What follows belongs to an exercise in optimizing a design on an open flow for small area, a short achievable clock period and few clock cycles per item; a production flow would make more cautious choices. Where RTL was checked, it was by simulation tests only, not by an equivalence proof against the original. Some runs may be left out. An edit can pass the tests and still lose a function that they never use. Only the layout flow was run in runs 1 to 4 and 10 to 12; the RTL was not checked for function there.

===== design.v =====
`timescale 1ns / 1ps
module iir_orde1_core (
    input  wire               clk,
    input  wire               rst,       
    input  wire               go,        
    input  wire               xv,        
    input  wire               xclr,      
    input  wire               pv,        
    input  wire               pclr,      
    input  wire        [15:0] x_in,      
    input  wire        [15:0] a0,
    input  wire        [15:0] a1,
    input  wire        [15:0] b1,
    output reg         [15:0] y_out      
);
    localparam W = 33;
    reg  [15:0]  x1;
    reg  [W-1:0] r;
    reg  [W-1:0] p;
    wire [15:0]  xm = xv ? (xclr ? 16'd0 : x_in) : x1;
    wire a0_neg0 = a0[1];
    wire a0_one0 = a0[0] ^ 1'b0;
    wire a0_two0 = (a0[1] & ~a0[0] & ~1'b0) | (~a0[1] & a0[0] & 1'b0);
    wire a0_neg1 = a0[3];
    wire a0_one1 = a0[2] ^ a0[1];
    wire a0_two1 = (a0[3] & ~a0[2] & ~a0[1]) | (~a0[3] & a0[2] & a0[1]);
    wire a0_neg2 = a0[5];
    wire a0_one2 = a0[4] ^ a0[3];
    wire a0_two2 = (a0[5] & ~a0[4] & ~a0[3]) | (~a0[5] & a0[4] & a0[3]);
    wire a0_neg3 = a0[7];
    wire a0_one3 = a0[6] ^ a0[5];
    wire a0_two3 = (a0[7] & ~a0[6] & ~a0[5]) | (~a0[7] & a0[6] & a0[5]);
    wire a0_neg4 = a0[9];
    wire a0_one4 = a0[8] ^ a0[7];
    wire a0_two4 = (a0[9] & ~a0[8] & ~a0[7]) | (~a0[9] & a0[8] & a0[7]);
    wire a0_neg5 = a0[11];
    wire a0_one5 = a0[10] ^ a0[9];
    wire a0_two5 = (a0[11] & ~a0[10] & ~a0[9]) | (~a0[11] & a0[10] & a0[9]);
    wire a0_neg6 = a0[13];
    wire a0_one6 = a0[12] ^ a0[11];
    wire a0_two6 = (a0[13] & ~a0[12] & ~a0[11]) | (~a0[13] & a0[12] & a0[11]);
    wire a0_neg7 = a0[15];
    wire a0_one7 = a0[14] ^ a0[13];
    wire a0_two7 = (a0[15] & ~a0[14] & ~a0[13]) | (~a0[15] & a0[14] & a0[13]);
    wire a1_neg0 = a1[1];
    wire a1_one0 = a1[0] ^ 1'b0;
    wire a1_two0 = (a1[1] & ~a1[0] & ~1'b0) | (~a1[1] & a1[0] & 1'b0);
    wire a1_neg1 = a1[3];
    wire a1_one1 = a1[2] ^ a1[1];
    wire a1_two1 = (a1[3] & ~a1[2] & ~a1[1]) | (~a1[3] & a1[2] & a1[1]);
    wire a1_neg2 = a1[5];
    wire a1_one2 = a1[4] ^ a1[3];
    wire a1_two2 = (a1[5] & ~a1[4] & ~a1[3]) | (~a1[5] & a1[4] & a1[3]);
    wire a1_neg3 = a1[7];
    wire a1_one3 = a1[6] ^ a1[5];
    wire a1_two3 = (a1[7] & ~a1[6] & ~a1[5]) | (~a1[7] & a1[6] & a1[5]);
    wire a1_neg4 = a1[9];
    wire a1_one4 = a1[8] ^ a1[7];
    wire a1_two4 = (a1[9] & ~a1[8] & ~a1[7]) | (~a1[9] & a1[8] & a1[7]);
    wire a1_neg5 = a1[11];
    wire a1_one5 = a1[10] ^ a1[9];
    wire a1_two5 = (a1[11] & ~a1[10] & ~a1[9]) | (~a1[11] & a1[10] & a1[9]);
    wire a1_neg6 = a1[13];
    wire a1_one6 = a1[12] ^ a1[11];
    wire a1_two6 = (a1[13] & ~a1[12] & ~a1[11]) | (~a1[13] & a1[12] & a1[11]);
    wire a1_neg7 = a1[15];
    wire a1_one7 = a1[14] ^ a1[13];
    wire a1_two7 = (a1[15] & ~a1[14] & ~a1[13]) | (~a1[15] & a1[14] & a1[13]);
    wire b1_neg0 = b1[1];
    wire b1_one0 = b1[0] ^ 1'b0;
    wire b1_two0 = (b1[1] & ~b1[0] & ~1'b0) | (~b1[1] & b1[0] & 1'b0);
    wire b1_neg1 = b1[3];
    wire b1_one1 = b1[2] ^ b1[1];
    wire b1_two1 = (b1[3] & ~b1[2] & ~b1[1]) | (~b1[3] & b1[2] & b1[1]);
    wire b1_neg2 = b1[5];
    wire b1_one2 = b1[4] ^ b1[3];
    wire b1_two2 = (b1[5] & ~b1[4] & ~b1[3]) | (~b1[5] & b1[4] & b1[3]);
    wire b1_neg3 = b1[7];
    wire b1_one3 = b1[6] ^ b1[5];
    wire b1_two3 = (b1[7] & ~b1[6] & ~b1[5]) | (~b1[7] & b1[6] & b1[5]);
    wire b1_neg4 = b1[9];
    wire b1_one4 = b1[8] ^ b1[7];
    wire b1_two4 = (b1[9] & ~b1[8] & ~b1[7]) | (~b1[9] & b1[8] & b1[7]);
    wire b1_neg5 = b1[11];
    wire b1_one5 = b1[10] ^ b1[9];
    wire b1_two5 = (b1[11] & ~b1[10] & ~b1[9]) | (~b1[11] & b1[10] & b1[9]);
    wire b1_neg6 = b1[13];
    wire b1_one6 = b1[12] ^ b1[11];
    wire b1_two6 = (b1[13] & ~b1[12] & ~b1[11]) | (~b1[13] & b1[12] & b1[11]);
    wire b1_neg7 = b1[15];
    wire b1_one7 = b1[14] ^ b1[13];
    wire b1_two7 = (b1[15] & ~b1[14] & ~b1[13]) | (~b1[15] & b1[14] & b1[13]);
    wire nsum14 = a0[15] ^ a1[15] ^ b1[15];
    wire ncar15 = (a0[15] & a1[15]) | (b1[15] & (a0[15] ^ a1[15]));
    wire pr_r0_0 = (((a1_one0 & xm[0]) | (a1_two0 & 1'b0)) ^ a1_neg0);
    wire pr_r0_1 = (((a1_one0 & xm[1]) | (a1_two0 & xm[0])) ^ a1_neg0);
    wire pr_r0_2 = (((a1_one0 & xm[2]) | (a1_two0 & xm[1])) ^ a1_neg0);
    wire pr_r0_3 = (((a1_one0 & xm[3]) | (a1_two0 & xm[2])) ^ a1_neg0);
    wire pr_r0_4 = (((a1_one0 & xm[4]) | (a1_two0 & xm[3])) ^ a1_neg0);
    wire pr_r0_5 = (((a1_one0 & xm[5]) | (a1_two0 & xm[4])) ^ a1_neg0);
    wire pr_r0_6 = (((a1_one0 & xm[6]) | (a1_two0 & xm[5])) ^ a1_neg0);
    wire pr_r0_7 = (((a1_one0 & xm[7]) | (a1_two0 & xm[6])) ^ a1_neg0);
    wire pr_r0_8 = (((a1_one0 & xm[8]) | (a1_two0 & xm[7])) ^ a1_neg0);
    wire pr_r0_9 = (((a1_one0 & xm[9]) | (a1_two0 & xm[8])) ^ a1_neg0);
    wire pr_r0_10 = (((a1_one0 & xm[10]) | (a1_two0 & xm[9])) ^ a1_neg0);
    wire pr_r0_11 = (((a1_one0 & xm[11]) | (a1_two0 & xm[10])) ^ a1_neg0);
    wire pr_r0_12 = (((a1_one0 & xm[12]) | (a1_two0 & xm[11])) ^ a1_neg0);
    wire pr_r0_13 = (((a1_one0 & xm[13]) | (a1_two0 & xm[12])) ^ a1_neg0);
    wire pr_r0_14 = (((a1_one0 & xm[14]) | (a1_two0 & xm[13])) ^ a1_neg0);
    wire pr_r0_15 = (((a1_one0 & xm[15]) | (a1_two0 & xm[14])) ^ a1_neg0);
    wire pr_r0_16 = ~(((a1_one0 & xm[15]) | (a1_two0 & xm[15])) ^ a1_neg0);
    wire pr_r1_0 = (((a1_one1 & xm[0]) | (a1_two1 & 1'b0)) ^ a1_neg1);
    wire pr_r1_1 = (((a1_one1 & xm[1]) | (a1_two1 & xm[0])) ^ a1_neg1);
    wire pr_r1_2 = (((a1_one1 & xm[2]) | (a1_two1 & xm[1])) ^ a1_neg1);
    wire pr_r1_3 = (((a1_one1 & xm[3]) | (a1_two1 & xm[2])) ^ a1_neg1);
    wire pr_r1_4 = (((a1_one1 & xm[4]) | (a1_two1 & xm[3])) ^ a1_neg1);
    wire pr_r1_5 = (((a1_one1 & xm[5]) | (a1_two1 & xm[4])) ^ a1_neg1);
    wire pr_r1_6 = (((a1_one1 & xm[6]) | (a1_two1 & xm[5])) ^ a1_neg1);
    wire pr_r1_7 = (((a1_one1 & xm[7]) | (a1_two1 & xm[6])) ^ a1_neg1);
    wire pr_r1_8 = (((a1_one1 & xm[8]) | (a1_two1 & xm[7])) ^ a1_neg1);
    wire pr_r1_9 = (((a1_one1 & xm[9]) | (a1_two1 & xm[8])) ^ a1_neg1);
    wire pr_r1_10 = (((a1_one1 & xm[10]) | (a1_two1 & xm[9])) ^ a1_neg1);
    wire pr_r1_11 = (((a1_one1 & xm[11]) | (a1_two1 & xm[10])) ^ a1_neg1);
    wire pr_r1_12 = (((a1_one1 & xm[12]) | (a1_two1 & xm[11])) ^ a1_neg1);
    wire pr_r1_13 = (((a1_one1 & xm[13]) | (a1_two1 & xm[12])) ^ a1_neg1);
    wire pr_r1_14 = (((a1_one1 & xm[14]) | (a1_two1 & xm[13])) ^ a1_neg1);
    wire pr_r1_15 = (((a1_one1 & xm[15]) | (a1_two1 & xm[14])) ^ a1_neg1);
    wire pr_r1_16 = ~(((a1_one1 & xm[15]) | (a1_two1 & xm[15])) ^ a1_neg1);
    wire pr_r2_0 = (((a1_one2 & xm[0]) | (a1_two2 & 1'b0)) ^ a1_neg2);
    wire pr_r2_1 = (((a1_one2 & xm[1]) | (a1_two2 & xm[0])) ^ a1_neg2);
    wire pr_r2_2 = (((a1_one2 & xm[2]) | (a1_two2 & xm[1])) ^ a1_neg2);
    wire pr_r2_3 = (((a1_one2 & xm[3]) | (a1_two2 & xm[2])) ^ a1_neg2);
    wire pr_r2_4 = (((a1_one2 & xm[4]) | (a1_two2 & xm[3])) ^ a1_neg2);
    wire pr_r2_5 = (((a1_one2 & xm[5]) | (a1_two2 & xm[4])) ^ a1_neg2);
    wire pr_r2_6 = (((a1_one2 & xm[6]) | (a1_two2 & xm[5])) ^ a1_neg2);
    wire pr_r2_7 = (((a1_one2 & xm[7]) | (a1_two2 & xm[6])) ^ a1_neg2);
    wire pr_r2_8 = (((a1_one2 & xm[8]) | (a1_two2 & xm[7])) ^ a1_neg2);
    wire pr_r2_9 = (((a1_one2 & xm[9]) | (a1_two2 & xm[8])) ^ a1_neg2);
    wire pr_r2_10 = (((a1_one2 & xm[10]) | (a1_two2 & xm[9])) ^ a1_neg2);
    wire pr_r2_11 = (((a1_one2 & xm[11]) | (a1_two2 & xm[10])) ^ a1_neg2);
    wire pr_r2_12 = (((a1_one2 & xm[12]) | (a1_two2 & xm[11])) ^ a1_neg2);
    wire pr_r2_13 = (((a1_one2 & xm[13]) | (a1_two2 & xm[12])) ^ a1_neg2);
    wire pr_r2_14 = (((a1_one2 & xm[14]) | (a1_two2 & xm[13])) ^ a1_neg2);
    wire pr_r2_15 = (((a1_one2 & xm[15]) | (a1_two2 & xm[14])) ^ a1_neg2);
    wire pr_r2_16 = ~(((a1_one2 & xm[15]) | (a1_two2 & xm[15])) ^ a1_neg2);
    wire pr_r3_0 = (((a1_one3 & xm[0]) | (a1_two3 & 1'b0)) ^ a1_neg3);
    wire pr_r3_1 = (((a1_one3 & xm[1]) | (a1_two3 & xm[0])) ^ a1_neg3);
    wire pr_r3_2 = (((a1_one3 & xm[2]) | (a1_two3 & xm[1])) ^ a1_neg3);
    wire pr_r3_3 = (((a1_one3 & xm[3]) | (a1_two3 & xm[2])) ^ a1_neg3);
    wire pr_r3_4 = (((a1_one3 & xm[4]) | (a1_two3 & xm[3])) ^ a1_neg3);
    wire pr_r3_5 = (((a1_one3 & xm[5]) | (a1_two3 & xm[4])) ^ a1_neg3);
    wire pr_r3_6 = (((a1_one3 & xm[6]) | (a1_two3 & xm[5])) ^ a1_neg3);
    wire pr_r3_7 = (((a1_one3 & xm[7]) | (a1_two3 & xm[6])) ^ a1_neg3);
    wire pr_r3_8 = (((a1_one3 & xm[8]) | (a1_two3 & xm[7])) ^ a1_neg3);
    wire pr_r3_9 = (((a1_one3 & xm[9]) | (a1_two3 & xm[8])) ^ a1_neg3);
    wire pr_r3_10 = (((a1_one3 & xm[10]) | (a1_two3 & xm[9])) ^ a1_neg3);
    wire pr_r3_11 = (((a1_one3 & xm[11]) | (a1_two3 & xm[10])) ^ a1_neg3);
    wire pr_r3_12 = (((a1_one3 & xm[12]) | (a1_two3 & xm[11])) ^ a1_neg3);
    wire pr_r3_13 = (((a1_one3 & xm[13]) | (a1_two3 & xm[12])) ^ a1_neg3);
    wire pr_r3_14 = (((a1_one3 & xm[14]) | (a1_two3 & xm[13])) ^ a1_neg3);
    wire pr_r3_15 = (((a1_one3 & xm[15]) | (a1_two3 & xm[14])) ^ a1_neg3);
    wire pr_r3_16 = ~(((a1_one3 & xm[15]) | (a1_two3 & xm[15])) ^ a1_neg3);
    wire pr_r4_0 = (((a1_one4 & xm[0]) | (a1_two4 & 1'b0)) ^ a1_neg4);
    wire pr_r4_1 = (((a1_one4 & xm[1]) | (a1_two4 & xm[0])) ^ a1_neg4);
    wire pr_r4_2 = (((a1_one4 & xm[2]) | (a1_two4 & xm[1])) ^ a1_neg4);
    wire pr_r4_3 = (((a1_one4 & xm[3]) | (a1_two4 & xm[2])) ^ a1_neg4);
    wire pr_r4_4 = (((a1_one4 & xm[4]) | (a1_two4 & xm[3])) ^ a1_neg4);
    wire pr_r4_5 = (((a1_one4 & xm[5]) | (a1_two4 & xm[4])) ^ a1_neg4);
    wire pr_r4_6 = (((a1_one4 & xm[6]) | (a1_two4 & xm[5])) ^ a1_neg4);
    wire pr_r4_7 = (((a1_one4 & xm[7]) | (a1_two4 & xm[6])) ^ a1_neg4);
    wire pr_r4_8 = (((a1_one4 & xm[8]) | (a1_two4 & xm[7])) ^ a1_neg4);
    wire pr_r4_9 = (((a1_one4 & xm[9]) | (a1_two4 & xm[8])) ^ a1_neg4);
    wire pr_r4_10 = (((a1_one4 & xm[10]) | (a1_two4 & xm[9])) ^ a1_neg4);
    wire pr_r4_11 = (((a1_one4 & xm[11]) | (a1_two4 & xm[10])) ^ a1_neg4);
    wire pr_r4_12 = (((a1_one4 & xm[12]) | (a1_two4 & xm[11])) ^ a1_neg4);
    wire pr_r4_13 = (((a1_one4 & xm[13]) | (a1_two4 & xm[12])) ^ a1_neg4);
    wire pr_r4_14 = (((a1_one4 & xm[14]) | (a1_two4 & xm[13])) ^ a1_neg4);
    wire pr_r4_15 = (((a1_one4 & xm[15]) | (a1_two4 & xm[14])) ^ a1_neg4);
    wire pr_r4_16 = ~(((a1_one4 & xm[15]) | (a1_two4 & xm[15])) ^ a1_neg4);
    wire pr_r5_0 = (((a1_one5 & xm[0]) | (a1_two5 & 1'b0)) ^ a1_neg5);
    wire pr_r5_1 = (((a1_one5 & xm[1]) | (a1_two5 & xm[0])) ^ a1_neg5);
    wire pr_r5_2 = (((a1_one5 & xm[2]) | (a1_two5 & xm[1])) ^ a1_neg5);
    wire pr_r5_3 = (((a1_one5 & xm[3]) | (a1_two5 & xm[2])) ^ a1_neg5);
    wire pr_r5_4 = (((a1_one5 & xm[4]) | (a1_two5 & xm[3])) ^ a1_neg5);
    wire pr_r5_5 = (((a1_one5 & xm[5]) | (a1_two5 & xm[4])) ^ a1_neg5);
    wire pr_r5_6 = (((a1_one5 & xm[6]) | (a1_two5 & xm[5])) ^ a1_neg5);
    wire pr_r5_7 = (((a1_one5 & xm[7]) | (a1_two5 & xm[6])) ^ a1_neg5);
    wire pr_r5_8 = (((a1_one5 & xm[8]) | (a1_two5 & xm[7])) ^ a1_neg5);
    wire pr_r5_9 = (((a1_one5 & xm[9]) | (a1_two5 & xm[8])) ^ a1_neg5);
    wire pr_r5_10 = (((a1_one5 & xm[10]) | (a1_two5 & xm[9])) ^ a1_neg5);
    wire pr_r5_11 = (((a1_one5 & xm[11]) | (a1_two5 & xm[10])) ^ a1_neg5);
    wire pr_r5_12 = (((a1_one5 & xm[12]) | (a1_two5 & xm[11])) ^ a1_neg5);
    wire pr_r5_13 = (((a1_one5 & xm[13]) | (a1_two5 & xm[12])) ^ a1_neg5);
    wire pr_r5_14 = (((a1_one5 & xm[14]) | (a1_two5 & xm[13])) ^ a1_neg5);
    wire pr_r5_15 = (((a1_one5 & xm[15]) | (a1_two5 & xm[14])) ^ a1_neg5);
    wire pr_r5_16 = ~(((a1_one5 & xm[15]) | (a1_two5 & xm[15])) ^ a1_neg5);
    wire pr_r6_0 = (((a1_one6 & xm[0]) | (a1_two6 & 1'b0)) ^ a1_neg6);
    wire pr_r6_1 = (((a1_one6 & xm[1]) | (a1_two6 & xm[0])) ^ a1_neg6);
    wire pr_r6_2 = (((a1_one6 & xm[2]) | (a1_two6 & xm[1])) ^ a1_neg6);
    wire pr_r6_3 = (((a1_one6 & xm[3]) | (a1_two6 & xm[2])) ^ a1_neg6);
    wire pr_r6_4 = (((a1_one6 & xm[4]) | (a1_two6 & xm[3])) ^ a1_neg6);
    wire pr_r6_5 = (((a1_one6 & xm[5]) | (a1_two6 & xm[4])) ^ a1_neg6);
    wire pr_r6_6 = (((a1_one6 & xm[6]) | (a1_two6 & xm[5])) ^ a1_neg6);
    wire pr_r6_7 = (((a1_one6 & xm[7]) | (a1_two6 & xm[6])) ^ a1_neg6);
    wire pr_r6_8 = (((a1_one6 & xm[8]) | (a1_two6 & xm[7])) ^ a1_neg6);
    wire pr_r6_9 = (((a1_one6 & xm[9]) | (a1_two6 & xm[8])) ^ a1_neg6);
    wire pr_r6_10 = (((a1_one6 & xm[10]) | (a1_two6 & xm[9])) ^ a1_neg6);
    wire pr_r6_11 = (((a1_one6 & xm[11]) | (a1_two6 & xm[10])) ^ a1_neg6);
    wire pr_r6_12 = (((a1_one6 & xm[12]) | (a1_two6 & xm[11])) ^ a1_neg6);
    wire pr_r6_13 = (((a1_one6 & xm[13]) | (a1_two6 & xm[12])) ^ a1_neg6);
    wire pr_r6_14 = (((a1_one6 & xm[14]) | (a1_two6 & xm[13])) ^ a1_neg6);
    wire pr_r6_15 = (((a1_one6 & xm[15]) | (a1_two6 & xm[14])) ^ a1_neg6);
    wire pr_r6_16 = ~(((a1_one6 & xm[15]) | (a1_two6 & xm[15])) ^ a1_neg6);
    wire pr_r7_0 = (((a1_one7 & xm[0]) | (a1_two7 & 1'b0)) ^ a1_neg7);
    wire pr_r7_1 = (((a1_one7 & xm[1]) | (a1_two7 & xm[0])) ^ a1_neg7);
    wire pr_r7_2 = (((a1_one7 & xm[2]) | (a1_two7 & xm[1])) ^ a1_neg7);
    wire pr_r7_3 = (((a1_one7 & xm[3]) | (a1_two7 & xm[2])) ^ a1_neg7);
    wire pr_r7_4 = (((a1_one7 & xm[4]) | (a1_two7 & xm[3])) ^ a1_neg7);
    wire pr_r7_5 = (((a1_one7 & xm[5]) | (a1_two7 & xm[4])) ^ a1_neg7);
    wire pr_r7_6 = (((a1_one7 & xm[6]) | (a1_two7 & xm[5])) ^ a1_neg7);
    wire pr_r7_7 = (((a1_one7 & xm[7]) | (a1_two7 & xm[6])) ^ a1_neg7);
    wire pr_r7_8 = (((a1_one7 & xm[8]) | (a1_two7 & xm[7])) ^ a1_neg7);
    wire pr_r7_9 = (((a1_one7 & xm[9]) | (a1_two7 & xm[8])) ^ a1_neg7);
    wire pr_r7_10 = (((a1_one7 & xm[10]) | (a1_two7 & xm[9])) ^ a1_neg7);
    wire pr_r7_11 = (((a1_one7 & xm[11]) | (a1_two7 & xm[10])) ^ a1_neg7);
    wire pr_r7_12 = (((a1_one7 & xm[12]) | (a1_two7 & xm[11])) ^ a1_neg7);
    wire pr_r7_13 = (((a1_one7 & xm[13]) | (a1_two7 & xm[12])) ^ a1_neg7);
    wire pr_r7_14 = (((a1_one7 & xm[14]) | (a1_two7 & xm[13])) ^ a1_neg7);
    wire pr_r7_15 = (((a1_one7 & xm[15]) | (a1_two7 & xm[14])) ^ a1_neg7);
    wire pr_r7_16 = ~(((a1_one7 & xm[15]) | (a1_two7 & xm[15])) ^ a1_neg7);
    wire tr_1 = pr_r0_8 ^ pr_r1_6;
    wire tr_2 = pr_r0_8 & pr_r1_6;
    wire tr_3 = pr_r0_10 ^ pr_r1_8 ^ pr_r2_6;
    wire tr_4 = (pr_r0_10 & pr_r1_8) | (pr_r2_6 & (pr_r0_10 ^ pr_r1_8));
    wire tr_5 = pr_r0_11 ^ pr_r1_9;
    wire tr_6 = pr_r0_11 & pr_r1_9;
    wire tr_7 = pr_r0_12 ^ pr_r1_10 ^ pr_r2_8;
    wire tr_8 = (pr_r0_12 & pr_r1_10) | (pr_r2_8 & (pr_r0_12 ^ pr_r1_10));
    wire tr_9 = pr_r3_6 ^ pr_r4_4 ^ pr_r5_2;
    wire tr_10 = (pr_r3_6 & pr_r4_4) | (pr_r5_2 & (pr_r3_6 ^ pr_r4_4));
    wire tr_11 = pr_r0_13 ^ pr_r1_11 ^ pr_r2_9;
    wire tr_12 = (pr_r0_13 & pr_r1_11) | (pr_r2_9 & (pr_r0_13 ^ pr_r1_11));
    wire tr_13 = pr_r3_7 ^ pr_r4_5;
    wire tr_14 = pr_r3_7 & pr_r4_5;
    wire tr_15 = pr_r0_14 ^ pr_r1_12 ^ pr_r2_10;
    wire tr_16 = (pr_r0_14 & pr_r1_12) | (pr_r2_10 & (pr_r0_14 ^ pr_r1_12));
    wire tr_17 = pr_r3_8 ^ pr_r4_6 ^ pr_r5_4;
    wire tr_18 = (pr_r3_8 & pr_r4_6) | (pr_r5_4 & (pr_r3_8 ^ pr_r4_6));
    wire tr_19 = pr_r6_2 ^ pr_r7_0;
    wire tr_20 = pr_r6_2 & pr_r7_0;
    wire tr_21 = pr_r0_15 ^ pr_r1_13 ^ pr_r2_11;
    wire tr_22 = (pr_r0_15 & pr_r1_13) | (pr_r2_11 & (pr_r0_15 ^ pr_r1_13));
    wire tr_23 = pr_r3_9 ^ pr_r4_7 ^ pr_r5_5;
    wire tr_24 = (pr_r3_9 & pr_r4_7) | (pr_r5_5 & (pr_r3_9 ^ pr_r4_7));
    wire tr_25 = pr_r6_3 ^ pr_r7_1 ^ ncar15;
    wire tr_26 = (pr_r6_3 & pr_r7_1) | (ncar15 & (pr_r6_3 ^ pr_r7_1));
    wire tr_27 = pr_r0_16 ^ pr_r1_14 ^ pr_r2_12;
    wire tr_28 = (pr_r0_16 & pr_r1_14) | (pr_r2_12 & (pr_r0_16 ^ pr_r1_14));
    wire tr_29 = pr_r3_10 ^ pr_r4_8 ^ pr_r5_6;
    wire tr_30 = (pr_r3_10 & pr_r4_8) | (pr_r5_6 & (pr_r3_10 ^ pr_r4_8));
    wire tr_31 = pr_r6_4 ^ pr_r7_2 ^ 1'b1;
    wire tr_32 = (pr_r6_4 & pr_r7_2) | (1'b1 & (pr_r6_4 ^ pr_r7_2));
    wire tr_33 = pr_r1_15 ^ pr_r2_13 ^ pr_r3_11;
    wire tr_34 = (pr_r1_15 & pr_r2_13) | (pr_r3_11 & (pr_r1_15 ^ pr_r2_13));
    wire tr_35 = pr_r4_9 ^ pr_r5_7 ^ pr_r6_5;
    wire tr_36 = (pr_r4_9 & pr_r5_7) | (pr_r6_5 & (pr_r4_9 ^ pr_r5_7));
    wire tr_37 = pr_r1_16 ^ pr_r2_14 ^ pr_r3_12;
    wire tr_38 = (pr_r1_16 & pr_r2_14) | (pr_r3_12 & (pr_r1_16 ^ pr_r2_14));
    wire tr_39 = pr_r4_10 ^ pr_r5_8;
    wire tr_40 = pr_r4_10 & pr_r5_8;
    wire tr_41 = pr_r2_15 ^ pr_r3_13 ^ pr_r4_11;
    wire tr_42 = (pr_r2_15 & pr_r3_13) | (pr_r4_11 & (pr_r2_15 ^ pr_r3_13));
    wire tr_43 = pr_r2_16 ^ pr_r3_14;
    wire tr_44 = pr_r2_16 & pr_r3_14;
    wire tr_45 = pr_r0_4 ^ pr_r1_2;
    wire tr_46 = pr_r0_4 & pr_r1_2;
    wire tr_47 = pr_r0_6 ^ pr_r1_4 ^ pr_r2_2;
    wire tr_48 = (pr_r0_6 & pr_r1_4) | (pr_r2_2 & (pr_r0_6 ^ pr_r1_4));
    wire tr_49 = pr_r0_7 ^ pr_r1_5;
    wire tr_50 = pr_r0_7 & pr_r1_5;
    wire tr_51 = pr_r2_4 ^ pr_r3_2 ^ pr_r4_0;
    wire tr_52 = (pr_r2_4 & pr_r3_2) | (pr_r4_0 & (pr_r2_4 ^ pr_r3_2));
    wire tr_53 = a1_neg4 ^ b1_neg4;
    wire tr_54 = a1_neg4 & b1_neg4;
    wire tr_55 = pr_r0_9 ^ pr_r1_7 ^ pr_r2_5;
    wire tr_56 = (pr_r0_9 & pr_r1_7) | (pr_r2_5 & (pr_r0_9 ^ pr_r1_7));
    wire tr_57 = pr_r3_3 ^ pr_r4_1 ^ tr_2;
    wire tr_58 = (pr_r3_3 & pr_r4_1) | (tr_2 & (pr_r3_3 ^ pr_r4_1));
    wire tr_59 = pr_r3_4 ^ pr_r4_2 ^ pr_r5_0;
    wire tr_60 = (pr_r3_4 & pr_r4_2) | (pr_r5_0 & (pr_r3_4 ^ pr_r4_2));
    wire tr_61 = a1_neg5 ^ b1_neg5 ^ tr_3;
    wire tr_62 = (a1_neg5 & b1_neg5) | (tr_3 & (a1_neg5 ^ b1_neg5));
    wire tr_63 = pr_r2_7 ^ pr_r3_5 ^ pr_r4_3;
    wire tr_64 = (pr_r2_7 & pr_r3_5) | (pr_r4_3 & (pr_r2_7 ^ pr_r3_5));
    wire tr_65 = pr_r5_1 ^ tr_5 ^ tr_4;
    wire tr_66 = (pr_r5_1 & tr_5) | (tr_4 & (pr_r5_1 ^ tr_5));
    wire tr_67 = pr_r6_0 ^ a1_neg6 ^ b1_neg6;
    wire tr_68 = (pr_r6_0 & a1_neg6) | (b1_neg6 & (pr_r6_0 ^ a1_neg6));
    wire tr_69 = tr_7 ^ tr_9 ^ tr_6;
    wire tr_70 = (tr_7 & tr_9) | (tr_6 & (tr_7 ^ tr_9));
    wire tr_71 = pr_r5_3 ^ pr_r6_1 ^ tr_11;
    wire tr_72 = (pr_r5_3 & pr_r6_1) | (tr_11 & (pr_r5_3 ^ pr_r6_1));
    wire tr_73 = tr_13 ^ tr_8 ^ tr_10;
    wire tr_74 = (tr_13 & tr_8) | (tr_10 & (tr_13 ^ tr_8));
    wire tr_75 = nsum14 ^ tr_15 ^ tr_17;
    wire tr_76 = (nsum14 & tr_15) | (tr_17 & (nsum14 ^ tr_15));
    wire tr_77 = tr_19 ^ tr_12 ^ tr_14;
    wire tr_78 = (tr_19 & tr_12) | (tr_14 & (tr_19 ^ tr_12));
    wire tr_79 = tr_21 ^ tr_23 ^ tr_25;
    wire tr_80 = (tr_21 & tr_23) | (tr_25 & (tr_21 ^ tr_23));
    wire tr_81 = tr_16 ^ tr_18 ^ tr_20;
    wire tr_82 = (tr_16 & tr_18) | (tr_20 & (tr_16 ^ tr_18));
    wire tr_83 = tr_27 ^ tr_29 ^ tr_31;
    wire tr_84 = (tr_27 & tr_29) | (tr_31 & (tr_27 ^ tr_29));
    wire tr_85 = tr_22 ^ tr_24 ^ tr_26;
    wire tr_86 = (tr_22 & tr_24) | (tr_26 & (tr_22 ^ tr_24));
    wire tr_87 = pr_r7_3 ^ tr_33 ^ tr_35;
    wire tr_88 = (pr_r7_3 & tr_33) | (tr_35 & (pr_r7_3 ^ tr_33));
    wire tr_89 = tr_28 ^ tr_30 ^ tr_32;
    wire tr_90 = (tr_28 & tr_30) | (tr_32 & (tr_28 ^ tr_30));
    wire tr_91 = pr_r6_6 ^ pr_r7_4 ^ tr_37;
    wire tr_92 = (pr_r6_6 & pr_r7_4) | (tr_37 & (pr_r6_6 ^ pr_r7_4));
    wire tr_93 = tr_39 ^ tr_34 ^ tr_36;
    wire tr_94 = (tr_39 & tr_34) | (tr_36 & (tr_39 ^ tr_34));
    wire tr_95 = pr_r5_9 ^ pr_r6_7 ^ pr_r7_5;
    wire tr_96 = (pr_r5_9 & pr_r6_7) | (pr_r7_5 & (pr_r5_9 ^ pr_r6_7));
    wire tr_97 = tr_41 ^ tr_38 ^ tr_40;
    wire tr_98 = (tr_41 & tr_38) | (tr_40 & (tr_41 ^ tr_38));
    wire tr_99 = pr_r4_12 ^ pr_r5_10 ^ pr_r6_8;
    wire tr_100 = (pr_r4_12 & pr_r5_10) | (pr_r6_8 & (pr_r4_12 ^ pr_r5_10));
    wire tr_101 = pr_r7_6 ^ tr_43 ^ tr_42;
    wire tr_102 = (pr_r7_6 & tr_43) | (tr_42 & (pr_r7_6 ^ tr_43));
    wire tr_103 = pr_r3_15 ^ pr_r4_13 ^ pr_r5_11;
    wire tr_104 = (pr_r3_15 & pr_r4_13) | (pr_r5_11 & (pr_r3_15 ^ pr_r4_13));
    wire tr_105 = pr_r6_9 ^ pr_r7_7 ^ tr_44;
    wire tr_106 = (pr_r6_9 & pr_r7_7) | (tr_44 & (pr_r6_9 ^ pr_r7_7));
    wire tr_107 = pr_r3_16 ^ pr_r4_14 ^ pr_r5_12;
    wire tr_108 = (pr_r3_16 & pr_r4_14) | (pr_r5_12 & (pr_r3_16 ^ pr_r4_14));
    wire tr_109 = pr_r6_10 ^ pr_r7_8;
    wire tr_110 = pr_r6_10 & pr_r7_8;
    wire tr_111 = pr_r4_15 ^ pr_r5_13 ^ pr_r6_11;
    wire tr_112 = (pr_r4_15 & pr_r5_13) | (pr_r6_11 & (pr_r4_15 ^ pr_r5_13));
    wire tr_113 = pr_r4_16 ^ pr_r5_14;
    wire tr_114 = pr_r4_16 & pr_r5_14;
    wire tr_115 = pr_r0_2 ^ pr_r1_0;
    wire tr_116 = pr_r0_2 & pr_r1_0;
    wire tr_117 = pr_r2_0 ^ a1_neg2;
    wire tr_118 = pr_r2_0 & a1_neg2;
    wire tr_119 = pr_r0_5 ^ pr_r1_3 ^ pr_r2_1;
    wire tr_120 = (pr_r0_5 & pr_r1_3) | (pr_r2_1 & (pr_r0_5 ^ pr_r1_3));
    wire tr_121 = pr_r3_0 ^ a1_neg3 ^ b1_neg3;
    wire tr_122 = (pr_r3_0 & a1_neg3) | (b1_neg3 & (pr_r3_0 ^ a1_neg3));
    wire tr_123 = pr_r2_3 ^ pr_r3_1 ^ tr_49;
    wire tr_124 = (pr_r2_3 & pr_r3_1) | (tr_49 & (pr_r2_3 ^ pr_r3_1));
    wire tr_125 = tr_1 ^ tr_51 ^ tr_53;
    wire tr_126 = (tr_1 & tr_51) | (tr_53 & (tr_1 ^ tr_51));
    wire tr_127 = tr_55 ^ tr_57 ^ tr_52;
    wire tr_128 = (tr_55 & tr_57) | (tr_52 & (tr_55 ^ tr_57));
    wire tr_129 = tr_59 ^ tr_61 ^ tr_56;
    wire tr_130 = (tr_59 & tr_61) | (tr_56 & (tr_59 ^ tr_61));
    wire tr_131 = tr_63 ^ tr_65 ^ tr_60;
    wire tr_132 = (tr_63 & tr_65) | (tr_60 & (tr_63 ^ tr_65));
    wire tr_133 = tr_67 ^ tr_69 ^ tr_64;
    wire tr_134 = (tr_67 & tr_69) | (tr_64 & (tr_67 ^ tr_69));
    wire tr_135 = tr_71 ^ tr_73 ^ tr_68;
    wire tr_136 = (tr_71 & tr_73) | (tr_68 & (tr_71 ^ tr_73));
    wire tr_137 = tr_75 ^ tr_77 ^ tr_72;
    wire tr_138 = (tr_75 & tr_77) | (tr_72 & (tr_75 ^ tr_77));
    wire tr_139 = tr_79 ^ tr_81 ^ tr_76;
    wire tr_140 = (tr_79 & tr_81) | (tr_76 & (tr_79 ^ tr_81));
    wire tr_141 = tr_83 ^ tr_85 ^ tr_80;
    wire tr_142 = (tr_83 & tr_85) | (tr_80 & (tr_83 ^ tr_85));
    wire tr_143 = tr_87 ^ tr_89 ^ tr_84;
    wire tr_144 = (tr_87 & tr_89) | (tr_84 & (tr_87 ^ tr_89));
    wire tr_145 = tr_91 ^ tr_93 ^ tr_88;
    wire tr_146 = (tr_91 & tr_93) | (tr_88 & (tr_91 ^ tr_93));
    wire tr_147 = tr_95 ^ tr_97 ^ tr_92;
    wire tr_148 = (tr_95 & tr_97) | (tr_92 & (tr_95 ^ tr_97));
    wire tr_149 = tr_99 ^ tr_101 ^ tr_96;
    wire tr_150 = (tr_99 & tr_101) | (tr_96 & (tr_99 ^ tr_101));
    wire tr_151 = tr_103 ^ tr_105 ^ tr_100;
    wire tr_152 = (tr_103 & tr_105) | (tr_100 & (tr_103 ^ tr_105));
    wire tr_153 = tr_107 ^ tr_109 ^ tr_104;
    wire tr_154 = (tr_107 & tr_109) | (tr_104 & (tr_107 ^ tr_109));
    wire tr_155 = pr_r7_9 ^ tr_111 ^ tr_108;
    wire tr_156 = (pr_r7_9 & tr_111) | (tr_108 & (pr_r7_9 ^ tr_111));
    wire tr_157 = pr_r6_12 ^ pr_r7_10 ^ tr_113;
    wire tr_158 = (pr_r6_12 & pr_r7_10) | (tr_113 & (pr_r6_12 ^ pr_r7_10));
    wire tr_159 = pr_r5_15 ^ pr_r6_13 ^ pr_r7_11;
    wire tr_160 = (pr_r5_15 & pr_r6_13) | (pr_r7_11 & (pr_r5_15 ^ pr_r6_13));
    wire tr_161 = pr_r5_16 ^ pr_r6_14;
    wire tr_162 = pr_r5_16 & pr_r6_14;
    wire tr_163 = pr_r0_0 ^ a1_neg0;
    wire tr_164 = pr_r0_0 & a1_neg0;
    wire tr_165 = a1_neg1 ^ b1_neg1;
    wire tr_166 = a1_neg1 & b1_neg1;
    wire tr_167 = pr_r0_3 ^ pr_r1_1 ^ tr_116;
    wire tr_168 = (pr_r0_3 & pr_r1_1) | (tr_116 & (pr_r0_3 ^ pr_r1_1));
    wire tr_169 = b1_neg2 ^ tr_45 ^ tr_117;
    wire tr_170 = (b1_neg2 & tr_45) | (tr_117 & (b1_neg2 ^ tr_45));
    wire tr_171 = tr_46 ^ tr_119 ^ tr_118;
    wire tr_172 = (tr_46 & tr_119) | (tr_118 & (tr_46 ^ tr_119));
    wire tr_173 = tr_47 ^ tr_121 ^ tr_120;
    wire tr_174 = (tr_47 & tr_121) | (tr_120 & (tr_47 ^ tr_121));
    wire tr_175 = tr_48 ^ tr_123 ^ tr_122;
    wire tr_176 = (tr_48 & tr_123) | (tr_122 & (tr_48 ^ tr_123));
    wire tr_177 = tr_50 ^ tr_125 ^ tr_124;
    wire tr_178 = (tr_50 & tr_125) | (tr_124 & (tr_50 ^ tr_125));
    wire tr_179 = tr_54 ^ tr_127 ^ tr_126;
    wire tr_180 = (tr_54 & tr_127) | (tr_126 & (tr_54 ^ tr_127));
    wire tr_181 = tr_58 ^ tr_129 ^ tr_128;
    wire tr_182 = (tr_58 & tr_129) | (tr_128 & (tr_58 ^ tr_129));
    wire tr_183 = tr_62 ^ tr_131 ^ tr_130;
    wire tr_184 = (tr_62 & tr_131) | (tr_130 & (tr_62 ^ tr_131));
    wire tr_185 = tr_66 ^ tr_133 ^ tr_132;
    wire tr_186 = (tr_66 & tr_133) | (tr_132 & (tr_66 ^ tr_133));
    wire tr_187 = tr_70 ^ tr_135 ^ tr_134;
    wire tr_188 = (tr_70 & tr_135) | (tr_134 & (tr_70 ^ tr_135));
    wire tr_189 = tr_74 ^ tr_137 ^ tr_136;
    wire tr_190 = (tr_74 & tr_137) | (tr_136 & (tr_74 ^ tr_137));
    wire tr_191 = tr_78 ^ tr_139 ^ tr_138;
    wire tr_192 = (tr_78 & tr_139) | (tr_138 & (tr_78 ^ tr_139));
    wire tr_193 = tr_82 ^ tr_141 ^ tr_140;
    wire tr_194 = (tr_82 & tr_141) | (tr_140 & (tr_82 ^ tr_141));
    wire tr_195 = tr_86 ^ tr_143 ^ tr_142;
    wire tr_196 = (tr_86 & tr_143) | (tr_142 & (tr_86 ^ tr_143));
    wire tr_197 = tr_90 ^ tr_145 ^ tr_144;
    wire tr_198 = (tr_90 & tr_145) | (tr_144 & (tr_90 ^ tr_145));
    wire tr_199 = tr_94 ^ tr_147 ^ tr_146;
    wire tr_200 = (tr_94 & tr_147) | (tr_146 & (tr_94 ^ tr_147));
    wire tr_201 = tr_98 ^ tr_149 ^ tr_148;
    wire tr_202 = (tr_98 & tr_149) | (tr_148 & (tr_98 ^ tr_149));
    wire tr_203 = tr_102 ^ tr_151 ^ tr_150;
    wire tr_204 = (tr_102 & tr_151) | (tr_150 & (tr_102 ^ tr_151));
    wire tr_205 = tr_106 ^ tr_153 ^ tr_152;
    wire tr_206 = (tr_106 & tr_153) | (tr_152 & (tr_106 ^ tr_153));
    wire tr_207 = tr_110 ^ tr_155 ^ tr_154;
    wire tr_208 = (tr_110 & tr_155) | (tr_154 & (tr_110 ^ tr_155));
    wire tr_209 = tr_112 ^ tr_157 ^ tr_156;
    wire tr_210 = (tr_112 & tr_157) | (tr_156 & (tr_112 ^ tr_157));
    wire tr_211 = tr_114 ^ tr_159 ^ tr_158;
    wire tr_212 = (tr_114 & tr_159) | (tr_158 & (tr_114 ^ tr_159));
    wire tr_213 = pr_r7_12 ^ tr_161 ^ tr_160;
    wire tr_214 = (pr_r7_12 & tr_161) | (tr_160 & (pr_r7_12 ^ tr_161));
    wire tr_215 = pr_r6_15 ^ pr_r7_13 ^ tr_162;
    wire tr_216 = (pr_r6_15 & pr_r7_13) | (tr_162 & (pr_r6_15 ^ pr_r7_13));
    wire tr_217 = pr_r6_16 ^ pr_r7_14;
    wire tr_218 = pr_r6_16 & pr_r7_14;
    wire [W-1:0] r_next = {1'b1, 1'b0, pr_r7_16, pr_r7_15, tr_217, tr_215, tr_213, tr_211, tr_209, tr_207, tr_205, tr_203, tr_201, tr_199, tr_197, tr_195, tr_193, tr_191, tr_189, tr_187, tr_185, tr_183, tr_181, tr_179, tr_177, tr_175, tr_173, tr_171, tr_169, tr_167, tr_115, pr_r0_1, b1_neg0} + {1'b0, 1'b0, 1'b0, tr_218, tr_216, tr_214, tr_212, tr_210, tr_208, tr_206, tr_204, tr_202, tr_200, tr_198, tr_196, tr_194, tr_192, tr_190, tr_188, tr_186, tr_184, tr_182, tr_180, tr_178, tr_176, tr_174, tr_172, tr_170, tr_168, tr_166, tr_165, tr_164, tr_163};
    wire pa_r0_0 = (((a0_one0 & x_in[0]) | (a0_two0 & 1'b0)) ^ a0_neg0);
    wire pa_r0_1 = (((a0_one0 & x_in[1]) | (a0_two0 & x_in[0])) ^ a0_neg0);
    wire pa_r0_2 = (((a0_one0 & x_in[2]) | (a0_two0 & x_in[1])) ^ a0_neg0);
    wire pa_r0_3 = (((a0_one0 & x_in[3]) | (a0_two0 & x_in[2])) ^ a0_neg0);
    wire pa_r0_4 = (((a0_one0 & x_in[4]) | (a0_two0 & x_in[3])) ^ a0_neg0);
    wire pa_r0_5 = (((a0_one0 & x_in[5]) | (a0_two0 & x_in[4])) ^ a0_neg0);
    wire pa_r0_6 = (((a0_one0 & x_in[6]) | (a0_two0 & x_in[5])) ^ a0_neg0);
    wire pa_r0_7 = (((a0_one0 & x_in[7]) | (a0_two0 & x_in[6])) ^ a0_neg0);
    wire pa_r0_8 = (((a0_one0 & x_in[8]) | (a0_two0 & x_in[7])) ^ a0_neg0);
    wire pa_r0_9 = (((a0_one0 & x_in[9]) | (a0_two0 & x_in[8])) ^ a0_neg0);
    wire pa_r0_10 = (((a0_one0 & x_in[10]) | (a0_two0 & x_in[9])) ^ a0_neg0);
    wire pa_r0_11 = (((a0_one0 & x_in[11]) | (a0_two0 & x_in[10])) ^ a0_neg0);
    wire pa_r0_12 = (((a0_one0 & x_in[12]) | (a0_two0 & x_in[11])) ^ a0_neg0);
    wire pa_r0_13 = (((a0_one0 & x_in[13]) | (a0_two0 & x_in[12])) ^ a0_neg0);
    wire pa_r0_14 = (((a0_one0 & x_in[14]) | (a0_two0 & x_in[13])) ^ a0_neg0);
    wire pa_r0_15 = (((a0_one0 & x_in[15]) | (a0_two0 & x_in[14])) ^ a0_neg0);
    wire pa_r0_16 = ~(((a0_one0 & x_in[15]) | (a0_two0 & x_in[15])) ^ a0_neg0);
    wire pa_r1_0 = (((a0_one1 & x_in[0]) | (a0_two1 & 1'b0)) ^ a0_neg1);
    wire pa_r1_1 = (((a0_one1 & x_in[1]) | (a0_two1 & x_in[0])) ^ a0_neg1);
    wire pa_r1_2 = (((a0_one1 & x_in[2]) | (a0_two1 & x_in[1])) ^ a0_neg1);
    wire pa_r1_3 = (((a0_one1 & x_in[3]) | (a0_two1 & x_in[2])) ^ a0_neg1);
    wire pa_r1_4 = (((a0_one1 & x_in[4]) | (a0_two1 & x_in[3])) ^ a0_neg1);
    wire pa_r1_5 = (((a0_one1 & x_in[5]) | (a0_two1 & x_in[4])) ^ a0_neg1);
    wire pa_r1_6 = (((a0_one1 & x_in[6]) | (a0_two1 & x_in[5])) ^ a0_neg1);
    wire pa_r1_7 = (((a0_one1 & x_in[7]) | (a0_two1 & x_in[6])) ^ a0_neg1);
    wire pa_r1_8 = (((a0_one1 & x_in[8]) | (a0_two1 & x_in[7])) ^ a0_neg1);
    wire pa_r1_9 = (((a0_one1 & x_in[9]) | (a0_two1 & x_in[8])) ^ a0_neg1);
    wire pa_r1_10 = (((a0_one1 & x_in[10]) | (a0_two1 & x_in[9])) ^ a0_neg1);
    wire pa_r1_11 = (((a0_one1 & x_in[11]) | (a0_two1 & x_in[10])) ^ a0_neg1);
    wire pa_r1_12 = (((a0_one1 & x_in[12]) | (a0_two1 & x_in[11])) ^ a0_neg1);
    wire pa_r1_13 = (((a0_one1 & x_in[13]) | (a0_two1 & x_in[12])) ^ a0_neg1);
    wire pa_r1_14 = (((a0_one1 & x_in[14]) | (a0_two1 & x_in[13])) ^ a0_neg1);
    wire pa_r1_15 = (((a0_one1 & x_in[15]) | (a0_two1 & x_in[14])) ^ a0_neg1);
    wire pa_r1_16 = ~(((a0_one1 & x_in[15]) | (a0_two1 & x_in[15])) ^ a0_neg1);
    wire pa_r2_0 = (((a0_one2 & x_in[0]) | (a0_two2 & 1'b0)) ^ a0_neg2);
    wire pa_r2_1 = (((a0_one2 & x_in[1]) | (a0_two2 & x_in[0])) ^ a0_neg2);
    wire pa_r2_2 = (((a0_one2 & x_in[2]) | (a0_two2 & x_in[1])) ^ a0_neg2);
    wire pa_r2_3 = (((a0_one2 & x_in[3]) | (a0_two2 & x_in[2])) ^ a0_neg2);
    wire pa_r2_4 = (((a0_one2 & x_in[4]) | (a0_two2 & x_in[3])) ^ a0_neg2);
    wire pa_r2_5 = (((a0_one2 & x_in[5]) | (a0_two2 & x_in[4])) ^ a0_neg2);
    wire pa_r2_6 = (((a0_one2 & x_in[6]) | (a0_two2 & x_in[5])) ^ a0_neg2);
    wire pa_r2_7 = (((a0_one2 & x_in[7]) | (a0_two2 & x_in[6])) ^ a0_neg2);
    wire pa_r2_8 = (((a0_one2 & x_in[8]) | (a0_two2 & x_in[7])) ^ a0_neg2);
    wire pa_r2_9 = (((a0_one2 & x_in[9]) | (a0_two2 & x_in[8])) ^ a0_neg2);
    wire pa_r2_10 = (((a0_one2 & x_in[10]) | (a0_two2 & x_in[9])) ^ a0_neg2);
    wire pa_r2_11 = (((a0_one2 & x_in[11]) | (a0_two2 & x_in[10])) ^ a0_neg2);
    wire pa_r2_12 = (((a0_one2 & x_in[12]) | (a0_two2 & x_in[11])) ^ a0_neg2);
    wire pa_r2_13 = (((a0_one2 & x_in[13]) | (a0_two2 & x_in[12])) ^ a0_neg2);
    wire pa_r2_14 = (((a0_one2 & x_in[14]) | (a0_two2 & x_in[13])) ^ a0_neg2);
    wire pa_r2_15 = (((a0_one2 & x_in[15]) | (a0_two2 & x_in[14])) ^ a0_neg2);
    wire pa_r2_16 = ~(((a0_one2 & x_in[15]) | (a0_two2 & x_in[15])) ^ a0_neg2);
    wire pa_r3_0 = (((a0_one3 & x_in[0]) | (a0_two3 & 1'b0)) ^ a0_neg3);
    wire pa_r3_1 = (((a0_one3 & x_in[1]) | (a0_two3 & x_in[0])) ^ a0_neg3);
    wire pa_r3_2 = (((a0_one3 & x_in[2]) | (a0_two3 & x_in[1])) ^ a0_neg3);
    wire pa_r3_3 = (((a0_one3 & x_in[3]) | (a0_two3 & x_in[2])) ^ a0_neg3);
    wire pa_r3_4 = (((a0_one3 & x_in[4]) | (a0_two3 & x_in[3])) ^ a0_neg3);
    wire pa_r3_5 = (((a0_one3 & x_in[5]) | (a0_two3 & x_in[4])) ^ a0_neg3);
    wire pa_r3_6 = (((a0_one3 & x_in[6]) | (a0_two3 & x_in[5])) ^ a0_neg3);
    wire pa_r3_7 = (((a0_one3 & x_in[7]) | (a0_two3 & x_in[6])) ^ a0_neg3);
    wire pa_r3_8 = (((a0_one3 & x_in[8]) | (a0_two3 & x_in[7])) ^ a0_neg3);
    wire pa_r3_9 = (((a0_one3 & x_in[9]) | (a0_two3 & x_in[8])) ^ a0_neg3);
    wire pa_r3_10 = (((a0_one3 & x_in[10]) | (a0_two3 & x_in[9])) ^ a0_neg3);
    wire pa_r3_11 = (((a0_one3 & x_in[11]) | (a0_two3 & x_in[10])) ^ a0_neg3);
    wire pa_r3_12 = (((a0_one3 & x_in[12]) | (a0_two3 & x_in[11])) ^ a0_neg3);
    wire pa_r3_13 = (((a0_one3 & x_in[13]) | (a0_two3 & x_in[12])) ^ a0_neg3);
    wire pa_r3_14 = (((a0_one3 & x_in[14]) | (a0_two3 & x_in[13])) ^ a0_neg3);
    wire pa_r3_15 = (((a0_one3 & x_in[15]) | (a0_two3 & x_in[14])) ^ a0_neg3);
    wire pa_r3_16 = ~(((a0_one3 & x_in[15]) | (a0_two3 & x_in[15])) ^ a0_neg3);
    wire pa_r4_0 = (((a0_one4 & x_in[0]) | (a0_two4 & 1'b0)) ^ a0_neg4);
    wire pa_r4_1 = (((a0_one4 & x_in[1]) | (a0_two4 & x_in[0])) ^ a0_neg4);
    wire pa_r4_2 = (((a0_one4 & x_in[2]) | (a0_two4 & x_in[1])) ^ a0_neg4);
    wire pa_r4_3 = (((a0_one4 & x_in[3]) | (a0_two4 & x_in[2])) ^ a0_neg4);
    wire pa_r4_4 = (((a0_one4 & x_in[4]) | (a0_two4 & x_in[3])) ^ a0_neg4);
    wire pa_r4_5 = (((a0_one4 & x_in[5]) | (a0_two4 & x_in[4])) ^ a0_neg4);
    wire pa_r4_6 = (((a0_one4 & x_in[6]) | (a0_two4 & x_in[5])) ^ a0_neg4);
    wire pa_r4_7 = (((a0_one4 & x_in[7]) | (a0_two4 & x_in[6])) ^ a0_neg4);
    wire pa_r4_8 = (((a0_one4 & x_in[8]) | (a0_two4 & x_in[7])) ^ a0_neg4);
    wire pa_r4_9 = (((a0_one4 & x_in[9]) | (a0_two4 & x_in[8])) ^ a0_neg4);
    wire pa_r4_10 = (((a0_one4 & x_in[10]) | (a0_two4 & x_in[9])) ^ a0_neg4);
    wire pa_r4_11 = (((a0_one4 & x_in[11]) | (a0_two4 & x_in[10])) ^ a0_neg4);
    wire pa_r4_12 = (((a0_one4 & x_in[12]) | (a0_two4 & x_in[11])) ^ a0_neg4);
    wire pa_r4_13 = (((a0_one4 & x_in[13]) | (a0_two4 & x_in[12])) ^ a0_neg4);
    wire pa_r4_14 = (((a0_one4 & x_in[14]) | (a0_two4 & x_in[13])) ^ a0_neg4);
    wire pa_r4_15 = (((a0_one4 & x_in[15]) | (a0_two4 & x_in[14])) ^ a0_neg4);
    wire pa_r4_16 = ~(((a0_one4 & x_in[15]) | (a0_two4 & x_in[15])) ^ a0_neg4);
    wire pa_r5_0 = (((a0_one5 & x_in[0]) | (a0_two5 & 1'b0)) ^ a0_neg5);
    wire pa_r5_1 = (((a0_one5 & x_in[1]) | (a0_two5 & x_in[0])) ^ a0_neg5);
    wire pa_r5_2 = (((a0_one5 & x_in[2]) | (a0_two5 & x_in[1])) ^ a0_neg5);
    wire pa_r5_3 = (((a0_one5 & x_in[3]) | (a0_two5 & x_in[2])) ^ a0_neg5);
    wire pa_r5_4 = (((a0_one5 & x_in[4]) | (a0_two5 & x_in[3])) ^ a0_neg5);
    wire pa_r5_5 = (((a0_one5 & x_in[5]) | (a0_two5 & x_in[4])) ^ a0_neg5);
    wire pa_r5_6 = (((a0_one5 & x_in[6]) | (a0_two5 & x_in[5])) ^ a0_neg5);
    wire pa_r5_7 = (((a0_one5 & x_in[7]) | (a0_two5 & x_in[6])) ^ a0_neg5);
    wire pa_r5_8 = (((a0_one5 & x_in[8]) | (a0_two5 & x_in[7])) ^ a0_neg5);
    wire pa_r5_9 = (((a0_one5 & x_in[9]) | (a0_two5 & x_in[8])) ^ a0_neg5);
    wire pa_r5_10 = (((a0_one5 & x_in[10]) | (a0_two5 & x_in[9])) ^ a0_neg5);
    wire pa_r5_11 = (((a0_one5 & x_in[11]) | (a0_two5 & x_in[10])) ^ a0_neg5);
    wire pa_r5_12 = (((a0_one5 & x_in[12]) | (a0_two5 & x_in[11])) ^ a0_neg5);
    wire pa_r5_13 = (((a0_one5 & x_in[13]) | (a0_two5 & x_in[12])) ^ a0_neg5);
    wire pa_r5_14 = (((a0_one5 & x_in[14]) | (a0_two5 & x_in[13])) ^ a0_neg5);
    wire pa_r5_15 = (((a0_one5 & x_in[15]) | (a0_two5 & x_in[14])) ^ a0_neg5);
    wire pa_r5_16 = ~(((a0_one5 & x_in[15]) | (a0_two5 & x_in[15])) ^ a0_neg5);
    wire pa_r6_0 = (((a0_one6 & x_in[0]) | (a0_two6 & 1'b0)) ^ a0_neg6);
    wire pa_r6_1 = (((a0_one6 & x_in[1]) | (a0_two6 & x_in[0])) ^ a0_neg6);
    wire pa_r6_2 = (((a0_one6 & x_in[2]) | (a0_two6 & x_in[1])) ^ a0_neg6);
    wire pa_r6_3 = (((a0_one6 & x_in[3]) | (a0_two6 & x_in[2])) ^ a0_neg6);
    wire pa_r6_4 = (((a0_one6 & x_in[4]) | (a0_two6 & x_in[3])) ^ a0_neg6);
    wire pa_r6_5 = (((a0_one6 & x_in[5]) | (a0_two6 & x_in[4])) ^ a0_neg6);
    wire pa_r6_6 = (((a0_one6 & x_in[6]) | (a0_two6 & x_in[5])) ^ a0_neg6);
    wire pa_r6_7 = (((a0_one6 & x_in[7]) | (a0_two6 & x_in[6])) ^ a0_neg6);
    wire pa_r6_8 = (((a0_one6 & x_in[8]) | (a0_two6 & x_in[7])) ^ a0_neg6);
    wire pa_r6_9 = (((a0_one6 & x_in[9]) | (a0_two6 & x_in[8])) ^ a0_neg6);
    wire pa_r6_10 = (((a0_one6 & x_in[10]) | (a0_two6 & x_in[9])) ^ a0_neg6);
    wire pa_r6_11 = (((a0_one6 & x_in[11]) | (a0_two6 & x_in[10])) ^ a0_neg6);
    wire pa_r6_12 = (((a0_one6 & x_in[12]) | (a0_two6 & x_in[11])) ^ a0_neg6);
    wire pa_r6_13 = (((a0_one6 & x_in[13]) | (a0_two6 & x_in[12])) ^ a0_neg6);
    wire pa_r6_14 = (((a0_one6 & x_in[14]) | (a0_two6 & x_in[13])) ^ a0_neg6);
    wire pa_r6_15 = (((a0_one6 & x_in[15]) | (a0_two6 & x_in[14])) ^ a0_neg6);
    wire pa_r6_16 = ~(((a0_one6 & x_in[15]) | (a0_two6 & x_in[15])) ^ a0_neg6);
    wire pa_r7_0 = (((a0_one7 & x_in[0]) | (a0_two7 & 1'b0)) ^ a0_neg7);
    wire pa_r7_1 = (((a0_one7 & x_in[1]) | (a0_two7 & x_in[0])) ^ a0_neg7);
    wire pa_r7_2 = (((a0_one7 & x_in[2]) | (a0_two7 & x_in[1])) ^ a0_neg7);
    wire pa_r7_3 = (((a0_one7 & x_in[3]) | (a0_two7 & x_in[2])) ^ a0_neg7);
    wire pa_r7_4 = (((a0_one7 & x_in[4]) | (a0_two7 & x_in[3])) ^ a0_neg7);
    wire pa_r7_5 = (((a0_one7 & x_in[5]) | (a0_two7 & x_in[4])) ^ a0_neg7);
    wire pa_r7_6 = (((a0_one7 & x_in[6]) | (a0_two7 & x_in[5])) ^ a0_neg7);
    wire pa_r7_7 = (((a0_one7 & x_in[7]) | (a0_two7 & x_in[6])) ^ a0_neg7);
    wire pa_r7_8 = (((a0_one7 & x_in[8]) | (a0_two7 & x_in[7])) ^ a0_neg7);
    wire pa_r7_9 = (((a0_one7 & x_in[9]) | (a0_two7 & x_in[8])) ^ a0_neg7);
    wire pa_r7_10 = (((a0_one7 & x_in[10]) | (a0_two7 & x_in[9])) ^ a0_neg7);
    wire pa_r7_11 = (((a0_one7 & x_in[11]) | (a0_two7 & x_in[10])) ^ a0_neg7);
    wire pa_r7_12 = (((a0_one7 & x_in[12]) | (a0_two7 & x_in[11])) ^ a0_neg7);
    wire pa_r7_13 = (((a0_one7 & x_in[13]) | (a0_two7 & x_in[12])) ^ a0_neg7);
    wire pa_r7_14 = (((a0_one7 & x_in[14]) | (a0_two7 & x_in[13])) ^ a0_neg7);
    wire pa_r7_15 = (((a0_one7 & x_in[15]) | (a0_two7 & x_in[14])) ^ a0_neg7);
    wire pa_r7_16 = ~(((a0_one7 & x_in[15]) | (a0_two7 & x_in[15])) ^ a0_neg7);
    wire tp_1 = pa_r0_8 ^ pa_r1_6;
    wire tp_2 = pa_r0_8 & pa_r1_6;
    wire tp_3 = pa_r0_9 ^ pa_r1_7;
    wire tp_4 = pa_r0_9 & pa_r1_7;
    wire tp_5 = pa_r0_10 ^ pa_r1_8 ^ pa_r2_6;
    wire tp_6 = (pa_r0_10 & pa_r1_8) | (pa_r2_6 & (pa_r0_10 ^ pa_r1_8));
    wire tp_7 = pa_r3_4 ^ pa_r4_2;
    wire tp_8 = pa_r3_4 & pa_r4_2;
    wire tp_9 = pa_r0_11 ^ pa_r1_9 ^ pa_r2_7;
    wire tp_10 = (pa_r0_11 & pa_r1_9) | (pa_r2_7 & (pa_r0_11 ^ pa_r1_9));
    wire tp_11 = pa_r3_5 ^ pa_r4_3;
    wire tp_12 = pa_r3_5 & pa_r4_3;
    wire tp_13 = pa_r0_12 ^ pa_r1_10 ^ pa_r2_8;
    wire tp_14 = (pa_r0_12 & pa_r1_10) | (pa_r2_8 & (pa_r0_12 ^ pa_r1_10));
    wire tp_15 = pa_r3_6 ^ pa_r4_4 ^ pa_r5_2;
    wire tp_16 = (pa_r3_6 & pa_r4_4) | (pa_r5_2 & (pa_r3_6 ^ pa_r4_4));
    wire tp_17 = pa_r6_0 ^ a0_neg6;
    wire tp_18 = pa_r6_0 & a0_neg6;
    wire tp_19 = pa_r0_13 ^ pa_r1_11 ^ pa_r2_9;
    wire tp_20 = (pa_r0_13 & pa_r1_11) | (pa_r2_9 & (pa_r0_13 ^ pa_r1_11));
    wire tp_21 = pa_r3_7 ^ pa_r4_5 ^ pa_r5_3;
    wire tp_22 = (pa_r3_7 & pa_r4_5) | (pa_r5_3 & (pa_r3_7 ^ pa_r4_5));
    wire tp_23 = pa_r6_1 ^ r[13];
    wire tp_24 = pa_r6_1 & r[13];
    wire tp_25 = pa_r0_14 ^ pa_r1_12 ^ pa_r2_10;
    wire tp_26 = (pa_r0_14 & pa_r1_12) | (pa_r2_10 & (pa_r0_14 ^ pa_r1_12));
    wire tp_27 = pa_r3_8 ^ pa_r4_6 ^ pa_r5_4;
    wire tp_28 = (pa_r3_8 & pa_r4_6) | (pa_r5_4 & (pa_r3_8 ^ pa_r4_6));
    wire tp_29 = pa_r6_2 ^ pa_r7_0 ^ r[14];
    wire tp_30 = (pa_r6_2 & pa_r7_0) | (r[14] & (pa_r6_2 ^ pa_r7_0));
    wire tp_31 = pa_r0_15 ^ pa_r1_13 ^ pa_r2_11;
    wire tp_32 = (pa_r0_15 & pa_r1_13) | (pa_r2_11 & (pa_r0_15 ^ pa_r1_13));
    wire tp_33 = pa_r3_9 ^ pa_r4_7 ^ pa_r5_5;
    wire tp_34 = (pa_r3_9 & pa_r4_7) | (pa_r5_5 & (pa_r3_9 ^ pa_r4_7));
    wire tp_35 = pa_r6_3 ^ pa_r7_1 ^ r[15];
    wire tp_36 = (pa_r6_3 & pa_r7_1) | (r[15] & (pa_r6_3 ^ pa_r7_1));
    wire tp_37 = pa_r0_16 ^ pa_r1_14 ^ pa_r2_12;
    wire tp_38 = (pa_r0_16 & pa_r1_14) | (pa_r2_12 & (pa_r0_16 ^ pa_r1_14));
    wire tp_39 = pa_r3_10 ^ pa_r4_8 ^ pa_r5_6;
    wire tp_40 = (pa_r3_10 & pa_r4_8) | (pa_r5_6 & (pa_r3_10 ^ pa_r4_8));
    wire tp_41 = pa_r6_4 ^ pa_r7_2 ^ r[16];
    wire tp_42 = (pa_r6_4 & pa_r7_2) | (r[16] & (pa_r6_4 ^ pa_r7_2));
    wire tp_43 = pa_r1_15 ^ pa_r2_13 ^ pa_r3_11;
    wire tp_44 = (pa_r1_15 & pa_r2_13) | (pa_r3_11 & (pa_r1_15 ^ pa_r2_13));
    wire tp_45 = pa_r4_9 ^ pa_r5_7 ^ pa_r6_5;
    wire tp_46 = (pa_r4_9 & pa_r5_7) | (pa_r6_5 & (pa_r4_9 ^ pa_r5_7));
    wire tp_47 = pa_r7_3 ^ r[17];
    wire tp_48 = pa_r7_3 & r[17];
    wire tp_49 = pa_r1_16 ^ pa_r2_14 ^ pa_r3_12;
    wire tp_50 = (pa_r1_16 & pa_r2_14) | (pa_r3_12 & (pa_r1_16 ^ pa_r2_14));
    wire tp_51 = pa_r4_10 ^ pa_r5_8 ^ pa_r6_6;
    wire tp_52 = (pa_r4_10 & pa_r5_8) | (pa_r6_6 & (pa_r4_10 ^ pa_r5_8));
    wire tp_53 = pa_r7_4 ^ r[18];
    wire tp_54 = pa_r7_4 & r[18];
    wire tp_55 = pa_r2_15 ^ pa_r3_13 ^ pa_r4_11;
    wire tp_56 = (pa_r2_15 & pa_r3_13) | (pa_r4_11 & (pa_r2_15 ^ pa_r3_13));
    wire tp_57 = pa_r5_9 ^ pa_r6_7 ^ pa_r7_5;
    wire tp_58 = (pa_r5_9 & pa_r6_7) | (pa_r7_5 & (pa_r5_9 ^ pa_r6_7));
    wire tp_59 = pa_r2_16 ^ pa_r3_14 ^ pa_r4_12;
    wire tp_60 = (pa_r2_16 & pa_r3_14) | (pa_r4_12 & (pa_r2_16 ^ pa_r3_14));
    wire tp_61 = pa_r5_10 ^ pa_r6_8;
    wire tp_62 = pa_r5_10 & pa_r6_8;
    wire tp_63 = pa_r3_15 ^ pa_r4_13 ^ pa_r5_11;
    wire tp_64 = (pa_r3_15 & pa_r4_13) | (pa_r5_11 & (pa_r3_15 ^ pa_r4_13));
    wire tp_65 = pa_r3_16 ^ pa_r4_14;
    wire tp_66 = pa_r3_16 & pa_r4_14;
    wire tp_67 = pa_r0_4 ^ pa_r1_2;
    wire tp_68 = pa_r0_4 & pa_r1_2;
    wire tp_69 = pa_r0_5 ^ pa_r1_3;
    wire tp_70 = pa_r0_5 & pa_r1_3;
    wire tp_71 = pa_r0_6 ^ pa_r1_4 ^ pa_r2_2;
    wire tp_72 = (pa_r0_6 & pa_r1_4) | (pa_r2_2 & (pa_r0_6 ^ pa_r1_4));
    wire tp_73 = pa_r3_0 ^ a0_neg3;
    wire tp_74 = pa_r3_0 & a0_neg3;
    wire tp_75 = pa_r0_7 ^ pa_r1_5 ^ pa_r2_3;
    wire tp_76 = (pa_r0_7 & pa_r1_5) | (pa_r2_3 & (pa_r0_7 ^ pa_r1_5));
    wire tp_77 = pa_r3_1 ^ r[7];
    wire tp_78 = pa_r3_1 & r[7];
    wire tp_79 = pa_r2_4 ^ pa_r3_2 ^ pa_r4_0;
    wire tp_80 = (pa_r2_4 & pa_r3_2) | (pa_r4_0 & (pa_r2_4 ^ pa_r3_2));
    wire tp_81 = a0_neg4 ^ r[8] ^ tp_1;
    wire tp_82 = (a0_neg4 & r[8]) | (tp_1 & (a0_neg4 ^ r[8]));
    wire tp_83 = pa_r2_5 ^ pa_r3_3 ^ pa_r4_1;
    wire tp_84 = (pa_r2_5 & pa_r3_3) | (pa_r4_1 & (pa_r2_5 ^ pa_r3_3));
    wire tp_85 = r[9] ^ tp_3 ^ tp_2;
    wire tp_86 = (r[9] & tp_3) | (tp_2 & (r[9] ^ tp_3));
    wire tp_87 = pa_r5_0 ^ a0_neg5 ^ r[10];
    wire tp_88 = (pa_r5_0 & a0_neg5) | (r[10] & (pa_r5_0 ^ a0_neg5));
    wire tp_89 = tp_5 ^ tp_7 ^ tp_4;
    wire tp_90 = (tp_5 & tp_7) | (tp_4 & (tp_5 ^ tp_7));
    wire tp_91 = pa_r5_1 ^ r[11] ^ tp_9;
    wire tp_92 = (pa_r5_1 & r[11]) | (tp_9 & (pa_r5_1 ^ r[11]));
    wire tp_93 = tp_11 ^ tp_6 ^ tp_8;
    wire tp_94 = (tp_11 & tp_6) | (tp_8 & (tp_11 ^ tp_6));
    wire tp_95 = r[12] ^ tp_13 ^ tp_15;
    wire tp_96 = (r[12] & tp_13) | (tp_15 & (r[12] ^ tp_13));
    wire tp_97 = tp_17 ^ tp_10 ^ tp_12;
    wire tp_98 = (tp_17 & tp_10) | (tp_12 & (tp_17 ^ tp_10));
    wire tp_99 = tp_19 ^ tp_21 ^ tp_23;
    wire tp_100 = (tp_19 & tp_21) | (tp_23 & (tp_19 ^ tp_21));
    wire tp_101 = tp_14 ^ tp_16 ^ tp_18;
    wire tp_102 = (tp_14 & tp_16) | (tp_18 & (tp_14 ^ tp_16));
    wire tp_103 = tp_25 ^ tp_27 ^ tp_29;
    wire tp_104 = (tp_25 & tp_27) | (tp_29 & (tp_25 ^ tp_27));
    wire tp_105 = tp_20 ^ tp_22 ^ tp_24;
    wire tp_106 = (tp_20 & tp_22) | (tp_24 & (tp_20 ^ tp_22));
    wire tp_107 = tp_31 ^ tp_33 ^ tp_35;
    wire tp_108 = (tp_31 & tp_33) | (tp_35 & (tp_31 ^ tp_33));
    wire tp_109 = tp_26 ^ tp_28 ^ tp_30;
    wire tp_110 = (tp_26 & tp_28) | (tp_30 & (tp_26 ^ tp_28));
    wire tp_111 = tp_37 ^ tp_39 ^ tp_41;
    wire tp_112 = (tp_37 & tp_39) | (tp_41 & (tp_37 ^ tp_39));
    wire tp_113 = tp_32 ^ tp_34 ^ tp_36;
    wire tp_114 = (tp_32 & tp_34) | (tp_36 & (tp_32 ^ tp_34));
    wire tp_115 = tp_43 ^ tp_45 ^ tp_47;
    wire tp_116 = (tp_43 & tp_45) | (tp_47 & (tp_43 ^ tp_45));
    wire tp_117 = tp_38 ^ tp_40 ^ tp_42;
    wire tp_118 = (tp_38 & tp_40) | (tp_42 & (tp_38 ^ tp_40));
    wire tp_119 = tp_49 ^ tp_51 ^ tp_53;
    wire tp_120 = (tp_49 & tp_51) | (tp_53 & (tp_49 ^ tp_51));
    wire tp_121 = tp_44 ^ tp_46 ^ tp_48;
    wire tp_122 = (tp_44 & tp_46) | (tp_48 & (tp_44 ^ tp_46));
    wire tp_123 = r[19] ^ tp_55 ^ tp_57;
    wire tp_124 = (r[19] & tp_55) | (tp_57 & (r[19] ^ tp_55));
    wire tp_125 = tp_50 ^ tp_52 ^ tp_54;
    wire tp_126 = (tp_50 & tp_52) | (tp_54 & (tp_50 ^ tp_52));
    wire tp_127 = pa_r7_6 ^ r[20] ^ tp_59;
    wire tp_128 = (pa_r7_6 & r[20]) | (tp_59 & (pa_r7_6 ^ r[20]));
    wire tp_129 = tp_61 ^ tp_56 ^ tp_58;
    wire tp_130 = (tp_61 & tp_56) | (tp_58 & (tp_61 ^ tp_56));
    wire tp_131 = pa_r6_9 ^ pa_r7_7 ^ r[21];
    wire tp_132 = (pa_r6_9 & pa_r7_7) | (r[21] & (pa_r6_9 ^ pa_r7_7));
    wire tp_133 = tp_63 ^ tp_60 ^ tp_62;
    wire tp_134 = (tp_63 & tp_60) | (tp_62 & (tp_63 ^ tp_60));
    wire tp_135 = pa_r5_12 ^ pa_r6_10 ^ pa_r7_8;
    wire tp_136 = (pa_r5_12 & pa_r6_10) | (pa_r7_8 & (pa_r5_12 ^ pa_r6_10));
    wire tp_137 = r[22] ^ tp_65 ^ tp_64;
    wire tp_138 = (r[22] & tp_65) | (tp_64 & (r[22] ^ tp_65));
    wire tp_139 = pa_r4_15 ^ pa_r5_13 ^ pa_r6_11;
    wire tp_140 = (pa_r4_15 & pa_r5_13) | (pa_r6_11 & (pa_r4_15 ^ pa_r5_13));
    wire tp_141 = pa_r7_9 ^ r[23] ^ tp_66;
    wire tp_142 = (pa_r7_9 & r[23]) | (tp_66 & (pa_r7_9 ^ r[23]));
    wire tp_143 = pa_r4_16 ^ pa_r5_14 ^ pa_r6_12;
    wire tp_144 = (pa_r4_16 & pa_r5_14) | (pa_r6_12 & (pa_r4_16 ^ pa_r5_14));
    wire tp_145 = pa_r7_10 ^ r[24];
    wire tp_146 = pa_r7_10 & r[24];
    wire tp_147 = pa_r5_15 ^ pa_r6_13 ^ pa_r7_11;
    wire tp_148 = (pa_r5_15 & pa_r6_13) | (pa_r7_11 & (pa_r5_15 ^ pa_r6_13));
    wire tp_149 = pa_r5_16 ^ pa_r6_14;
    wire tp_150 = pa_r5_16 & pa_r6_14;
    wire tp_151 = pa_r0_2 ^ pa_r1_0;
    wire tp_152 = pa_r0_2 & pa_r1_0;
    wire tp_153 = pa_r0_3 ^ pa_r1_1;
    wire tp_154 = pa_r0_3 & pa_r1_1;
    wire tp_155 = pa_r2_0 ^ a0_neg2 ^ r[4];
    wire tp_156 = (pa_r2_0 & a0_neg2) | (r[4] & (pa_r2_0 ^ a0_neg2));
    wire tp_157 = pa_r2_1 ^ r[5] ^ tp_69;
    wire tp_158 = (pa_r2_1 & r[5]) | (tp_69 & (pa_r2_1 ^ r[5]));
    wire tp_159 = r[6] ^ tp_71 ^ tp_73;
    wire tp_160 = (r[6] & tp_71) | (tp_73 & (r[6] ^ tp_71));
    wire tp_161 = tp_75 ^ tp_77 ^ tp_72;
    wire tp_162 = (tp_75 & tp_77) | (tp_72 & (tp_75 ^ tp_77));
    wire tp_163 = tp_79 ^ tp_81 ^ tp_76;
    wire tp_164 = (tp_79 & tp_81) | (tp_76 & (tp_79 ^ tp_81));
    wire tp_165 = tp_83 ^ tp_85 ^ tp_80;
    wire tp_166 = (tp_83 & tp_85) | (tp_80 & (tp_83 ^ tp_85));
    wire tp_167 = tp_87 ^ tp_89 ^ tp_84;
    wire tp_168 = (tp_87 & tp_89) | (tp_84 & (tp_87 ^ tp_89));
    wire tp_169 = tp_91 ^ tp_93 ^ tp_88;
    wire tp_170 = (tp_91 & tp_93) | (tp_88 & (tp_91 ^ tp_93));
    wire tp_171 = tp_95 ^ tp_97 ^ tp_92;
    wire tp_172 = (tp_95 & tp_97) | (tp_92 & (tp_95 ^ tp_97));
    wire tp_173 = tp_99 ^ tp_101 ^ tp_96;
    wire tp_174 = (tp_99 & tp_101) | (tp_96 & (tp_99 ^ tp_101));
    wire tp_175 = tp_103 ^ tp_105 ^ tp_100;
    wire tp_176 = (tp_103 & tp_105) | (tp_100 & (tp_103 ^ tp_105));
    wire tp_177 = tp_107 ^ tp_109 ^ tp_104;
    wire tp_178 = (tp_107 & tp_109) | (tp_104 & (tp_107 ^ tp_109));
    wire tp_179 = tp_111 ^ tp_113 ^ tp_108;
    wire tp_180 = (tp_111 & tp_113) | (tp_108 & (tp_111 ^ tp_113));
    wire tp_181 = tp_115 ^ tp_117 ^ tp_112;
    wire tp_182 = (tp_115 & tp_117) | (tp_112 & (tp_115 ^ tp_117));
    wire tp_183 = tp_119 ^ tp_121 ^ tp_116;
    wire tp_184 = (tp_119 & tp_121) | (tp_116 & (tp_119 ^ tp_121));
    wire tp_185 = tp_123 ^ tp_125 ^ tp_120;
    wire tp_186 = (tp_123 & tp_125) | (tp_120 & (tp_123 ^ tp_125));
    wire tp_187 = tp_127 ^ tp_129 ^ tp_124;
    wire tp_188 = (tp_127 & tp_129) | (tp_124 & (tp_127 ^ tp_129));
    wire tp_189 = tp_131 ^ tp_133 ^ tp_128;
    wire tp_190 = (tp_131 & tp_133) | (tp_128 & (tp_131 ^ tp_133));
    wire tp_191 = tp_135 ^ tp_137 ^ tp_132;
    wire tp_192 = (tp_135 & tp_137) | (tp_132 & (tp_135 ^ tp_137));
    wire tp_193 = tp_139 ^ tp_141 ^ tp_136;
    wire tp_194 = (tp_139 & tp_141) | (tp_136 & (tp_139 ^ tp_141));
    wire tp_195 = tp_143 ^ tp_145 ^ tp_140;
    wire tp_196 = (tp_143 & tp_145) | (tp_140 & (tp_143 ^ tp_145));
    wire tp_197 = r[25] ^ tp_147 ^ tp_144;
    wire tp_198 = (r[25] & tp_147) | (tp_144 & (r[25] ^ tp_147));
    wire tp_199 = pa_r7_12 ^ r[26] ^ tp_149;
    wire tp_200 = (pa_r7_12 & r[26]) | (tp_149 & (pa_r7_12 ^ r[26]));
    wire tp_201 = pa_r6_15 ^ pa_r7_13 ^ r[27];
    wire tp_202 = (pa_r6_15 & pa_r7_13) | (r[27] & (pa_r6_15 ^ pa_r7_13));
    wire tp_203 = pa_r6_16 ^ pa_r7_14;
    wire tp_204 = pa_r6_16 & pa_r7_14;
    wire tp_205 = pa_r0_0 ^ a0_neg0;
    wire tp_206 = pa_r0_0 & a0_neg0;
    wire tp_207 = pa_r0_1 ^ r[1];
    wire tp_208 = pa_r0_1 & r[1];
    wire tp_209 = a0_neg1 ^ r[2] ^ tp_151;
    wire tp_210 = (a0_neg1 & r[2]) | (tp_151 & (a0_neg1 ^ r[2]));
    wire tp_211 = r[3] ^ tp_153 ^ tp_152;
    wire tp_212 = (r[3] & tp_153) | (tp_152 & (r[3] ^ tp_153));
    wire tp_213 = tp_67 ^ tp_155 ^ tp_154;
    wire tp_214 = (tp_67 & tp_155) | (tp_154 & (tp_67 ^ tp_155));
    wire tp_215 = tp_68 ^ tp_157 ^ tp_156;
    wire tp_216 = (tp_68 & tp_157) | (tp_156 & (tp_68 ^ tp_157));
    wire tp_217 = tp_70 ^ tp_159 ^ tp_158;
    wire tp_218 = (tp_70 & tp_159) | (tp_158 & (tp_70 ^ tp_159));
    wire tp_219 = tp_74 ^ tp_161 ^ tp_160;
    wire tp_220 = (tp_74 & tp_161) | (tp_160 & (tp_74 ^ tp_161));
    wire tp_221 = tp_78 ^ tp_163 ^ tp_162;
    wire tp_222 = (tp_78 & tp_163) | (tp_162 & (tp_78 ^ tp_163));
    wire tp_223 = tp_82 ^ tp_165 ^ tp_164;
    wire tp_224 = (tp_82 & tp_165) | (tp_164 & (tp_82 ^ tp_165));
    wire tp_225 = tp_86 ^ tp_167 ^ tp_166;
    wire tp_226 = (tp_86 & tp_167) | (tp_166 & (tp_86 ^ tp_167));
    wire tp_227 = tp_90 ^ tp_169 ^ tp_168;
    wire tp_228 = (tp_90 & tp_169) | (tp_168 & (tp_90 ^ tp_169));
    wire tp_229 = tp_94 ^ tp_171 ^ tp_170;
    wire tp_230 = (tp_94 & tp_171) | (tp_170 & (tp_94 ^ tp_171));
    wire tp_231 = tp_98 ^ tp_173 ^ tp_172;
    wire tp_232 = (tp_98 & tp_173) | (tp_172 & (tp_98 ^ tp_173));
    wire tp_233 = tp_102 ^ tp_175 ^ tp_174;
    wire tp_234 = (tp_102 & tp_175) | (tp_174 & (tp_102 ^ tp_175));
    wire tp_235 = tp_106 ^ tp_177 ^ tp_176;
    wire tp_236 = (tp_106 & tp_177) | (tp_176 & (tp_106 ^ tp_177));
    wire tp_237 = tp_110 ^ tp_179 ^ tp_178;
    wire tp_238 = (tp_110 & tp_179) | (tp_178 & (tp_110 ^ tp_179));
    wire tp_239 = tp_114 ^ tp_181 ^ tp_180;
    wire tp_240 = (tp_114 & tp_181) | (tp_180 & (tp_114 ^ tp_181));
    wire tp_241 = tp_118 ^ tp_183 ^ tp_182;
    wire tp_242 = (tp_118 & tp_183) | (tp_182 & (tp_118 ^ tp_183));
    wire tp_243 = tp_122 ^ tp_185 ^ tp_184;
    wire tp_244 = (tp_122 & tp_185) | (tp_184 & (tp_122 ^ tp_185));
    wire tp_245 = tp_126 ^ tp_187 ^ tp_186;
    wire tp_246 = (tp_126 & tp_187) | (tp_186 & (tp_126 ^ tp_187));
    wire tp_247 = tp_130 ^ tp_189 ^ tp_188;
    wire tp_248 = (tp_130 & tp_189) | (tp_188 & (tp_130 ^ tp_189));
    wire tp_249 = tp_134 ^ tp_191 ^ tp_190;
    wire tp_250 = (tp_134 & tp_191) | (tp_190 & (tp_134 ^ tp_191));
    wire tp_251 = tp_138 ^ tp_193 ^ tp_192;
    wire tp_252 = (tp_138 & tp_193) | (tp_192 & (tp_138 ^ tp_193));
    wire tp_253 = tp_142 ^ tp_195 ^ tp_194;
    wire tp_254 = (tp_142 & tp_195) | (tp_194 & (tp_142 ^ tp_195));
    wire tp_255 = tp_146 ^ tp_197 ^ tp_196;
    wire tp_256 = (tp_146 & tp_197) | (tp_196 & (tp_146 ^ tp_197));
    wire tp_257 = tp_148 ^ tp_199 ^ tp_198;
    wire tp_258 = (tp_148 & tp_199) | (tp_198 & (tp_148 ^ tp_199));
    wire tp_259 = tp_150 ^ tp_201 ^ tp_200;
    wire tp_260 = (tp_150 & tp_201) | (tp_200 & (tp_150 ^ tp_201));
    wire tp_261 = r[28] ^ tp_203 ^ tp_202;
    wire tp_262 = (r[28] & tp_203) | (tp_202 & (r[28] ^ tp_203));
    wire tp_263 = pa_r7_15 ^ r[29] ^ tp_204;
    wire tp_264 = (pa_r7_15 & r[29]) | (tp_204 & (pa_r7_15 ^ r[29]));
    wire tp_265 = pa_r7_16 ^ r[30];
    wire tp_266 = pa_r7_16 & r[30];
    wire [W-1:0] p_next = {r[32], r[31], tp_265, tp_263, tp_261, tp_259, tp_257, tp_255, tp_253, tp_251, tp_249, tp_247, tp_245, tp_243, tp_241, tp_239, tp_237, tp_235, tp_233, tp_231, tp_229, tp_227, tp_225, tp_223, tp_221, tp_219, tp_217, tp_215, tp_213, tp_211, tp_209, tp_207, r[0]} + {1'b0, tp_266, tp_264, tp_262, tp_260, tp_258, tp_256, tp_254, tp_252, tp_250, tp_248, tp_246, tp_244, tp_242, tp_240, tp_238, tp_236, tp_234, tp_232, tp_230, tp_228, tp_226, tp_224, tp_222, tp_220, tp_218, tp_216, tp_214, tp_212, tp_210, tp_208, tp_206, tp_205};
    wire pc_r0_0 = (((b1_one0 & y_out[0]) | (b1_two0 & 1'b0)) ^ b1_neg0);
    wire pc_r0_1 = (((b1_one0 & y_out[1]) | (b1_two0 & y_out[0])) ^ b1_neg0);
    wire pc_r0_2 = (((b1_one0 & y_out[2]) | (b1_two0 & y_out[1])) ^ b1_neg0);
    wire pc_r0_3 = (((b1_one0 & y_out[3]) | (b1_two0 & y_out[2])) ^ b1_neg0);
    wire pc_r0_4 = (((b1_one0 & y_out[4]) | (b1_two0 & y_out[3])) ^ b1_neg0);
    wire pc_r0_5 = (((b1_one0 & y_out[5]) | (b1_two0 & y_out[4])) ^ b1_neg0);
    wire pc_r0_6 = (((b1_one0 & y_out[6]) | (b1_two0 & y_out[5])) ^ b1_neg0);
    wire pc_r0_7 = (((b1_one0 & y_out[7]) | (b1_two0 & y_out[6])) ^ b1_neg0);
    wire pc_r0_8 = (((b1_one0 & y_out[8]) | (b1_two0 & y_out[7])) ^ b1_neg0);
    wire pc_r0_9 = (((b1_one0 & y_out[9]) | (b1_two0 & y_out[8])) ^ b1_neg0);
    wire pc_r0_10 = (((b1_one0 & y_out[10]) | (b1_two0 & y_out[9])) ^ b1_neg0);
    wire pc_r0_11 = (((b1_one0 & y_out[11]) | (b1_two0 & y_out[10])) ^ b1_neg0);
    wire pc_r0_12 = (((b1_one0 & y_out[12]) | (b1_two0 & y_out[11])) ^ b1_neg0);
    wire pc_r0_13 = (((b1_one0 & y_out[13]) | (b1_two0 & y_out[12])) ^ b1_neg0);
    wire pc_r0_14 = (((b1_one0 & y_out[14]) | (b1_two0 & y_out[13])) ^ b1_neg0);
    wire pc_r0_15 = (((b1_one0 & y_out[15]) | (b1_two0 & y_out[14])) ^ b1_neg0);
    wire pc_r0_16 = ~(((b1_one0 & y_out[15]) | (b1_two0 & y_out[15])) ^ b1_neg0);
    wire pc_r1_0 = (((b1_one1 & y_out[0]) | (b1_two1 & 1'b0)) ^ b1_neg1);
    wire pc_r1_1 = (((b1_one1 & y_out[1]) | (b1_two1 & y_out[0])) ^ b1_neg1);
    wire pc_r1_2 = (((b1_one1 & y_out[2]) | (b1_two1 & y_out[1])) ^ b1_neg1);
    wire pc_r1_3 = (((b1_one1 & y_out[3]) | (b1_two1 & y_out[2])) ^ b1_neg1);
    wire pc_r1_4 = (((b1_one1 & y_out[4]) | (b1_two1 & y_out[3])) ^ b1_neg1);
    wire pc_r1_5 = (((b1_one1 & y_out[5]) | (b1_two1 & y_out[4])) ^ b1_neg1);
    wire pc_r1_6 = (((b1_one1 & y_out[6]) | (b1_two1 & y_out[5])) ^ b1_neg1);
    wire pc_r1_7 = (((b1_one1 & y_out[7]) | (b1_two1 & y_out[6])) ^ b1_neg1);
    wire pc_r1_8 = (((b1_one1 & y_out[8]) | (b1_two1 & y_out[7])) ^ b1_neg1);
    wire pc_r1_9 = (((b1_one1 & y_out[9]) | (b1_two1 & y_out[8])) ^ b1_neg1);
    wire pc_r1_10 = (((b1_one1 & y_out[10]) | (b1_two1 & y_out[9])) ^ b1_neg1);
    wire pc_r1_11 = (((b1_one1 & y_out[11]) | (b1_two1 & y_out[10])) ^ b1_neg1);
    wire pc_r1_12 = (((b1_one1 & y_out[12]) | (b1_two1 & y_out[11])) ^ b1_neg1);
    wire pc_r1_13 = (((b1_one1 & y_out[13]) | (b1_two1 & y_out[12])) ^ b1_neg1);
    wire pc_r1_14 = (((b1_one1 & y_out[14]) | (b1_two1 & y_out[13])) ^ b1_neg1);
    wire pc_r1_15 = (((b1_one1 & y_out[15]) | (b1_two1 & y_out[14])) ^ b1_neg1);
    wire pc_r1_16 = ~(((b1_one1 & y_out[15]) | (b1_two1 & y_out[15])) ^ b1_neg1);
    wire pc_r2_0 = (((b1_one2 & y_out[0]) | (b1_two2 & 1'b0)) ^ b1_neg2);
    wire pc_r2_1 = (((b1_one2 & y_out[1]) | (b1_two2 & y_out[0])) ^ b1_neg2);
    wire pc_r2_2 = (((b1_one2 & y_out[2]) | (b1_two2 & y_out[1])) ^ b1_neg2);
    wire pc_r2_3 = (((b1_one2 & y_out[3]) | (b1_two2 & y_out[2])) ^ b1_neg2);
    wire pc_r2_4 = (((b1_one2 & y_out[4]) | (b1_two2 & y_out[3])) ^ b1_neg2);
    wire pc_r2_5 = (((b1_one2 & y_out[5]) | (b1_two2 & y_out[4])) ^ b1_neg2);
    wire pc_r2_6 = (((b1_one2 & y_out[6]) | (b1_two2 & y_out[5])) ^ b1_neg2);
    wire pc_r2_7 = (((b1_one2 & y_out[7]) | (b1_two2 & y_out[6])) ^ b1_neg2);
    wire pc_r2_8 = (((b1_one2 & y_out[8]) | (b1_two2 & y_out[7])) ^ b1_neg2);
    wire pc_r2_9 = (((b1_one2 & y_out[9]) | (b1_two2 & y_out[8])) ^ b1_neg2);
    wire pc_r2_10 = (((b1_one2 & y_out[10]) | (b1_two2 & y_out[9])) ^ b1_neg2);
    wire pc_r2_11 = (((b1_one2 & y_out[11]) | (b1_two2 & y_out[10])) ^ b1_neg2);
    wire pc_r2_12 = (((b1_one2 & y_out[12]) | (b1_two2 & y_out[11])) ^ b1_neg2);
    wire pc_r2_13 = (((b1_one2 & y_out[13]) | (b1_two2 & y_out[12])) ^ b1_neg2);
    wire pc_r2_14 = (((b1_one2 & y_out[14]) | (b1_two2 & y_out[13])) ^ b1_neg2);
    wire pc_r2_15 = (((b1_one2 & y_out[15]) | (b1_two2 & y_out[14])) ^ b1_neg2);
    wire pc_r2_16 = ~(((b1_one2 & y_out[15]) | (b1_two2 & y_out[15])) ^ b1_neg2);
    wire pc_r3_0 = (((b1_one3 & y_out[0]) | (b1_two3 & 1'b0)) ^ b1_neg3);
    wire pc_r3_1 = (((b1_one3 & y_out[1]) | (b1_two3 & y_out[0])) ^ b1_neg3);
    wire pc_r3_2 = (((b1_one3 & y_out[2]) | (b1_two3 & y_out[1])) ^ b1_neg3);
    wire pc_r3_3 = (((b1_one3 & y_out[3]) | (b1_two3 & y_out[2])) ^ b1_neg3);
    wire pc_r3_4 = (((b1_one3 & y_out[4]) | (b1_two3 & y_out[3])) ^ b1_neg3);
    wire pc_r3_5 = (((b1_one3 & y_out[5]) | (b1_two3 & y_out[4])) ^ b1_neg3);
    wire pc_r3_6 = (((b1_one3 & y_out[6]) | (b1_two3 & y_out[5])) ^ b1_neg3);
    wire pc_r3_7 = (((b1_one3 & y_out[7]) | (b1_two3 & y_out[6])) ^ b1_neg3);
    wire pc_r3_8 = (((b1_one3 & y_out[8]) | (b1_two3 & y_out[7])) ^ b1_neg3);
    wire pc_r3_9 = (((b1_one3 & y_out[9]) | (b1_two3 & y_out[8])) ^ b1_neg3);
    wire pc_r3_10 = (((b1_one3 & y_out[10]) | (b1_two3 & y_out[9])) ^ b1_neg3);
    wire pc_r3_11 = (((b1_one3 & y_out[11]) | (b1_two3 & y_out[10])) ^ b1_neg3);
    wire pc_r3_12 = (((b1_one3 & y_out[12]) | (b1_two3 & y_out[11])) ^ b1_neg3);
    wire pc_r3_13 = (((b1_one3 & y_out[13]) | (b1_two3 & y_out[12])) ^ b1_neg3);
    wire pc_r3_14 = (((b1_one3 & y_out[14]) | (b1_two3 & y_out[13])) ^ b1_neg3);
    wire pc_r3_15 = (((b1_one3 & y_out[15]) | (b1_two3 & y_out[14])) ^ b1_neg3);
    wire pc_r3_16 = ~(((b1_one3 & y_out[15]) | (b1_two3 & y_out[15])) ^ b1_neg3);
    wire pc_r4_0 = (((b1_one4 & y_out[0]) | (b1_two4 & 1'b0)) ^ b1_neg4);
    wire pc_r4_1 = (((b1_one4 & y_out[1]) | (b1_two4 & y_out[0])) ^ b1_neg4);
    wire pc_r4_2 = (((b1_one4 & y_out[2]) | (b1_two4 & y_out[1])) ^ b1_neg4);
    wire pc_r4_3 = (((b1_one4 & y_out[3]) | (b1_two4 & y_out[2])) ^ b1_neg4);
    wire pc_r4_4 = (((b1_one4 & y_out[4]) | (b1_two4 & y_out[3])) ^ b1_neg4);
    wire pc_r4_5 = (((b1_one4 & y_out[5]) | (b1_two4 & y_out[4])) ^ b1_neg4);
    wire pc_r4_6 = (((b1_one4 & y_out[6]) | (b1_two4 & y_out[5])) ^ b1_neg4);
    wire pc_r4_7 = (((b1_one4 & y_out[7]) | (b1_two4 & y_out[6])) ^ b1_neg4);
    wire pc_r4_8 = (((b1_one4 & y_out[8]) | (b1_two4 & y_out[7])) ^ b1_neg4);
    wire pc_r4_9 = (((b1_one4 & y_out[9]) | (b1_two4 & y_out[8])) ^ b1_neg4);
    wire pc_r4_10 = (((b1_one4 & y_out[10]) | (b1_two4 & y_out[9])) ^ b1_neg4);
    wire pc_r4_11 = (((b1_one4 & y_out[11]) | (b1_two4 & y_out[10])) ^ b1_neg4);
    wire pc_r4_12 = (((b1_one4 & y_out[12]) | (b1_two4 & y_out[11])) ^ b1_neg4);
    wire pc_r4_13 = (((b1_one4 & y_out[13]) | (b1_two4 & y_out[12])) ^ b1_neg4);
    wire pc_r4_14 = (((b1_one4 & y_out[14]) | (b1_two4 & y_out[13])) ^ b1_neg4);
    wire pc_r4_15 = (((b1_one4 & y_out[15]) | (b1_two4 & y_out[14])) ^ b1_neg4);
    wire pc_r4_16 = ~(((b1_one4 & y_out[15]) | (b1_two4 & y_out[15])) ^ b1_neg4);
    wire pc_r5_0 = (((b1_one5 & y_out[0]) | (b1_two5 & 1'b0)) ^ b1_neg5);
    wire pc_r5_1 = (((b1_one5 & y_out[1]) | (b1_two5 & y_out[0])) ^ b1_neg5);
    wire pc_r5_2 = (((b1_one5 & y_out[2]) | (b1_two5 & y_out[1])) ^ b1_neg5);
    wire pc_r5_3 = (((b1_one5 & y_out[3]) | (b1_two5 & y_out[2])) ^ b1_neg5);
    wire pc_r5_4 = (((b1_one5 & y_out[4]) | (b1_two5 & y_out[3])) ^ b1_neg5);
    wire pc_r5_5 = (((b1_one5 & y_out[5]) | (b1_two5 & y_out[4])) ^ b1_neg5);
    wire pc_r5_6 = (((b1_one5 & y_out[6]) | (b1_two5 & y_out[5])) ^ b1_neg5);
    wire pc_r5_7 = (((b1_one5 & y_out[7]) | (b1_two5 & y_out[6])) ^ b1_neg5);
    wire pc_r5_8 = (((b1_one5 & y_out[8]) | (b1_two5 & y_out[7])) ^ b1_neg5);
    wire pc_r5_9 = (((b1_one5 & y_out[9]) | (b1_two5 & y_out[8])) ^ b1_neg5);
    wire pc_r5_10 = (((b1_one5 & y_out[10]) | (b1_two5 & y_out[9])) ^ b1_neg5);
    wire pc_r5_11 = (((b1_one5 & y_out[11]) | (b1_two5 & y_out[10])) ^ b1_neg5);
    wire pc_r5_12 = (((b1_one5 & y_out[12]) | (b1_two5 & y_out[11])) ^ b1_neg5);
    wire pc_r5_13 = (((b1_one5 & y_out[13]) | (b1_two5 & y_out[12])) ^ b1_neg5);
    wire pc_r5_14 = (((b1_one5 & y_out[14]) | (b1_two5 & y_out[13])) ^ b1_neg5);
    wire pc_r5_15 = (((b1_one5 & y_out[15]) | (b1_two5 & y_out[14])) ^ b1_neg5);
    wire pc_r5_16 = ~(((b1_one5 & y_out[15]) | (b1_two5 & y_out[15])) ^ b1_neg5);
    wire pc_r6_0 = (((b1_one6 & y_out[0]) | (b1_two6 & 1'b0)) ^ b1_neg6);
    wire pc_r6_1 = (((b1_one6 & y_out[1]) | (b1_two6 & y_out[0])) ^ b1_neg6);
    wire pc_r6_2 = (((b1_one6 & y_out[2]) | (b1_two6 & y_out[1])) ^ b1_neg6);
    wire pc_r6_3 = (((b1_one6 & y_out[3]) | (b1_two6 & y_out[2])) ^ b1_neg6);
    wire pc_r6_4 = (((b1_one6 & y_out[4]) | (b1_two6 & y_out[3])) ^ b1_neg6);
    wire pc_r6_5 = (((b1_one6 & y_out[5]) | (b1_two6 & y_out[4])) ^ b1_neg6);
    wire pc_r6_6 = (((b1_one6 & y_out[6]) | (b1_two6 & y_out[5])) ^ b1_neg6);
    wire pc_r6_7 = (((b1_one6 & y_out[7]) | (b1_two6 & y_out[6])) ^ b1_neg6);
    wire pc_r6_8 = (((b1_one6 & y_out[8]) | (b1_two6 & y_out[7])) ^ b1_neg6);
    wire pc_r6_9 = (((b1_one6 & y_out[9]) | (b1_two6 & y_out[8])) ^ b1_neg6);
    wire pc_r6_10 = (((b1_one6 & y_out[10]) | (b1_two6 & y_out[9])) ^ b1_neg6);
    wire pc_r6_11 = (((b1_one6 & y_out[11]) | (b1_two6 & y_out[10])) ^ b1_neg6);
    wire pc_r6_12 = (((b1_one6 & y_out[12]) | (b1_two6 & y_out[11])) ^ b1_neg6);
    wire pc_r6_13 = (((b1_one6 & y_out[13]) | (b1_two6 & y_out[12])) ^ b1_neg6);
    wire pc_r6_14 = (((b1_one6 & y_out[14]) | (b1_two6 & y_out[13])) ^ b1_neg6);
    wire pc_r6_15 = (((b1_one6 & y_out[15]) | (b1_two6 & y_out[14])) ^ b1_neg6);
    wire pc_r6_16 = ~(((b1_one6 & y_out[15]) | (b1_two6 & y_out[15])) ^ b1_neg6);
    wire pc_r7_0 = (((b1_one7 & y_out[0]) | (b1_two7 & 1'b0)) ^ b1_neg7);
    wire pc_r7_1 = (((b1_one7 & y_out[1]) | (b1_two7 & y_out[0])) ^ b1_neg7);
    wire pc_r7_2 = (((b1_one7 & y_out[2]) | (b1_two7 & y_out[1])) ^ b1_neg7);
    wire pc_r7_3 = (((b1_one7 & y_out[3]) | (b1_two7 & y_out[2])) ^ b1_neg7);
    wire pc_r7_4 = (((b1_one7 & y_out[4]) | (b1_two7 & y_out[3])) ^ b1_neg7);
    wire pc_r7_5 = (((b1_one7 & y_out[5]) | (b1_two7 & y_out[4])) ^ b1_neg7);
    wire pc_r7_6 = (((b1_one7 & y_out[6]) | (b1_two7 & y_out[5])) ^ b1_neg7);
    wire pc_r7_7 = (((b1_one7 & y_out[7]) | (b1_two7 & y_out[6])) ^ b1_neg7);
    wire pc_r7_8 = (((b1_one7 & y_out[8]) | (b1_two7 & y_out[7])) ^ b1_neg7);
    wire pc_r7_9 = (((b1_one7 & y_out[9]) | (b1_two7 & y_out[8])) ^ b1_neg7);
    wire pc_r7_10 = (((b1_one7 & y_out[10]) | (b1_two7 & y_out[9])) ^ b1_neg7);
    wire pc_r7_11 = (((b1_one7 & y_out[11]) | (b1_two7 & y_out[10])) ^ b1_neg7);
    wire pc_r7_12 = (((b1_one7 & y_out[12]) | (b1_two7 & y_out[11])) ^ b1_neg7);
    wire pc_r7_13 = (((b1_one7 & y_out[13]) | (b1_two7 & y_out[12])) ^ b1_neg7);
    wire pc_r7_14 = (((b1_one7 & y_out[14]) | (b1_two7 & y_out[13])) ^ b1_neg7);
    wire pc_r7_15 = (((b1_one7 & y_out[15]) | (b1_two7 & y_out[14])) ^ b1_neg7);
    wire pc_r7_16 = ~(((b1_one7 & y_out[15]) | (b1_two7 & y_out[15])) ^ b1_neg7);
    wire ty_1 = pc_r0_10 ^ pc_r1_8;
    wire ty_2 = pc_r0_10 & pc_r1_8;
    wire ty_3 = pc_r0_11 ^ pc_r1_9 ^ pc_r2_7;
    wire ty_4 = (pc_r0_11 & pc_r1_9) | (pc_r2_7 & (pc_r0_11 ^ pc_r1_9));
    wire ty_5 = pc_r0_12 ^ pc_r1_10 ^ pc_r2_8;
    wire ty_6 = (pc_r0_12 & pc_r1_10) | (pc_r2_8 & (pc_r0_12 ^ pc_r1_10));
    wire ty_7 = pc_r3_6 ^ pc_r4_4;
    wire ty_8 = pc_r3_6 & pc_r4_4;
    wire ty_9 = pc_r0_13 ^ pc_r1_11 ^ pc_r2_9;
    wire ty_10 = (pc_r0_13 & pc_r1_11) | (pc_r2_9 & (pc_r0_13 ^ pc_r1_11));
    wire ty_11 = pc_r3_7 ^ pc_r4_5 ^ pc_r5_3;
    wire ty_12 = (pc_r3_7 & pc_r4_5) | (pc_r5_3 & (pc_r3_7 ^ pc_r4_5));
    wire ty_13 = pc_r0_14 ^ pc_r1_12 ^ pc_r2_10;
    wire ty_14 = (pc_r0_14 & pc_r1_12) | (pc_r2_10 & (pc_r0_14 ^ pc_r1_12));
    wire ty_15 = pc_r3_8 ^ pc_r4_6 ^ pc_r5_4;
    wire ty_16 = (pc_r3_8 & pc_r4_6) | (pc_r5_4 & (pc_r3_8 ^ pc_r4_6));
    wire ty_17 = pc_r6_2 ^ pc_r7_0;
    wire ty_18 = pc_r6_2 & pc_r7_0;
    wire ty_19 = pc_r0_15 ^ pc_r1_13 ^ pc_r2_11;
    wire ty_20 = (pc_r0_15 & pc_r1_13) | (pc_r2_11 & (pc_r0_15 ^ pc_r1_13));
    wire ty_21 = pc_r3_9 ^ pc_r4_7 ^ pc_r5_5;
    wire ty_22 = (pc_r3_9 & pc_r4_7) | (pc_r5_5 & (pc_r3_9 ^ pc_r4_7));
    wire ty_23 = pc_r6_3 ^ pc_r7_1 ^ p[15];
    wire ty_24 = (pc_r6_3 & pc_r7_1) | (p[15] & (pc_r6_3 ^ pc_r7_1));
    wire ty_25 = pc_r0_16 ^ pc_r1_14 ^ pc_r2_12;
    wire ty_26 = (pc_r0_16 & pc_r1_14) | (pc_r2_12 & (pc_r0_16 ^ pc_r1_14));
    wire ty_27 = pc_r3_10 ^ pc_r4_8 ^ pc_r5_6;
    wire ty_28 = (pc_r3_10 & pc_r4_8) | (pc_r5_6 & (pc_r3_10 ^ pc_r4_8));
    wire ty_29 = pc_r6_4 ^ pc_r7_2 ^ p[16];
    wire ty_30 = (pc_r6_4 & pc_r7_2) | (p[16] & (pc_r6_4 ^ pc_r7_2));
    wire ty_31 = pc_r1_15 ^ pc_r2_13 ^ pc_r3_11;
    wire ty_32 = (pc_r1_15 & pc_r2_13) | (pc_r3_11 & (pc_r1_15 ^ pc_r2_13));
    wire ty_33 = pc_r4_9 ^ pc_r5_7 ^ pc_r6_5;
    wire ty_34 = (pc_r4_9 & pc_r5_7) | (pc_r6_5 & (pc_r4_9 ^ pc_r5_7));
    wire ty_35 = pc_r7_3 ^ p[17];
    wire ty_36 = pc_r7_3 & p[17];
    wire ty_37 = pc_r1_16 ^ pc_r2_14 ^ pc_r3_12;
    wire ty_38 = (pc_r1_16 & pc_r2_14) | (pc_r3_12 & (pc_r1_16 ^ pc_r2_14));
    wire ty_39 = pc_r4_10 ^ pc_r5_8 ^ pc_r6_6;
    wire ty_40 = (pc_r4_10 & pc_r5_8) | (pc_r6_6 & (pc_r4_10 ^ pc_r5_8));
    wire ty_41 = pc_r7_4 ^ p[18];
    wire ty_42 = pc_r7_4 & p[18];
    wire ty_43 = pc_r2_15 ^ pc_r3_13 ^ pc_r4_11;
    wire ty_44 = (pc_r2_15 & pc_r3_13) | (pc_r4_11 & (pc_r2_15 ^ pc_r3_13));
    wire ty_45 = pc_r5_9 ^ pc_r6_7 ^ pc_r7_5;
    wire ty_46 = (pc_r5_9 & pc_r6_7) | (pc_r7_5 & (pc_r5_9 ^ pc_r6_7));
    wire ty_47 = pc_r2_16 ^ pc_r3_14 ^ pc_r4_12;
    wire ty_48 = (pc_r2_16 & pc_r3_14) | (pc_r4_12 & (pc_r2_16 ^ pc_r3_14));
    wire ty_49 = pc_r5_10 ^ pc_r6_8;
    wire ty_50 = pc_r5_10 & pc_r6_8;
    wire ty_51 = pc_r3_15 ^ pc_r4_13 ^ pc_r5_11;
    wire ty_52 = (pc_r3_15 & pc_r4_13) | (pc_r5_11 & (pc_r3_15 ^ pc_r4_13));
    wire ty_53 = pc_r3_16 ^ pc_r4_14;
    wire ty_54 = pc_r3_16 & pc_r4_14;
    wire ty_55 = pc_r0_6 ^ pc_r1_4;
    wire ty_56 = pc_r0_6 & pc_r1_4;
    wire ty_57 = pc_r0_7 ^ pc_r1_5 ^ pc_r2_3;
    wire ty_58 = (pc_r0_7 & pc_r1_5) | (pc_r2_3 & (pc_r0_7 ^ pc_r1_5));
    wire ty_59 = pc_r0_8 ^ pc_r1_6 ^ pc_r2_4;
    wire ty_60 = (pc_r0_8 & pc_r1_6) | (pc_r2_4 & (pc_r0_8 ^ pc_r1_6));
    wire ty_61 = pc_r3_2 ^ pc_r4_0;
    wire ty_62 = pc_r3_2 & pc_r4_0;
    wire ty_63 = pc_r0_9 ^ pc_r1_7 ^ pc_r2_5;
    wire ty_64 = (pc_r0_9 & pc_r1_7) | (pc_r2_5 & (pc_r0_9 ^ pc_r1_7));
    wire ty_65 = pc_r3_3 ^ pc_r4_1 ^ p[9];
    wire ty_66 = (pc_r3_3 & pc_r4_1) | (p[9] & (pc_r3_3 ^ pc_r4_1));
    wire ty_67 = pc_r2_6 ^ pc_r3_4 ^ pc_r4_2;
    wire ty_68 = (pc_r2_6 & pc_r3_4) | (pc_r4_2 & (pc_r2_6 ^ pc_r3_4));
    wire ty_69 = pc_r5_0 ^ p[10] ^ ty_1;
    wire ty_70 = (pc_r5_0 & p[10]) | (ty_1 & (pc_r5_0 ^ p[10]));
    wire ty_71 = pc_r3_5 ^ pc_r4_3 ^ pc_r5_1;
    wire ty_72 = (pc_r3_5 & pc_r4_3) | (pc_r5_1 & (pc_r3_5 ^ pc_r4_3));
    wire ty_73 = p[11] ^ ty_3 ^ ty_2;
    wire ty_74 = (p[11] & ty_3) | (ty_2 & (p[11] ^ ty_3));
    wire ty_75 = pc_r5_2 ^ pc_r6_0 ^ p[12];
    wire ty_76 = (pc_r5_2 & pc_r6_0) | (p[12] & (pc_r5_2 ^ pc_r6_0));
    wire ty_77 = ty_5 ^ ty_7 ^ ty_4;
    wire ty_78 = (ty_5 & ty_7) | (ty_4 & (ty_5 ^ ty_7));
    wire ty_79 = pc_r6_1 ^ p[13] ^ ty_9;
    wire ty_80 = (pc_r6_1 & p[13]) | (ty_9 & (pc_r6_1 ^ p[13]));
    wire ty_81 = ty_11 ^ ty_6 ^ ty_8;
    wire ty_82 = (ty_11 & ty_6) | (ty_8 & (ty_11 ^ ty_6));
    wire ty_83 = p[14] ^ ty_13 ^ ty_15;
    wire ty_84 = (p[14] & ty_13) | (ty_15 & (p[14] ^ ty_13));
    wire ty_85 = ty_17 ^ ty_10 ^ ty_12;
    wire ty_86 = (ty_17 & ty_10) | (ty_12 & (ty_17 ^ ty_10));
    wire ty_87 = ty_19 ^ ty_21 ^ ty_23;
    wire ty_88 = (ty_19 & ty_21) | (ty_23 & (ty_19 ^ ty_21));
    wire ty_89 = ty_14 ^ ty_16 ^ ty_18;
    wire ty_90 = (ty_14 & ty_16) | (ty_18 & (ty_14 ^ ty_16));
    wire ty_91 = ty_25 ^ ty_27 ^ ty_29;
    wire ty_92 = (ty_25 & ty_27) | (ty_29 & (ty_25 ^ ty_27));
    wire ty_93 = ty_20 ^ ty_22 ^ ty_24;
    wire ty_94 = (ty_20 & ty_22) | (ty_24 & (ty_20 ^ ty_22));
    wire ty_95 = ty_31 ^ ty_33 ^ ty_35;
    wire ty_96 = (ty_31 & ty_33) | (ty_35 & (ty_31 ^ ty_33));
    wire ty_97 = ty_26 ^ ty_28 ^ ty_30;
    wire ty_98 = (ty_26 & ty_28) | (ty_30 & (ty_26 ^ ty_28));
    wire ty_99 = ty_37 ^ ty_39 ^ ty_41;
    wire ty_100 = (ty_37 & ty_39) | (ty_41 & (ty_37 ^ ty_39));
    wire ty_101 = ty_32 ^ ty_34 ^ ty_36;
    wire ty_102 = (ty_32 & ty_34) | (ty_36 & (ty_32 ^ ty_34));
    wire ty_103 = p[19] ^ ty_43 ^ ty_45;
    wire ty_104 = (p[19] & ty_43) | (ty_45 & (p[19] ^ ty_43));
    wire ty_105 = ty_38 ^ ty_40 ^ ty_42;
    wire ty_106 = (ty_38 & ty_40) | (ty_42 & (ty_38 ^ ty_40));
    wire ty_107 = pc_r7_6 ^ p[20] ^ ty_47;
    wire ty_108 = (pc_r7_6 & p[20]) | (ty_47 & (pc_r7_6 ^ p[20]));
    wire ty_109 = ty_49 ^ ty_44 ^ ty_46;
    wire ty_110 = (ty_49 & ty_44) | (ty_46 & (ty_49 ^ ty_44));
    wire ty_111 = pc_r6_9 ^ pc_r7_7 ^ p[21];
    wire ty_112 = (pc_r6_9 & pc_r7_7) | (p[21] & (pc_r6_9 ^ pc_r7_7));
    wire ty_113 = ty_51 ^ ty_48 ^ ty_50;
    wire ty_114 = (ty_51 & ty_48) | (ty_50 & (ty_51 ^ ty_48));
    wire ty_115 = pc_r5_12 ^ pc_r6_10 ^ pc_r7_8;
    wire ty_116 = (pc_r5_12 & pc_r6_10) | (pc_r7_8 & (pc_r5_12 ^ pc_r6_10));
    wire ty_117 = p[22] ^ ty_53 ^ ty_52;
    wire ty_118 = (p[22] & ty_53) | (ty_52 & (p[22] ^ ty_53));
    wire ty_119 = pc_r4_15 ^ pc_r5_13 ^ pc_r6_11;
    wire ty_120 = (pc_r4_15 & pc_r5_13) | (pc_r6_11 & (pc_r4_15 ^ pc_r5_13));
    wire ty_121 = pc_r7_9 ^ p[23] ^ ty_54;
    wire ty_122 = (pc_r7_9 & p[23]) | (ty_54 & (pc_r7_9 ^ p[23]));
    wire ty_123 = pc_r4_16 ^ pc_r5_14 ^ pc_r6_12;
    wire ty_124 = (pc_r4_16 & pc_r5_14) | (pc_r6_12 & (pc_r4_16 ^ pc_r5_14));
    wire ty_125 = pc_r7_10 ^ p[24];
    wire ty_126 = pc_r7_10 & p[24];
    wire ty_127 = pc_r5_15 ^ pc_r6_13 ^ pc_r7_11;
    wire ty_128 = (pc_r5_15 & pc_r6_13) | (pc_r7_11 & (pc_r5_15 ^ pc_r6_13));
    wire ty_129 = pc_r5_16 ^ pc_r6_14;
    wire ty_130 = pc_r5_16 & pc_r6_14;
    wire ty_131 = pc_r0_4 ^ pc_r1_2;
    wire ty_132 = pc_r0_4 & pc_r1_2;
    wire ty_133 = pc_r0_5 ^ pc_r1_3 ^ pc_r2_1;
    wire ty_134 = (pc_r0_5 & pc_r1_3) | (pc_r2_1 & (pc_r0_5 ^ pc_r1_3));
    wire ty_135 = pc_r2_2 ^ pc_r3_0 ^ p[6];
    wire ty_136 = (pc_r2_2 & pc_r3_0) | (p[6] & (pc_r2_2 ^ pc_r3_0));
    wire ty_137 = pc_r3_1 ^ p[7] ^ ty_57;
    wire ty_138 = (pc_r3_1 & p[7]) | (ty_57 & (pc_r3_1 ^ p[7]));
    wire ty_139 = p[8] ^ ty_59 ^ ty_61;
    wire ty_140 = (p[8] & ty_59) | (ty_61 & (p[8] ^ ty_59));
    wire ty_141 = ty_63 ^ ty_65 ^ ty_60;
    wire ty_142 = (ty_63 & ty_65) | (ty_60 & (ty_63 ^ ty_65));
    wire ty_143 = ty_67 ^ ty_69 ^ ty_64;
    wire ty_144 = (ty_67 & ty_69) | (ty_64 & (ty_67 ^ ty_69));
    wire ty_145 = ty_71 ^ ty_73 ^ ty_68;
    wire ty_146 = (ty_71 & ty_73) | (ty_68 & (ty_71 ^ ty_73));
    wire ty_147 = ty_75 ^ ty_77 ^ ty_72;
    wire ty_148 = (ty_75 & ty_77) | (ty_72 & (ty_75 ^ ty_77));
    wire ty_149 = ty_79 ^ ty_81 ^ ty_76;
    wire ty_150 = (ty_79 & ty_81) | (ty_76 & (ty_79 ^ ty_81));
    wire ty_151 = ty_83 ^ ty_85 ^ ty_80;
    wire ty_152 = (ty_83 & ty_85) | (ty_80 & (ty_83 ^ ty_85));
    wire ty_153 = ty_87 ^ ty_89 ^ ty_84;
    wire ty_154 = (ty_87 & ty_89) | (ty_84 & (ty_87 ^ ty_89));
    wire ty_155 = ty_91 ^ ty_93 ^ ty_88;
    wire ty_156 = (ty_91 & ty_93) | (ty_88 & (ty_91 ^ ty_93));
    wire ty_157 = ty_95 ^ ty_97 ^ ty_92;
    wire ty_158 = (ty_95 & ty_97) | (ty_92 & (ty_95 ^ ty_97));
    wire ty_159 = ty_99 ^ ty_101 ^ ty_96;
    wire ty_160 = (ty_99 & ty_101) | (ty_96 & (ty_99 ^ ty_101));
    wire ty_161 = ty_103 ^ ty_105 ^ ty_100;
    wire ty_162 = (ty_103 & ty_105) | (ty_100 & (ty_103 ^ ty_105));
    wire ty_163 = ty_107 ^ ty_109 ^ ty_104;
    wire ty_164 = (ty_107 & ty_109) | (ty_104 & (ty_107 ^ ty_109));
    wire ty_165 = ty_111 ^ ty_113 ^ ty_108;
    wire ty_166 = (ty_111 & ty_113) | (ty_108 & (ty_111 ^ ty_113));
    wire ty_167 = ty_115 ^ ty_117 ^ ty_112;
    wire ty_168 = (ty_115 & ty_117) | (ty_112 & (ty_115 ^ ty_117));
    wire ty_169 = ty_119 ^ ty_121 ^ ty_116;
    wire ty_170 = (ty_119 & ty_121) | (ty_116 & (ty_119 ^ ty_121));
    wire ty_171 = ty_123 ^ ty_125 ^ ty_120;
    wire ty_172 = (ty_123 & ty_125) | (ty_120 & (ty_123 ^ ty_125));
    wire ty_173 = p[25] ^ ty_127 ^ ty_124;
    wire ty_174 = (p[25] & ty_127) | (ty_124 & (p[25] ^ ty_127));
    wire ty_175 = pc_r7_12 ^ p[26] ^ ty_129;
    wire ty_176 = (pc_r7_12 & p[26]) | (ty_129 & (pc_r7_12 ^ p[26]));
    wire ty_177 = pc_r6_15 ^ pc_r7_13 ^ p[27];
    wire ty_178 = (pc_r6_15 & pc_r7_13) | (p[27] & (pc_r6_15 ^ pc_r7_13));
    wire ty_179 = pc_r6_16 ^ pc_r7_14;
    wire ty_180 = pc_r6_16 & pc_r7_14;
    wire ty_181 = pc_r0_2 ^ pc_r1_0;
    wire ty_182 = pc_r0_2 & pc_r1_0;
    wire ty_183 = pc_r0_3 ^ pc_r1_1 ^ p[3];
    wire ty_184 = (pc_r0_3 & pc_r1_1) | (p[3] & (pc_r0_3 ^ pc_r1_1));
    wire ty_185 = pc_r2_0 ^ p[4] ^ ty_131;
    wire ty_186 = (pc_r2_0 & p[4]) | (ty_131 & (pc_r2_0 ^ p[4]));
    wire ty_187 = p[5] ^ ty_133 ^ ty_132;
    wire ty_188 = (p[5] & ty_133) | (ty_132 & (p[5] ^ ty_133));
    wire ty_189 = ty_55 ^ ty_135 ^ ty_134;
    wire ty_190 = (ty_55 & ty_135) | (ty_134 & (ty_55 ^ ty_135));
    wire ty_191 = ty_56 ^ ty_137 ^ ty_136;
    wire ty_192 = (ty_56 & ty_137) | (ty_136 & (ty_56 ^ ty_137));
    wire ty_193 = ty_58 ^ ty_139 ^ ty_138;
    wire ty_194 = (ty_58 & ty_139) | (ty_138 & (ty_58 ^ ty_139));
    wire ty_195 = ty_62 ^ ty_141 ^ ty_140;
    wire ty_196 = (ty_62 & ty_141) | (ty_140 & (ty_62 ^ ty_141));
    wire ty_197 = ty_66 ^ ty_143 ^ ty_142;
    wire ty_198 = (ty_66 & ty_143) | (ty_142 & (ty_66 ^ ty_143));
    wire ty_199 = ty_70 ^ ty_145 ^ ty_144;
    wire ty_200 = (ty_70 & ty_145) | (ty_144 & (ty_70 ^ ty_145));
    wire ty_201 = ty_74 ^ ty_147 ^ ty_146;
    wire ty_202 = (ty_74 & ty_147) | (ty_146 & (ty_74 ^ ty_147));
    wire ty_203 = ty_78 ^ ty_149 ^ ty_148;
    wire ty_204 = (ty_78 & ty_149) | (ty_148 & (ty_78 ^ ty_149));
    wire ty_205 = ty_82 ^ ty_151 ^ ty_150;
    wire ty_206 = (ty_82 & ty_151) | (ty_150 & (ty_82 ^ ty_151));
    wire ty_207 = ty_86 ^ ty_153 ^ ty_152;
    wire ty_208 = (ty_86 & ty_153) | (ty_152 & (ty_86 ^ ty_153));
    wire ty_209 = ty_90 ^ ty_155 ^ ty_154;
    wire ty_210 = (ty_90 & ty_155) | (ty_154 & (ty_90 ^ ty_155));
    wire ty_211 = ty_94 ^ ty_157 ^ ty_156;
    wire ty_212 = (ty_94 & ty_157) | (ty_156 & (ty_94 ^ ty_157));
    wire ty_213 = ty_98 ^ ty_159 ^ ty_158;
    wire ty_214 = (ty_98 & ty_159) | (ty_158 & (ty_98 ^ ty_159));
    wire ty_215 = ty_102 ^ ty_161 ^ ty_160;
    wire ty_216 = (ty_102 & ty_161) | (ty_160 & (ty_102 ^ ty_161));
    wire ty_217 = ty_106 ^ ty_163 ^ ty_162;
    wire ty_218 = (ty_106 & ty_163) | (ty_162 & (ty_106 ^ ty_163));
    wire ty_219 = ty_110 ^ ty_165 ^ ty_164;
    wire ty_220 = (ty_110 & ty_165) | (ty_164 & (ty_110 ^ ty_165));
    wire ty_221 = ty_114 ^ ty_167 ^ ty_166;
    wire ty_222 = (ty_114 & ty_167) | (ty_166 & (ty_114 ^ ty_167));
    wire ty_223 = ty_118 ^ ty_169 ^ ty_168;
    wire ty_224 = (ty_118 & ty_169) | (ty_168 & (ty_118 ^ ty_169));
    wire ty_225 = ty_122 ^ ty_171 ^ ty_170;
    wire ty_226 = (ty_122 & ty_171) | (ty_170 & (ty_122 ^ ty_171));
    wire ty_227 = ty_126 ^ ty_173 ^ ty_172;
    wire ty_228 = (ty_126 & ty_173) | (ty_172 & (ty_126 ^ ty_173));
    wire ty_229 = ty_128 ^ ty_175 ^ ty_174;
    wire ty_230 = (ty_128 & ty_175) | (ty_174 & (ty_128 ^ ty_175));
    wire ty_231 = ty_130 ^ ty_177 ^ ty_176;
    wire ty_232 = (ty_130 & ty_177) | (ty_176 & (ty_130 ^ ty_177));
    wire ty_233 = p[28] ^ ty_179 ^ ty_178;
    wire ty_234 = (p[28] & ty_179) | (ty_178 & (p[28] ^ ty_179));
    wire ty_235 = pc_r7_15 ^ p[29] ^ ty_180;
    wire ty_236 = (pc_r7_15 & p[29]) | (ty_180 & (pc_r7_15 ^ p[29]));
    wire ty_237 = pc_r7_16 ^ p[30];
    wire ty_238 = pc_r7_16 & p[30];
    wire [W-1:0] acc = {p[32], p[31], ty_237, ty_235, ty_233, ty_231, ty_229, ty_227, ty_225, ty_223, ty_221, ty_219, ty_217, ty_215, ty_213, ty_211, ty_209, ty_207, ty_205, ty_203, ty_201, ty_199, ty_197, ty_195, ty_193, ty_191, ty_189, ty_187, ty_185, ty_183, p[2], pc_r0_1, pc_r0_0} + {1'b0, ty_238, ty_236, ty_234, ty_232, ty_230, ty_228, ty_226, ty_224, ty_222, ty_220, ty_218, ty_216, ty_214, ty_212, ty_210, ty_208, ty_206, ty_204, ty_202, ty_200, ty_198, ty_196, ty_194, ty_192, ty_190, ty_188, ty_186, ty_184, ty_182, ty_181, p[1], p[0]};
    wire [15:0] y_next =
        (acc[32:30] == 3'b000 || acc[32:30] == 3'b111) ? acc[30:15] :
        acc[32] ? 16'h8000 : 16'h7fff;
    always @(posedge clk) begin
        if (rst) begin
            x1    <= 16'd0;
            y_out <= 16'd0;
        end else begin
            if (go | ~xv)
                x1 <= xm;
            if (go & pv)
                y_out <= pclr ? 16'd0 : y_next;
        end
    end
    always @(posedge clk) begin
        if (go | ~xv)
            r <= r_next;
    end
    always @(posedge clk) begin
        if (go)
            p <= p_next;
    end
endmodule
`timescale 1ns / 1ps
module iir_orde1_axis_wrapper #(
    parameter integer C_S_AXI_DATA_WIDTH = 32,
    parameter integer C_S_AXI_ADDR_WIDTH = 4,
    parameter integer DATA_WIDTH         = 32   
)(
    input  wire aclk,
    input  wire aresetn,   
    input  wire [DATA_WIDTH-1:0] s_axis_tdata,
    input  wire                  s_axis_tvalid,
    output wire                  s_axis_tready,
    input  wire                  s_axis_tlast,
    output wire [DATA_WIDTH-1:0] m_axis_tdata,
    output reg                   m_axis_tvalid,
    input  wire                  m_axis_tready,
    output reg                   m_axis_tlast,
    input  wire [C_S_AXI_ADDR_WIDTH-1:0] s_axi_awaddr,
    input  wire                          s_axi_awvalid,
    output wire                          s_axi_awready,
    input  wire [C_S_AXI_DATA_WIDTH-1:0] s_axi_wdata,
    input  wire [C_S_AXI_DATA_WIDTH/8-1:0] s_axi_wstrb,
    input  wire                          s_axi_wvalid,
    output wire                          s_axi_wready,
    output wire [1:0]                    s_axi_bresp,
    output wire                          s_axi_bvalid,
    input  wire                          s_axi_bready,
    input  wire [C_S_AXI_ADDR_WIDTH-1:0] s_axi_araddr,
    input  wire                          s_axi_arvalid,
    output wire                          s_axi_arready,
    output wire [C_S_AXI_DATA_WIDTH-1:0] s_axi_rdata,
    output wire [1:0]                    s_axi_rresp,
    output wire                          s_axi_rvalid,
    input  wire                          s_axi_rready
);
    reg [C_S_AXI_DATA_WIDTH-1:0] reg_ctrl;
    reg [C_S_AXI_DATA_WIDTH-1:0] reg_a0;
    reg [C_S_AXI_DATA_WIDTH-1:0] reg_a1;
    reg [C_S_AXI_DATA_WIDTH-1:0] reg_b1;
    reg axi_awready;
    reg axi_wready;
    reg axi_bvalid;
    reg axi_arready;
    reg [C_S_AXI_DATA_WIDTH-1:0] axi_rdata;
    reg axi_rvalid;
    reg aw_en;   
    assign s_axi_awready = axi_awready;
    assign s_axi_wready  = axi_wready;
    assign s_axi_bresp   = 2'b00;   
    assign s_axi_bvalid  = axi_bvalid;
    assign s_axi_arready = axi_arready;
    assign s_axi_rdata   = axi_rdata;
    assign s_axi_rresp   = 2'b00;   
    assign s_axi_rvalid  = axi_rvalid;
    wire reg_write = axi_awready && s_axi_awvalid &&
                     axi_wready  && s_axi_wvalid && ~axi_bvalid;
    always @(posedge aclk) begin
        if (!aresetn) begin
            axi_awready <= 1'b0;
            axi_wready  <= 1'b0;
            axi_bvalid  <= 1'b0;
            aw_en       <= 1'b1;
            reg_ctrl    <= 32'h0000_0001;  
            reg_a0      <= 32'd0;
            reg_a1      <= 32'd0;
            reg_b1      <= 32'd0;
        end else begin
            if (~axi_awready && s_axi_awvalid && aw_en) begin
                axi_awready <= 1'b1;
                aw_en       <= 1'b0;
            end else begin
                axi_awready <= 1'b0;
            end
            if (~axi_wready && s_axi_wvalid) begin
                axi_wready <= 1'b1;
            end else begin
                axi_wready <= 1'b0;
            end
            if (reg_write) begin
                axi_bvalid <= 1'b1;
                case (s_axi_awaddr[3:2])
                    2'h0: reg_ctrl <= s_axi_wdata;
                    2'h1: reg_a0   <= s_axi_wdata;
                    2'h2: reg_a1   <= s_axi_wdata;
                    2'h3: reg_b1   <= s_axi_wdata;
                    default: ;
                endcase
            end else if (s_axi_bready && axi_bvalid) begin
                axi_bvalid <= 1'b0;
                aw_en      <= 1'b1;
            end
        end
    end
    always @(posedge aclk) begin
        if (!aresetn) begin
            axi_arready <= 1'b0;
            axi_rvalid  <= 1'b0;
            axi_rdata   <= 32'd0;
        end else begin
            if (~axi_arready && s_axi_arvalid)
                axi_arready <= 1'b1;
            else
                axi_arready <= 1'b0;
            if (axi_arready && s_axi_arvalid && ~axi_rvalid) begin
                axi_rvalid <= 1'b1;
                case (s_axi_araddr[3:2])
                    2'h0: axi_rdata <= reg_ctrl;
                    2'h1: axi_rdata <= reg_a0;
                    2'h2: axi_rdata <= reg_a1;
                    2'h3: axi_rdata <= reg_b1;
                    default: axi_rdata <= 32'd0;
                endcase
            end else if (axi_rvalid && s_axi_rready) begin
                axi_rvalid <= 1'b0;
            end
        end
    end
    wire go = ~m_axis_tvalid | m_axis_tready;
    reg        rdy;                  
    reg        sk_v, sk_last, sk_clr;
    reg [31:0] sk_d;                 
    reg        x_v, x_last, x_clr;
    reg [31:0] x_d;                  
    reg        p_v, p_last, p_clr;   
    assign s_axis_tready = rdy;
    wire accept = s_axis_tvalid & rdy;
    wire ctrl0_next = (reg_write && s_axi_awaddr[3:2] == 2'h0) ?
                      s_axi_wdata[0] : reg_ctrl[0];
    wire sk_v_next  = ~go & (sk_v | accept);
    always @(posedge aclk) begin
        if (!aresetn) begin
            rdy           <= 1'b1;
            sk_v          <= 1'b0;
            x_v           <= 1'b0;
            p_v           <= 1'b0;
            m_axis_tvalid <= 1'b0;
        end else begin
            rdy  <= ctrl0_next & ~sk_v_next;
            sk_v <= sk_v_next;
            if (go) begin
                x_v           <= sk_v | accept;
                p_v           <= x_v;
                m_axis_tvalid <= p_v;
            end
        end
    end
    always @(posedge aclk) begin
        if (~go & accept) begin
            sk_d    <= s_axis_tdata;
            sk_last <= s_axis_tlast;
            sk_clr  <= reg_ctrl[1];
        end
        if (go) begin
            if (sk_v) begin
                x_d    <= sk_d;
                x_last <= sk_last;
                x_clr  <= sk_clr;
            end else begin
                x_d    <= s_axis_tdata;
                x_last <= s_axis_tlast;
                x_clr  <= reg_ctrl[1];
            end
            p_last       <= x_last;
            p_clr        <= x_clr;
            m_axis_tlast <= p_last;
        end
    end
    wire core_reset = ~aresetn;
    wire [15:0] data_out_L;
    wire [15:0] data_out_R;
    iir_orde1_core core_left (
        .clk   (aclk),
        .rst   (core_reset),
        .go    (go),
        .xv    (x_v),
        .xclr  (x_clr),
        .pv    (p_v),
        .pclr  (p_clr),
        .x_in  (x_d[31:16]),
        .a0    (reg_a0[15:0]),
        .a1    (reg_a1[15:0]),
        .b1    (reg_b1[15:0]),
        .y_out (data_out_L)
    );
    iir_orde1_core core_right (
        .clk   (aclk),
        .rst   (core_reset),
        .go    (go),
        .xv    (x_v),
        .xclr  (x_clr),
        .pv    (p_v),
        .pclr  (p_clr),
        .x_in  (x_d[15:0]),
        .a0    (reg_a0[15:0]),
        .a1    (reg_a1[15:0]),
        .b1    (reg_b1[15:0]),
        .y_out (data_out_R)
    );
    assign m_axis_tdata = {data_out_L, data_out_R};
endmodule

===== flow/run.sh =====
#!/bin/bash
# Standard layout, with timing repair aimed well below the clock period.
set -o pipefail
export SETUP_SLACK_MARGIN=${SETUP_SLACK_MARGIN_OVERRIDE:-10}
bash standard.sh 2>&1 | tee standard.log

===== standard.sh =====
#!/bin/bash
# synth_recipe.tcl (not shown) runs the flow's synth.tcl, then flattens the netlist and writes it again
# the make line also repeats each setting of config.mk as NAME=value (left out here)
make -C /OpenROAD-flow-scripts/flow DESIGN_CONFIG=/design/flow/config.mk WORK_HOME=/design/flow/orfs CLKGATE_MAP_FILE= SYNTH_SCRIPT=/design/flow/synth_recipe.tcl "${@:-finish}"

===== config.mk =====
export PLATFORM = sky130hd
export DESIGN_NAME = iir_orde1_axis_wrapper
export DESIGN_NICKNAME = iir_orde1_axis_wrapper
export VERILOG_FILES = /design/flow/design.v
export SDC_FILE = /design/flow/constraint.sdc
export NUM_CORES = 4
export LEC_CHECK = 0
export CAP_MARGIN = 20
export CORE_MARGIN = 2
export CORE_UTILIZATION = 40
export SLEW_MARGIN = 20

===== constraint.sdc =====
create_clock -name core_clock -period 15.0 [get_ports {aclk}]
set_input_delay 3.0000 -clock core_clock [delete_from_list [all_inputs] [get_ports {aclk}]]
set_output_delay 3.0000 -clock core_clock [all_outputs]
set_load 0.01 [all_outputs]

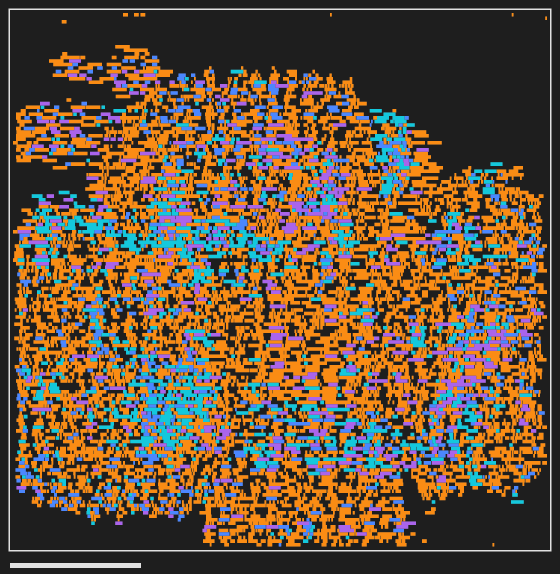
(run_1/sizing.png)
The bar under the picture is 100 µm long.
- x2: blue (cells 703; share 7.6%)
- x3 and x4: cyan (cells 969; share 10%)
- x1 and smaller: orange (cells 7140; share 77%)
- x6 and larger: purple (cells 477; share 5.1%)
final instance area: 87600 µm²
Non-CTS buffers: 1059
Area Overhead vs Synth: 31.0%

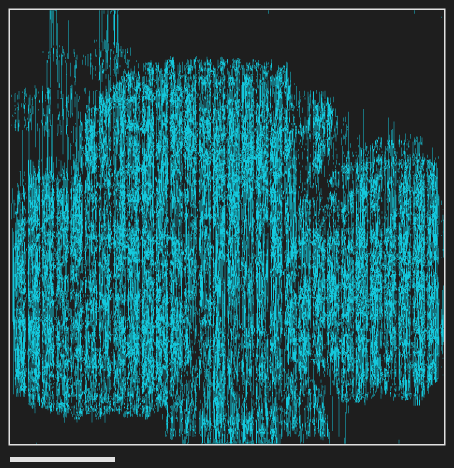
(run_1/m2.png)
The bar under the picture is 100 µm long.
- share of all routed wire: 42%
- main direction: vertical
- nets with wire on the layer: 8229
- wire length on this layer: 130 mm
- longest straight run: 154 µm
final WL: 307000 µm
vias: 72900
routing usage on met2: 52.0%

==> flow_summary.yaml, run 1 <==
global_routing:
  overflow: 0
  grt_util_met3_pct: 9.16
  grtUsageMet1_pct: 42.8
  grt_busiest_layer: "met2"
  grt_max_degree: 186
  grt_pass1_vias: 67900
  grt_usage_pct: 34.5
  antenna_found_initial: 26
  grt_pass1_wl_um: 444000
worst_setup_path:
  regToRegSetupSlack_ps: 8550
  setup.worst_path.class: "reg -> reg"
  worstReg2RegEnd: "core_right.r[31]"
  cpPeakStageDelay_ps: 570
  rr_startpoint: "x_clr"
  path_buf_inv: 12
  worstSetupEndpointType: "flip-flop"
  worstRegToRegCells: 30
  cp-start-kind: "flip-flop"
  worstPathArrival_ps: 6860
  worst_path_max_delay_cell: "fa_1"
  required_ps: 15400
  crit_family: "adder cells"
  crit_cells: 30
  cp_max_fo: 8
layout:
  nClkBuffers: 64
  multi_input_area_um2: 56500
  seq_area_um2: 10900
  final_core_util_pct: 52.6
  drive_above_1_share_pct: 23.1
  multi_input_gates: 6888
  buf_share_pct: 14.3
  inverters: 808
  layout_common_cells: "1595 x nand2_1, 771 x a21oi_1, 751 x inv_1"
  clkCellAreaFrac_pct: 2.08
  seq_share_pct: 12.5
  largest_cell_class: "multi-input gates"
  seq_cell_count: 436
  diodes: 7
  layout_commonest_cell: "nand2_1"
  fillers: 15000
yosys:
  yosysSeqAreaShare_pct: 16.1
  synth_simple_gate_area_share_pct: 16.8
  synth_xor_xnor_area_share_pct: 3.31
  synth_edf_count: 201
  syn_inst: 8989
  yosys_register_bits: 436
  synth_top_family_by_area: "adder cells"
  yosys_warnings: 2
  yosysUniqueCellTypes: 85
  syn_area_per_cell_um2: 7.44
  synthMuxAreaShare_pct: 3.21
  synthAdderAreaFrac_pct: 26.2
  syn_area_um2: 66900
  ys.flop_type: "dfxtp_1"
clock_tree:
  clk_path_buf_depth: 3
  clock_latency_ps: 710
  cts_made_buffers: 53
  cts.sinks: 436
  ctsHtreeMaxLevel: 2
  cts_root_buf: "clkbuf_16"
  clk_pin_slew_ps: 60
  cts_tree: "yes"
floorplan:
  die_area_um2: 171000
  fp.dieW_um: 413
  start_util_pct: 40.1
  die_h_um: 413
  coreArea_um2: 167000
worst_hold_path:
  hp-start: "p_last"
  min_to: "m_axis_tlast"
  hold_depth: 0
timing:
  worstMarginPinSlew_ps: 1220
  rsz0062_at_grt: "yes"
  fin_setup_tns_ps: 0
  finalSetupViolCount: 0
  drv_slew: 0
  timing.slew.headroom_pct: 18.3
  finalCritPeriodShare_pct: 43.0
  layout_min_cycle_time_ps: 6450
  hold_violations: 0
  fin_skew_ps: 76.4
placed_design:
  place_area_um2: 71200
  numPortBuffers: 149
  gp_congestion: 0.951
  placed_cells: 10600
  hpwl_um: 177000
routing:
  highest_layer: "met5"
  ant_nets: 0
  drt_iter0_markers: 10000
  drcViolationCount: 0
  met1_length_um: 111000
  dr_wl_met3_um: 38300
  vias_per_cell: 6.34
  wl_met2_um: 130000
  drt_pass1_iterations: 13
status:
  outcome: "timing/DRC/antenna clean"
job:
  maxCapViolCount: 0
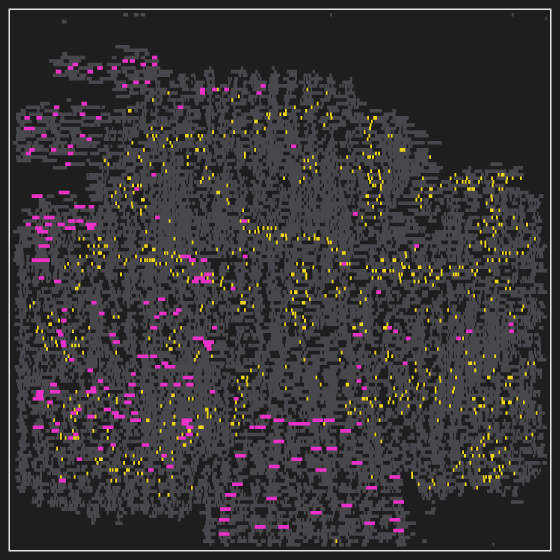
(run_1/gates.png)
- inv cells: yellow (cells 808; most used inv_1)
- mux cells: magenta (cells 202; most used mux2_2)
multi-input gate share of total cell area: 64.5%
final cell count without fillers: 11500

## run 1: Yosys cell counts (24+ instances only)
library cell / number / share of area (%)
a21o_1: 74 / 0.83
nor3_1: 35 / 0.26
o221ai_1: 24 / 0.31
mux4_2: 32 / 1.1
o22ai_1: 247 / 2.3
a22oi_1: 128 / 1.4
clkbuf_1: 784 / 4.4
nand2b_1: 51 / 0.48
ha_1: 294 / 5.5
nand3_1: 62 / 0.46
edfxtp_1: 201 / 9.0
nor2b_1: 87 / 0.81
nand2_1: 1642 / 9.2
dfxtp_1: 235 / 7.0
nor2_1: 720 / 4.0
a22o_1: 31 / 0.41
and2_1: 46 / 0.43
xnor2_1: 158 / 2.1
inv_1: 804 / 4.5
mux2_2: 70 / 1.2
a21oi_1: 882 / 6.6
fa_1: 609 / 18
a21boi_0: 198 / 2.2
xor2_1: 93 / 1.2
a221oi_1: 359 / 4.7
and3_1: 30 / 0.28
maj3_1: 164 / 2.5
buf_1: 125 / 0.70
o21ai_0: 446 / 3.3
mux2i_1: 64 / 0.96
## run 1: state kept, by name, summed over array words and instances, names as in the netlist, 32 cells and up
signal	cells
reg_ctrl	32
reg_b1	32
reg_a0	32
core_left.r	32
core_right.p	33
reg_a1	32
core_left.p	33
x_d	32
axi_rdata	32
sk_d	32
core_right.r	32
## run 1: per-stage QoR
stage	worst slack [ps]	hold WS (ps)
3_3_place_gp	7120	409
3_5_place_dp	7030	415
5_1_grt	8410	428
4_1_cts	8780	428
6_report	8550	427
2_1_floorplan	9260	400
## run 1: worst max path at each step
stage	from	slack [ps]	end
2_1_floorplan	x_d[30]	9260	core_left.r[30]
3_5_place_dp	reg_a0[2]	7030	core_left.p[30]
4_1_cts	x_clr	8780	core_left.r[30]
6_report	x_clr	8550	core_right.r[31]
5_1_grt	x_clr	8410	core_right.r[31]
3_3_place_gp	reg_a0[2]	7120	core_left.p[30]
## run 1: timing repair
| item | in CTS | in global routing |
|---|---|---|
| setup endpoints to repair | 244 | 174 |
| cloned | 120 | 6 |
| hold buffers | 0 | 0 |
| buffers inserted | 523 | 130 |
| pin swaps | 396 | 271 |
| resized for setup | 1104 | 322 |
## run 1: kinds of logic after synthesis
group,Yosys count
xor+xnor,252
mux,166
compound gates,2588
other cells,1
fa+ha+maj,1067
flops,436
buf+inv,1729
simple gates,2750
==> run 2: too many edits to list; what changed since run 1 <==
design.v: 1449 -> 1609 lines; modules unchanged: 0
  iir_orde1_core: edited, 1249 -> 1379 lines
  iir_orde1_axis_wrapper: edited, 198 -> 228 lines
==> module iir_orde1_axis_wrapper as of run 2 <==
module iir_orde1_axis_wrapper #(
    parameter integer C_S_AXI_DATA_WIDTH = 32,
    parameter integer C_S_AXI_ADDR_WIDTH = 4,
    parameter integer DATA_WIDTH         = 32   
)(
    input  wire aclk,
    input  wire aresetn,   
    input  wire [DATA_WIDTH-1:0] s_axis_tdata,
    input  wire                  s_axis_tvalid,
    output wire                  s_axis_tready,
    input  wire                  s_axis_tlast,
    output wire [DATA_WIDTH-1:0] m_axis_tdata,
    output reg                   m_axis_tvalid,
    input  wire                  m_axis_tready,
    output reg                   m_axis_tlast,
    input  wire [C_S_AXI_ADDR_WIDTH-1:0] s_axi_awaddr,
    input  wire                          s_axi_awvalid,
    output wire                          s_axi_awready,
    input  wire [C_S_AXI_DATA_WIDTH-1:0] s_axi_wdata,
    input  wire [C_S_AXI_DATA_WIDTH/8-1:0] s_axi_wstrb,
    input  wire                          s_axi_wvalid,
    output wire                          s_axi_wready,
    output wire [1:0]                    s_axi_bresp,
    output wire                          s_axi_bvalid,
    input  wire                          s_axi_bready,
    input  wire [C_S_AXI_ADDR_WIDTH-1:0] s_axi_araddr,
    input  wire                          s_axi_arvalid,
    output wire                          s_axi_arready,
    output wire [C_S_AXI_DATA_WIDTH-1:0] s_axi_rdata,
    output wire [1:0]                    s_axi_rresp,
    output wire                          s_axi_rvalid,
    input  wire                          s_axi_rready
);
    reg [C_S_AXI_DATA_WIDTH-1:0] reg_ctrl;
    reg [C_S_AXI_DATA_WIDTH-1:0] reg_a0;
    reg [C_S_AXI_DATA_WIDTH-1:0] reg_a1;
    reg [C_S_AXI_DATA_WIDTH-1:0] reg_b1;
    reg axi_awready;
    reg axi_wready;
    reg axi_bvalid;
    reg axi_arready;
    reg [C_S_AXI_DATA_WIDTH-1:0] axi_rdata;
    reg axi_rvalid;
    reg aw_en;   
    assign s_axi_awready = axi_awready;
    assign s_axi_wready  = axi_wready;
    assign s_axi_bresp   = 2'b00;   
    assign s_axi_bvalid  = axi_bvalid;
    assign s_axi_arready = axi_arready;
    assign s_axi_rdata   = axi_rdata;
    assign s_axi_rresp   = 2'b00;   
    assign s_axi_rvalid  = axi_rvalid;
    wire reg_write = axi_awready && s_axi_awvalid &&
                     axi_wready  && s_axi_wvalid && ~axi_bvalid;
    always @(posedge aclk) begin
        if (!aresetn) begin
            axi_awready <= 1'b0;
            axi_wready  <= 1'b0;
            axi_bvalid  <= 1'b0;
            aw_en       <= 1'b1;
            reg_ctrl    <= 32'h0000_0001;  
            reg_a0      <= 32'd0;
            reg_a1      <= 32'd0;
            reg_b1      <= 32'd0;
        end else begin
            if (~axi_awready && s_axi_awvalid && aw_en) begin
                axi_awready <= 1'b1;
                aw_en       <= 1'b0;
            end else begin
                axi_awready <= 1'b0;
            end
            if (~axi_wready && s_axi_wvalid) begin
                axi_wready <= 1'b1;
            end else begin
                axi_wready <= 1'b0;
            end
            if (reg_write) begin
                axi_bvalid <= 1'b1;
                case (s_axi_awaddr[3:2])
                    2'h0: reg_ctrl <= s_axi_wdata;
                    2'h1: reg_a0   <= s_axi_wdata;
                    2'h2: reg_a1   <= s_axi_wdata;
                    2'h3: reg_b1   <= s_axi_wdata;
                    default: ;
                endcase
            end else if (s_axi_bready && axi_bvalid) begin
                axi_bvalid <= 1'b0;
                aw_en      <= 1'b1;
            end
        end
    end
    always @(posedge aclk) begin
        if (!aresetn) begin
            axi_arready <= 1'b0;
            axi_rvalid  <= 1'b0;
            axi_rdata   <= 32'd0;
        end else begin
            if (~axi_arready && s_axi_arvalid)
                axi_arready <= 1'b1;
            else
                axi_arready <= 1'b0;
            if (axi_arready && s_axi_arvalid && ~axi_rvalid) begin
                axi_rvalid <= 1'b1;
                case (s_axi_araddr[3:2])
                    2'h0: axi_rdata <= reg_ctrl;
                    2'h1: axi_rdata <= reg_a0;
                    2'h2: axi_rdata <= reg_a1;
                    2'h3: axi_rdata <= reg_b1;
                    default: axi_rdata <= 32'd0;
                endcase
            end else if (axi_rvalid && s_axi_rready) begin
                axi_rvalid <= 1'b0;
            end
        end
    end
    reg  o2_v;
    wire go = ~o2_v;
    reg        rdy;                   
    reg [1:0]  cnt;                   
    reg [15:0] e0_d, e1_d, e2_d;
    reg        e0_l, e1_l, e2_l;      
    reg        e0_c, e1_c, e2_c;      
    reg        hc;                    
    reg        ph;                    
    reg        p_v, q_v;              
    assign s_axis_tready = rdy;
    wire accept = s_axis_tvalid & rdy;
    wire idle = (cnt == 2'd0) & ~p_v & ~q_v;
    wire adv  = go & ~(idle & ~ph);
    wire f_v = (cnt != 2'd0) & (hc == ph);
    wire pop = adv & f_v;
    wire [1:0] cnt_next = cnt - {1'b0, pop} + {accept, 1'b0};
    wire ctrl0_next = (reg_write && s_axi_awaddr[3:2] == 2'h0) ?
                      s_axi_wdata[0] : reg_ctrl[0];
    always @(posedge aclk) begin
        if (!aresetn) begin
            rdy <= 1'b1;
            cnt <= 2'd0;
            hc  <= 1'b0;
            ph  <= 1'b0;
        end else begin
            rdy <= ctrl0_next & (cnt_next <= 2'd1);
            cnt <= cnt_next;
            if (pop)
                hc <= ~hc;
            if (adv)
                ph <= ~ph;
        end
    end
    reg [17:0] v0, v1, v2, v3;
    wire [17:0] in_l = {s_axis_tlast, reg_ctrl[1], s_axis_tdata[31:16]};
    wire [17:0] in_r = {s_axis_tlast, reg_ctrl[1], s_axis_tdata[15:0]};
    always @* begin
        v0 = (cnt == 2'd0) ? in_l : {e0_l, e0_c, e0_d};
        v1 = (cnt == 2'd0) ? in_r : (cnt == 2'd1) ? in_l : {e1_l, e1_c, e1_d};
        v2 = (cnt == 2'd1) ? in_r : (cnt == 2'd2) ? in_l : {e2_l, e2_c, e2_d};
        v3 = in_r;
    end
    always @(posedge aclk) begin
        {e0_l, e0_c, e0_d} <= pop ? v1 : v0;
        {e1_l, e1_c, e1_d} <= pop ? v2 : v1;
        {e2_l, e2_c, e2_d} <= pop ? v3 : v2;
    end
    reg p_l, p_c, p_ch;               
    reg q_l, q_c, q_ch;               
    reg [31:0] out_d;
    wire [15:0] y_new;
    wire [15:0] y_left;
    wire        beat   = adv & q_v & q_ch;
    wire [31:0] beat_d = {y_left, y_new};
    wire        take   = m_axis_tvalid & m_axis_tready;
    wire        o_load = ~m_axis_tvalid | m_axis_tready;
    reg  [31:0] o2_d;
    reg         o2_l;
    always @(posedge aclk) begin
        if (!aresetn) begin
            p_v           <= 1'b0;
            q_v           <= 1'b0;
            m_axis_tvalid <= 1'b0;
            o2_v          <= 1'b0;
        end else begin
            if (adv) begin
                p_v <= f_v;
                q_v <= p_v;
            end
            if (o_load)
                m_axis_tvalid <= o2_v | beat;
            if (o2_v)
                o2_v <= ~take;
            else
                o2_v <= beat & ~o_load;
        end
    end
    always @(posedge aclk) begin
        if (adv) begin
            p_l  <= e0_l;
            p_c  <= e0_c;
            p_ch <= hc;
            q_l  <= p_l;
            q_c  <= p_c;
            q_ch <= p_ch;
        end
        if (o_load) begin
            out_d        <= o2_v ? o2_d : beat_d;
            m_axis_tlast <= o2_v ? o2_l : q_l;
        end
        if (~o2_v) begin
            o2_d <= beat_d;
            o2_l <= q_l;
        end
    end
    assign m_axis_tdata = out_d;
    iir_orde1_core core (
        .clk   (aclk),
        .rst   (~aresetn),
        .go    (adv),
        .fv    (f_v),
        .fclr  (e0_c),
        .lbv   (q_v),
        .lbclr (q_c),
        .x_in  (e0_d),
        .a0    (reg_a0[15:0]),
        .a1    (reg_a1[15:0]),
        .b1    (reg_b1[15:0]),
        .y_new (y_new),
        .ya    (y_left)
    );
endmodule
==> flow/run.sh (replaced) <==
#!/bin/bash
# The standard layout (standard.sh, unchanged synthesis), with ORFS's
# timing repair aimed at a slack margin, so it works on the paths that set
# the achieved period. The SDC and every other setting stay as given.
set -o pipefail
export SETUP_SLACK_MARGIN=11.0
bash standard.sh > standard.log 2>&1
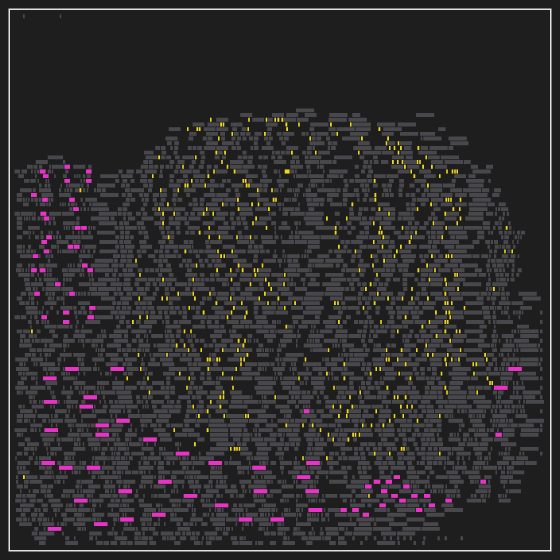
(run_2/gates.png)
- mux cells: magenta (cells 87; most used mux4_2)
- inv cells: yellow (cells 387; most used inv_1)
final cell count without fillers: 5205
commonest non-fill, non-tap cell in the layout: nand2_1
multi-input gate share of total cell area: 52.9%

==> flow_summary.yaml, run 2 <==
worst_hold_path:
  worstHoldPathType: "reg -> reg"
clock_tree:
  cts_tree: "yes"
  clock_latency_ps: 650
  clk_pin_slew_ps: 60
  clk_path_buf_depth: 3
  cts.sinks: 551
  ctsHtreeMaxLevel: 2
  cts_made_buffers: 58
  cts_root_buf: "clkbuf_16"
  cts-hold-fix-buffers: 0
timing:
  rsz0062_at_grt: "yes"
  fin_setup_tns_ps: 0
  finalCritPeriodShare_pct: 30.3
  hold_violations: 0
  layout_min_cycle_time_ps: 4550
  drv_slew: 0
  finalSetupViolCount: 0
  fin_skew_ps: 42.3
  fmaxAchievable_mhz: 220
  timing.slew.headroom_pct: 33.9
  worstMarginPinSlew_ps: 992
layout:
  drive_above_1_share_pct: 16.7
  layout_common_cells: "577 x nand2_1, 371 x inv_1, 355 x fa_1"
  area_growth_pct: 16.3
  fillers: 8753
  final_core_util_pct: 46.8
  nets: 4426
worst_setup_path:
  worst_path_max_delay_cell: "fa_1"
  path_buf_inv: 5
  worstRegToRegCells: 16
  cp-start-kind: "flip-flop"
  cp_max_fo: 3
  crit_cells: 16
  worstPathArrival_ps: 4900
  crit_end: "core.qb"
  cpMostUsedCell: "fa_1"
  crit_family: "adder cells"
  startpoint: "core.b1_one[0]"
  worstReg2RegEnd: "core.qb"
  setup.worst_path.class: "reg -> reg"
  crit_path_cell_trace: "buf_12, a22oi_2, xnor2_2, fa_1, inv_2, fa_1, inv_1, fa_1, fa_1, inv_2, fa_1, inv_1, ha_1, nor2b_1, o31ai_2, a21oi_2"
  required_ps: 15360
  regToRegSetupSlack_ps: 10450
  worstSetupEndpointType: "flip-flop"
  cpPeakStageDelay_ps: 520
  rr_startpoint: "core.b1_one[0]"
global_routing:
  grt_max_degree: 131
  overflow: 0
  grt_pass1_vias: 27400
  antenna_found_initial: 2
  grt_pass1_wl_um: 164000
placed_design:
  hpwl_um: 72800
  numPortBuffers: 149
  placed_cells: 4980
  gp_congestion: 0.862
floorplan:
  rows: 113
  coreArea_um2: 94600
  die_h_um: 312
  fp.dieW_um: 312
  start_util_pct: 40.2
  die_area_um2: 97600
  io_pins: 162
yosys:
  ys.flop_type: "dfxtp_1"
  syn_area_um2: 38000
  synth_edf_count: 155
  ys_top_cells_by_count: "581 x nand2_1, 396 x dfxtp_1, 385 x inv_1"
  syn_area_per_cell_um2: 9.85
  yosysSeqAreaShare_pct: 33.1
  yosys_register_bits: 551
  synthTopCellsByArea: "dfxtp_1 21%, fa_1 19%, edfxtp_1 12%, a22oi_1 7.1%, xor2_1 6.8%"
  yosysTopAreaCellShare_pct: 20.8
  syn_inst: 3863
  yosys_warnings: 2
  yosysTopAreaCell: "dfxtp_1"
  yosysUniqueCellTypes: 66
  synth-async-reset-ratio_pct: 0
  yosysMostFrequentCell: "nand2_1"
routing:
  num_vias: 27600
  drcViolationCount: 0
  vias_per_cell: 5.31
  routed_wl_um: 106000
  ant_nets: 0
  drt_pass1_iterations: 7
  drt_iter0_markers: 2292
status:
  outcome: "timing/DRC/antenna clean"
job:
  maxCapViolCount: 0
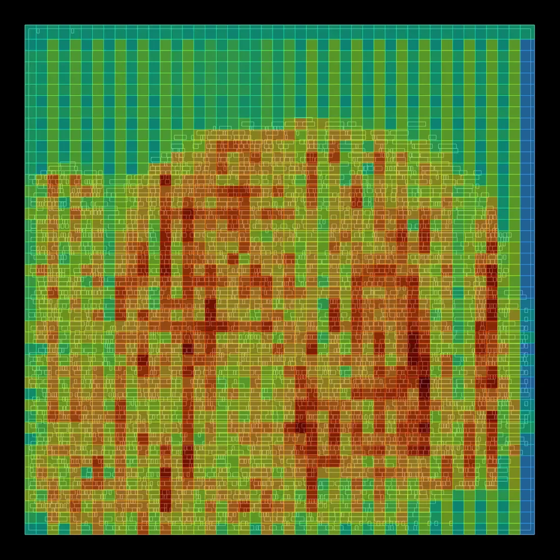
(run_2/congestion_map.png)
Global Route met3 Usage: 4.66%
WL per Instance: 20.5 µm
GR Util All Layers: 21.5%

==> run 2: cell types whose count changed in the layout (fill, tap and decap cells not counted), sizes merged, moves of 240 or more <==
cell / change
nand2: -1062
a21oi: -826
buf: -639
nor2: -639
inv: -424
a221oi: -359
o21ai: -337
o22ai: -241
fa: -240
==> run 2: cell type report <==
| type | count | area, µm² | area share, % |
|---|---|---|---|
| Clock buffer | 80 | 1650 | 3.72 |
| Clock inverter | 30 | 354 | 0.800 |
| Tap cell | 1265 | 1580 | 3.58 |
| Inverter | 387 | 1460 | 3.30 |
| Multi-Input combinational cell | 2591 | 23400 | 52.9 |
| Antenna cell | 1 | 2.50 | 0.00566 |
| Timing Repair Buffer | 300 | 2960 | 6.68 |
| Sequential cell | 551 | 12900 | 29.1 |
==> run 2: timing repair <==
item,CTS,global route
pin swaps,39,110
setup buffers,68,39
gates cloned,4,3
resized for setup,569,163
setup endpoints to repair,318,236
hold endpoints to repair,0,0
==> run 2: per-layer routing <==
metal  global-route usage (%)  up-vias  routed length, µm
li1                         -    12800                  -
met1                     30.1    13700              47400
met2                     33.2      965              47700
met3                     4.66      174               8200
met4                     6.52        2               3200
met5                        0        -                 11
==> run 2: cell families after synthesis <==
logic type / synth area share, %
buffers and inverters: 7.36
other: 0.00986
and+or+nand+nor: 8.52
adders and majority gates: 22.1
xor gates and xnor gates: 10.2
AOI/OAI and AO/OA: 15.3
DFF: 33.1
muxes: 3.42
==> run 2: how the worst min path moves through the flow <==
stage	startpoint	to	cells after the start
final	reg_a0[0]	core.a0_one[0]	0
after global routing	reg_a0[0]	core.a0_one[0]	0
after CTS	reg_a0[0]	core.a0_one[0]	0
after detailed placement	reg_a0[0]	core.a0_one[0]	0
after global placement	reg_a0[0]	core.a0_one[0]	0
after floorplan	reg_a1[0]	core.a1_one[0]	0
==> run 2: metrics by stage <==
stage	hold slack [ps]	area [µm²]	worst slack [ps]
after global placement	378	40200	9660
after floorplan	361	38500	10600
after detailed placement	378	40200	9640
final	375	44200	10450
after CTS	377	43200	10510
after global routing	399	44200	10330
==> run 3, diff against run 2 <==
--- a/flow/run.sh
+++ b/flow/run.sh
@@ -4,4 +4,4 @@
 # the achieved period. The SDC and every other setting stay as given.
 set -o pipefail
-export SETUP_SLACK_MARGIN=11.0
+export SETUP_SLACK_MARGIN=10.5
 bash standard.sh > standard.log 2>&1
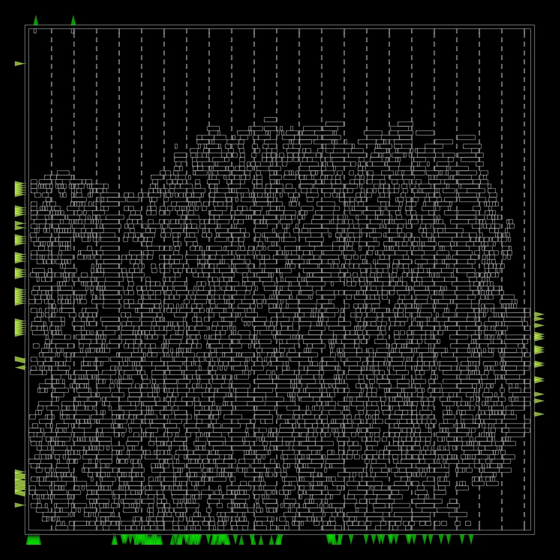
(run_3/placed.png)
Core Region: 94600 µm²
Seq/total area: 29.7%
FP Rows: 113
Fillers: 8933

==> flow_summary.yaml, run 3 <==
routing:
  routed_wl_um: 103000
  drt_iter0_markers: 2278
  drt_pass1_iterations: 5
  drcViolationCount: 0
  num_vias: 27200
  vias_per_cell: 5.31
  ant_nets: 0
timing:
  fin_setup_tns_ps: 0
  layout_min_cycle_time_ps: 4570
  fin_skew_ps: 35.7
  hold_violations: 0
  worstMarginPinSlew_ps: 1070
  timing.slew.headroom_pct: 28.4
  finalSetupViolCount: 0
  drv_slew: 0
  fmaxAchievable_mhz: 219
  finalCritPeriodShare_pct: 30.5
  rsz0062_at_grt: "yes"
floorplan:
  die_area_um2: 97600
  start_util_pct: 40.2
  die_h_um: 312
  io_pins: 162
  fp.dieW_um: 312
yosys:
  synth_edf_count: 155
  yosysTopAreaCell: "dfxtp_1"
  synthAdderAreaFrac_pct: 22.1
  syn_area_per_cell_um2: 9.85
  synth_xor_xnor_area_share_pct: 10.2
  synthTopCellsByArea: "dfxtp_1 21%, fa_1 19%, edfxtp_1 12%, a22oi_1 7.1%, xor2_1 6.8%"
  yosysSeqAreaShare_pct: 33.1
  synth-compound-area-share_pct: 15.3
  yosysTopAreaCellShare_pct: 20.8
  yosys_warnings: 2
  synth_simple_gate_area_share_pct: 8.52
  yosys_register_bits: 551
  syn_inst: 3863
  yosysUniqueCellTypes: 66
  synth-async-reset-ratio_pct: 0
  synthMuxAreaShare_pct: 3.42
  synth_top_family_by_area: "adder cells"
  syn_area_um2: 38000
  ys_top_cells_by_count: "581 x nand2_1, 396 x dfxtp_1, 385 x inv_1"
  yosysMostFrequentCell: "nand2_1"
  ys.flop_type: "dfxtp_1"
global_routing:
  grt_pass1_wl_um: 162000
  overflow: 0
  antenna_found_initial: 0
  grt_pass1_vias: 27000
  grt_max_degree: 95
worst_setup_path:
  crit_path_cell_trace: "buf_12, a22oi_2, xnor2_2, fa_1, inv_2, fa_1, inv_1, fa_1, fa_1, inv_1, fa_1, inv_1, ha_1, nand3_1, nor3_1, o31ai_2, a21oi_1"
  crit_family: "adder cells"
  cp-start-kind: "flip-flop"
  worst_path_max_delay_cell: "fa_1"
  worstSetupEndpointType: "flip-flop"
  cp_max_fo: 2
  cpMostUsedCell: "fa_1"
  worstPathArrival_ps: 4960
  setup.worst_path.class: "reg -> reg"
  path_buf_inv: 5
  required_ps: 15390
  cpPeakStageDelay_ps: 560
status:
  outcome: "timing/DRC/antenna clean"
layout:
  area_growth_pct: 12.0
  seq_area_um2: 12700
  multi_input_area_um2: 22800
  nets: 4342
  layout_common_cells: "579 x nand2_1, 384 x inv_1, 369 x fa_1"
  layout_commonest_cell: "nand2_1"
  final_cell_area_um2: 42600
  diodes: 0
  drive_above_1_share_pct: 7.80
placed_design:
  gp_congestion: 0.852
  numPortBuffers: 149
  place_area_um2: 40100
  hpwl_um: 72700
clock_tree:
  clk_pin_slew_ps: 60
  cts-hold-fix-buffers: 0
  ctsHtreeMaxLevel: 2
  cts_made_buffers: 60
  cts_root_buf: "clkbuf_16"
  clock_latency_ps: 650
  cts_tree: "yes"
  cts.sinks: 551
  clk_path_buf_depth: 3
worst_hold_path:
  worstHoldPathType: "reg -> reg"
job:
  maxCapViolCount: 0
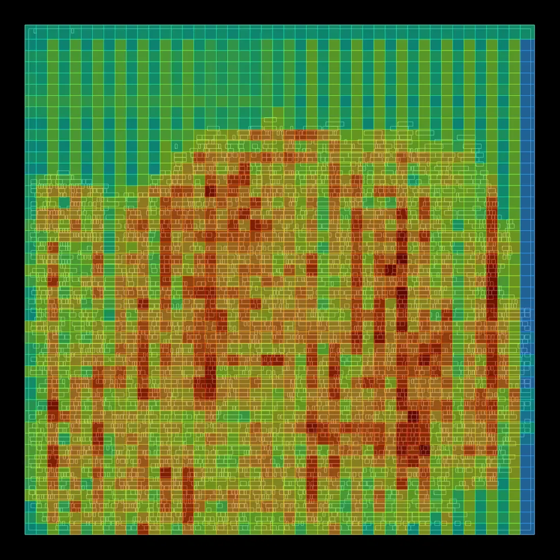
(run_3/congestion_map.png)
final core utilization: 45.0%
GRT busiest layer: met2
WL per Instance: 20.1 µm
routing usage on met2: 32.4%
GR Util All Layers: 21.1%

==> run 3: path summary, 6_finish.rpt <==
path,from,end,slack [ps],depth (start not counted)
max,core.b1_one[2],core.qb,10430,17
min,reg_a1[0],core.a1_one[0],390,0
max reg2reg,core.b1_one[2],core.qb,10430,17
min reg2reg,reg_a1[0],core.a1_one[0],390,0
==> run 3: cell type report <==
cell class / count / share of cell area [%]
Sequential cell: 551 / 29.7
Inverter: 387 / 3.42
Tap cell: 1265 / 3.72
Clock inverter: 33 / 0.905
Clock buffer: 81 / 4.00
Multi-Input combinational cell: 2589 / 53.6
Timing Repair Buffer: 216 / 4.65
==> run 3: cells by family after synthesis <==
| group | Yosys count |
|---|---|
| and+or+nand+nor | 782 |
| buffers and inverters | 729 |
| AOI/OAI and AO/OA | 820 |
| DFF | 551 |
| other | 1 |
| xor gates and xnor gates | 443 |
| adders and majority gates | 451 |
| muxes | 86 |
==> run 3: routing by layer <==
| layer | global-route usage, % | share of wire, % | up-vias |
|---|---|---|---|
| met2 | 32.4 | 45 | 961 |
| met3 | 3.94 | 7.6 | 168 |
| met5 | 0 | 0 | - |
| met1 | 30.5 | 45 | 13500 |
| li1 | - | - | 12600 |
| met4 | 5.80 | 2.7 | 0 |
==> run 3: worst register-to-register path, cell delays in order, from the launching register on <==
cell and delay [ps]:
dfxtp_1 320, buf_12 130, a22oi_2 220, xnor2_2 110, fa_1 560, inv_2 60, fa_1 530, inv_1 50
fa_1 460, fa_1 500, inv_1 50, fa_1 480, inv_1 40, ha_1 270, nand3_1 90, nor3_1 60
o31ai_2 260, a21oi_1 120
==> run 3: metrics by stage <==
step | hold slack (ps) | instances | setup WS, ps
after floorplan | 361 | 3866 | 10440
after global placement | 372 | 4982 | 9670
after global routing | 395 | 5122 | 10280
final | 388 | 5122 | 10430
after detailed placement | 378 | 4982 | 9670
after CTS | 385 | 5117 | 10340
==> run 3: what timing repair did <==
action,4_1_cts,5_1_grt
buffers inserted,21,2
pin swaps,10,5
setup endpoints to repair,136,95
resized for setup,133,23
cloned,0,3
==> run 4, diff against run 3 <==
==> flow/run.sh (replaced) <==
#!/bin/bash
# The standard layout (standard.sh, unchanged synthesis and SDC) with
# two changes to how ORFS builds it:
#  - the port buffers are plain buf_2 cells (ORFS otherwise picks a slow
#    delay-buffer cell for them); every port is still buffered;
#  - timing repair aims at a slack margin, so it works on the paths that
#    set the achieved period.
set -o pipefail
export SETUP_SLACK_MARGIN=10.5
export BUFFER_PORTS_ARGS="-inputs -outputs -buffer_cell sky130_fd_sc_hd__buf_2"
bash standard.sh > standard.log 2>&1
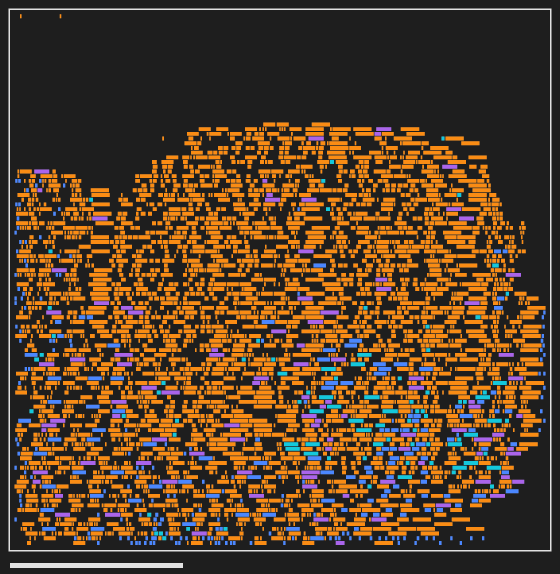
(run_4/sizing.png)
The bar under the picture is 100 µm long.
- x1 and smaller: orange (cells 3381; share 88%)
- x2: blue (cells 284; share 7.4%)
- x3 and x4: cyan (cells 85; share 2.2%)
- x6 and larger: purple (cells 98; share 2.5%)
Non-CTS buffers: 217
final instance area: 42000 µm²
Setup WS post-layout: 10550 ps
Area Overhead vs Synth: 10.4%

==> flow_summary.yaml, run 4 <==
status:
  outcome: "timing/DRC/antenna clean"
placed_design:
  hpwl_um: 72400
  numPortBuffers: 149
  gp_congestion: 0.868
clock_tree:
  cts_made_buffers: 57
  clk_path_buf_depth: 3
  clock_latency_ps: 640
  cts_root_buf: "clkbuf_16"
  cts_tree: "yes"
  clk_pin_slew_ps: 60
  ctsHtreeMaxLevel: 2
  cts.sinks: 551
timing:
  finalCritPeriodShare_pct: 29.6
  timing.slew.headroom_pct: 27.1
  fin_skew_ps: 18.2
  layout_min_cycle_time_ps: 4450
  rsz0062_at_grt: "yes"
  fmaxAchievable_mhz: 225
  finalSetupViolCount: 0
  hold_violations: 0
  drv_slew: 0
  fin_setup_tns_ps: 0
  worstMarginPinSlew_ps: 1090
yosys:
  syn_area_per_cell_um2: 9.85
  yosysMostFrequentCell: "nand2_1"
  ys_top_cells_by_count: "581 x nand2_1, 396 x dfxtp_1, 385 x inv_1"
  synth_edf_count: 155
  yosysTopAreaCell: "dfxtp_1"
  yosysTopAreaCellShare_pct: 20.8
  synthTopCellsByArea: "dfxtp_1 21%, fa_1 19%, edfxtp_1 12%, a22oi_1 7.1%, xor2_1 6.8%"
  syn_inst: 3863
  yosysUniqueCellTypes: 66
  synth-async-reset-ratio_pct: 0
  ys.flop_type: "dfxtp_1"
  yosysSeqAreaShare_pct: 33.1
  syn_area_um2: 38000
  yosys_register_bits: 551
  yosys_warnings: 2
routing:
  drcViolationCount: 0
  num_vias: 26900
  routedWlPerCell_um: 20.0
  ant_nets: 0
  vias_per_cell: 5.27
  drt_pass1_iterations: 5
  drt_iter0_markers: 2232
  routed_wl_um: 102000
layout:
  seq_area_um2: 12700
  fillers: 8989
  layout_commonest_cell: "nand2_1"
  drive_above_1_share_pct: 12.1
  layout_common_cells: "579 x nand2_1, 382 x inv_1, 367 x fa_1"
  multi_input_area_um2: 22900
  diodes: 0
  nets: 4337
global_routing:
  overflow: 0
  grt_usage_pct: 21.0
  grt_pass1_vias: 26900
  grt_max_degree: 155
  grt_pass1_wl_um: 162000
  antenna_found_initial: 1
floorplan:
  fp.dieW_um: 312
  die_area_um2: 97600
  start_util_pct: 40.2
  die_h_um: 312
  rows: 113
  io_pins: 162
  coreArea_um2: 94600
worst_setup_path:
  worstSetupEndpointType: "flip-flop"
  cp_max_fo: 7
  cp-start-kind: "flip-flop"
  crit_family: "adder cells"
  path_buf_inv: 4
  worst_path_max_delay_cell: "fa_1"
  setup.worst_path.class: "reg -> reg"
  worstPathArrival_ps: 4820
  crit_path_cell_trace: "buf_12, buf_4, a22oi_1, xor2_1, fa_1, inv_1, fa_1, inv_1, fa_1, fa_1, fa_1, fa_1, a21oi_2"
  required_ps: 15370
  cpPeakStageDelay_ps: 580
  cpMostUsedCell: "fa_1"
worst_hold_path:
  worstHoldPathType: "reg -> reg"
job:
  maxCapViolCount: 0
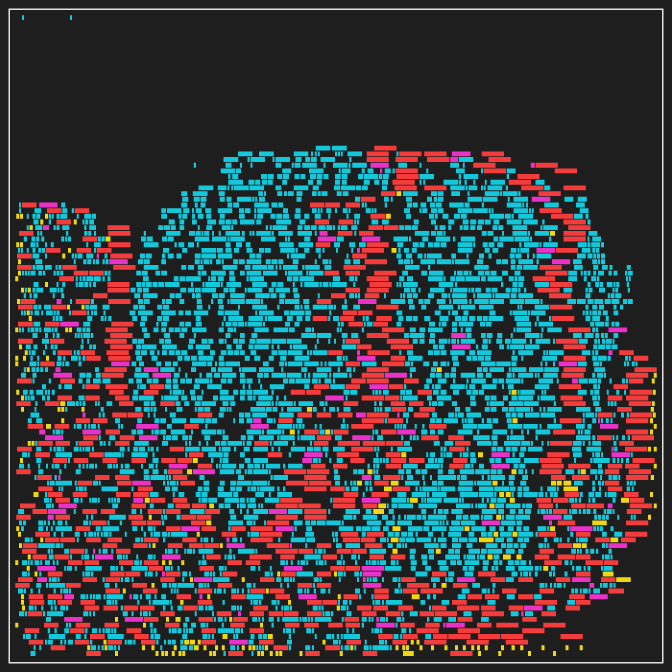
(run_4/class_map.png)
- remaining buffers and delay cells: yellow (cells 217; share of their area 3.4%)
- registers: red (cells 551; share of their area 31%)
- clock drivers and dummy loads: magenta (cells 107; share of their area 4.9%)
- remaining logic cells: cyan (cells 2973; share of their area 60%)
final core utilization: 44.4%
Seq/total area: 30.2%

[run 4: cell counts after synthesis]
Identical to the previous run, type by type.
[run 4: cells by family after synthesis]
group | after synthesis | synth area share [%]
multiplexers | 86 | 3.42
buffers and inverters | 729 | 7.36
AO/OA/AOI/OAI | 820 | 15.3
adder cells (fa/ha/maj) | 451 | 22.1
AND/OR/NAND/NOR | 782 | 8.52
XOR/XNOR | 443 | 10.2
flip-flops | 551 | 33.1
other | 1 | 0.00986
[run 4: what timing repair did]
| action | CTS | global route |
|---|---|---|
| setup endpoints to repair | 17 | 29 |
| pin swaps | 8 | 27 |
| setup buffers | 19 | 10 |
| gates resized for setup | 57 | 60 |
| hold buffers | 0 | 0 |
[run 4: worst paths after layout]
kind	from	end	slack, ps	cells past startpoint
min	reg_a1[0]	core.a1_one[0]	400	0
max reg2reg	core.ya[11]	core.qb	10550	13
min reg2reg	reg_a1[0]	core.a1_one[0]	400	0
max	core.ya[11]	core.qb	10550	13
[run 4: per-layer routing]
metal	wire length [µm]	track usage (%)	up-vias
met4	2730	5.85	0
met5	0	0	-
li1	-	-	12600
met2	45800	32.0	912
met1	46300	30.5	13300
met3	7630	3.93	140
[run 4: area by class of cell]
cell class / count / share of cell area [%]
repair buffers: 217 / 3.28
flip-flops and latches: 551 / 30.2
clock buffers: 75 / 3.85
clock inverters: 32 / 0.856
well taps: 1265 / 3.77
inverters: 387 / 3.47
multi-input cells: 2586 / 54.6
[run 4: metrics by stage]
step | util (%) | hold WS, ps | std cells | setup WS (ps) | cell area, µm²
5_1_grt | 44.4 | 402 | 5113 | 10400 | 42000
6_report | 44.4 | 402 | 5113 | 10550 | 42000
2_1_floorplan | - | 361 | 3866 | 10440 | 38100
4_1_cts | 44.0 | 380 | 5103 | 10360 | 41600
3_3_place_gp | 41.6 | 372 | 4977 | 9690 | 39400
3_5_place_dp | 41.6 | 382 | 4977 | 9680 | 39400
[run 4: worst reg2reg max path: stages, from the launching register on]
cell and delay [ps]:
dfxtp_2 330, buf_12 120, buf_4 160, a22oi_1 190, xor2_1 110, fa_1 510, inv_1 80, fa_1 540
inv_1 50, fa_1 470, fa_1 540, fa_1 460, fa_1 580, a21oi_2 50
--- run 5: outline of the changes from run 4 ---
design.v: 1609 -> 1570 lines; modules unchanged: 0
  iir_orde1_core: edited, 1379 -> 1354 lines
  iir_orde1_axis_wrapper: edited, 228 -> 214 lines
==> module iir_orde1_axis_wrapper as of run 5 <==
module iir_orde1_axis_wrapper #(
    parameter integer C_S_AXI_DATA_WIDTH = 32,
    parameter integer C_S_AXI_ADDR_WIDTH = 4,
    parameter integer DATA_WIDTH         = 32   
)(
    input  wire aclk,
    input  wire aresetn,   
    input  wire [DATA_WIDTH-1:0] s_axis_tdata,
    input  wire                  s_axis_tvalid,
    output wire                  s_axis_tready,
    input  wire                  s_axis_tlast,
    output wire [DATA_WIDTH-1:0] m_axis_tdata,
    output reg                   m_axis_tvalid,
    input  wire                  m_axis_tready,
    output reg                   m_axis_tlast,
    input  wire [C_S_AXI_ADDR_WIDTH-1:0] s_axi_awaddr,
    input  wire                          s_axi_awvalid,
    output wire                          s_axi_awready,
    input  wire [C_S_AXI_DATA_WIDTH-1:0] s_axi_wdata,
    input  wire [C_S_AXI_DATA_WIDTH/8-1:0] s_axi_wstrb,
    input  wire                          s_axi_wvalid,
    output wire                          s_axi_wready,
    output wire [1:0]                    s_axi_bresp,
    output wire                          s_axi_bvalid,
    input  wire                          s_axi_bready,
    input  wire [C_S_AXI_ADDR_WIDTH-1:0] s_axi_araddr,
    input  wire                          s_axi_arvalid,
    output wire                          s_axi_arready,
    output wire [C_S_AXI_DATA_WIDTH-1:0] s_axi_rdata,
    output wire [1:0]                    s_axi_rresp,
    output wire                          s_axi_rvalid,
    input  wire                          s_axi_rready
);
    reg [C_S_AXI_DATA_WIDTH-1:0] reg_ctrl;
    reg [C_S_AXI_DATA_WIDTH-1:0] reg_a0;
    reg [C_S_AXI_DATA_WIDTH-1:0] reg_a1;
    reg [C_S_AXI_DATA_WIDTH-1:0] reg_b1;
    reg axi_awready;
    reg axi_wready;
    reg axi_bvalid;
    reg axi_arready;
    reg [C_S_AXI_DATA_WIDTH-1:0] axi_rdata;
    reg axi_rvalid;
    reg aw_en;   
    assign s_axi_awready = axi_awready;
    assign s_axi_wready  = axi_wready;
    assign s_axi_bresp   = 2'b00;   
    assign s_axi_bvalid  = axi_bvalid;
    assign s_axi_arready = axi_arready;
    assign s_axi_rdata   = axi_rdata;
    assign s_axi_rresp   = 2'b00;   
    assign s_axi_rvalid  = axi_rvalid;
    wire reg_write = axi_awready && s_axi_awvalid &&
                     axi_wready  && s_axi_wvalid && ~axi_bvalid;
    always @(posedge aclk) begin
        if (!aresetn) begin
            axi_awready <= 1'b0;
            axi_wready  <= 1'b0;
            axi_bvalid  <= 1'b0;
            aw_en       <= 1'b1;
            reg_ctrl    <= 32'h0000_0001;  
            reg_a0      <= 32'd0;
            reg_a1      <= 32'd0;
            reg_b1      <= 32'd0;
        end else begin
            if (~axi_awready && s_axi_awvalid && aw_en) begin
                axi_awready <= 1'b1;
                aw_en       <= 1'b0;
            end else begin
                axi_awready <= 1'b0;
            end
            if (~axi_wready && s_axi_wvalid) begin
                axi_wready <= 1'b1;
            end else begin
                axi_wready <= 1'b0;
            end
            if (reg_write) begin
                axi_bvalid <= 1'b1;
                case (s_axi_awaddr[3:2])
                    2'h0: reg_ctrl <= s_axi_wdata;
                    2'h1: reg_a0   <= s_axi_wdata;
                    2'h2: reg_a1   <= s_axi_wdata;
                    2'h3: reg_b1   <= s_axi_wdata;
                    default: ;
                endcase
            end else if (s_axi_bready && axi_bvalid) begin
                axi_bvalid <= 1'b0;
                aw_en      <= 1'b1;
            end
        end
    end
    always @(posedge aclk) begin
        if (!aresetn) begin
            axi_arready <= 1'b0;
            axi_rvalid  <= 1'b0;
            axi_rdata   <= 32'd0;
        end else begin
            if (~axi_arready && s_axi_arvalid)
                axi_arready <= 1'b1;
            else
                axi_arready <= 1'b0;
            if (axi_arready && s_axi_arvalid && ~axi_rvalid) begin
                axi_rvalid <= 1'b1;
                case (s_axi_araddr[3:2])
                    2'h0: axi_rdata <= reg_ctrl;
                    2'h1: axi_rdata <= reg_a0;
                    2'h2: axi_rdata <= reg_a1;
                    2'h3: axi_rdata <= reg_b1;
                    default: axi_rdata <= 32'd0;
                endcase
            end else if (axi_rvalid && s_axi_rready) begin
                axi_rvalid <= 1'b0;
            end
        end
    end
    wire go = ~m_axis_tvalid | m_axis_tready;
    reg        rdy;                   
    reg [1:0]  cnt;                   
    reg [15:0] e0_d, e1_d, e2_d;
    reg        e0_l, e1_l, e2_l;      
    reg        e0_c, e1_c, e2_c;      
    reg        hc;                    
    reg        ph;                    
    reg        p_v, q_v;              
    assign s_axis_tready = rdy;
    wire accept = s_axis_tvalid & rdy;
    wire idle = (cnt == 2'd0) & ~p_v & ~q_v;
    wire adv  = go & ~(idle & ~ph);
    wire f_v = (cnt != 2'd0) & (hc == ph);
    wire pop = adv & f_v;
    wire [1:0] cnt_next = cnt - {1'b0, pop} + {accept, 1'b0};
    wire ctrl0_next = (reg_write && s_axi_awaddr[3:2] == 2'h0) ?
                      s_axi_wdata[0] : reg_ctrl[0];
    always @(posedge aclk) begin
        if (!aresetn) begin
            rdy <= 1'b1;
            cnt <= 2'd0;
            hc  <= 1'b0;
            ph  <= 1'b0;
        end else begin
            rdy <= ctrl0_next & (cnt_next <= 2'd1);
            cnt <= cnt_next;
            if (pop)
                hc <= ~hc;
            if (adv)
                ph <= ~ph;
        end
    end
    reg [17:0] v0, v1, v2, v3;
    wire [17:0] in_l = {s_axis_tlast, reg_ctrl[1], s_axis_tdata[31:16]};
    wire [17:0] in_r = {s_axis_tlast, reg_ctrl[1], s_axis_tdata[15:0]};
    always @* begin
        v0 = (cnt == 2'd0) ? in_l : {e0_l, e0_c, e0_d};
        v1 = (cnt == 2'd0) ? in_r : (cnt == 2'd1) ? in_l : {e1_l, e1_c, e1_d};
        v2 = (cnt == 2'd1) ? in_r : (cnt == 2'd2) ? in_l : {e2_l, e2_c, e2_d};
        v3 = in_r;
    end
    always @(posedge aclk) begin
        {e0_l, e0_c, e0_d} <= pop ? v1 : v0;
        {e1_l, e1_c, e1_d} <= pop ? v2 : v1;
        {e2_l, e2_c, e2_d} <= pop ? v3 : v2;
    end
    reg p_l, p_c, p_ch;               
    reg q_l, q_c, q_ch;               
    reg [31:0] out_d;
    wire [15:0] y_new;
    wire [15:0] y_left;
    always @(posedge aclk) begin
        if (!aresetn) begin
            p_v           <= 1'b0;
            q_v           <= 1'b0;
            m_axis_tvalid <= 1'b0;
        end else begin
            if (adv) begin
                p_v <= f_v;
                q_v <= p_v;
            end
            if (adv & q_v & q_ch)
                m_axis_tvalid <= 1'b1;
            else if (m_axis_tready)
                m_axis_tvalid <= 1'b0;
        end
    end
    always @(posedge aclk) begin
        if (adv) begin
            p_l  <= e0_l;
            p_c  <= e0_c;
            p_ch <= hc;
            q_l  <= p_l;
            q_c  <= p_c;
            q_ch <= p_ch;
        end
        if (adv & q_v & q_ch) begin
            out_d        <= {y_left, y_new};
            m_axis_tlast <= q_l;
        end
    end
    assign m_axis_tdata = out_d;
    iir_orde1_core core (
        .clk   (aclk),
        .rst   (~aresetn),
        .go    (adv),
        .fv    (f_v),
        .fclr  (e0_c),
        .lbv   (q_v),
        .lbclr (q_c),
        .x_in  (e0_d),
        .a0    (reg_a0[15:0]),
        .a1    (reg_a1[15:0]),
        .b1    (reg_b1[15:0]),
        .y_new (y_new),
        .ya    (y_left)
    );
endmodule
==> run.sh (new file) <==
#!/bin/bash
# synth_recipe.tcl (not shown) runs the flow's synth.tcl, then flattens the netlist and writes it again
# the make line also repeats each setting of config.mk as NAME=value (left out here)
make -C /OpenROAD-flow-scripts/flow DESIGN_CONFIG=/design/flow/config.mk WORK_HOME=/design/flow/orfs CLKGATE_MAP_FILE= SYNTH_SCRIPT=/design/flow/synth_recipe.tcl finish
removed: flow/run.sh
removed: standard.sh
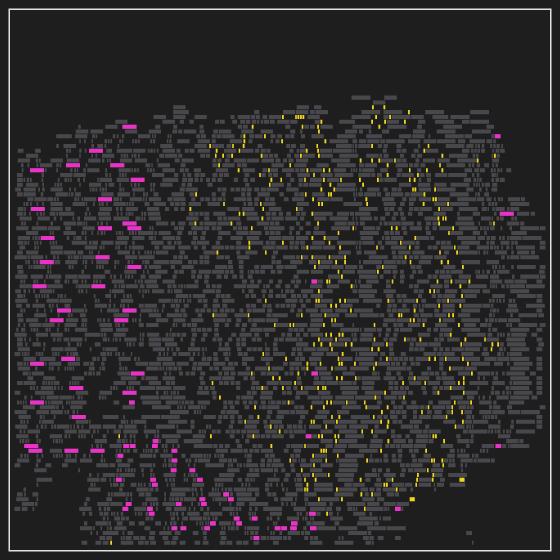
(run_5/gates.png)
- inv cells: yellow (cells 370; most used inv_1)
- mux cells: magenta (cells 76; most used mux2i_1)
multi-input gate share of total cell area: 54.4%
final cell count without fillers: 4860

==> flow_summary.yaml, run 5 <==
status:
  outcome: "timing/DRC/antenna clean"
yosys:
  yosys_register_bits: 502
  yosysUniqueCellTypes: 55
  yosysTopAreaCell: "fa_1"
  ys_top_cells_by_count: "563 x nand2_1, 366 x fa_1, 361 x inv_1"
  syn_inst: 3727
  syn_area_um2: 35900
  synthTopCellsByArea: "fa_1 20%, dfxtp_1 19%, edfxtp_1 13%, a22oi_1 7.5%, nand2_1 5.9%"
  synth-async-reset-ratio_pct: 0
  yosysSeqAreaShare_pct: 32.3
  yosysTopAreaCellShare_pct: 20.4
  syn_area_per_cell_um2: 9.63
  yosys_warnings: 2
worst_setup_path:
  cpMostUsedCell: "buf_4"
  path_buf_inv: 5
  worstReg2RegEnd: "core.ps[16]"
  crit_path_cell_trace: "clkdlybuf4s50_1, nand2b_1, buf_4, o41ai_4, buf_4, inv_6, buf_4, o21ai_0, a311oi_2"
  worst_path_max_delay_cell: "buf_4"
  setup.worst_path.class: "in -> reg"
  worstSetupEndpointType: "flip-flop"
  regToRegSetupSlack_ps: 9600
  cp-start-kind: "input port"
  cp_max_fo: 99
  worstRegToRegCells: 9
  rr_startpoint: "core.a1_neg[1]"
timing:
  fin_setup_tns_ps: 0
  hold_violations: 0
  finalSetupViolCount: 0
  rsz0062_at_grt: "no"
  worstMarginPinSlew_ps: 1080
clock_tree:
  cts_made_buffers: 54
  clk_path_buf_depth: 3
  cts.sinks: 502
  post_cts_buffers: 0
  clk_pin_slew_ps: 60
  cts_tree: "yes"
  clock_latency_ps: 640
  cts_root_buf: "clkbuf_16"
global_routing:
  grt_max_degree: 105
  antenna_found_initial: 7
  overflow: 0
  grt_pass1_vias: 26000
  grt_util_met2_pct: 33.9
floorplan:
  io_pins: 162
  die_h_um: 304
  coreArea_um2: 88600
  rows: 109
  fp.dieW_um: 304
  start_util_pct: 40.5
worst_hold_path:
  worstHoldPathType: "reg -> reg"
  min_to: "core.a0_one[0]"
  hold_depth: 0
  hp-start: "reg_a0[0]"
routing:
  num_vias: 26100
  ant_nets: 0
  drcViolationCount: 0
  drt_iter0_markers: 2013
layout:
  area_growth_pct: 10.8
  nets: 4170
  drive_above_1_share_pct: 5.74
  layout_common_cells: "561 x nand2_1, 366 x fa_1, 360 x inv_1, 360 x a22oi_1, 344 x dfxtp_1"
job:
  maxCapViolCount: 0
placed_design:
  hpwl_um: 69100
  gp_congestion: 0.904
  numPortBuffers: 149
Testbench counts for the RTL of run 5, summed over its fixed seeds: cycles 8,320, items 4,096.
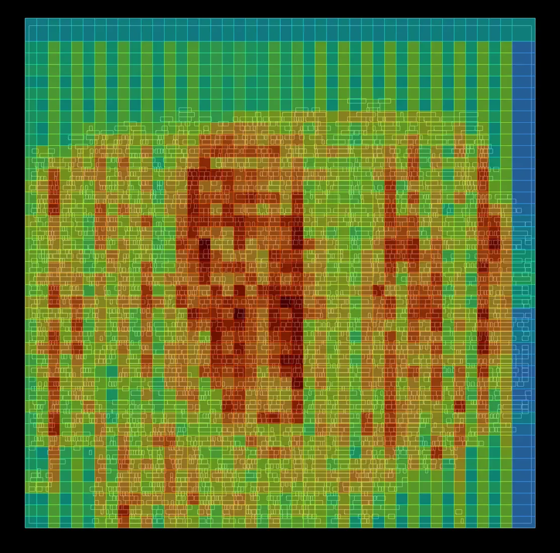
(run_5/congestion_map.png)
WL per Instance: 20.2 µm
GR Util All Layers: 21.4%
Global Route met3 Usage: 6.00%
final core utilization: 44.9%
GR Layer Usage met1: 28.5%

[run 5: cells by family (layout without fill, tap and decap cells)]
| group | after synthesis | after routing | share of synthesized area (%) |
|---|---|---|---|
| and+or+nand+nor | 743 | 743 | 8.48 |
| xor gates and xnor gates | 447 | 447 | 10.9 |
| other | 1 | 5 | 0.0104 |
| muxes | 76 | 76 | 3.29 |
| adders and majority gates | 434 | 434 | 22.8 |
| buffers and inverters | 708 | 672 | 7.48 |
| AOI/OAI and AO/OA | 816 | 816 | 14.7 |
| DFF | 502 | 502 | 32.3 |
[run 5: layout make-up]
cell class / count / area [µm²]
timing repair buffer: 202 / 1880
tap: 1165 / 1460
fill: 8537 / 48900
sequential: 502 / 11600
clock inverter: 21 / 220
clock buffer: 79 / 1540
antenna: 1 / 2.50
inverter: 370 / 1400
multi-input combinational: 2520 / 21700
[run 5: metrics by stage]
| stage | instance area, µm² | setup slack [ps] | std cells | utilization [%] | hold WS, ps |
|---|---|---|---|---|---|
| after floorplan | 35900 | 7970 | 3730 | - | 361 |
| after global placement | 38000 | 8760 | 4759 | 42.9 | 375 |
| after detailed placement | 38000 | 8680 | 4759 | 42.9 | 380 |
| after CTS | 39800 | 9340 | 4859 | 44.9 | 391 |
| after global routing | 39800 | 9120 | 4859 | 44.9 | 410 |
| final | 39800 | 9390 | 4860 | 44.9 | 392 |
[run 5: worst max path at each step]
stage / start / to / slack (ps) / cells past startpoint
2_1_floorplan: m_axis_tready / core.pc[0] / 7970 / 4
3_3_place_gp: m_axis_tready / core.ya[11] / 8760 / 9
3_5_place_dp: m_axis_tready / core.ya[12] / 8680 / 9
4_1_cts: m_axis_tready / core.ya[12] / 9340 / 9
5_1_grt: m_axis_tready / core.ya[6] / 9120 / 9
6_report: m_axis_tready / core.ya[12] / 9390 / 9
[run 5: metal layers]
layer	share of wire, %	up-vias	wire (µm)
li1	-	12100	-
met1	42	12700	41700
met2	45	1056	44200
met3	9.6	202	9470
met4	3.0	12	2930
met5	0.072	-	71
==> run 6, diff against run 5 <==
==> flow/run.sh (new file) <==
#!/bin/bash
# The standard layout (standard.sh, unchanged synthesis), with ORFS's
# timing repair aimed at a slack margin, so it works on the paths that set
# the achieved period. The SDC and every other setting stay as given.
set -o pipefail
export SETUP_SLACK_MARGIN=10.5
bash standard.sh > standard.log 2>&1
==> standard.sh (new file) <==
#!/bin/bash
# synth_recipe.tcl (not shown) runs the flow's synth.tcl, then flattens the netlist and writes it again
# the make line also repeats each setting of config.mk as NAME=value (left out here)
make -C /OpenROAD-flow-scripts/flow DESIGN_CONFIG=/design/flow/config.mk WORK_HOME=/design/flow/orfs CLKGATE_MAP_FILE= SYNTH_SCRIPT=/design/flow/synth_recipe.tcl "${@:-finish}"
removed: run.sh
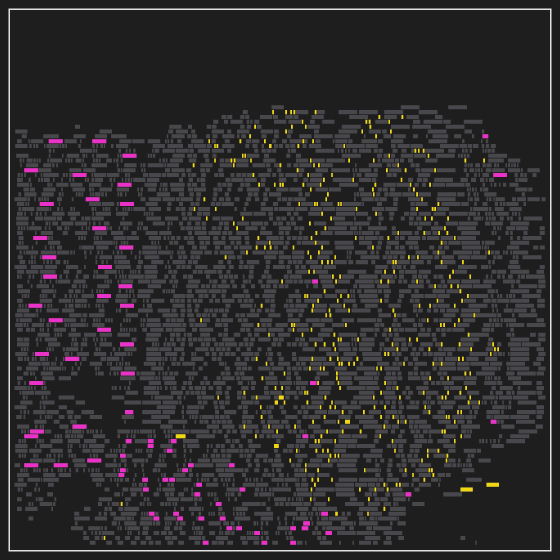
(run_6/gates.png)
- inv cells: yellow (cells 372; most used inv_1)
- mux cells: magenta (cells 76; most used mux2i_1)
final cell count without fillers: 4921
multi-input gate share of total cell area: 53.6%

==> flow_summary.yaml, run 6 <==
status:
  outcome: "timing/DRC/antenna clean"
floorplan:
  die_h_um: 304
  die_area_um2: 92200
  fp.dieW_um: 304
  start_util_pct: 40.5
  coreArea_um2: 88600
  io_pins: 162
layout:
  drive_above_1_share_pct: 9.48
  layout_common_cells: "560 x nand2_1, 362 x fa_1, 359 x inv_1"
  nets: 4232
  area_growth_pct: 13.5
  layout_commonest_cell: "nand2_1"
job:
  maxCapViolCount: 0
worst_setup_path:
  regToRegSetupSlack_ps: 10530
  worstRegToRegCells: 10
  required_ps: 15360
  path_buf_inv: 2
  startpoint: "core.xa[7]"
  crit_path_cell_trace: "buf_4, a22oi_1, xnor2_1, fa_1, fa_1, fa_1, fa_1, fa_1, fa_1, inv_1"
  cpMostUsedCell: "fa_1"
  rr_startpoint: "core.xa[7]"
  setup.worst_path.class: "reg -> reg"
  worstSetupEndpointType: "flip-flop"
  crit_family: "adder cells"
  worstReg2RegEnd: "core.ps[14]"
  crit_end: "core.ps[14]"
  cp-start-kind: "flip-flop"
  cp_max_fo: 12
  worstPathArrival_ps: 4830
  crit_cells: 10
  cpPeakStageDelay_ps: 550
  worst_path_max_delay_cell: "dfxtp_1"
timing:
  worstMarginPinSlew_ps: 1030
  layout_min_cycle_time_ps: 4470
  drv_slew: 0
  finalSetupViolCount: 0
  finalCritPeriodShare_pct: 29.8
  timing.slew.headroom_pct: 31.4
  rsz0062_at_grt: "yes"
  hold_violations: 0
  fin_skew_ps: 27.3
  fmaxAchievable_mhz: 224
  fin_setup_tns_ps: 0
yosys:
  ys.flop_type: "dfxtp_1"
  yosysMostFrequentCell: "nand2_1"
  yosys_warnings: 2
  synthTopCellsByArea: "fa_1 20%, dfxtp_1 19%, edfxtp_1 13%, a22oi_1 7.5%, nand2_1 5.9%"
  syn_inst: 3727
  synth-async-reset-ratio_pct: 0
  yosysTopAreaCellShare_pct: 20.4
  syn_area_um2: 35900
  synth_edf_count: 156
  yosysUniqueCellTypes: 55
  yosys_register_bits: 502
  syn_area_per_cell_um2: 9.63
  yosysSeqAreaShare_pct: 32.3
  yosysTopAreaCell: "fa_1"
  ys_top_cells_by_count: "563 x nand2_1, 366 x fa_1, 361 x inv_1"
routing:
  num_vias: 26600
  vias_per_cell: 5.41
  routed_wl_um: 102000
  ant_nets: 0
  drt_iter0_markers: 2260
  routedWlPerCell_um: 20.8
  drt_pass1_iterations: 6
  drcViolationCount: 0
clock_tree:
  clk_pin_slew_ps: 60
  clock_latency_ps: 620
  cts_made_buffers: 54
  ctsHtreeMaxLevel: 2
  cts_root_buf: "clkbuf_16"
  clk_path_buf_depth: 3
  cts_tree: "yes"
  cts.sinks: 502
global_routing:
  grt_pass1_vias: 26500
  grt_pass1_wl_um: 157000
  grt_usage_pct: 22.0
  overflow: 0
  antenna_found_initial: 1
  grt_max_degree: 97
placed_design:
  hpwl_um: 69000
  numPortBuffers: 149
  gp_congestion: 0.890
worst_hold_path:
  worstHoldPathType: "reg -> reg"
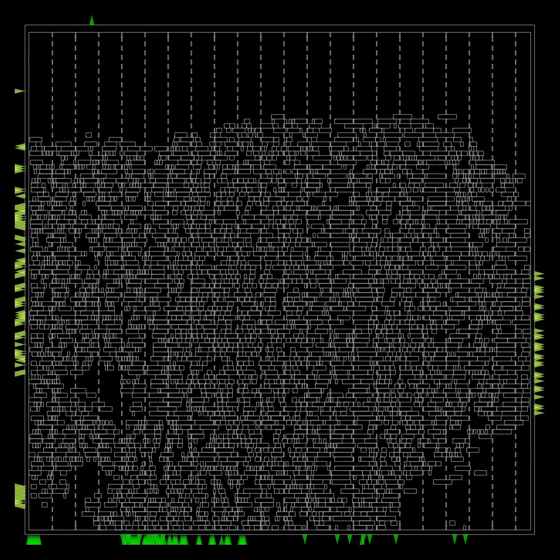
(run_6/placed.png)
# Taps: 1165
Fillers: 8390
FP Rows: 109
final core utilization: 46.0%

-- run 6: changes by cell type in the layout (fill, tap and decap cells not counted), moves of 23 or more --
cell and change:
dlymetal6s2s_1 +23, dfxtp_2 +38, dfxtp_1 -49, buf_4 +38
dlygate4sd2_1 +43, clkdlybuf4s50_1 -66
-- run 6: final cells by class --
class / count / area (µm²)
diodes: 1 / 2.50
clock buffers: 79 / 1580
clock inverters: 20 / 239
fillers: 8390 / 47900
inverters: 370 / 1440
multi-input cells: 2525 / 21800
flip-flops and latches: 502 / 11700
well taps: 1165 / 1460
repair buffers: 257 / 2460
repair inverters: 2 / 17.5
-- run 6: per-stage QoR --
step | cells | instance area, µm² | hold slack, ps | worst slack (ps)
after floorplan | 3730 | 36000 | 361 | 10500
after global placement | 4765 | 38100 | 377 | 8460
after detailed placement | 4765 | 38100 | 384 | 8420
after CTS | 4908 | 40400 | 383 | 10470
after global routing | 4920 | 40700 | 396 | 10370
final | 4921 | 40700 | 377 | 10530
-- run 6: kinds of logic after synthesis --
logic type / synth area share (%)
AOI/OAI and AO/OA: 14.7
and+or+nand+nor: 8.48
buffers and inverters: 7.48
DFF: 32.3
xor gates and xnor gates: 10.9
adders and majority gates: 22.8
muxes: 3.29
other: 0.0104
-- run 6: worst min-delay path by stage --
stage	depth (start not counted)	from	slack (ps)	endpoint
CTS	0	reg_a0[0]	380	core.a0_one[0]
global route	0	reg_a0[0]	400	core.a0_one[0]
finish	0	reg_a0[0]	380	core.a0_one[0]
global placement	0	reg_a0[0]	380	core.a0_one[0]
detailed placement	0	reg_a0[0]	380	core.a0_one[0]
floorplan	0	reg_a1[0]	360	core.a1_one[0]
-- run 6: repair_timing --
item,4_1_cts,5_1_grt
hold buffers,0,0
endpoints found under the setup margin,441,215
setup buffers,38,8
gates cloned,6,4
resized for setup,132,69
pin swaps,7,38
-- run 6: layer usage --
layer  vias up  global-route usage [%]  routed length, µm
li1      12300                       -                  -
met1     12900                    29.5              42800
met2      1194                    34.7              46200
met3       235                    5.55               9660
met4         2                    7.12               3510
met5         -                       0                 13
==> run 7, diff against run 6 <==
==> flow/run.sh (replaced) <==
#!/bin/bash
# The standard layout (standard.sh, unchanged synthesis and SDC) with
# two changes to how ORFS builds it:
#  - the port buffers are plain buf_2 cells (ORFS otherwise picks a slow
#    delay-buffer cell for them); every port is still buffered;
#  - timing repair aims at a slack margin, so it works on the paths that
#    set the achieved period.
set -o pipefail
export SETUP_SLACK_MARGIN=11.0
export BUFFER_PORTS_ARGS="-inputs -outputs -buffer_cell sky130_fd_sc_hd__buf_2"
bash standard.sh > standard.log 2>&1
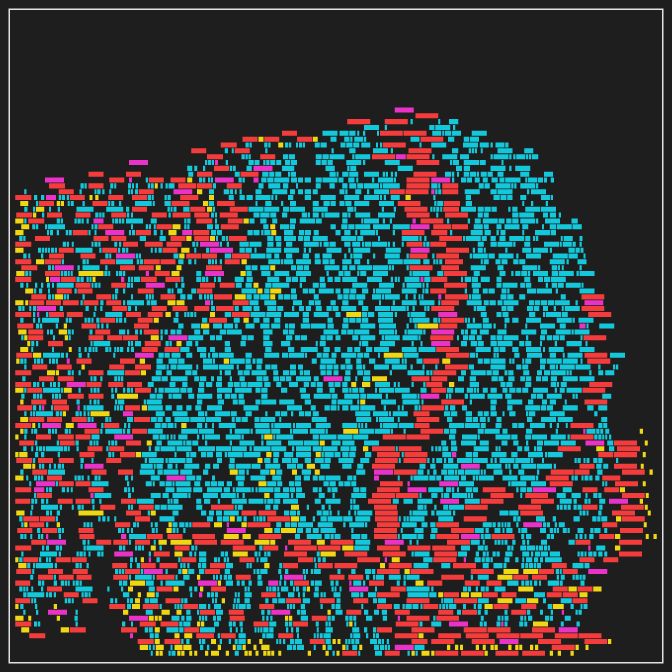
(run_7/class_map.png)
- remaining buffers and delay cells: yellow (cells 280; share of their area 6.2%)
- clock drivers and dummy loads: magenta (cells 100; share of their area 4.4%)
- remaining logic cells: cyan (cells 2894; share of their area 60%)
- registers: red (cells 502; share of their area 30%)
Core Region: 88600 µm²
final instance area: 41200 µm²

==> flow_summary.yaml, run 7 <==
status:
  outcome: "timing/DRC/antenna clean"
floorplan:
  fp.dieW_um: 304
  io_pins: 162
  die_area_um2: 92200
  die_h_um: 304
  start_util_pct: 40.5
timing:
  worstMarginPinSlew_ps: 1060
  fin_skew_ps: 41.9
  hold_violations: 0
  timing.slew.headroom_pct: 28.3
  layout_min_cycle_time_ps: 4400
  finalCritPeriodShare_pct: 29.4
  finalSetupViolCount: 0
  rsz0062_at_grt: "yes"
  fin_setup_tns_ps: 0
  drv_slew: 0
  fmaxAchievable_mhz: 227
worst_hold_path:
  worstHoldPathType: "reg -> reg"
  hold_depth: 0
layout:
  nets: 4252
  layout_common_cells: "554 x nand2_1, 350 x inv_1, 339 x fa_1"
  seq_area_um2: 11800
  drive_above_1_share_pct: 17.5
  fillers: 8318
  multi_input_area_um2: 22200
  area_growth_pct: 14.7
  fin_cells: 4942
worst_setup_path:
  cpPeakStageDelay_ps: 590
  path_buf_inv: 2
  worstPathArrival_ps: 4730
  crit_path_cell_trace: "buf_6, a22oi_1, xor2_1, fa_1, fa_2, fa_1, fa_2, fa_2, inv_1, fa_1"
  worst_path_max_delay_cell: "fa_2"
  required_ps: 15330
  setup.worst_path.class: "reg -> reg"
  worstRegToRegCells: 10
  cp_max_fo: 4
  crit_cells: 10
  cp-start-kind: "flip-flop"
  worstSetupEndpointType: "flip-flop"
  crit_family: "adder cells"
routing:
  vias_per_cell: 5.51
  drcViolationCount: 0
  routed_wl_um: 107000
  drt_iter0_markers: 2461
  ant_nets: 0
  num_vias: 27200
  drt_pass1_iterations: 10
yosys:
  ys.flop_type: "dfxtp_1"
  yosysSeqAreaShare_pct: 32.3
  synth-async-reset-ratio_pct: 0
  yosysUniqueCellTypes: 55
  ys_top_cells_by_count: "563 x nand2_1, 366 x fa_1, 361 x inv_1"
  synthTopCellsByArea: "fa_1 20%, dfxtp_1 19%, edfxtp_1 13%, a22oi_1 7.5%, nand2_1 5.9%"
  synth_edf_count: 156
  yosysMostFrequentCell: "nand2_1"
  syn_area_per_cell_um2: 9.63
  syn_inst: 3727
  syn_area_um2: 35900
  yosys_warnings: 2
  yosys_register_bits: 502
  yosysTopAreaCellShare_pct: 20.4
job:
  maxCapViolCount: 0
clock_tree:
  ctsHtreeMaxLevel: 2
  cts_made_buffers: 54
  clk_path_buf_depth: 3
  cts_root_buf: "clkbuf_16"
  cts_tree: "yes"
  cts.sinks: 502
  clock_latency_ps: 620
global_routing:
  grt_busiest_layer: "met2"
  grt_util_met3_pct: 6.10
  grt_util_met2_pct: 36.0
  grt_pass1_wl_um: 163000
  antenna_found_initial: 3
  grt_pass1_vias: 27300
  overflow: 0
  grt_max_degree: 91
placed_design:
  place_area_um2: 37700
  placed_cells: 4782
  gp_congestion: 0.895
  numPortBuffers: 149
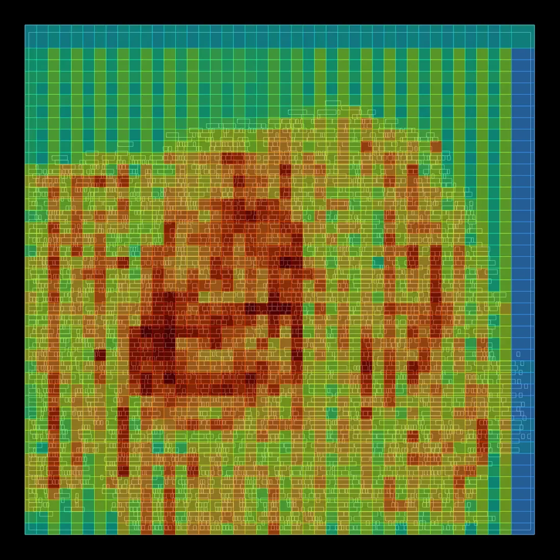
(run_7/congestion_map.png)
WL per Instance: 21.6 µm
GR Layer Usage met1: 31.0%
final core utilization: 46.5%
GR Util All Layers: 23.0%

==> run 7: logic make-up (layout without fill, tap and decap cells) <==
family	after synthesis	in the layout	synth area share (%)
other	1	5	0.0104
adder cells (fa/ha/maj)	434	434	22.8
AND/OR/NAND/NOR	743	744	8.48
multiplexers	76	77	3.29
buffers and inverters	708	752	7.48
flip-flops	502	502	32.3
AO/OA/AOI/OAI	816	816	14.7
XOR/XNOR	447	447	10.9
==> run 7: worst paths after layout <==
check,slack (ps),end,start
min,400,core.a0_neg[7],reg_a0[15]
max,10600,core.ps[18],e0_d[7]
max reg2reg,10600,core.ps[18],e0_d[7]
min reg2reg,400,core.a0_neg[7],reg_a0[15]
==> run 7: timing repair <==
| action | CTS | global route |
|---|---|---|
| gates resized for setup | 278 | 66 |
| endpoints found under the setup margin | 326 | 257 |
| endpoints found under the hold margin | 0 | 0 |
| pin swaps | 67 | 40 |
| buffers inserted | 40 | 11 |
| gates cloned | 4 | 4 |
==> run 7: worst register-to-register path, stage by stage, from the launching register on <==
cell	delay, ps
edfxtp_1	520
buf_6	180
a22oi_1	180
xor2_1	200
fa_1	460
fa_2	560
fa_1	440
fa_2	450
fa_2	590
inv_1	60
fa_1	460
==> run 7: stage by stage <==
step                      setup slack (ps)  hold WS [ps]
final                                10600           402
after global routing                 10490           419
after CTS                            10630           406
after detailed placement              9290           394
after global placement                9270           392
after floorplan                      10730           361
==> run 7: cell type report <==
cell class,count,area share (%)
Antenna cell,1,0.00608
Timing Repair Buffer,280,5.98
Multi-Input combinational cell,2522,53.9
Clock inverter,21,0.474
Clock buffer,79,3.76
Sequential cell,502,28.7
Tap cell,1165,3.54
Timing Repair inverter,2,0.0425
Inverter,370,3.59
==> run 7: metal layers <==
layer	share of wire (%)	wire length, µm
met5	0.038	41
met4	3.3	3510
met2	45	48100
met1	41	44100
met3	10	11100
==> run 8, diff against run 7 <==
--- a/flow/run.sh
+++ b/flow/run.sh
@@ -7,5 +7,5 @@
 #    set the achieved period.
 set -o pipefail
-export SETUP_SLACK_MARGIN=11.0
+export SETUP_SLACK_MARGIN=10.5
 export BUFFER_PORTS_ARGS="-inputs -outputs -buffer_cell sky130_fd_sc_hd__buf_2"
 bash standard.sh > standard.log 2>&1
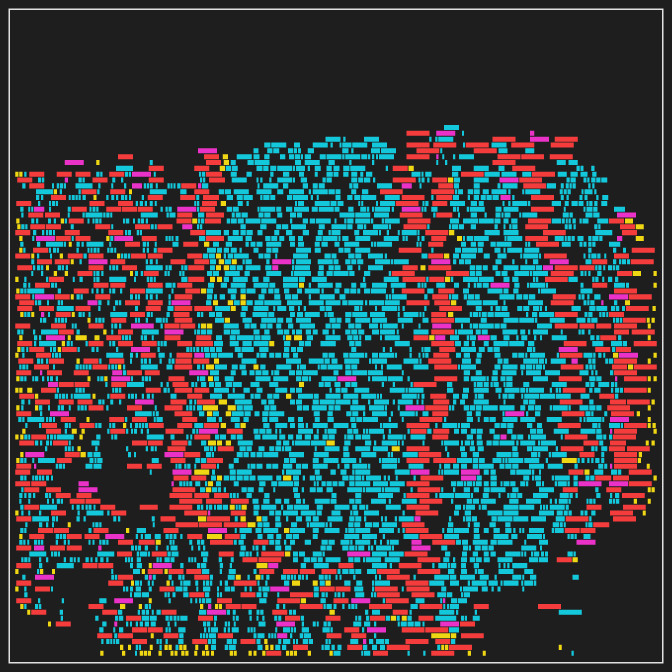
(run_8/class_map.png)
- remaining buffers and delay cells: yellow (cells 246; share of their area 4.2%)
- remaining logic cells: cyan (cells 2890; share of their area 61%)
- registers: red (cells 502; share of their area 31%)
- clock drivers and dummy loads: magenta (cells 99; share of their area 4.7%)
final instance area: 39900 µm²
Seq/total area: 29.4%
final core utilization: 45.0%

==> flow_summary.yaml, run 8 <==
status:
  outcome: "timing/DRC/antenna clean"
global_routing:
  antenna_found_initial: 9
  grt_pass1_vias: 26100
  grt_max_degree: 103
  grt_usage_pct: 21.4
  overflow: 0
  grt_pass1_wl_um: 154000
floorplan:
  coreArea_um2: 88600
  die_h_um: 304
  io_pins: 162
  die_area_um2: 92200
  rows: 109
  fp.dieW_um: 304
  start_util_pct: 40.5
yosys:
  yosys_register_bits: 502
  synthTopCellsByArea: "fa_1 20%, dfxtp_1 19%, edfxtp_1 13%, a22oi_1 7.5%, nand2_1 5.9%"
  synth_edf_count: 156
  yosysMostFrequentCell: "nand2_1"
  ys.flop_type: "dfxtp_1"
  synth_simple_gate_area_share_pct: 8.48
  synth_xor_xnor_area_share_pct: 10.9
  yosysSeqAreaShare_pct: 32.3
  yosysTopAreaCellShare_pct: 20.4
  yosysTopAreaCell: "fa_1"
  syn_inst: 3727
  synthMuxAreaShare_pct: 3.29
  yosys_warnings: 2
  yosysUniqueCellTypes: 55
  synth_top_family_by_area: "adder cells"
  synth-compound-area-share_pct: 14.7
  ys_top_cells_by_count: "563 x nand2_1, 366 x fa_1, 361 x inv_1"
  synthAdderAreaFrac_pct: 22.8
  syn_area_per_cell_um2: 9.63
  syn_area_um2: 35900
  synth-async-reset-ratio_pct: 0
routing:
  num_vias: 26600
  vias_per_cell: 5.43
  routedWlPerCell_um: 20.3
  drt_iter0_markers: 2086
  drt_pass1_iterations: 6
  routed_wl_um: 99600
  drcViolationCount: 0
  ant_nets: 0
clock_tree:
  cts_tree: "yes"
  ctsHtreeMaxLevel: 2
  cts_made_buffers: 54
  clk_pin_slew_ps: 60
  clk_path_buf_depth: 3
  cts-hold-fix-buffers: 0
  cts.sinks: 502
  cts_root_buf: "clkbuf_16"
  clock_latency_ps: 630
placed_design:
  post-place-ws_ps: 9060
  gp_congestion: 0.889
  place_area_um2: 37300
  hpwl_um: 68400
  numPortBuffers: 149
timing:
  fmaxAchievable_mhz: 225
  rsz0062_at_grt: "yes"
  hold_violations: 0
  layout_min_cycle_time_ps: 4450
  finalSetupViolCount: 0
  worstMarginPinSlew_ps: 1020
  setup_ws_ps: 10550
  whs_ps: 381
  drv_slew: 0
  fin_skew_ps: 21.1
  fin_setup_tns_ps: 0
  timing.slew.headroom_pct: 32.2
  finalCritPeriodShare_pct: 29.7
worst_setup_path:
  setup.worst_path.class: "reg -> reg"
  worstPathArrival_ps: 4840
  required_ps: 15380
  cp-start-kind: "flip-flop"
  cp_max_fo: 4
  worstSetupEndpointType: "flip-flop"
layout:
  multi_input_area_um2: 21800
  drive_above_1_share_pct: 13.6
  seq_area_um2: 11700
  layout_common_cells: "560 x nand2_1, 361 x fa_1, 358 x inv_1"
  nets: 4214
  layout_commonest_cell: "nand2_1"
  area_growth_pct: 11.1
  diodes: 0
worst_hold_path:
  worstHoldPathType: "reg -> reg"
job:
  maxCapViolCount: 0
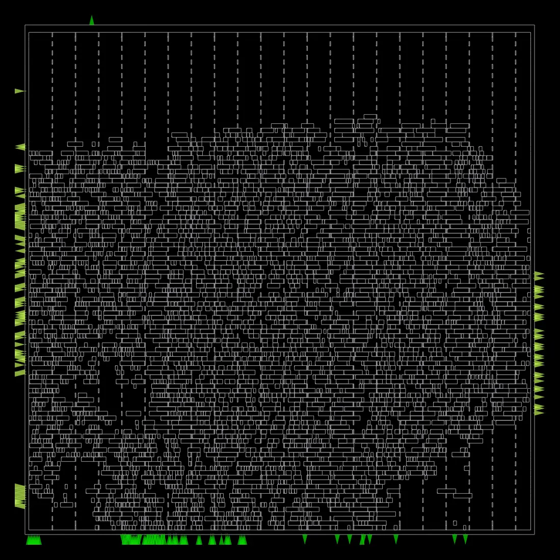
(run_8/placed.png)
FF+latch count: 502
Fillers: 8438
final cell count without fillers: 4902

==> run 8: cell counts after synthesis <==
Identical to the previous run, type by type.
==> run 8: path summary, 6_finish.rpt <==
kind	from	endpoint	slack [ps]	cells past startpoint
worst max-delay path	e0_d[11]	core.ps[13]	10550	12
worst min-delay path	reg_a0[0]	core.a0_one[0]	380	0
worst max register to register	e0_d[11]	core.ps[13]	10550	12
worst min register to register	reg_a0[0]	core.a0_one[0]	380	0
==> run 8: kinds of logic (layout without fill, tap and decap cells) <==
group / after synthesis / in the layout
AO/OA/AOI/OAI: 816 / 816
AND/OR/NAND/NOR: 743 / 743
buffers and inverters: 708 / 715
flip-flops: 502 / 502
XOR/XNOR: 447 / 447
adder cells (fa/ha/maj): 434 / 434
multiplexers: 76 / 76
other: 1 / 4
==> run 8: worst max-delay path, stage by stage (launching register included) <==
cell and delay, ps:
edfxtp_1 510, buf_4 190, a22oi_1 190, xnor2_1 160
fa_1 460, fa_2 590, fa_1 430, fa_1 520
inv_1 60, fa_1 520, inv_1 50, fa_1 490
inv_1 40
==> run 8: through the flow <==
step                      util (%)  instances
after detailed placement      42.0       4757
after CTS                     44.6       4892
final                         45.0       4902
after global placement        42.0       4757
after global routing          45.0       4902
after floorplan                  -       3730
==> run 8: what timing repair did <==
item | in CTS | in global routing
cloned | 0 | 2
gates resized for setup | 66 | 79
pin swaps | 2 | 28
endpoints found under the setup margin | 194 | 129
setup buffers | 36 | 8
==> run 8: area by class of cell <==
cell class	count	share of cell area, %
repair buffers	246	4.04
clock inverters	19	0.539
multi-input cells	2520	54.7
inverters	370	3.62
well taps	1165	3.65
clock buffers	80	4.03
flip-flops and latches	502	29.4
==> run 8: metal layers <==
layer  GRT usage (%)  up-vias  part of all wire, %
met3            5.45      235                  9.3
met2            33.5     1125                   45
met5               0        -                 0.11
met4            6.55       18                  3.0
met1            29.1    13100                   43
li1                -    12200                    -
==> run 9, diff against run 8 <==
--- a/config.mk
+++ b/config.mk
@@ -8,4 +8,6 @@
 export CAP_MARGIN = 20
 export CORE_MARGIN = 2
-export CORE_UTILIZATION = 40
+export CORE_UTILIZATION = 55
+export CTS_CLUSTER_DIAMETER = 60
+export CTS_CLUSTER_SIZE = 30
 export SLEW_MARGIN = 20
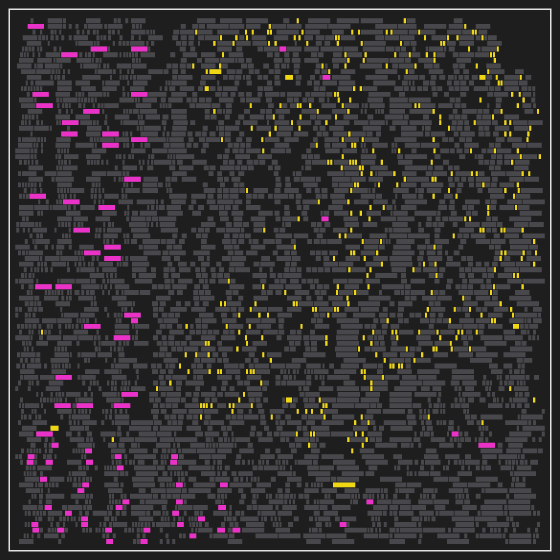
(run_9/gates.png)
- mux cells: magenta (cells 76; most used mux2i_1)
- inv cells: yellow (cells 370; most used inv_1)
multi-input gate share of total cell area: 55.5%
final cell count without fillers: 4577

==> flow_summary.yaml, run 9 <==
floorplan:
  coreArea_um2: 64500
  io_pins: 162
  die_h_um: 259
  start_util_pct: 55.7
  die_area_um2: 67300
  fp.dieW_um: 259
layout:
  drive_above_1_share_pct: 13.6
  nets: 4209
  final_cell_area_um2: 39500
  layout_common_cells: "560 x nand2_1, 359 x inv_1, 357 x fa_1"
  area_growth_pct: 9.92
routing:
  ant_nets: 0
  met1_length_um: 42900
  wl_met2_um: 48900
  dr_wl_met3_um: 9210
  highest_layer: "met5"
  drcViolationCount: 0
  vias_per_cell: 5.94
  routedWlPerCell_um: 23.0
  routed_wl_um: 105000
  num_vias: 27200
  drt_iter0_markers: 2683
  drt_pass1_iterations: 6
yosys:
  ys.flop_type: "dfxtp_1"
  syn_inst: 3727
  synthTopCellsByArea: "fa_1 20%, dfxtp_1 19%, edfxtp_1 13%, a22oi_1 7.5%, nand2_1 5.9%"
  yosysMostFrequentCell: "nand2_1"
  syn_area_per_cell_um2: 9.63
  yosysTopAreaCell: "fa_1"
  yosys_warnings: 2
  synth-async-reset-ratio_pct: 0
  syn_area_um2: 35900
  synth_edf_count: 156
  yosysUniqueCellTypes: 55
  ys_top_cells_by_count: "563 x nand2_1, 366 x fa_1, 361 x inv_1"
  yosys_register_bits: 502
  yosysSeqAreaShare_pct: 32.3
clock_tree:
  ctsHtreeMaxLevel: 2
  clk_pin_slew_ps: 100
  cts-hold-fix-buffers: 0
  cts_tree: "yes"
  clk_path_buf_depth: 3
  cts.sinks: 502
  clock_latency_ps: 610
  cts_root_buf: "clkbuf_16"
  cts_made_buffers: 41
global_routing:
  antenna_found_initial: 7
  grt_max_degree: 111
  grt_pass1_vias: 27700
  grt_pass1_wl_um: 162000
  overflow: 0
timing:
  finalSetupViolCount: 0
  timing.slew.headroom_pct: 32.9
  fmaxAchievable_mhz: 224
  setup_ws_ps: 10530
  fin_skew_ps: 41.8
  worstMarginPinSlew_ps: 1010
  layout_min_cycle_time_ps: 4470
  hold_violations: 0
  drv_slew: 0
  whs_ps: 374
  finalCritPeriodShare_pct: 29.8
  rsz0062_at_grt: "yes"
placed_design:
  placed_cells: 4455
  post-place-ws_ps: 8770
  hpwl_um: 72100
  numPortBuffers: 149
  gp_congestion: 0.930
worst_setup_path:
  required_ps: 15340
  path_buf_inv: 4
  crit_cells: 10
  crit_path_cell_trace: "clkinv_4, xnor2_1, fa_1, fa_1, fa_1, inv_1, fa_1, inv_1, fa_1, inv_1"
  cpMostUsedCell: "fa_1"
  setup.worst_path.class: "reg -> reg"
  worst_path_max_delay_cell: "dfxtp_1"
  cpPeakStageDelay_ps: 800
  cp-start-kind: "flip-flop"
  worstRegToRegCells: 10
  worstSetupEndpointType: "flip-flop"
  cp_max_fo: 14
  worstPathArrival_ps: 4810
job:
  maxCapViolCount: 0
worst_hold_path:
  hold_depth: 0
  worstHoldPathType: "reg -> reg"
status:
  outcome: "timing/DRC/antenna clean"
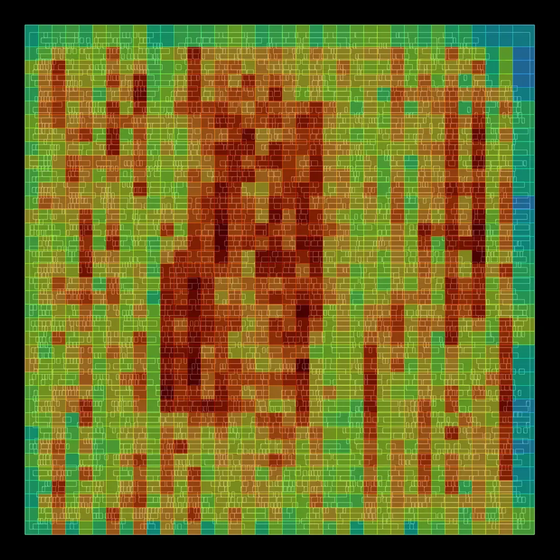
(run_9/congestion_map.png)
GR Layer Usage met1: 41.3%
GR Util All Layers: 31.3%
Global Route met3 Usage: 6.82%
final core utilization: 61.2%

run 9: path summary, 6_finish.rpt:
kind                         end  slack [ps]           start
setup / recovery     core.ps[13]       10530  core.a1_neg[6]
setup reg to reg     core.ps[13]       10530  core.a1_neg[6]
hold reg to reg   core.a0_one[0]         370       reg_a0[0]
hold / removal    core.a0_one[0]         370       reg_a0[0]
run 9: layer usage:
| layer | track usage (%) | vias up |
|---|---|---|
| met5 | 0 | - |
| met4 | 12.0 | 8 |
| met3 | 6.82 | 319 |
| met2 | 50.7 | 1282 |
| met1 | 41.3 | 13400 |
| li1 | - | 12200 |
run 9: what timing repair did:
item                       in CTS  in global routing
gates cloned                    2                  0
pin swaps                       9                 47
gates resized for setup        71                103
setup endpoints to repair     271                 50
setup buffers                  36                  8
run 9: logic make-up (layout without fill, tap and decap cells):
family / after synthesis / count (layout) / share of synthesized area (%)
AO/OA/AOI/OAI: 816 / 816 / 14.7
XOR/XNOR: 447 / 447 / 10.9
adder cells (fa/ha/maj): 434 / 434 / 22.8
buffers and inverters: 708 / 697 / 7.48
flip-flops: 502 / 502 / 32.3
multiplexers: 76 / 76 / 3.29
other: 1 / 5 / 0.0104
AND/OR/NAND/NOR: 743 / 745 / 8.48
run 9: layout make-up:
class	count	area, µm²	share of cell area [%]
Multi-Input combinational cell	2522	21900	55.5
Sequential cell	502	11700	29.8
Timing Repair Buffer	252	1740	4.40
Inverter	370	1460	3.70
Clock buffer	45	1080	2.75
Tap cell	855	1070	2.71
Clock inverter	30	469	1.19
Antenna cell	1	2.50	0.00634
run 9: worst reg2reg max path, delay by kind of cell (launching register included):
family	cells	cell delay (ps)
DFF	1	800
adders and majority gates	5	2580
buffers and inverters	4	530
xor gates and xnor gates	1	310
==> run 10, diff against run 9 <==
--- a/design.v
+++ b/design.v
@@ -21,82 +21,61 @@
     reg  [17:0]  qs, qc;          
     reg          qk;
-    reg [7:0] a0_neg, a0_one, a0_two;
+    reg [7:0] a0_one, a0_two;
+    wire [7:0] a0_neg = {a0[15], a0[13], a0[11], a0[9], a0[7], a0[5], a0[3], a0[1]};
     always @(posedge clk) begin
-        a0_neg[0] <= a0[1];
         a0_one[0] <= a0[0] ^ 1'b0;
         a0_two[0] <= (a0[1] & ~a0[0] & ~1'b0) | (~a0[1] & a0[0] & 1'b0);
-        a0_neg[1] <= a0[3];
         a0_one[1] <= a0[2] ^ a0[1];
         a0_two[1] <= (a0[3] & ~a0[2] & ~a0[1]) | (~a0[3] & a0[2] & a0[1]);
-        a0_neg[2] <= a0[5];
         a0_one[2] <= a0[4] ^ a0[3];
         a0_two[2] <= (a0[5] & ~a0[4] & ~a0[3]) | (~a0[5] & a0[4] & a0[3]);
-        a0_neg[3] <= a0[7];
         a0_one[3] <= a0[6] ^ a0[5];
         a0_two[3] <= (a0[7] & ~a0[6] & ~a0[5]) | (~a0[7] & a0[6] & a0[5]);
-        a0_neg[4] <= a0[9];
         a0_one[4] <= a0[8] ^ a0[7];
         a0_two[4] <= (a0[9] & ~a0[8] & ~a0[7]) | (~a0[9] & a0[8] & a0[7]);
-        a0_neg[5] <= a0[11];
         a0_one[5] <= a0[10] ^ a0[9];
         a0_two[5] <= (a0[11] & ~a0[10] & ~a0[9]) | (~a0[11] & a0[10] & a0[9]);
-        a0_neg[6] <= a0[13];
         a0_one[6] <= a0[12] ^ a0[11];
         a0_two[6] <= (a0[13] & ~a0[12] & ~a0[11]) | (~a0[13] & a0[12] & a0[11]);
-        a0_neg[7] <= a0[15];
         a0_one[7] <= a0[14] ^ a0[13];
         a0_two[7] <= (a0[15] & ~a0[14] & ~a0[13]) | (~a0[15] & a0[14] & a0[13]);
     end
-    reg [7:0] a1_neg, a1_one, a1_two;
+    reg [7:0] a1_one, a1_two;
+    wire [7:0] a1_neg = {a1[15], a1[13], a1[11], a1[9], a1[7], a1[5], a1[3], a1[1]};
     always @(posedge clk) begin
-        a1_neg[0] <= a1[1];
         a1_one[0] <= a1[0] ^ 1'b0;
         a1_two[0] <= (a1[1] & ~a1[0] & ~1'b0) | (~a1[1] & a1[0] & 1'b0);
-        a1_neg[1] <= a1[3];
         a1_one[1] <= a1[2] ^ a1[1];
         a1_two[1] <= (a1[3] & ~a1[2] & ~a1[1]) | (~a1[3] & a1[2] & a1[1]);
-        a1_neg[2] <= a1[5];
         a1_one[2] <= a1[4] ^ a1[3];
         a1_two[2] <= (a1[5] & ~a1[4] & ~a1[3]) | (~a1[5] & a1[4] & a1[3]);
-        a1_neg[3] <= a1[7];
         a1_one[3] <= a1[6] ^ a1[5];
         a1_two[3] <= (a1[7] & ~a1[6] & ~a1[5]) | (~a1[7] & a1[6] & a1[5]);
-        a1_neg[4] <= a1[9];
         a1_one[4] <= a1[8] ^ a1[7];
         a1_two[4] <= (a1[9] & ~a1[8] & ~a1[7]) | (~a1[9] & a1[8] & a1[7]);
-        a1_neg[5] <= a1[11];
         a1_one[5] <= a1[10] ^ a1[9];
         a1_two[5] <= (a1[11] & ~a1[10] & ~a1[9]) | (~a1[11] & a1[10] & a1[9]);
-        a1_neg[6] <= a1[13];
         a1_one[6] <= a1[12] ^ a1[11];
         a1_two[6] <= (a1[13] & ~a1[12] & ~a1[11]) | (~a1[13] & a1[12] & a1[11]);
-        a1_neg[7] <= a1[15];
         a1_one[7] <= a1[14] ^ a1[13];
         a1_two[7] <= (a1[15] & ~a1[14] & ~a1[13]) | (~a1[15] & a1[14] & a1[13]);
     end
-    reg [7:0] b1_neg, b1_one, b1_two;
+    reg [7:0] b1_one, b1_two;
+    wire [7:0] b1_neg = {b1[15], b1[13], b1[11], b1[9], b1[7], b1[5], b1[3], b1[1]};
     always @(posedge clk) begin
-        b1_neg[0] <= b1[1];
         b1_one[0] <= b1[0] ^ 1'b0;
         b1_two[0] <= (b1[1] & ~b1[0] & ~1'b0) | (~b1[1] & b1[0] & 1'b0);
-        b1_neg[1] <= b1[3];
         b1_one[1] <= b1[2] ^ b1[1];
         b1_two[1] <= (b1[3] & ~b1[2] & ~b1[1]) | (~b1[3] & b1[2] & b1[1]);
-        b1_neg[2] <= b1[5];
         b1_one[2] <= b1[4] ^ b1[3];
         b1_two[2] <= (b1[5] & ~b1[4] & ~b1[3]) | (~b1[5] & b1[4] & b1[3]);
-        b1_neg[3] <= b1[7];
         b1_one[3] <= b1[6] ^ b1[5];
         b1_two[3] <= (b1[7] & ~b1[6] & ~b1[5]) | (~b1[7] & b1[6] & b1[5]);
-        b1_neg[4] <= b1[9];
         b1_one[4] <= b1[8] ^ b1[7];
         b1_two[4] <= (b1[9] & ~b1[8] & ~b1[7]) | (~b1[9] & b1[8] & b1[7]);
-        b1_neg[5] <= b1[11];
         b1_one[5] <= b1[10] ^ b1[9];
         b1_two[5] <= (b1[11] & ~b1[10] & ~b1[9]) | (~b1[11] & b1[10] & b1[9]);
-        b1_neg[6] <= b1[13];
         b1_one[6] <= b1[12] ^ b1[11];
         b1_two[6] <= (b1[13] & ~b1[12] & ~b1[11]) | (~b1[13] & b1[12] & b1[11]);
-        b1_neg[7] <= b1[15];
         b1_one[7] <= b1[14] ^ b1[13];
         b1_two[7] <= (b1[15] & ~b1[14] & ~b1[13]) | (~b1[15] & b1[14] & b1[13]);
--- a/config.mk
+++ b/config.mk
@@ -8,6 +8,4 @@
 export CAP_MARGIN = 20
 export CORE_MARGIN = 2
-export CORE_UTILIZATION = 55
-export CTS_CLUSTER_DIAMETER = 60
-export CTS_CLUSTER_SIZE = 30
+export CORE_UTILIZATION = 40
 export SLEW_MARGIN = 20
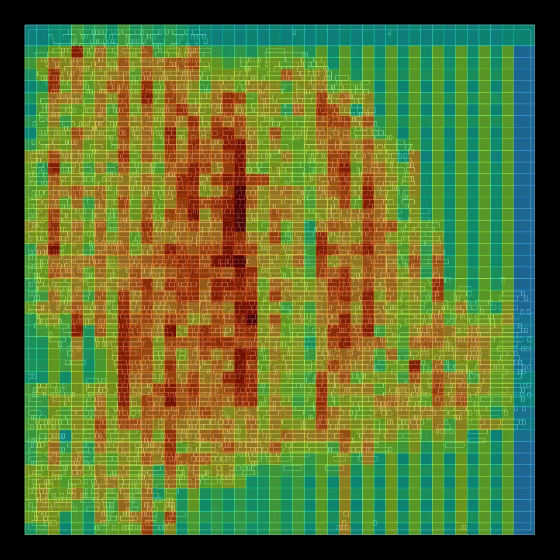
(run_10/congestion_map.png)
WL per Instance: 19.9 µm
routing usage on met2: 33.9%

==> flow_summary.yaml, run 10 <==
status:
  outcome: "timing/DRC/antenna clean"
layout:
  multi_input_area_um2: 21800
  area_growth_pct: 11.4
  nets: 4204
  drive_above_1_share_pct: 13.4
clock_tree:
  cts_tree: "yes"
  clk_pin_slew_ps: 60
  ctsHtreeMaxLevel: 2
  cts_root_buf: "clkbuf_16"
  cts_made_buffers: 54
  clock_latency_ps: 650
  clk_path_buf_depth: 3
  cts.sinks: 478
  cts-hold-fix-buffers: 0
worst_setup_path:
  crit_cells: 11
  required_ps: 15380
  cp-start-kind: "flip-flop"
  crit_path_cell_trace: "a22oi_2, xor2_1, fa_1, inv_1, fa_1, inv_1, fa_1, fa_1, fa_1, fa_1, inv_1"
  cpPeakStageDelay_ps: 590
  regToRegSetupSlack_ps: 10540
  worstPathArrival_ps: 4840
  setup.worst_path.class: "reg -> reg"
  cp_max_fo: 5
  worstSetupEndpointType: "flip-flop"
worst_hold_path:
  hold_depth: 0
yosys:
  synthAdderAreaFrac_pct: 23.0
  synth_edf_count: 156
  yosysUniqueCellTypes: 67
  synthTopCellsByArea: "fa_1 21%, dfxtp_1 18%, edfxtp_1 13%, a22oi_1 7.6%, nand2_1 5.8%"
  yosys_register_bits: 478
  synth_xor_xnor_area_share_pct: 11.0
  synth-compound-area-share_pct: 15.0
  synth-async-reset-ratio_pct: 0
  yosysTopAreaCell: "fa_1"
  synth_top_family_by_area: "adder cells"
  synthMuxAreaShare_pct: 3.26
  syn_area_per_cell_um2: 9.56
  yosys_warnings: 2
  ys.flop_type: "dfxtp_1"
placed_design:
  gp_congestion: 0.912
  hpwl_um: 67800
  placed_cells: 4746
  numPortBuffers: 149
routing:
  ant_nets: 0
  drt_iter0_markers: 2240
  vias_per_cell: 5.37
floorplan:
  io_pins: 162
  die_area_um2: 91300
  coreArea_um2: 88200
  fp.dieW_um: 302
timing:
  finalCritPeriodShare_pct: 29.7
  timing.slew.headroom_pct: 32.3
  fin_skew_ps: 53.2
  worstMarginPinSlew_ps: 1020
  layout_min_cycle_time_ps: 4460
  hold_violations: 0
  rsz0062_at_grt: "yes"
  drv_slew: 0
global_routing:
  antenna_found_initial: 3
  grt_usage_pct: 21.5
  grt_pass1_wl_um: 154000
  grt_pass1_vias: 26200
  overflow: 0
job:
  maxCapViolCount: 0
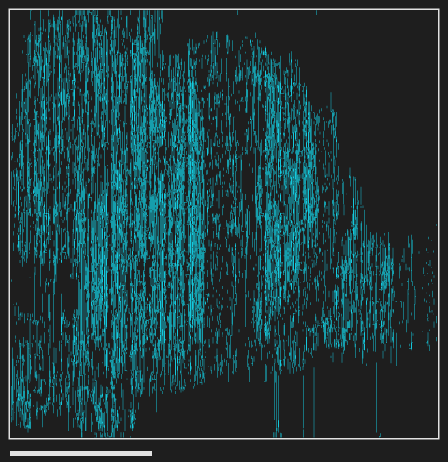
(run_10/m2.png)
The bar under the picture is 100 µm long.
- wire length on this layer: 44.3 mm
- longest straight run: 103 µm
- nets with wire on the layer: 3207
vias: 26300
final WL: 97500 µm

-- run 10: cell types whose count changed after synthesis, sizes merged, moves of 4 or more --
cell / before / now
nor2: 76 / 62
and2: 2 / 6
or3: 17 / 23
dfxtp: 346 / 322
buf: 52 / 60
clkbuf: 286 / 297
a21oi: 270 / 256
a21boi: 0 / 12
nand2: 563 / 549
inv: 364 / 371
-- run 10: layout make-up --
type	instances	area share, %
clock inverter	26	0.727
antenna	3	0.0190
multi-input combinational	2511	55.0
timing repair buffer	263	4.56
tap	1165	3.68
inverter	376	3.72
clock buffer	71	3.91
sequential	478	28.4
-- run 10: final timing paths --
check        startpoint              to
max reg2reg    e0_d[14]     core.ps[14]
min           reg_a0[0]  core.a0_one[0]
max            e0_d[14]     core.ps[14]
min reg2reg   reg_a0[0]  core.a0_one[0]
-- run 10: cell families after synthesis --
| logic type | count (synthesis) |
|---|---|
| mux | 75 |
| simple gates | 732 |
| fa+ha+maj | 434 |
| compound gates | 821 |
| buf+inv | 733 |
| flops | 478 |
| other cells | 1 |
| xor+xnor | 445 |
-- run 10: per-stage QoR --
step           area [µm²]  hold slack (ps)  setup slack (ps)  util (%)
2_1_floorplan       35600              361             10500         -
3_3_place_gp        36900              396              9650      41.9
3_5_place_dp        36900              396              9620      41.9
4_1_cts             39300              395             10500      44.5
5_1_grt             39600              411             10390      44.9
6_report            39600              396             10540      44.9
-- run 10: metal layers --
layer | share of wire (%) | track usage, % | vias to the layer above | wire (µm)
li1 | - | - | 12200 | -
met1 | 45 | 30.2 | 12900 | 43400
met2 | 45 | 33.9 | 1015 | 44300
met3 | 7.4 | 3.62 | 154 | 7240
met4 | 2.5 | 6.38 | 2 | 2470
met5 | 0.011 | 0 | - | 11
-- run 10: what timing repair did --
item | 4_1_cts | 5_1_grt
pin swaps | 0 | 25
resized for setup | 57 | 69
endpoints found under the setup margin | 87 | 75
endpoints found under the hold margin | 0 | 0
buffers inserted | 39 | 8
cloned | 0 | 0
==> run 11, diff against run 10 <==
--- a/flow/run.sh
+++ b/flow/run.sh
@@ -7,5 +7,5 @@
 #    set the achieved period.
 set -o pipefail
-export SETUP_SLACK_MARGIN=10.5
+export SETUP_SLACK_MARGIN=10.0
 export BUFFER_PORTS_ARGS="-inputs -outputs -buffer_cell sky130_fd_sc_hd__buf_2"
 bash standard.sh > standard.log 2>&1
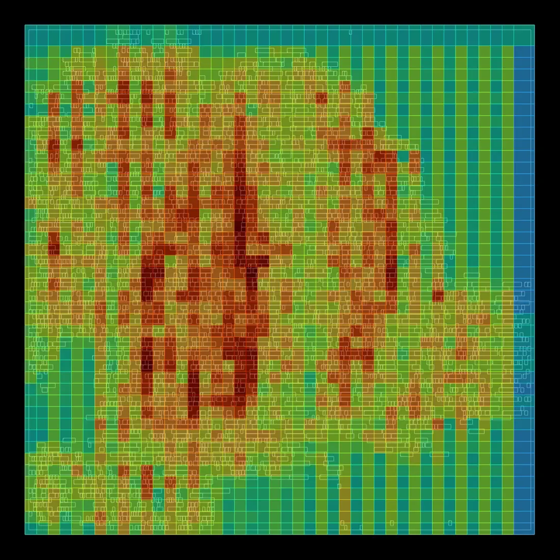
(run_11/congestion_map.png)
WL per Instance: 19.9 µm
GR Util All Layers: 21.2%
GR Layer Usage met1: 29.9%

==> flow_summary.yaml, run 11 <==
status:
  outcome: "timing/DRC/antenna clean"
routing:
  routed_wl_um: 96700
  drt_iter0_markers: 2420
  vias_per_cell: 5.40
  drt_pass1_iterations: 8
  num_vias: 26200
  ant_nets: 0
  drcViolationCount: 0
layout:
  layout_common_cells: "548 x nand2_1, 366 x inv_1, 366 x fa_1"
  area_growth_pct: 9.69
  layout_commonest_cell: "nand2_1"
  nets: 4162
  fillers: 8479
  drive_above_1_share_pct: 10.7
worst_setup_path:
  crit_path_cell_trace: "a22oi_1, xor2_1, fa_1, inv_1, fa_1, inv_1, fa_1, fa_1, fa_1, fa_1, inv_1"
  worst_path_max_delay_cell: "edfxtp_1"
  cpMostUsedCell: "fa_1"
  required_ps: 15360
  cpPeakStageDelay_ps: 910
  worstPathArrival_ps: 5310
  cp-start-kind: "flip-flop"
  worstSetupEndpointType: "flip-flop"
  regToRegSetupSlack_ps: 10050
  cp_max_fo: 17
  setup.worst_path.class: "reg -> reg"
clock_tree:
  cts_tree: "yes"
  clk_pin_slew_ps: 60
  cts.sinks: 478
  clk_path_buf_depth: 3
  ctsHtreeMaxLevel: 2
  cts_made_buffers: 55
  cts-hold-fix-buffers: 0
  clock_latency_ps: 660
  cts_root_buf: "clkbuf_16"
floorplan:
  start_util_pct: 40.3
  io_pins: 162
  rows: 109
  die_area_um2: 91300
  fp.dieW_um: 302
  coreArea_um2: 88200
  die_h_um: 302
yosys:
  yosysSeqAreaShare_pct: 31.3
  yosysTopAreaCell: "fa_1"
  synth_simple_gate_area_share_pct: 8.60
  ys_top_cells_by_count: "549 x nand2_1, 367 x inv_1, 366 x fa_1"
  syn_area_per_cell_um2: 9.56
  synth-async-reset-ratio_pct: 0
  synth_xor_xnor_area_share_pct: 11.0
  syn_area_um2: 35500
  synthTopCellsByArea: "fa_1 21%, dfxtp_1 18%, edfxtp_1 13%, a22oi_1 7.6%, nand2_1 5.8%"
  synthMuxAreaShare_pct: 3.26
  yosysMostFrequentCell: "nand2_1"
  syn_inst: 3719
  yosys_register_bits: 478
  ys.flop_type: "dfxtp_1"
  yosysTopAreaCellShare_pct: 20.6
  synthAdderAreaFrac_pct: 23.0
  synth-compound-area-share_pct: 15.0
  yosys_warnings: 2
  synth_top_family_by_area: "adder cells"
  yosysUniqueCellTypes: 67
  synth_edf_count: 156
timing:
  drv_slew: 0
  finalSetupViolCount: 0
  timing.slew.headroom_pct: 27.7
  fmaxAchievable_mhz: 202
  layout_min_cycle_time_ps: 4950
  finalCritPeriodShare_pct: 33.0
  worstMarginPinSlew_ps: 1080
  fin_setup_tns_ps: 0
  rsz0062_at_grt: "yes"
  whs_ps: 406
  hold_violations: 0
  fin_skew_ps: 65.8
global_routing:
  antenna_found_initial: 4
  overflow: 0
  grt_pass1_vias: 26100
  grt_max_degree: 116
  grt_pass1_wl_um: 152000
worst_hold_path:
  worstHoldPathType: "reg -> reg"
placed_design:
  place_area_um2: 36900
  numPortBuffers: 149
  gp_congestion: 0.888
  hpwl_um: 67500
job:
  maxCapViolCount: 0
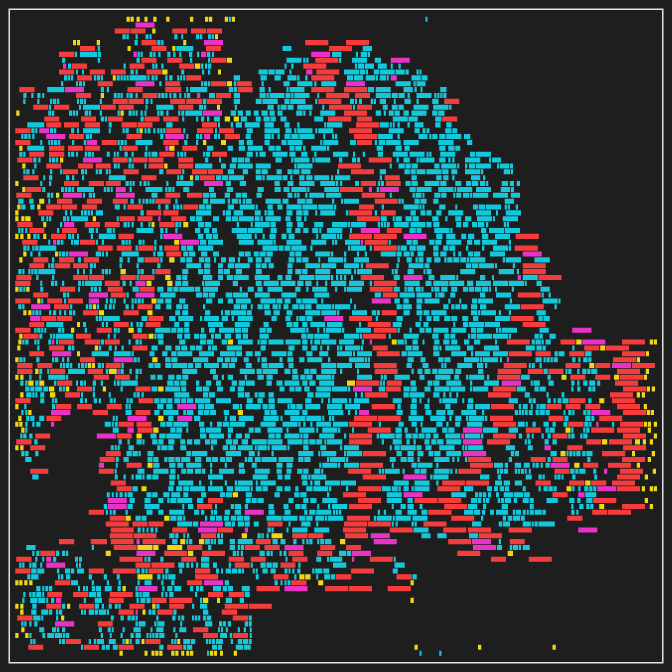
(run_11/class_map.png)
- clock drivers and dummy loads: magenta (cells 104; share of their area 5.2%)
- remaining logic cells: cyan (cells 2887; share of their area 62%)
- registers: red (cells 478; share of their area 30%)
- remaining buffers and delay cells: yellow (cells 220; share of their area 3.5%)
final core utilization: 44.2%
final instance area: 39000 µm²
Seq/total area: 28.6%

run 11: cell counts after synthesis:
No cell type changed its count.
run 11: stage by stage:
stage | worst slack (ps) | instances
floorplan | 10020 | 3722
global placement | 9370 | 4740
detailed placement | 9350 | 4740
CTS | 10050 | 4844
global route | 9930 | 4855
finish | 10050 | 4855
run 11: final cells by class:
class                   instances  area, µm²  area share (%)
flip-flops and latches        478      11100            28.6
repair buffers                220       1330            3.41
inverters                     376       1440            3.70
multi-input cells            2511      21700            55.6
well taps                    1165       1460            3.74
clock buffers                  71       1540            3.94
clock inverters                33        410            1.05
diodes                          1       2.50         0.00642
run 11: logic make-up after synthesis:
kind of cell	after synthesis
buffers and inverters	733
AO/OA/AOI/OAI	821
adder cells (fa/ha/maj)	434
AND/OR/NAND/NOR	732
flip-flops	478
other	1
XOR/XNOR	445
multiplexers	75
run 11: critical path: cells and delay by family, from the launching register on:
kind                       cells  cell delay [ps]
buffers and inverters          3              160
xor gates and xnor gates       1              210
adders and majority gates      6             3190
AOI/OAI and AO/OA              1              180
DFF                            1              910
run 11: worst paths after layout:
path | to | from | depth (start not counted)
setup / recovery | core.ps[14] | e0_d[7] | 11
hold / removal | core.a0_one[0] | reg_a0[0] | 0
setup reg to reg | core.ps[14] | e0_d[7] | 11
hold reg to reg | core.a0_one[0] | reg_a0[0] | 0
run 11: routing by layer:
metal  global-route usage, %  routed length, µm
met1                    29.9              42800
met4                    7.04               3100
met5                       0                 21
met3                    4.01               7520
met2                    33.0              43300
run 11: repair_timing:
item                                    in CTS  in global routing
endpoints found under the hold margin        0                  0
gates resized for setup                      8                  4
endpoints found under the setup margin      50                128
setup buffers                                0                  9
==> run 12, diff against run 11 <==
--- a/flow/run.sh
+++ b/flow/run.sh
@@ -7,5 +7,5 @@
 #    set the achieved period.
 set -o pipefail
-export SETUP_SLACK_MARGIN=10.0
+export SETUP_SLACK_MARGIN=10.3
 export BUFFER_PORTS_ARGS="-inputs -outputs -buffer_cell sky130_fd_sc_hd__buf_2"
 bash standard.sh > standard.log 2>&1
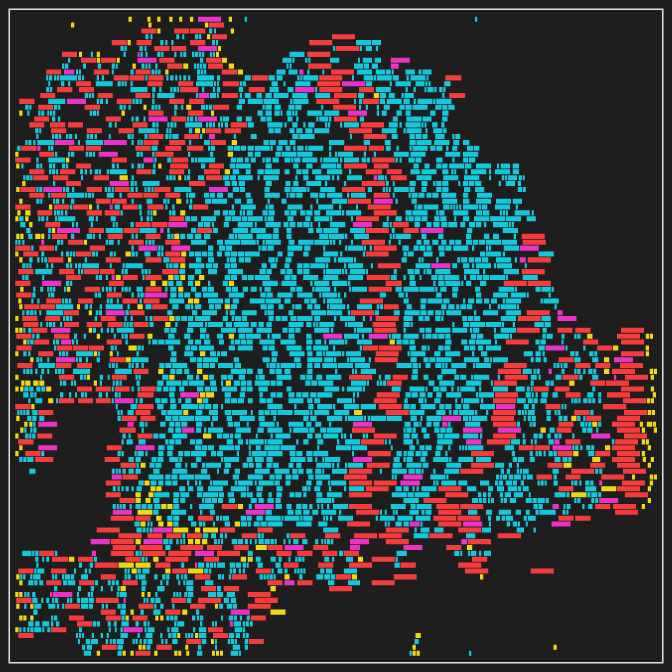
(run_12/class_map.png)
- remaining logic cells: cyan (cells 2887; share of their area 61%)
- registers: red (cells 478; share of their area 29%)
- clock drivers and dummy loads: magenta (cells 102; share of their area 5.2%)
- remaining buffers and delay cells: yellow (cells 263; share of their area 4.6%)
Seq/total area: 28.3%
Core Region: 88200 µm²

==> flow_summary.yaml, run 12 <==
yosys:
  yosysSeqAreaShare_pct: 31.3
  ys.flop_type: "dfxtp_1"
  synth-async-reset-ratio_pct: 0
  synthTopCellsByArea: "fa_1 21%, dfxtp_1 18%, edfxtp_1 13%, a22oi_1 7.6%, nand2_1 5.8%"
  syn_area_um2: 35500
  yosysTopAreaCell: "fa_1"
  ys_top_cells_by_count: "549 x nand2_1, 367 x inv_1, 366 x fa_1"
  synth_edf_count: 156
  syn_inst: 3719
  yosysMostFrequentCell: "nand2_1"
  yosys_warnings: 2
  yosysUniqueCellTypes: 67
  yosysTopAreaCellShare_pct: 20.6
  syn_area_per_cell_um2: 9.56
  yosys_register_bits: 478
worst_setup_path:
  worstSetupEndpointType: "flip-flop"
  setup.worst_path.class: "reg -> reg"
  rr_startpoint: "reg_a0[3]"
  worstPathArrival_ps: 4940
  crit_end: "core.ps[13]"
  cp_max_fo: 15
  required_ps: 15360
  startpoint: "reg_a0[3]"
  cpMostUsedCell: "fa_1"
  worstRegToRegCells: 11
  crit_path_cell_trace: "clkinv_4, xnor2_1, fa_1, fa_1, fa_1, fa_1, inv_1, fa_1, inv_1, fa_1, inv_1"
  regToRegSetupSlack_ps: 10420
  path_buf_inv: 4
  worstReg2RegEnd: "core.ps[13]"
  cpPeakStageDelay_ps: 610
  worst_path_max_delay_cell: "fa_1"
  cp-start-kind: "flip-flop"
  crit_cells: 11
  crit_family: "adder cells"
worst_hold_path:
  worstHoldPathType: "reg -> reg"
placed_design:
  numPortBuffers: 149
  placed_cells: 4742
  gp_congestion: 0.901
  hpwl_um: 66700
  place_area_um2: 36900
layout:
  seq_area_um2: 11200
  fin_cells: 4897
  layout_common_cells: "548 x nand2_1, 366 x inv_1, 365 x fa_1"
  final_core_util_pct: 44.8
  layout_commonest_cell: "nand2_1"
  fillers: 8341
  drive_above_1_share_pct: 12.7
  multi_input_area_um2: 21700
  nets: 4204
clock_tree:
  cts_root_buf: "clkbuf_16"
  cts_tree: "yes"
  ctsHtreeMaxLevel: 2
  clk_path_buf_depth: 3
  cts.sinks: 478
  clock_latency_ps: 650
  cts_made_buffers: 54
  clk_pin_slew_ps: 70
  cts-hold-fix-buffers: 0
timing:
  hold_violations: 0
  fmaxAchievable_mhz: 218
  drv_slew: 0
  rsz0062_at_grt: "yes"
  worstMarginPinSlew_ps: 1040
  finalSetupViolCount: 0
  layout_min_cycle_time_ps: 4580
  finalCritPeriodShare_pct: 30.5
  fin_setup_tns_ps: 0
  timing.slew.headroom_pct: 30.5
  fin_skew_ps: 63.0
global_routing:
  grt_pass1_vias: 26700
  grtUsageMet1_pct: 29.6
  grt_util_met3_pct: 4.35
  antenna_found_initial: 5
  grt_max_degree: 115
  grt_usage_pct: 21.5
  grt_util_met2_pct: 33.3
  grt_pass1_wl_um: 154000
  overflow: 0
  grt_busiest_layer: "met2"
floorplan:
  fp.dieW_um: 302
  start_util_pct: 40.3
  die_area_um2: 91300
  die_h_um: 302
  io_pins: 162
  rows: 109
status:
  outcome: "timing/DRC/antenna clean"
routing:
  drt_iter0_markers: 2329
  routed_wl_um: 97300
  routedWlPerCell_um: 19.9
  drt_pass1_iterations: 5
  ant_nets: 0
  num_vias: 26400
  drcViolationCount: 0
  vias_per_cell: 5.39
job:
  maxCapViolCount: 0
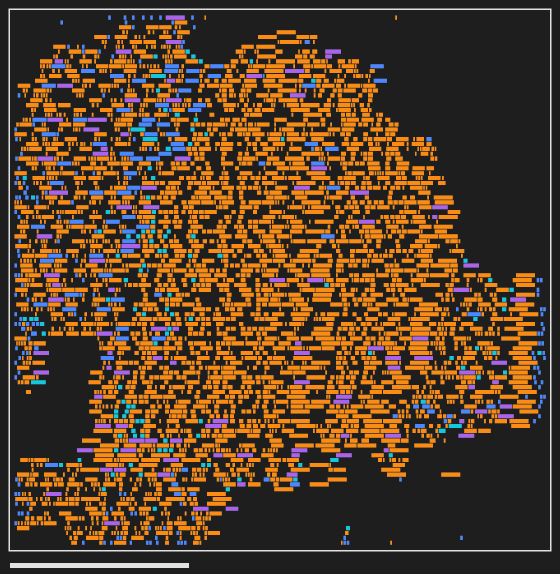
(run_12/sizing.png)
The bar under the picture is 100 µm long.
- x6 and larger: purple (cells 100; share 2.7%)
- x2: blue (cells 257; share 6.9%)
- x1 and smaller: orange (cells 3258; share 87%)
- x3 and x4: cyan (cells 115; share 3.1%)
Setup WS post-layout: 10420 ps
final instance area: 39500 µm²
Area Overhead vs Synth: 11.2%
Non-CTS buffers: 263

-- run 12: worst min-delay path by stage --
stage / from / to / slack (ps) / depth (start not counted)
2_1_floorplan: reg_a1[0] / core.a1_one[0] / 360 / 0
3_3_place_gp: reg_a0[0] / core.a0_one[0] / 390 / 0
3_5_place_dp: reg_a0[0] / core.a0_one[0] / 390 / 0
4_1_cts: reg_a0[0] / core.a0_one[0] / 390 / 0
5_1_grt: reg_a0[0] / core.a0_one[0] / 400 / 0
6_report: reg_a0[0] / core.a0_one[0] / 390 / 0
-- run 12: kinds of logic after synthesis --
group	count (synthesis)	share of synthesized area, %
other	1	0.0106
AND/OR/NAND/NOR	732	8.60
XOR/XNOR	445	11.0
multiplexers	75	3.26
flip-flops	478	31.3
adder cells (fa/ha/maj)	434	23.0
buffers and inverters	733	7.85
AO/OA/AOI/OAI	821	15.0
-- run 12: through the flow --
| stage | setup WS (ps) | hold WS (ps) |
|---|---|---|
| after floorplan | 10310 | 361 |
| after global placement | 9370 | 389 |
| after detailed placement | 9370 | 392 |
| after CTS | 10300 | 395 |
| after global routing | 10240 | 399 |
| final | 10420 | 390 |
-- run 12: metal layers --
metal | routed length, µm | up-vias
met5 | 38 | -
met4 | 3730 | 6
met3 | 7320 | 246
met2 | 43400 | 1031
met1 | 42800 | 12900
li1 | - | 12200
-- run 12: final cells by class --
cell class	count	area share (%)
Sequential cell	478	28.3
Tap cell	1165	3.69
Antenna cell	2	0.0127
Multi-Input combinational cell	2511	54.9
Inverter	376	3.66
Timing Repair Buffer	263	4.42
Clock inverter	29	0.966
Clock buffer	73	4.07
-- run 12: timing repair --
action	in CTS	in global routing
pin swaps	0	2
gates resized for setup	26	37
setup buffers	49	1
endpoints found under the setup margin	103	71
-- run 12: worst reg2reg max path, stage by stage, from the launching register on --
cell and delay [ps]:
dfxtp_4 480, clkinv_4 240, xnor2_1 290, fa_1 490, fa_1 610, fa_1 480
fa_1 520, inv_1 50, fa_1 520, inv_1 50, fa_1 510, inv_1 40
==> run 13, diff against run 12 <==
--- a/design.v
+++ b/design.v
@@ -1452,7 +1452,7 @@
     reg        rdy;                   
     reg [1:0]  cnt;                   
-    reg [15:0] e0_d, e1_d, e2_d;
-    reg        e0_l, e1_l, e2_l;      
-    reg        e0_c, e1_c, e2_c;      
+    reg [15:0] e0_d, e1_d;
+    reg        e0_l, e1_l;            
+    reg        e0_c, e1_c;            
     reg        hc;                    
     reg        ph;                    
@@ -1465,4 +1465,7 @@
     wire pop = adv & f_v;
     wire [1:0] cnt_next = cnt - {1'b0, pop} + {accept, 1'b0};
+    wire tvalid_next = (adv & q_v & q_ch) | (m_axis_tvalid & ~m_axis_tready);
+    wire ph_next     = ph ^ adv;
+    wire hc_next     = hc ^ pop;
     wire ctrl0_next = (reg_write && s_axi_awaddr[3:2] == 2'h0) ?
                       s_axi_wdata[0] : reg_ctrl[0];
@@ -1474,5 +1477,7 @@
             ph  <= 1'b0;
         end else begin
-            rdy <= ctrl0_next & (cnt_next <= 2'd1);
+            rdy <= ctrl0_next & ~tvalid_next &
+                   ((cnt_next == 2'd0) |
+                    ((cnt_next == 2'd1) & (ph_next == hc_next)));
             cnt <= cnt_next;
             if (pop)
@@ -1482,17 +1487,11 @@
         end
     end
-    reg [17:0] v0, v1, v2, v3;
-    wire [17:0] in_l = {s_axis_tlast, reg_ctrl[1], s_axis_tdata[31:16]};
-    wire [17:0] in_r = {s_axis_tlast, reg_ctrl[1], s_axis_tdata[15:0]};
-    always @* begin
-        v0 = (cnt == 2'd0) ? in_l : {e0_l, e0_c, e0_d};
-        v1 = (cnt == 2'd0) ? in_r : (cnt == 2'd1) ? in_l : {e1_l, e1_c, e1_d};
-        v2 = (cnt == 2'd1) ? in_r : (cnt == 2'd2) ? in_l : {e2_l, e2_c, e2_d};
-        v3 = in_r;
-    end
     always @(posedge aclk) begin
-        {e0_l, e0_c, e0_d} <= pop ? v1 : v0;
-        {e1_l, e1_c, e1_d} <= pop ? v2 : v1;
-        {e2_l, e2_c, e2_d} <= pop ? v3 : v2;
+        if (accept) begin
+            {e0_l, e0_c, e0_d} <= {s_axis_tlast, reg_ctrl[1], s_axis_tdata[31:16]};
+            {e1_l, e1_c, e1_d} <= {s_axis_tlast, reg_ctrl[1], s_axis_tdata[15:0]};
+        end else if (pop) begin
+            {e0_l, e0_c, e0_d} <= {e1_l, e1_c, e1_d};
+        end
     end
     reg p_l, p_c, p_ch;               
--- a/flow/run.sh
+++ b/flow/run.sh
@@ -7,5 +7,5 @@
 #    set the achieved period.
 set -o pipefail
-export SETUP_SLACK_MARGIN=10.3
+export SETUP_SLACK_MARGIN=10.5
 export BUFFER_PORTS_ARGS="-inputs -outputs -buffer_cell sky130_fd_sc_hd__buf_2"
 bash standard.sh > standard.log 2>&1
--- a/config.mk
+++ b/config.mk
@@ -9,3 +9,4 @@
 export CORE_MARGIN = 2
 export CORE_UTILIZATION = 40
+export CTS_BUF_LIST = sky130_fd_sc_hd__clkbuf_8
 export SLEW_MARGIN = 20
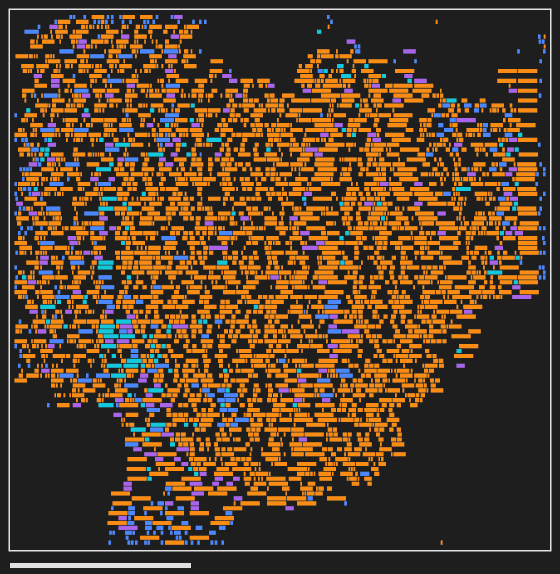
(run_13/sizing.png)
The bar under the picture is 100 µm long.
- x1 and smaller: orange (cells 3011; share 84%)
- x2: blue (cells 287; share 8.0%)
- x6 and larger: purple (cells 155; share 4.3%)
- x3 and x4: cyan (cells 117; share 3.3%)
Setup WS post-layout: 10570 ps
Area Overhead vs Synth: 12.2%
final instance area: 39100 µm²
Non-CTS buffers: 267

==> flow_summary.yaml, run 13 <==
placed_design:
  place_area_um2: 36400
  hpwl_um: 66800
  gp_congestion: 0.897
  numPortBuffers: 149
worst_setup_path:
  cpPeakStageDelay_ps: 630
  cp-start-kind: "flip-flop"
  cp_max_fo: 16
  worstReg2RegEnd: "core.ps[15]"
  crit_path_cell_trace: "a22oi_1, xor2_1, fa_1, fa_1, fa_1, fa_1, fa_1, inv_1, fa_1"
  regToRegSetupSlack_ps: 10570
  worstSetupEndpointType: "flip-flop"
  setup.worst_path.class: "reg -> reg"
  worst_path_max_delay_cell: "dfxtp_2"
  cpMostUsedCell: "fa_1"
  rr_startpoint: "core.a0_two[6]"
  required_ps: 15410
  worstPathArrival_ps: 4840
  worstRegToRegCells: 9
routing:
  drt_iter0_markers: 2120
  vias_per_cell: 5.39
  routed_wl_um: 100000
  ant_nets: 0
  routedWlPerCell_um: 21.2
  drcViolationCount: 0
  drt_pass1_iterations: 6
  num_vias: 25500
worst_hold_path:
  worstHoldPathType: "reg -> reg"
  hp-start: "reg_a1[0]"
  min_to: "core.a1_one[0]"
  hold_depth: 0
yosys:
  yosysTopAreaCellShare_pct: 21.0
  syn_area_per_cell_um2: 10.0
  ys_top_cells_by_count: "489 x nand2_1, 385 x inv_1, 366 x fa_1"
  synth_edf_count: 174
  syn_area_um2: 34800
  syn_inst: 3475
  synthTopCellsByArea: "fa_1 21%, dfxtp_1 16%, edfxtp_1 15%, a22oi_1 7.8%, xor2_1 5.9%"
  yosys_warnings: 2
  synth-async-reset-ratio_pct: 0
  yosysTopAreaCell: "fa_1"
  yosysUniqueCellTypes: 71
  yosysMostFrequentCell: "nand2_1"
  yosys_register_bits: 460
  ys.flop_type: "dfxtp_1"
  yosysSeqAreaShare_pct: 31.5
layout:
  layout_commonest_cell: "nand2_1"
  layout_common_cells: "489 x nand2_1, 406 x inv_1, 361 x fa_1"
  fillers: 8270
  drive_above_1_share_pct: 15.7
  nets: 4021
  seq_area_um2: 11100
  final_core_util_pct: 45.2
  multi_input_area_um2: 21300
global_routing:
  grt_usage_pct: 22.3
  overflow: 0
  antenna_found_initial: 4
  grt_max_degree: 117
  grt_pass1_vias: 26000
  grt_pass1_wl_um: 155000
timing:
  timing.slew.headroom_pct: 22.1
  finalSetupViolCount: 0
  whs_ps: 388
  worstMarginPinSlew_ps: 1140
  drv_slew: 0
  finalCritPeriodShare_pct: 29.5
  fin_skew_ps: 72.2
  rsz0062_at_grt: "yes"
  layout_min_cycle_time_ps: 4430
  fmaxAchievable_mhz: 226
  fin_setup_tns_ps: 0
  hold_violations: 0
floorplan:
  io_pins: 162
  coreArea_um2: 86500
  die_h_um: 299
  die_area_um2: 89400
  fp.dieW_um: 299
  start_util_pct: 40.3
status:
  outcome: "timing/DRC/antenna clean"
clock_tree:
  cts_root_buf: "clkbuf_8"
  ctsHtreeMaxLevel: 3
  cts.sinks: 460
  cts_made_buffers: 85
  clock_latency_ps: 710
  clk_path_buf_depth: 3
  cts_tree: "yes"
  clk_pin_slew_ps: 60
job:
  maxCapViolCount: 0
Testbench counts for the RTL of run 13, summed over its fixed seeds: cycles 8,320, items 4,096.
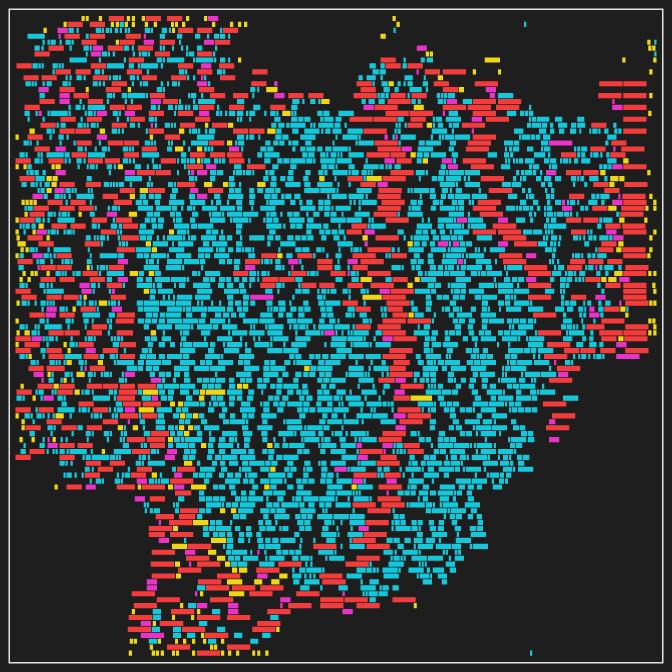
(run_13/class_map.png)
- clock drivers and dummy loads: magenta (cells 156; share of their area 4.8%)
- remaining buffers and delay cells: yellow (cells 267; share of their area 5.1%)
- registers: red (cells 460; share of their area 29%)
- remaining logic cells: cyan (cells 2687; share of their area 61%)
Seq/total area: 28.3%
FP Rows: 108

run 13: cell count changes after synthesis, moves of 32 or more:
cell	change
a21oi_1	-223
a21boi_0	+182
mux2i_1	-32
a211oi_1	-32
nand2_1	-60
dfxtp_1	-36
run 13: timing repair:
| item | 4_1_cts | 5_1_grt |
|---|---|---|
| resized for setup | 55 | 85 |
| hold buffers | 0 | 0 |
| cloned | 0 | 2 |
| endpoints found under the setup margin | 105 | 34 |
| pin swaps | 4 | 34 |
| setup buffers | 29 | 8 |
run 13: cell type report:
class / count / area share, %
Multi-Input combinational cell: 2295 / 54.5
Clock buffer: 105 / 3.70
Tap cell: 1155 / 3.70
Clock inverter: 51 / 0.961
Timing Repair Buffer: 267 / 4.93
Antenna cell: 1 / 0.00641
Inverter: 392 / 3.84
Sequential cell: 460 / 28.3
run 13: worst max-delay path by stage:
stage                        start  slack [ps]  cells after the start           to
finish              core.a0_two[6]       10570                      9  core.ps[15]
detailed placement   m_axis_tready        8710                      8   core.xb[8]
floorplan                 e0_d[10]       10510                     13  core.ps[13]
CTS                  m_axis_tready       10480                      8   core.xb[8]
global route           core.ya[11]       10460                     15      core.qk
global placement     m_axis_tready        8860                      8   core.xb[3]
run 13: worst max-delay path, delay by kind of cell, from the launching register on:
kind                     cells  cell delay [ps]
buffers and inverters        1               50
flip-flops                   1              630
AO/OA/AOI/OAI                1              150
XOR/XNOR                     1              190
adder cells (fa/ha/maj)      6             3100
run 13: through the flow:
| stage | setup WS, ps | instances |
|---|---|---|
| CTS | 10480 | 4714 |
| floorplan | 10510 | 3478 |
| global placement | 8860 | 4529 |
| finish | 10570 | 4726 |
| detailed placement | 8710 | 4529 |
| global route | 10460 | 4726 |
run 13: logic make-up after synthesis:
logic type,after synthesis,synth area share [%]
adder cells (fa/ha/maj),434,23.5
AND/OR/NAND/NOR,595,7.03
multiplexers,59,2.92
AO/OA/AOI/OAI,761,16.0
flip-flops,460,31.5
XOR/XNOR,442,11.1
other,1,0.0108
buffers and inverters,723,7.92
run 13: per-layer routing:
layer	global-route usage, %	share of wire (%)	vias to the layer above
li1	-	-	11500
met1	29.6	42	12600
met2	35.4	46	1145
met3	5.21	8.9	250
met4	8.83	3.7	2
met5	0	0.0070	-

==> gallery <==
The metal 2 layer.
The bar under the picture is 100 µm long.
(a)
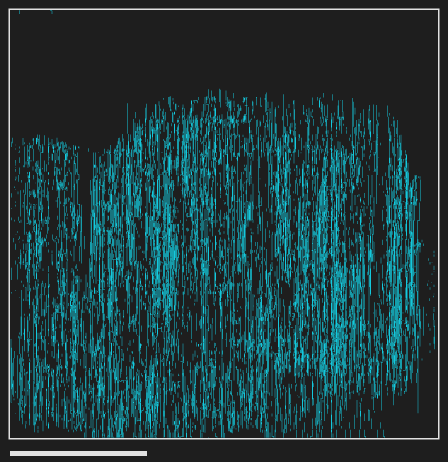
(b)
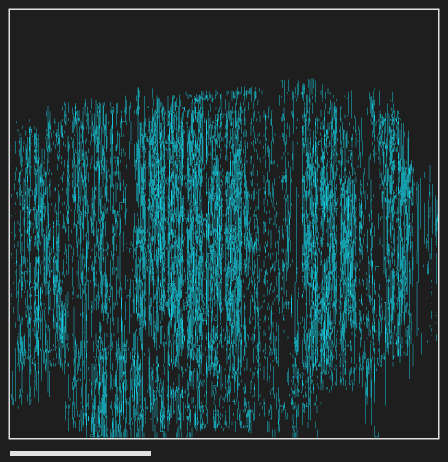
(c)
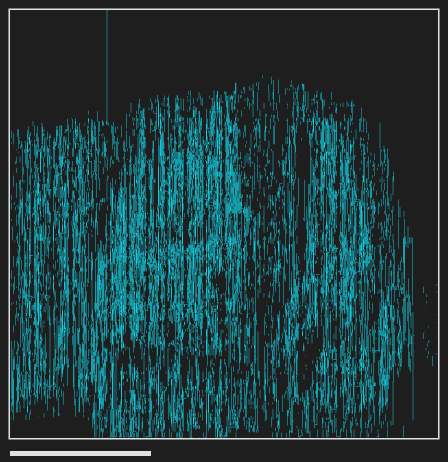
(d)
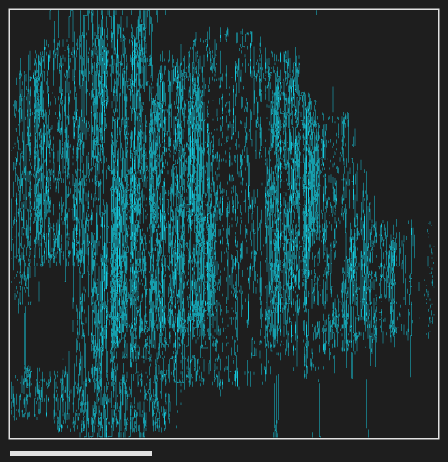
(e)
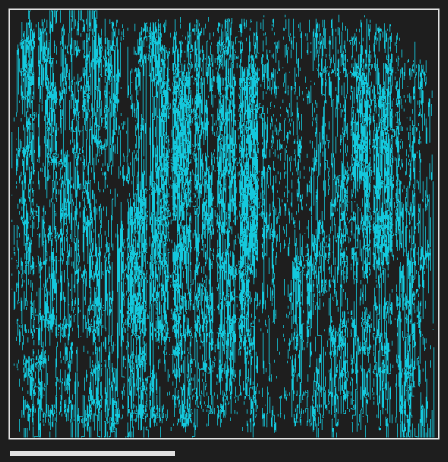
(f)
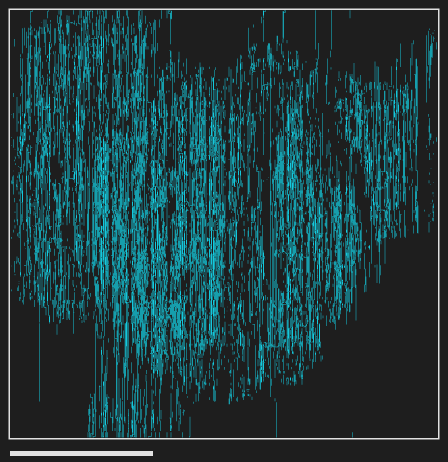
- run 9 = (e)
- run 7 = (c)
- run 5 = (b)
- run 12 = (d)
- run 13 = (f)
- run 3 = (a)


## Gallery

The metal 2 layer.
The bar under the picture is 100 µm long.
picture 1
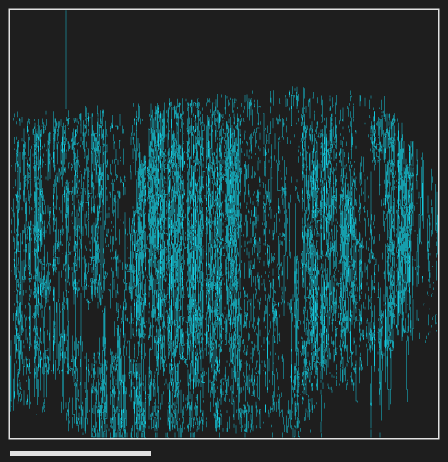
picture 2
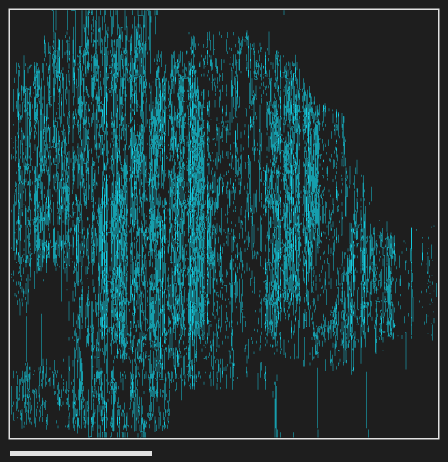
picture 3
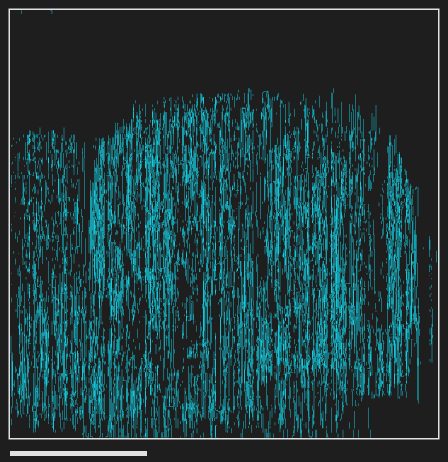
- picture 3 = run 2
- picture 1 = run 8
- picture 2 = run 11

[static timing again, ports no longer ideal]
In the flow no input, the clock included, has a driving cell. The finished layouts below were timed again as built, in two steps.
Step 1 assumes that a clkbuf_16 drives the clock port and a buf_2 every other input.
Step 2 moves the port delays by t, midway between the first and last clock arrival at a register: inputs arrive t later, outputs are due t later. That takes back most of the time a late clock gives input paths.
Slacks: ideal ports / drivers / drivers and shift; pairs: ideal ports / drivers.
| run | t, ns | setup slack, ns | hold slack, ns | worst slew at a driven data input, ns |
|---|---|---|---|---|
| run 1 | 0.754 | 8.548 / 8.548 / 8.548 | 0.427 / 0.427 / 0.427 | 0.21 |
| run 2 | 0.701 | 10.453 / 10.453 / 10.402 | 0.375 / 0.375 / 0.375 | 0.07 |
| run 3 | 0.705 | 10.426 / 10.426 / 9.915 | 0.388 / 0.388 / 0.388 | 0.09 |
| run 4 | 0.699 | 10.555 / 10.555 / 10.035 | 0.402 / 0.402 / 0.402 | 0.07 |
| run 5 | 0.690 | 9.391 / 9.435 / 8.745 | 0.392 / 0.392 / 0.392 | 0.08 |
| run 6 | 0.670 | 10.533 / 10.474 / 9.965 | 0.377 / 0.377 / 0.377 | 0.07 |
| run 7 | 0.668 | 10.597 / 10.597 / 10.408 | 0.402 / 0.402 / 0.402 | 0.06 |
| run 8 | 0.685 | 10.546 / 10.546 / 9.964 | 0.381 / 0.381 / 0.381 | 0.08 |
| run 9 | 0.659 | 10.529 / 10.529 / 10.006 | 0.374 / 0.374 / 0.374 | 0.06 |
| run 10 | 0.691 | 10.540 / 10.540 / 10.004 | 0.396 / 0.396 / 0.396 | 0.08 |
| run 11 | 0.690 | 10.047 / 10.047 / 9.632 | 0.406 / 0.406 / 0.406 | 0.09 |
| run 12 | 0.686 | 10.421 / 10.421 / 9.801 | 0.390 / 0.390 / 0.390 | 0.09 |
| run 13 | 0.747 | 10.574 / 10.574 / 9.941 | 0.388 / 0.388 / 0.388 | 0.07 |
After both steps setup and hold are still met in every run listed. The setup slack of run 5, which loses most, moves by +0.044 ns with the drivers and by -0.646 ns with both steps.
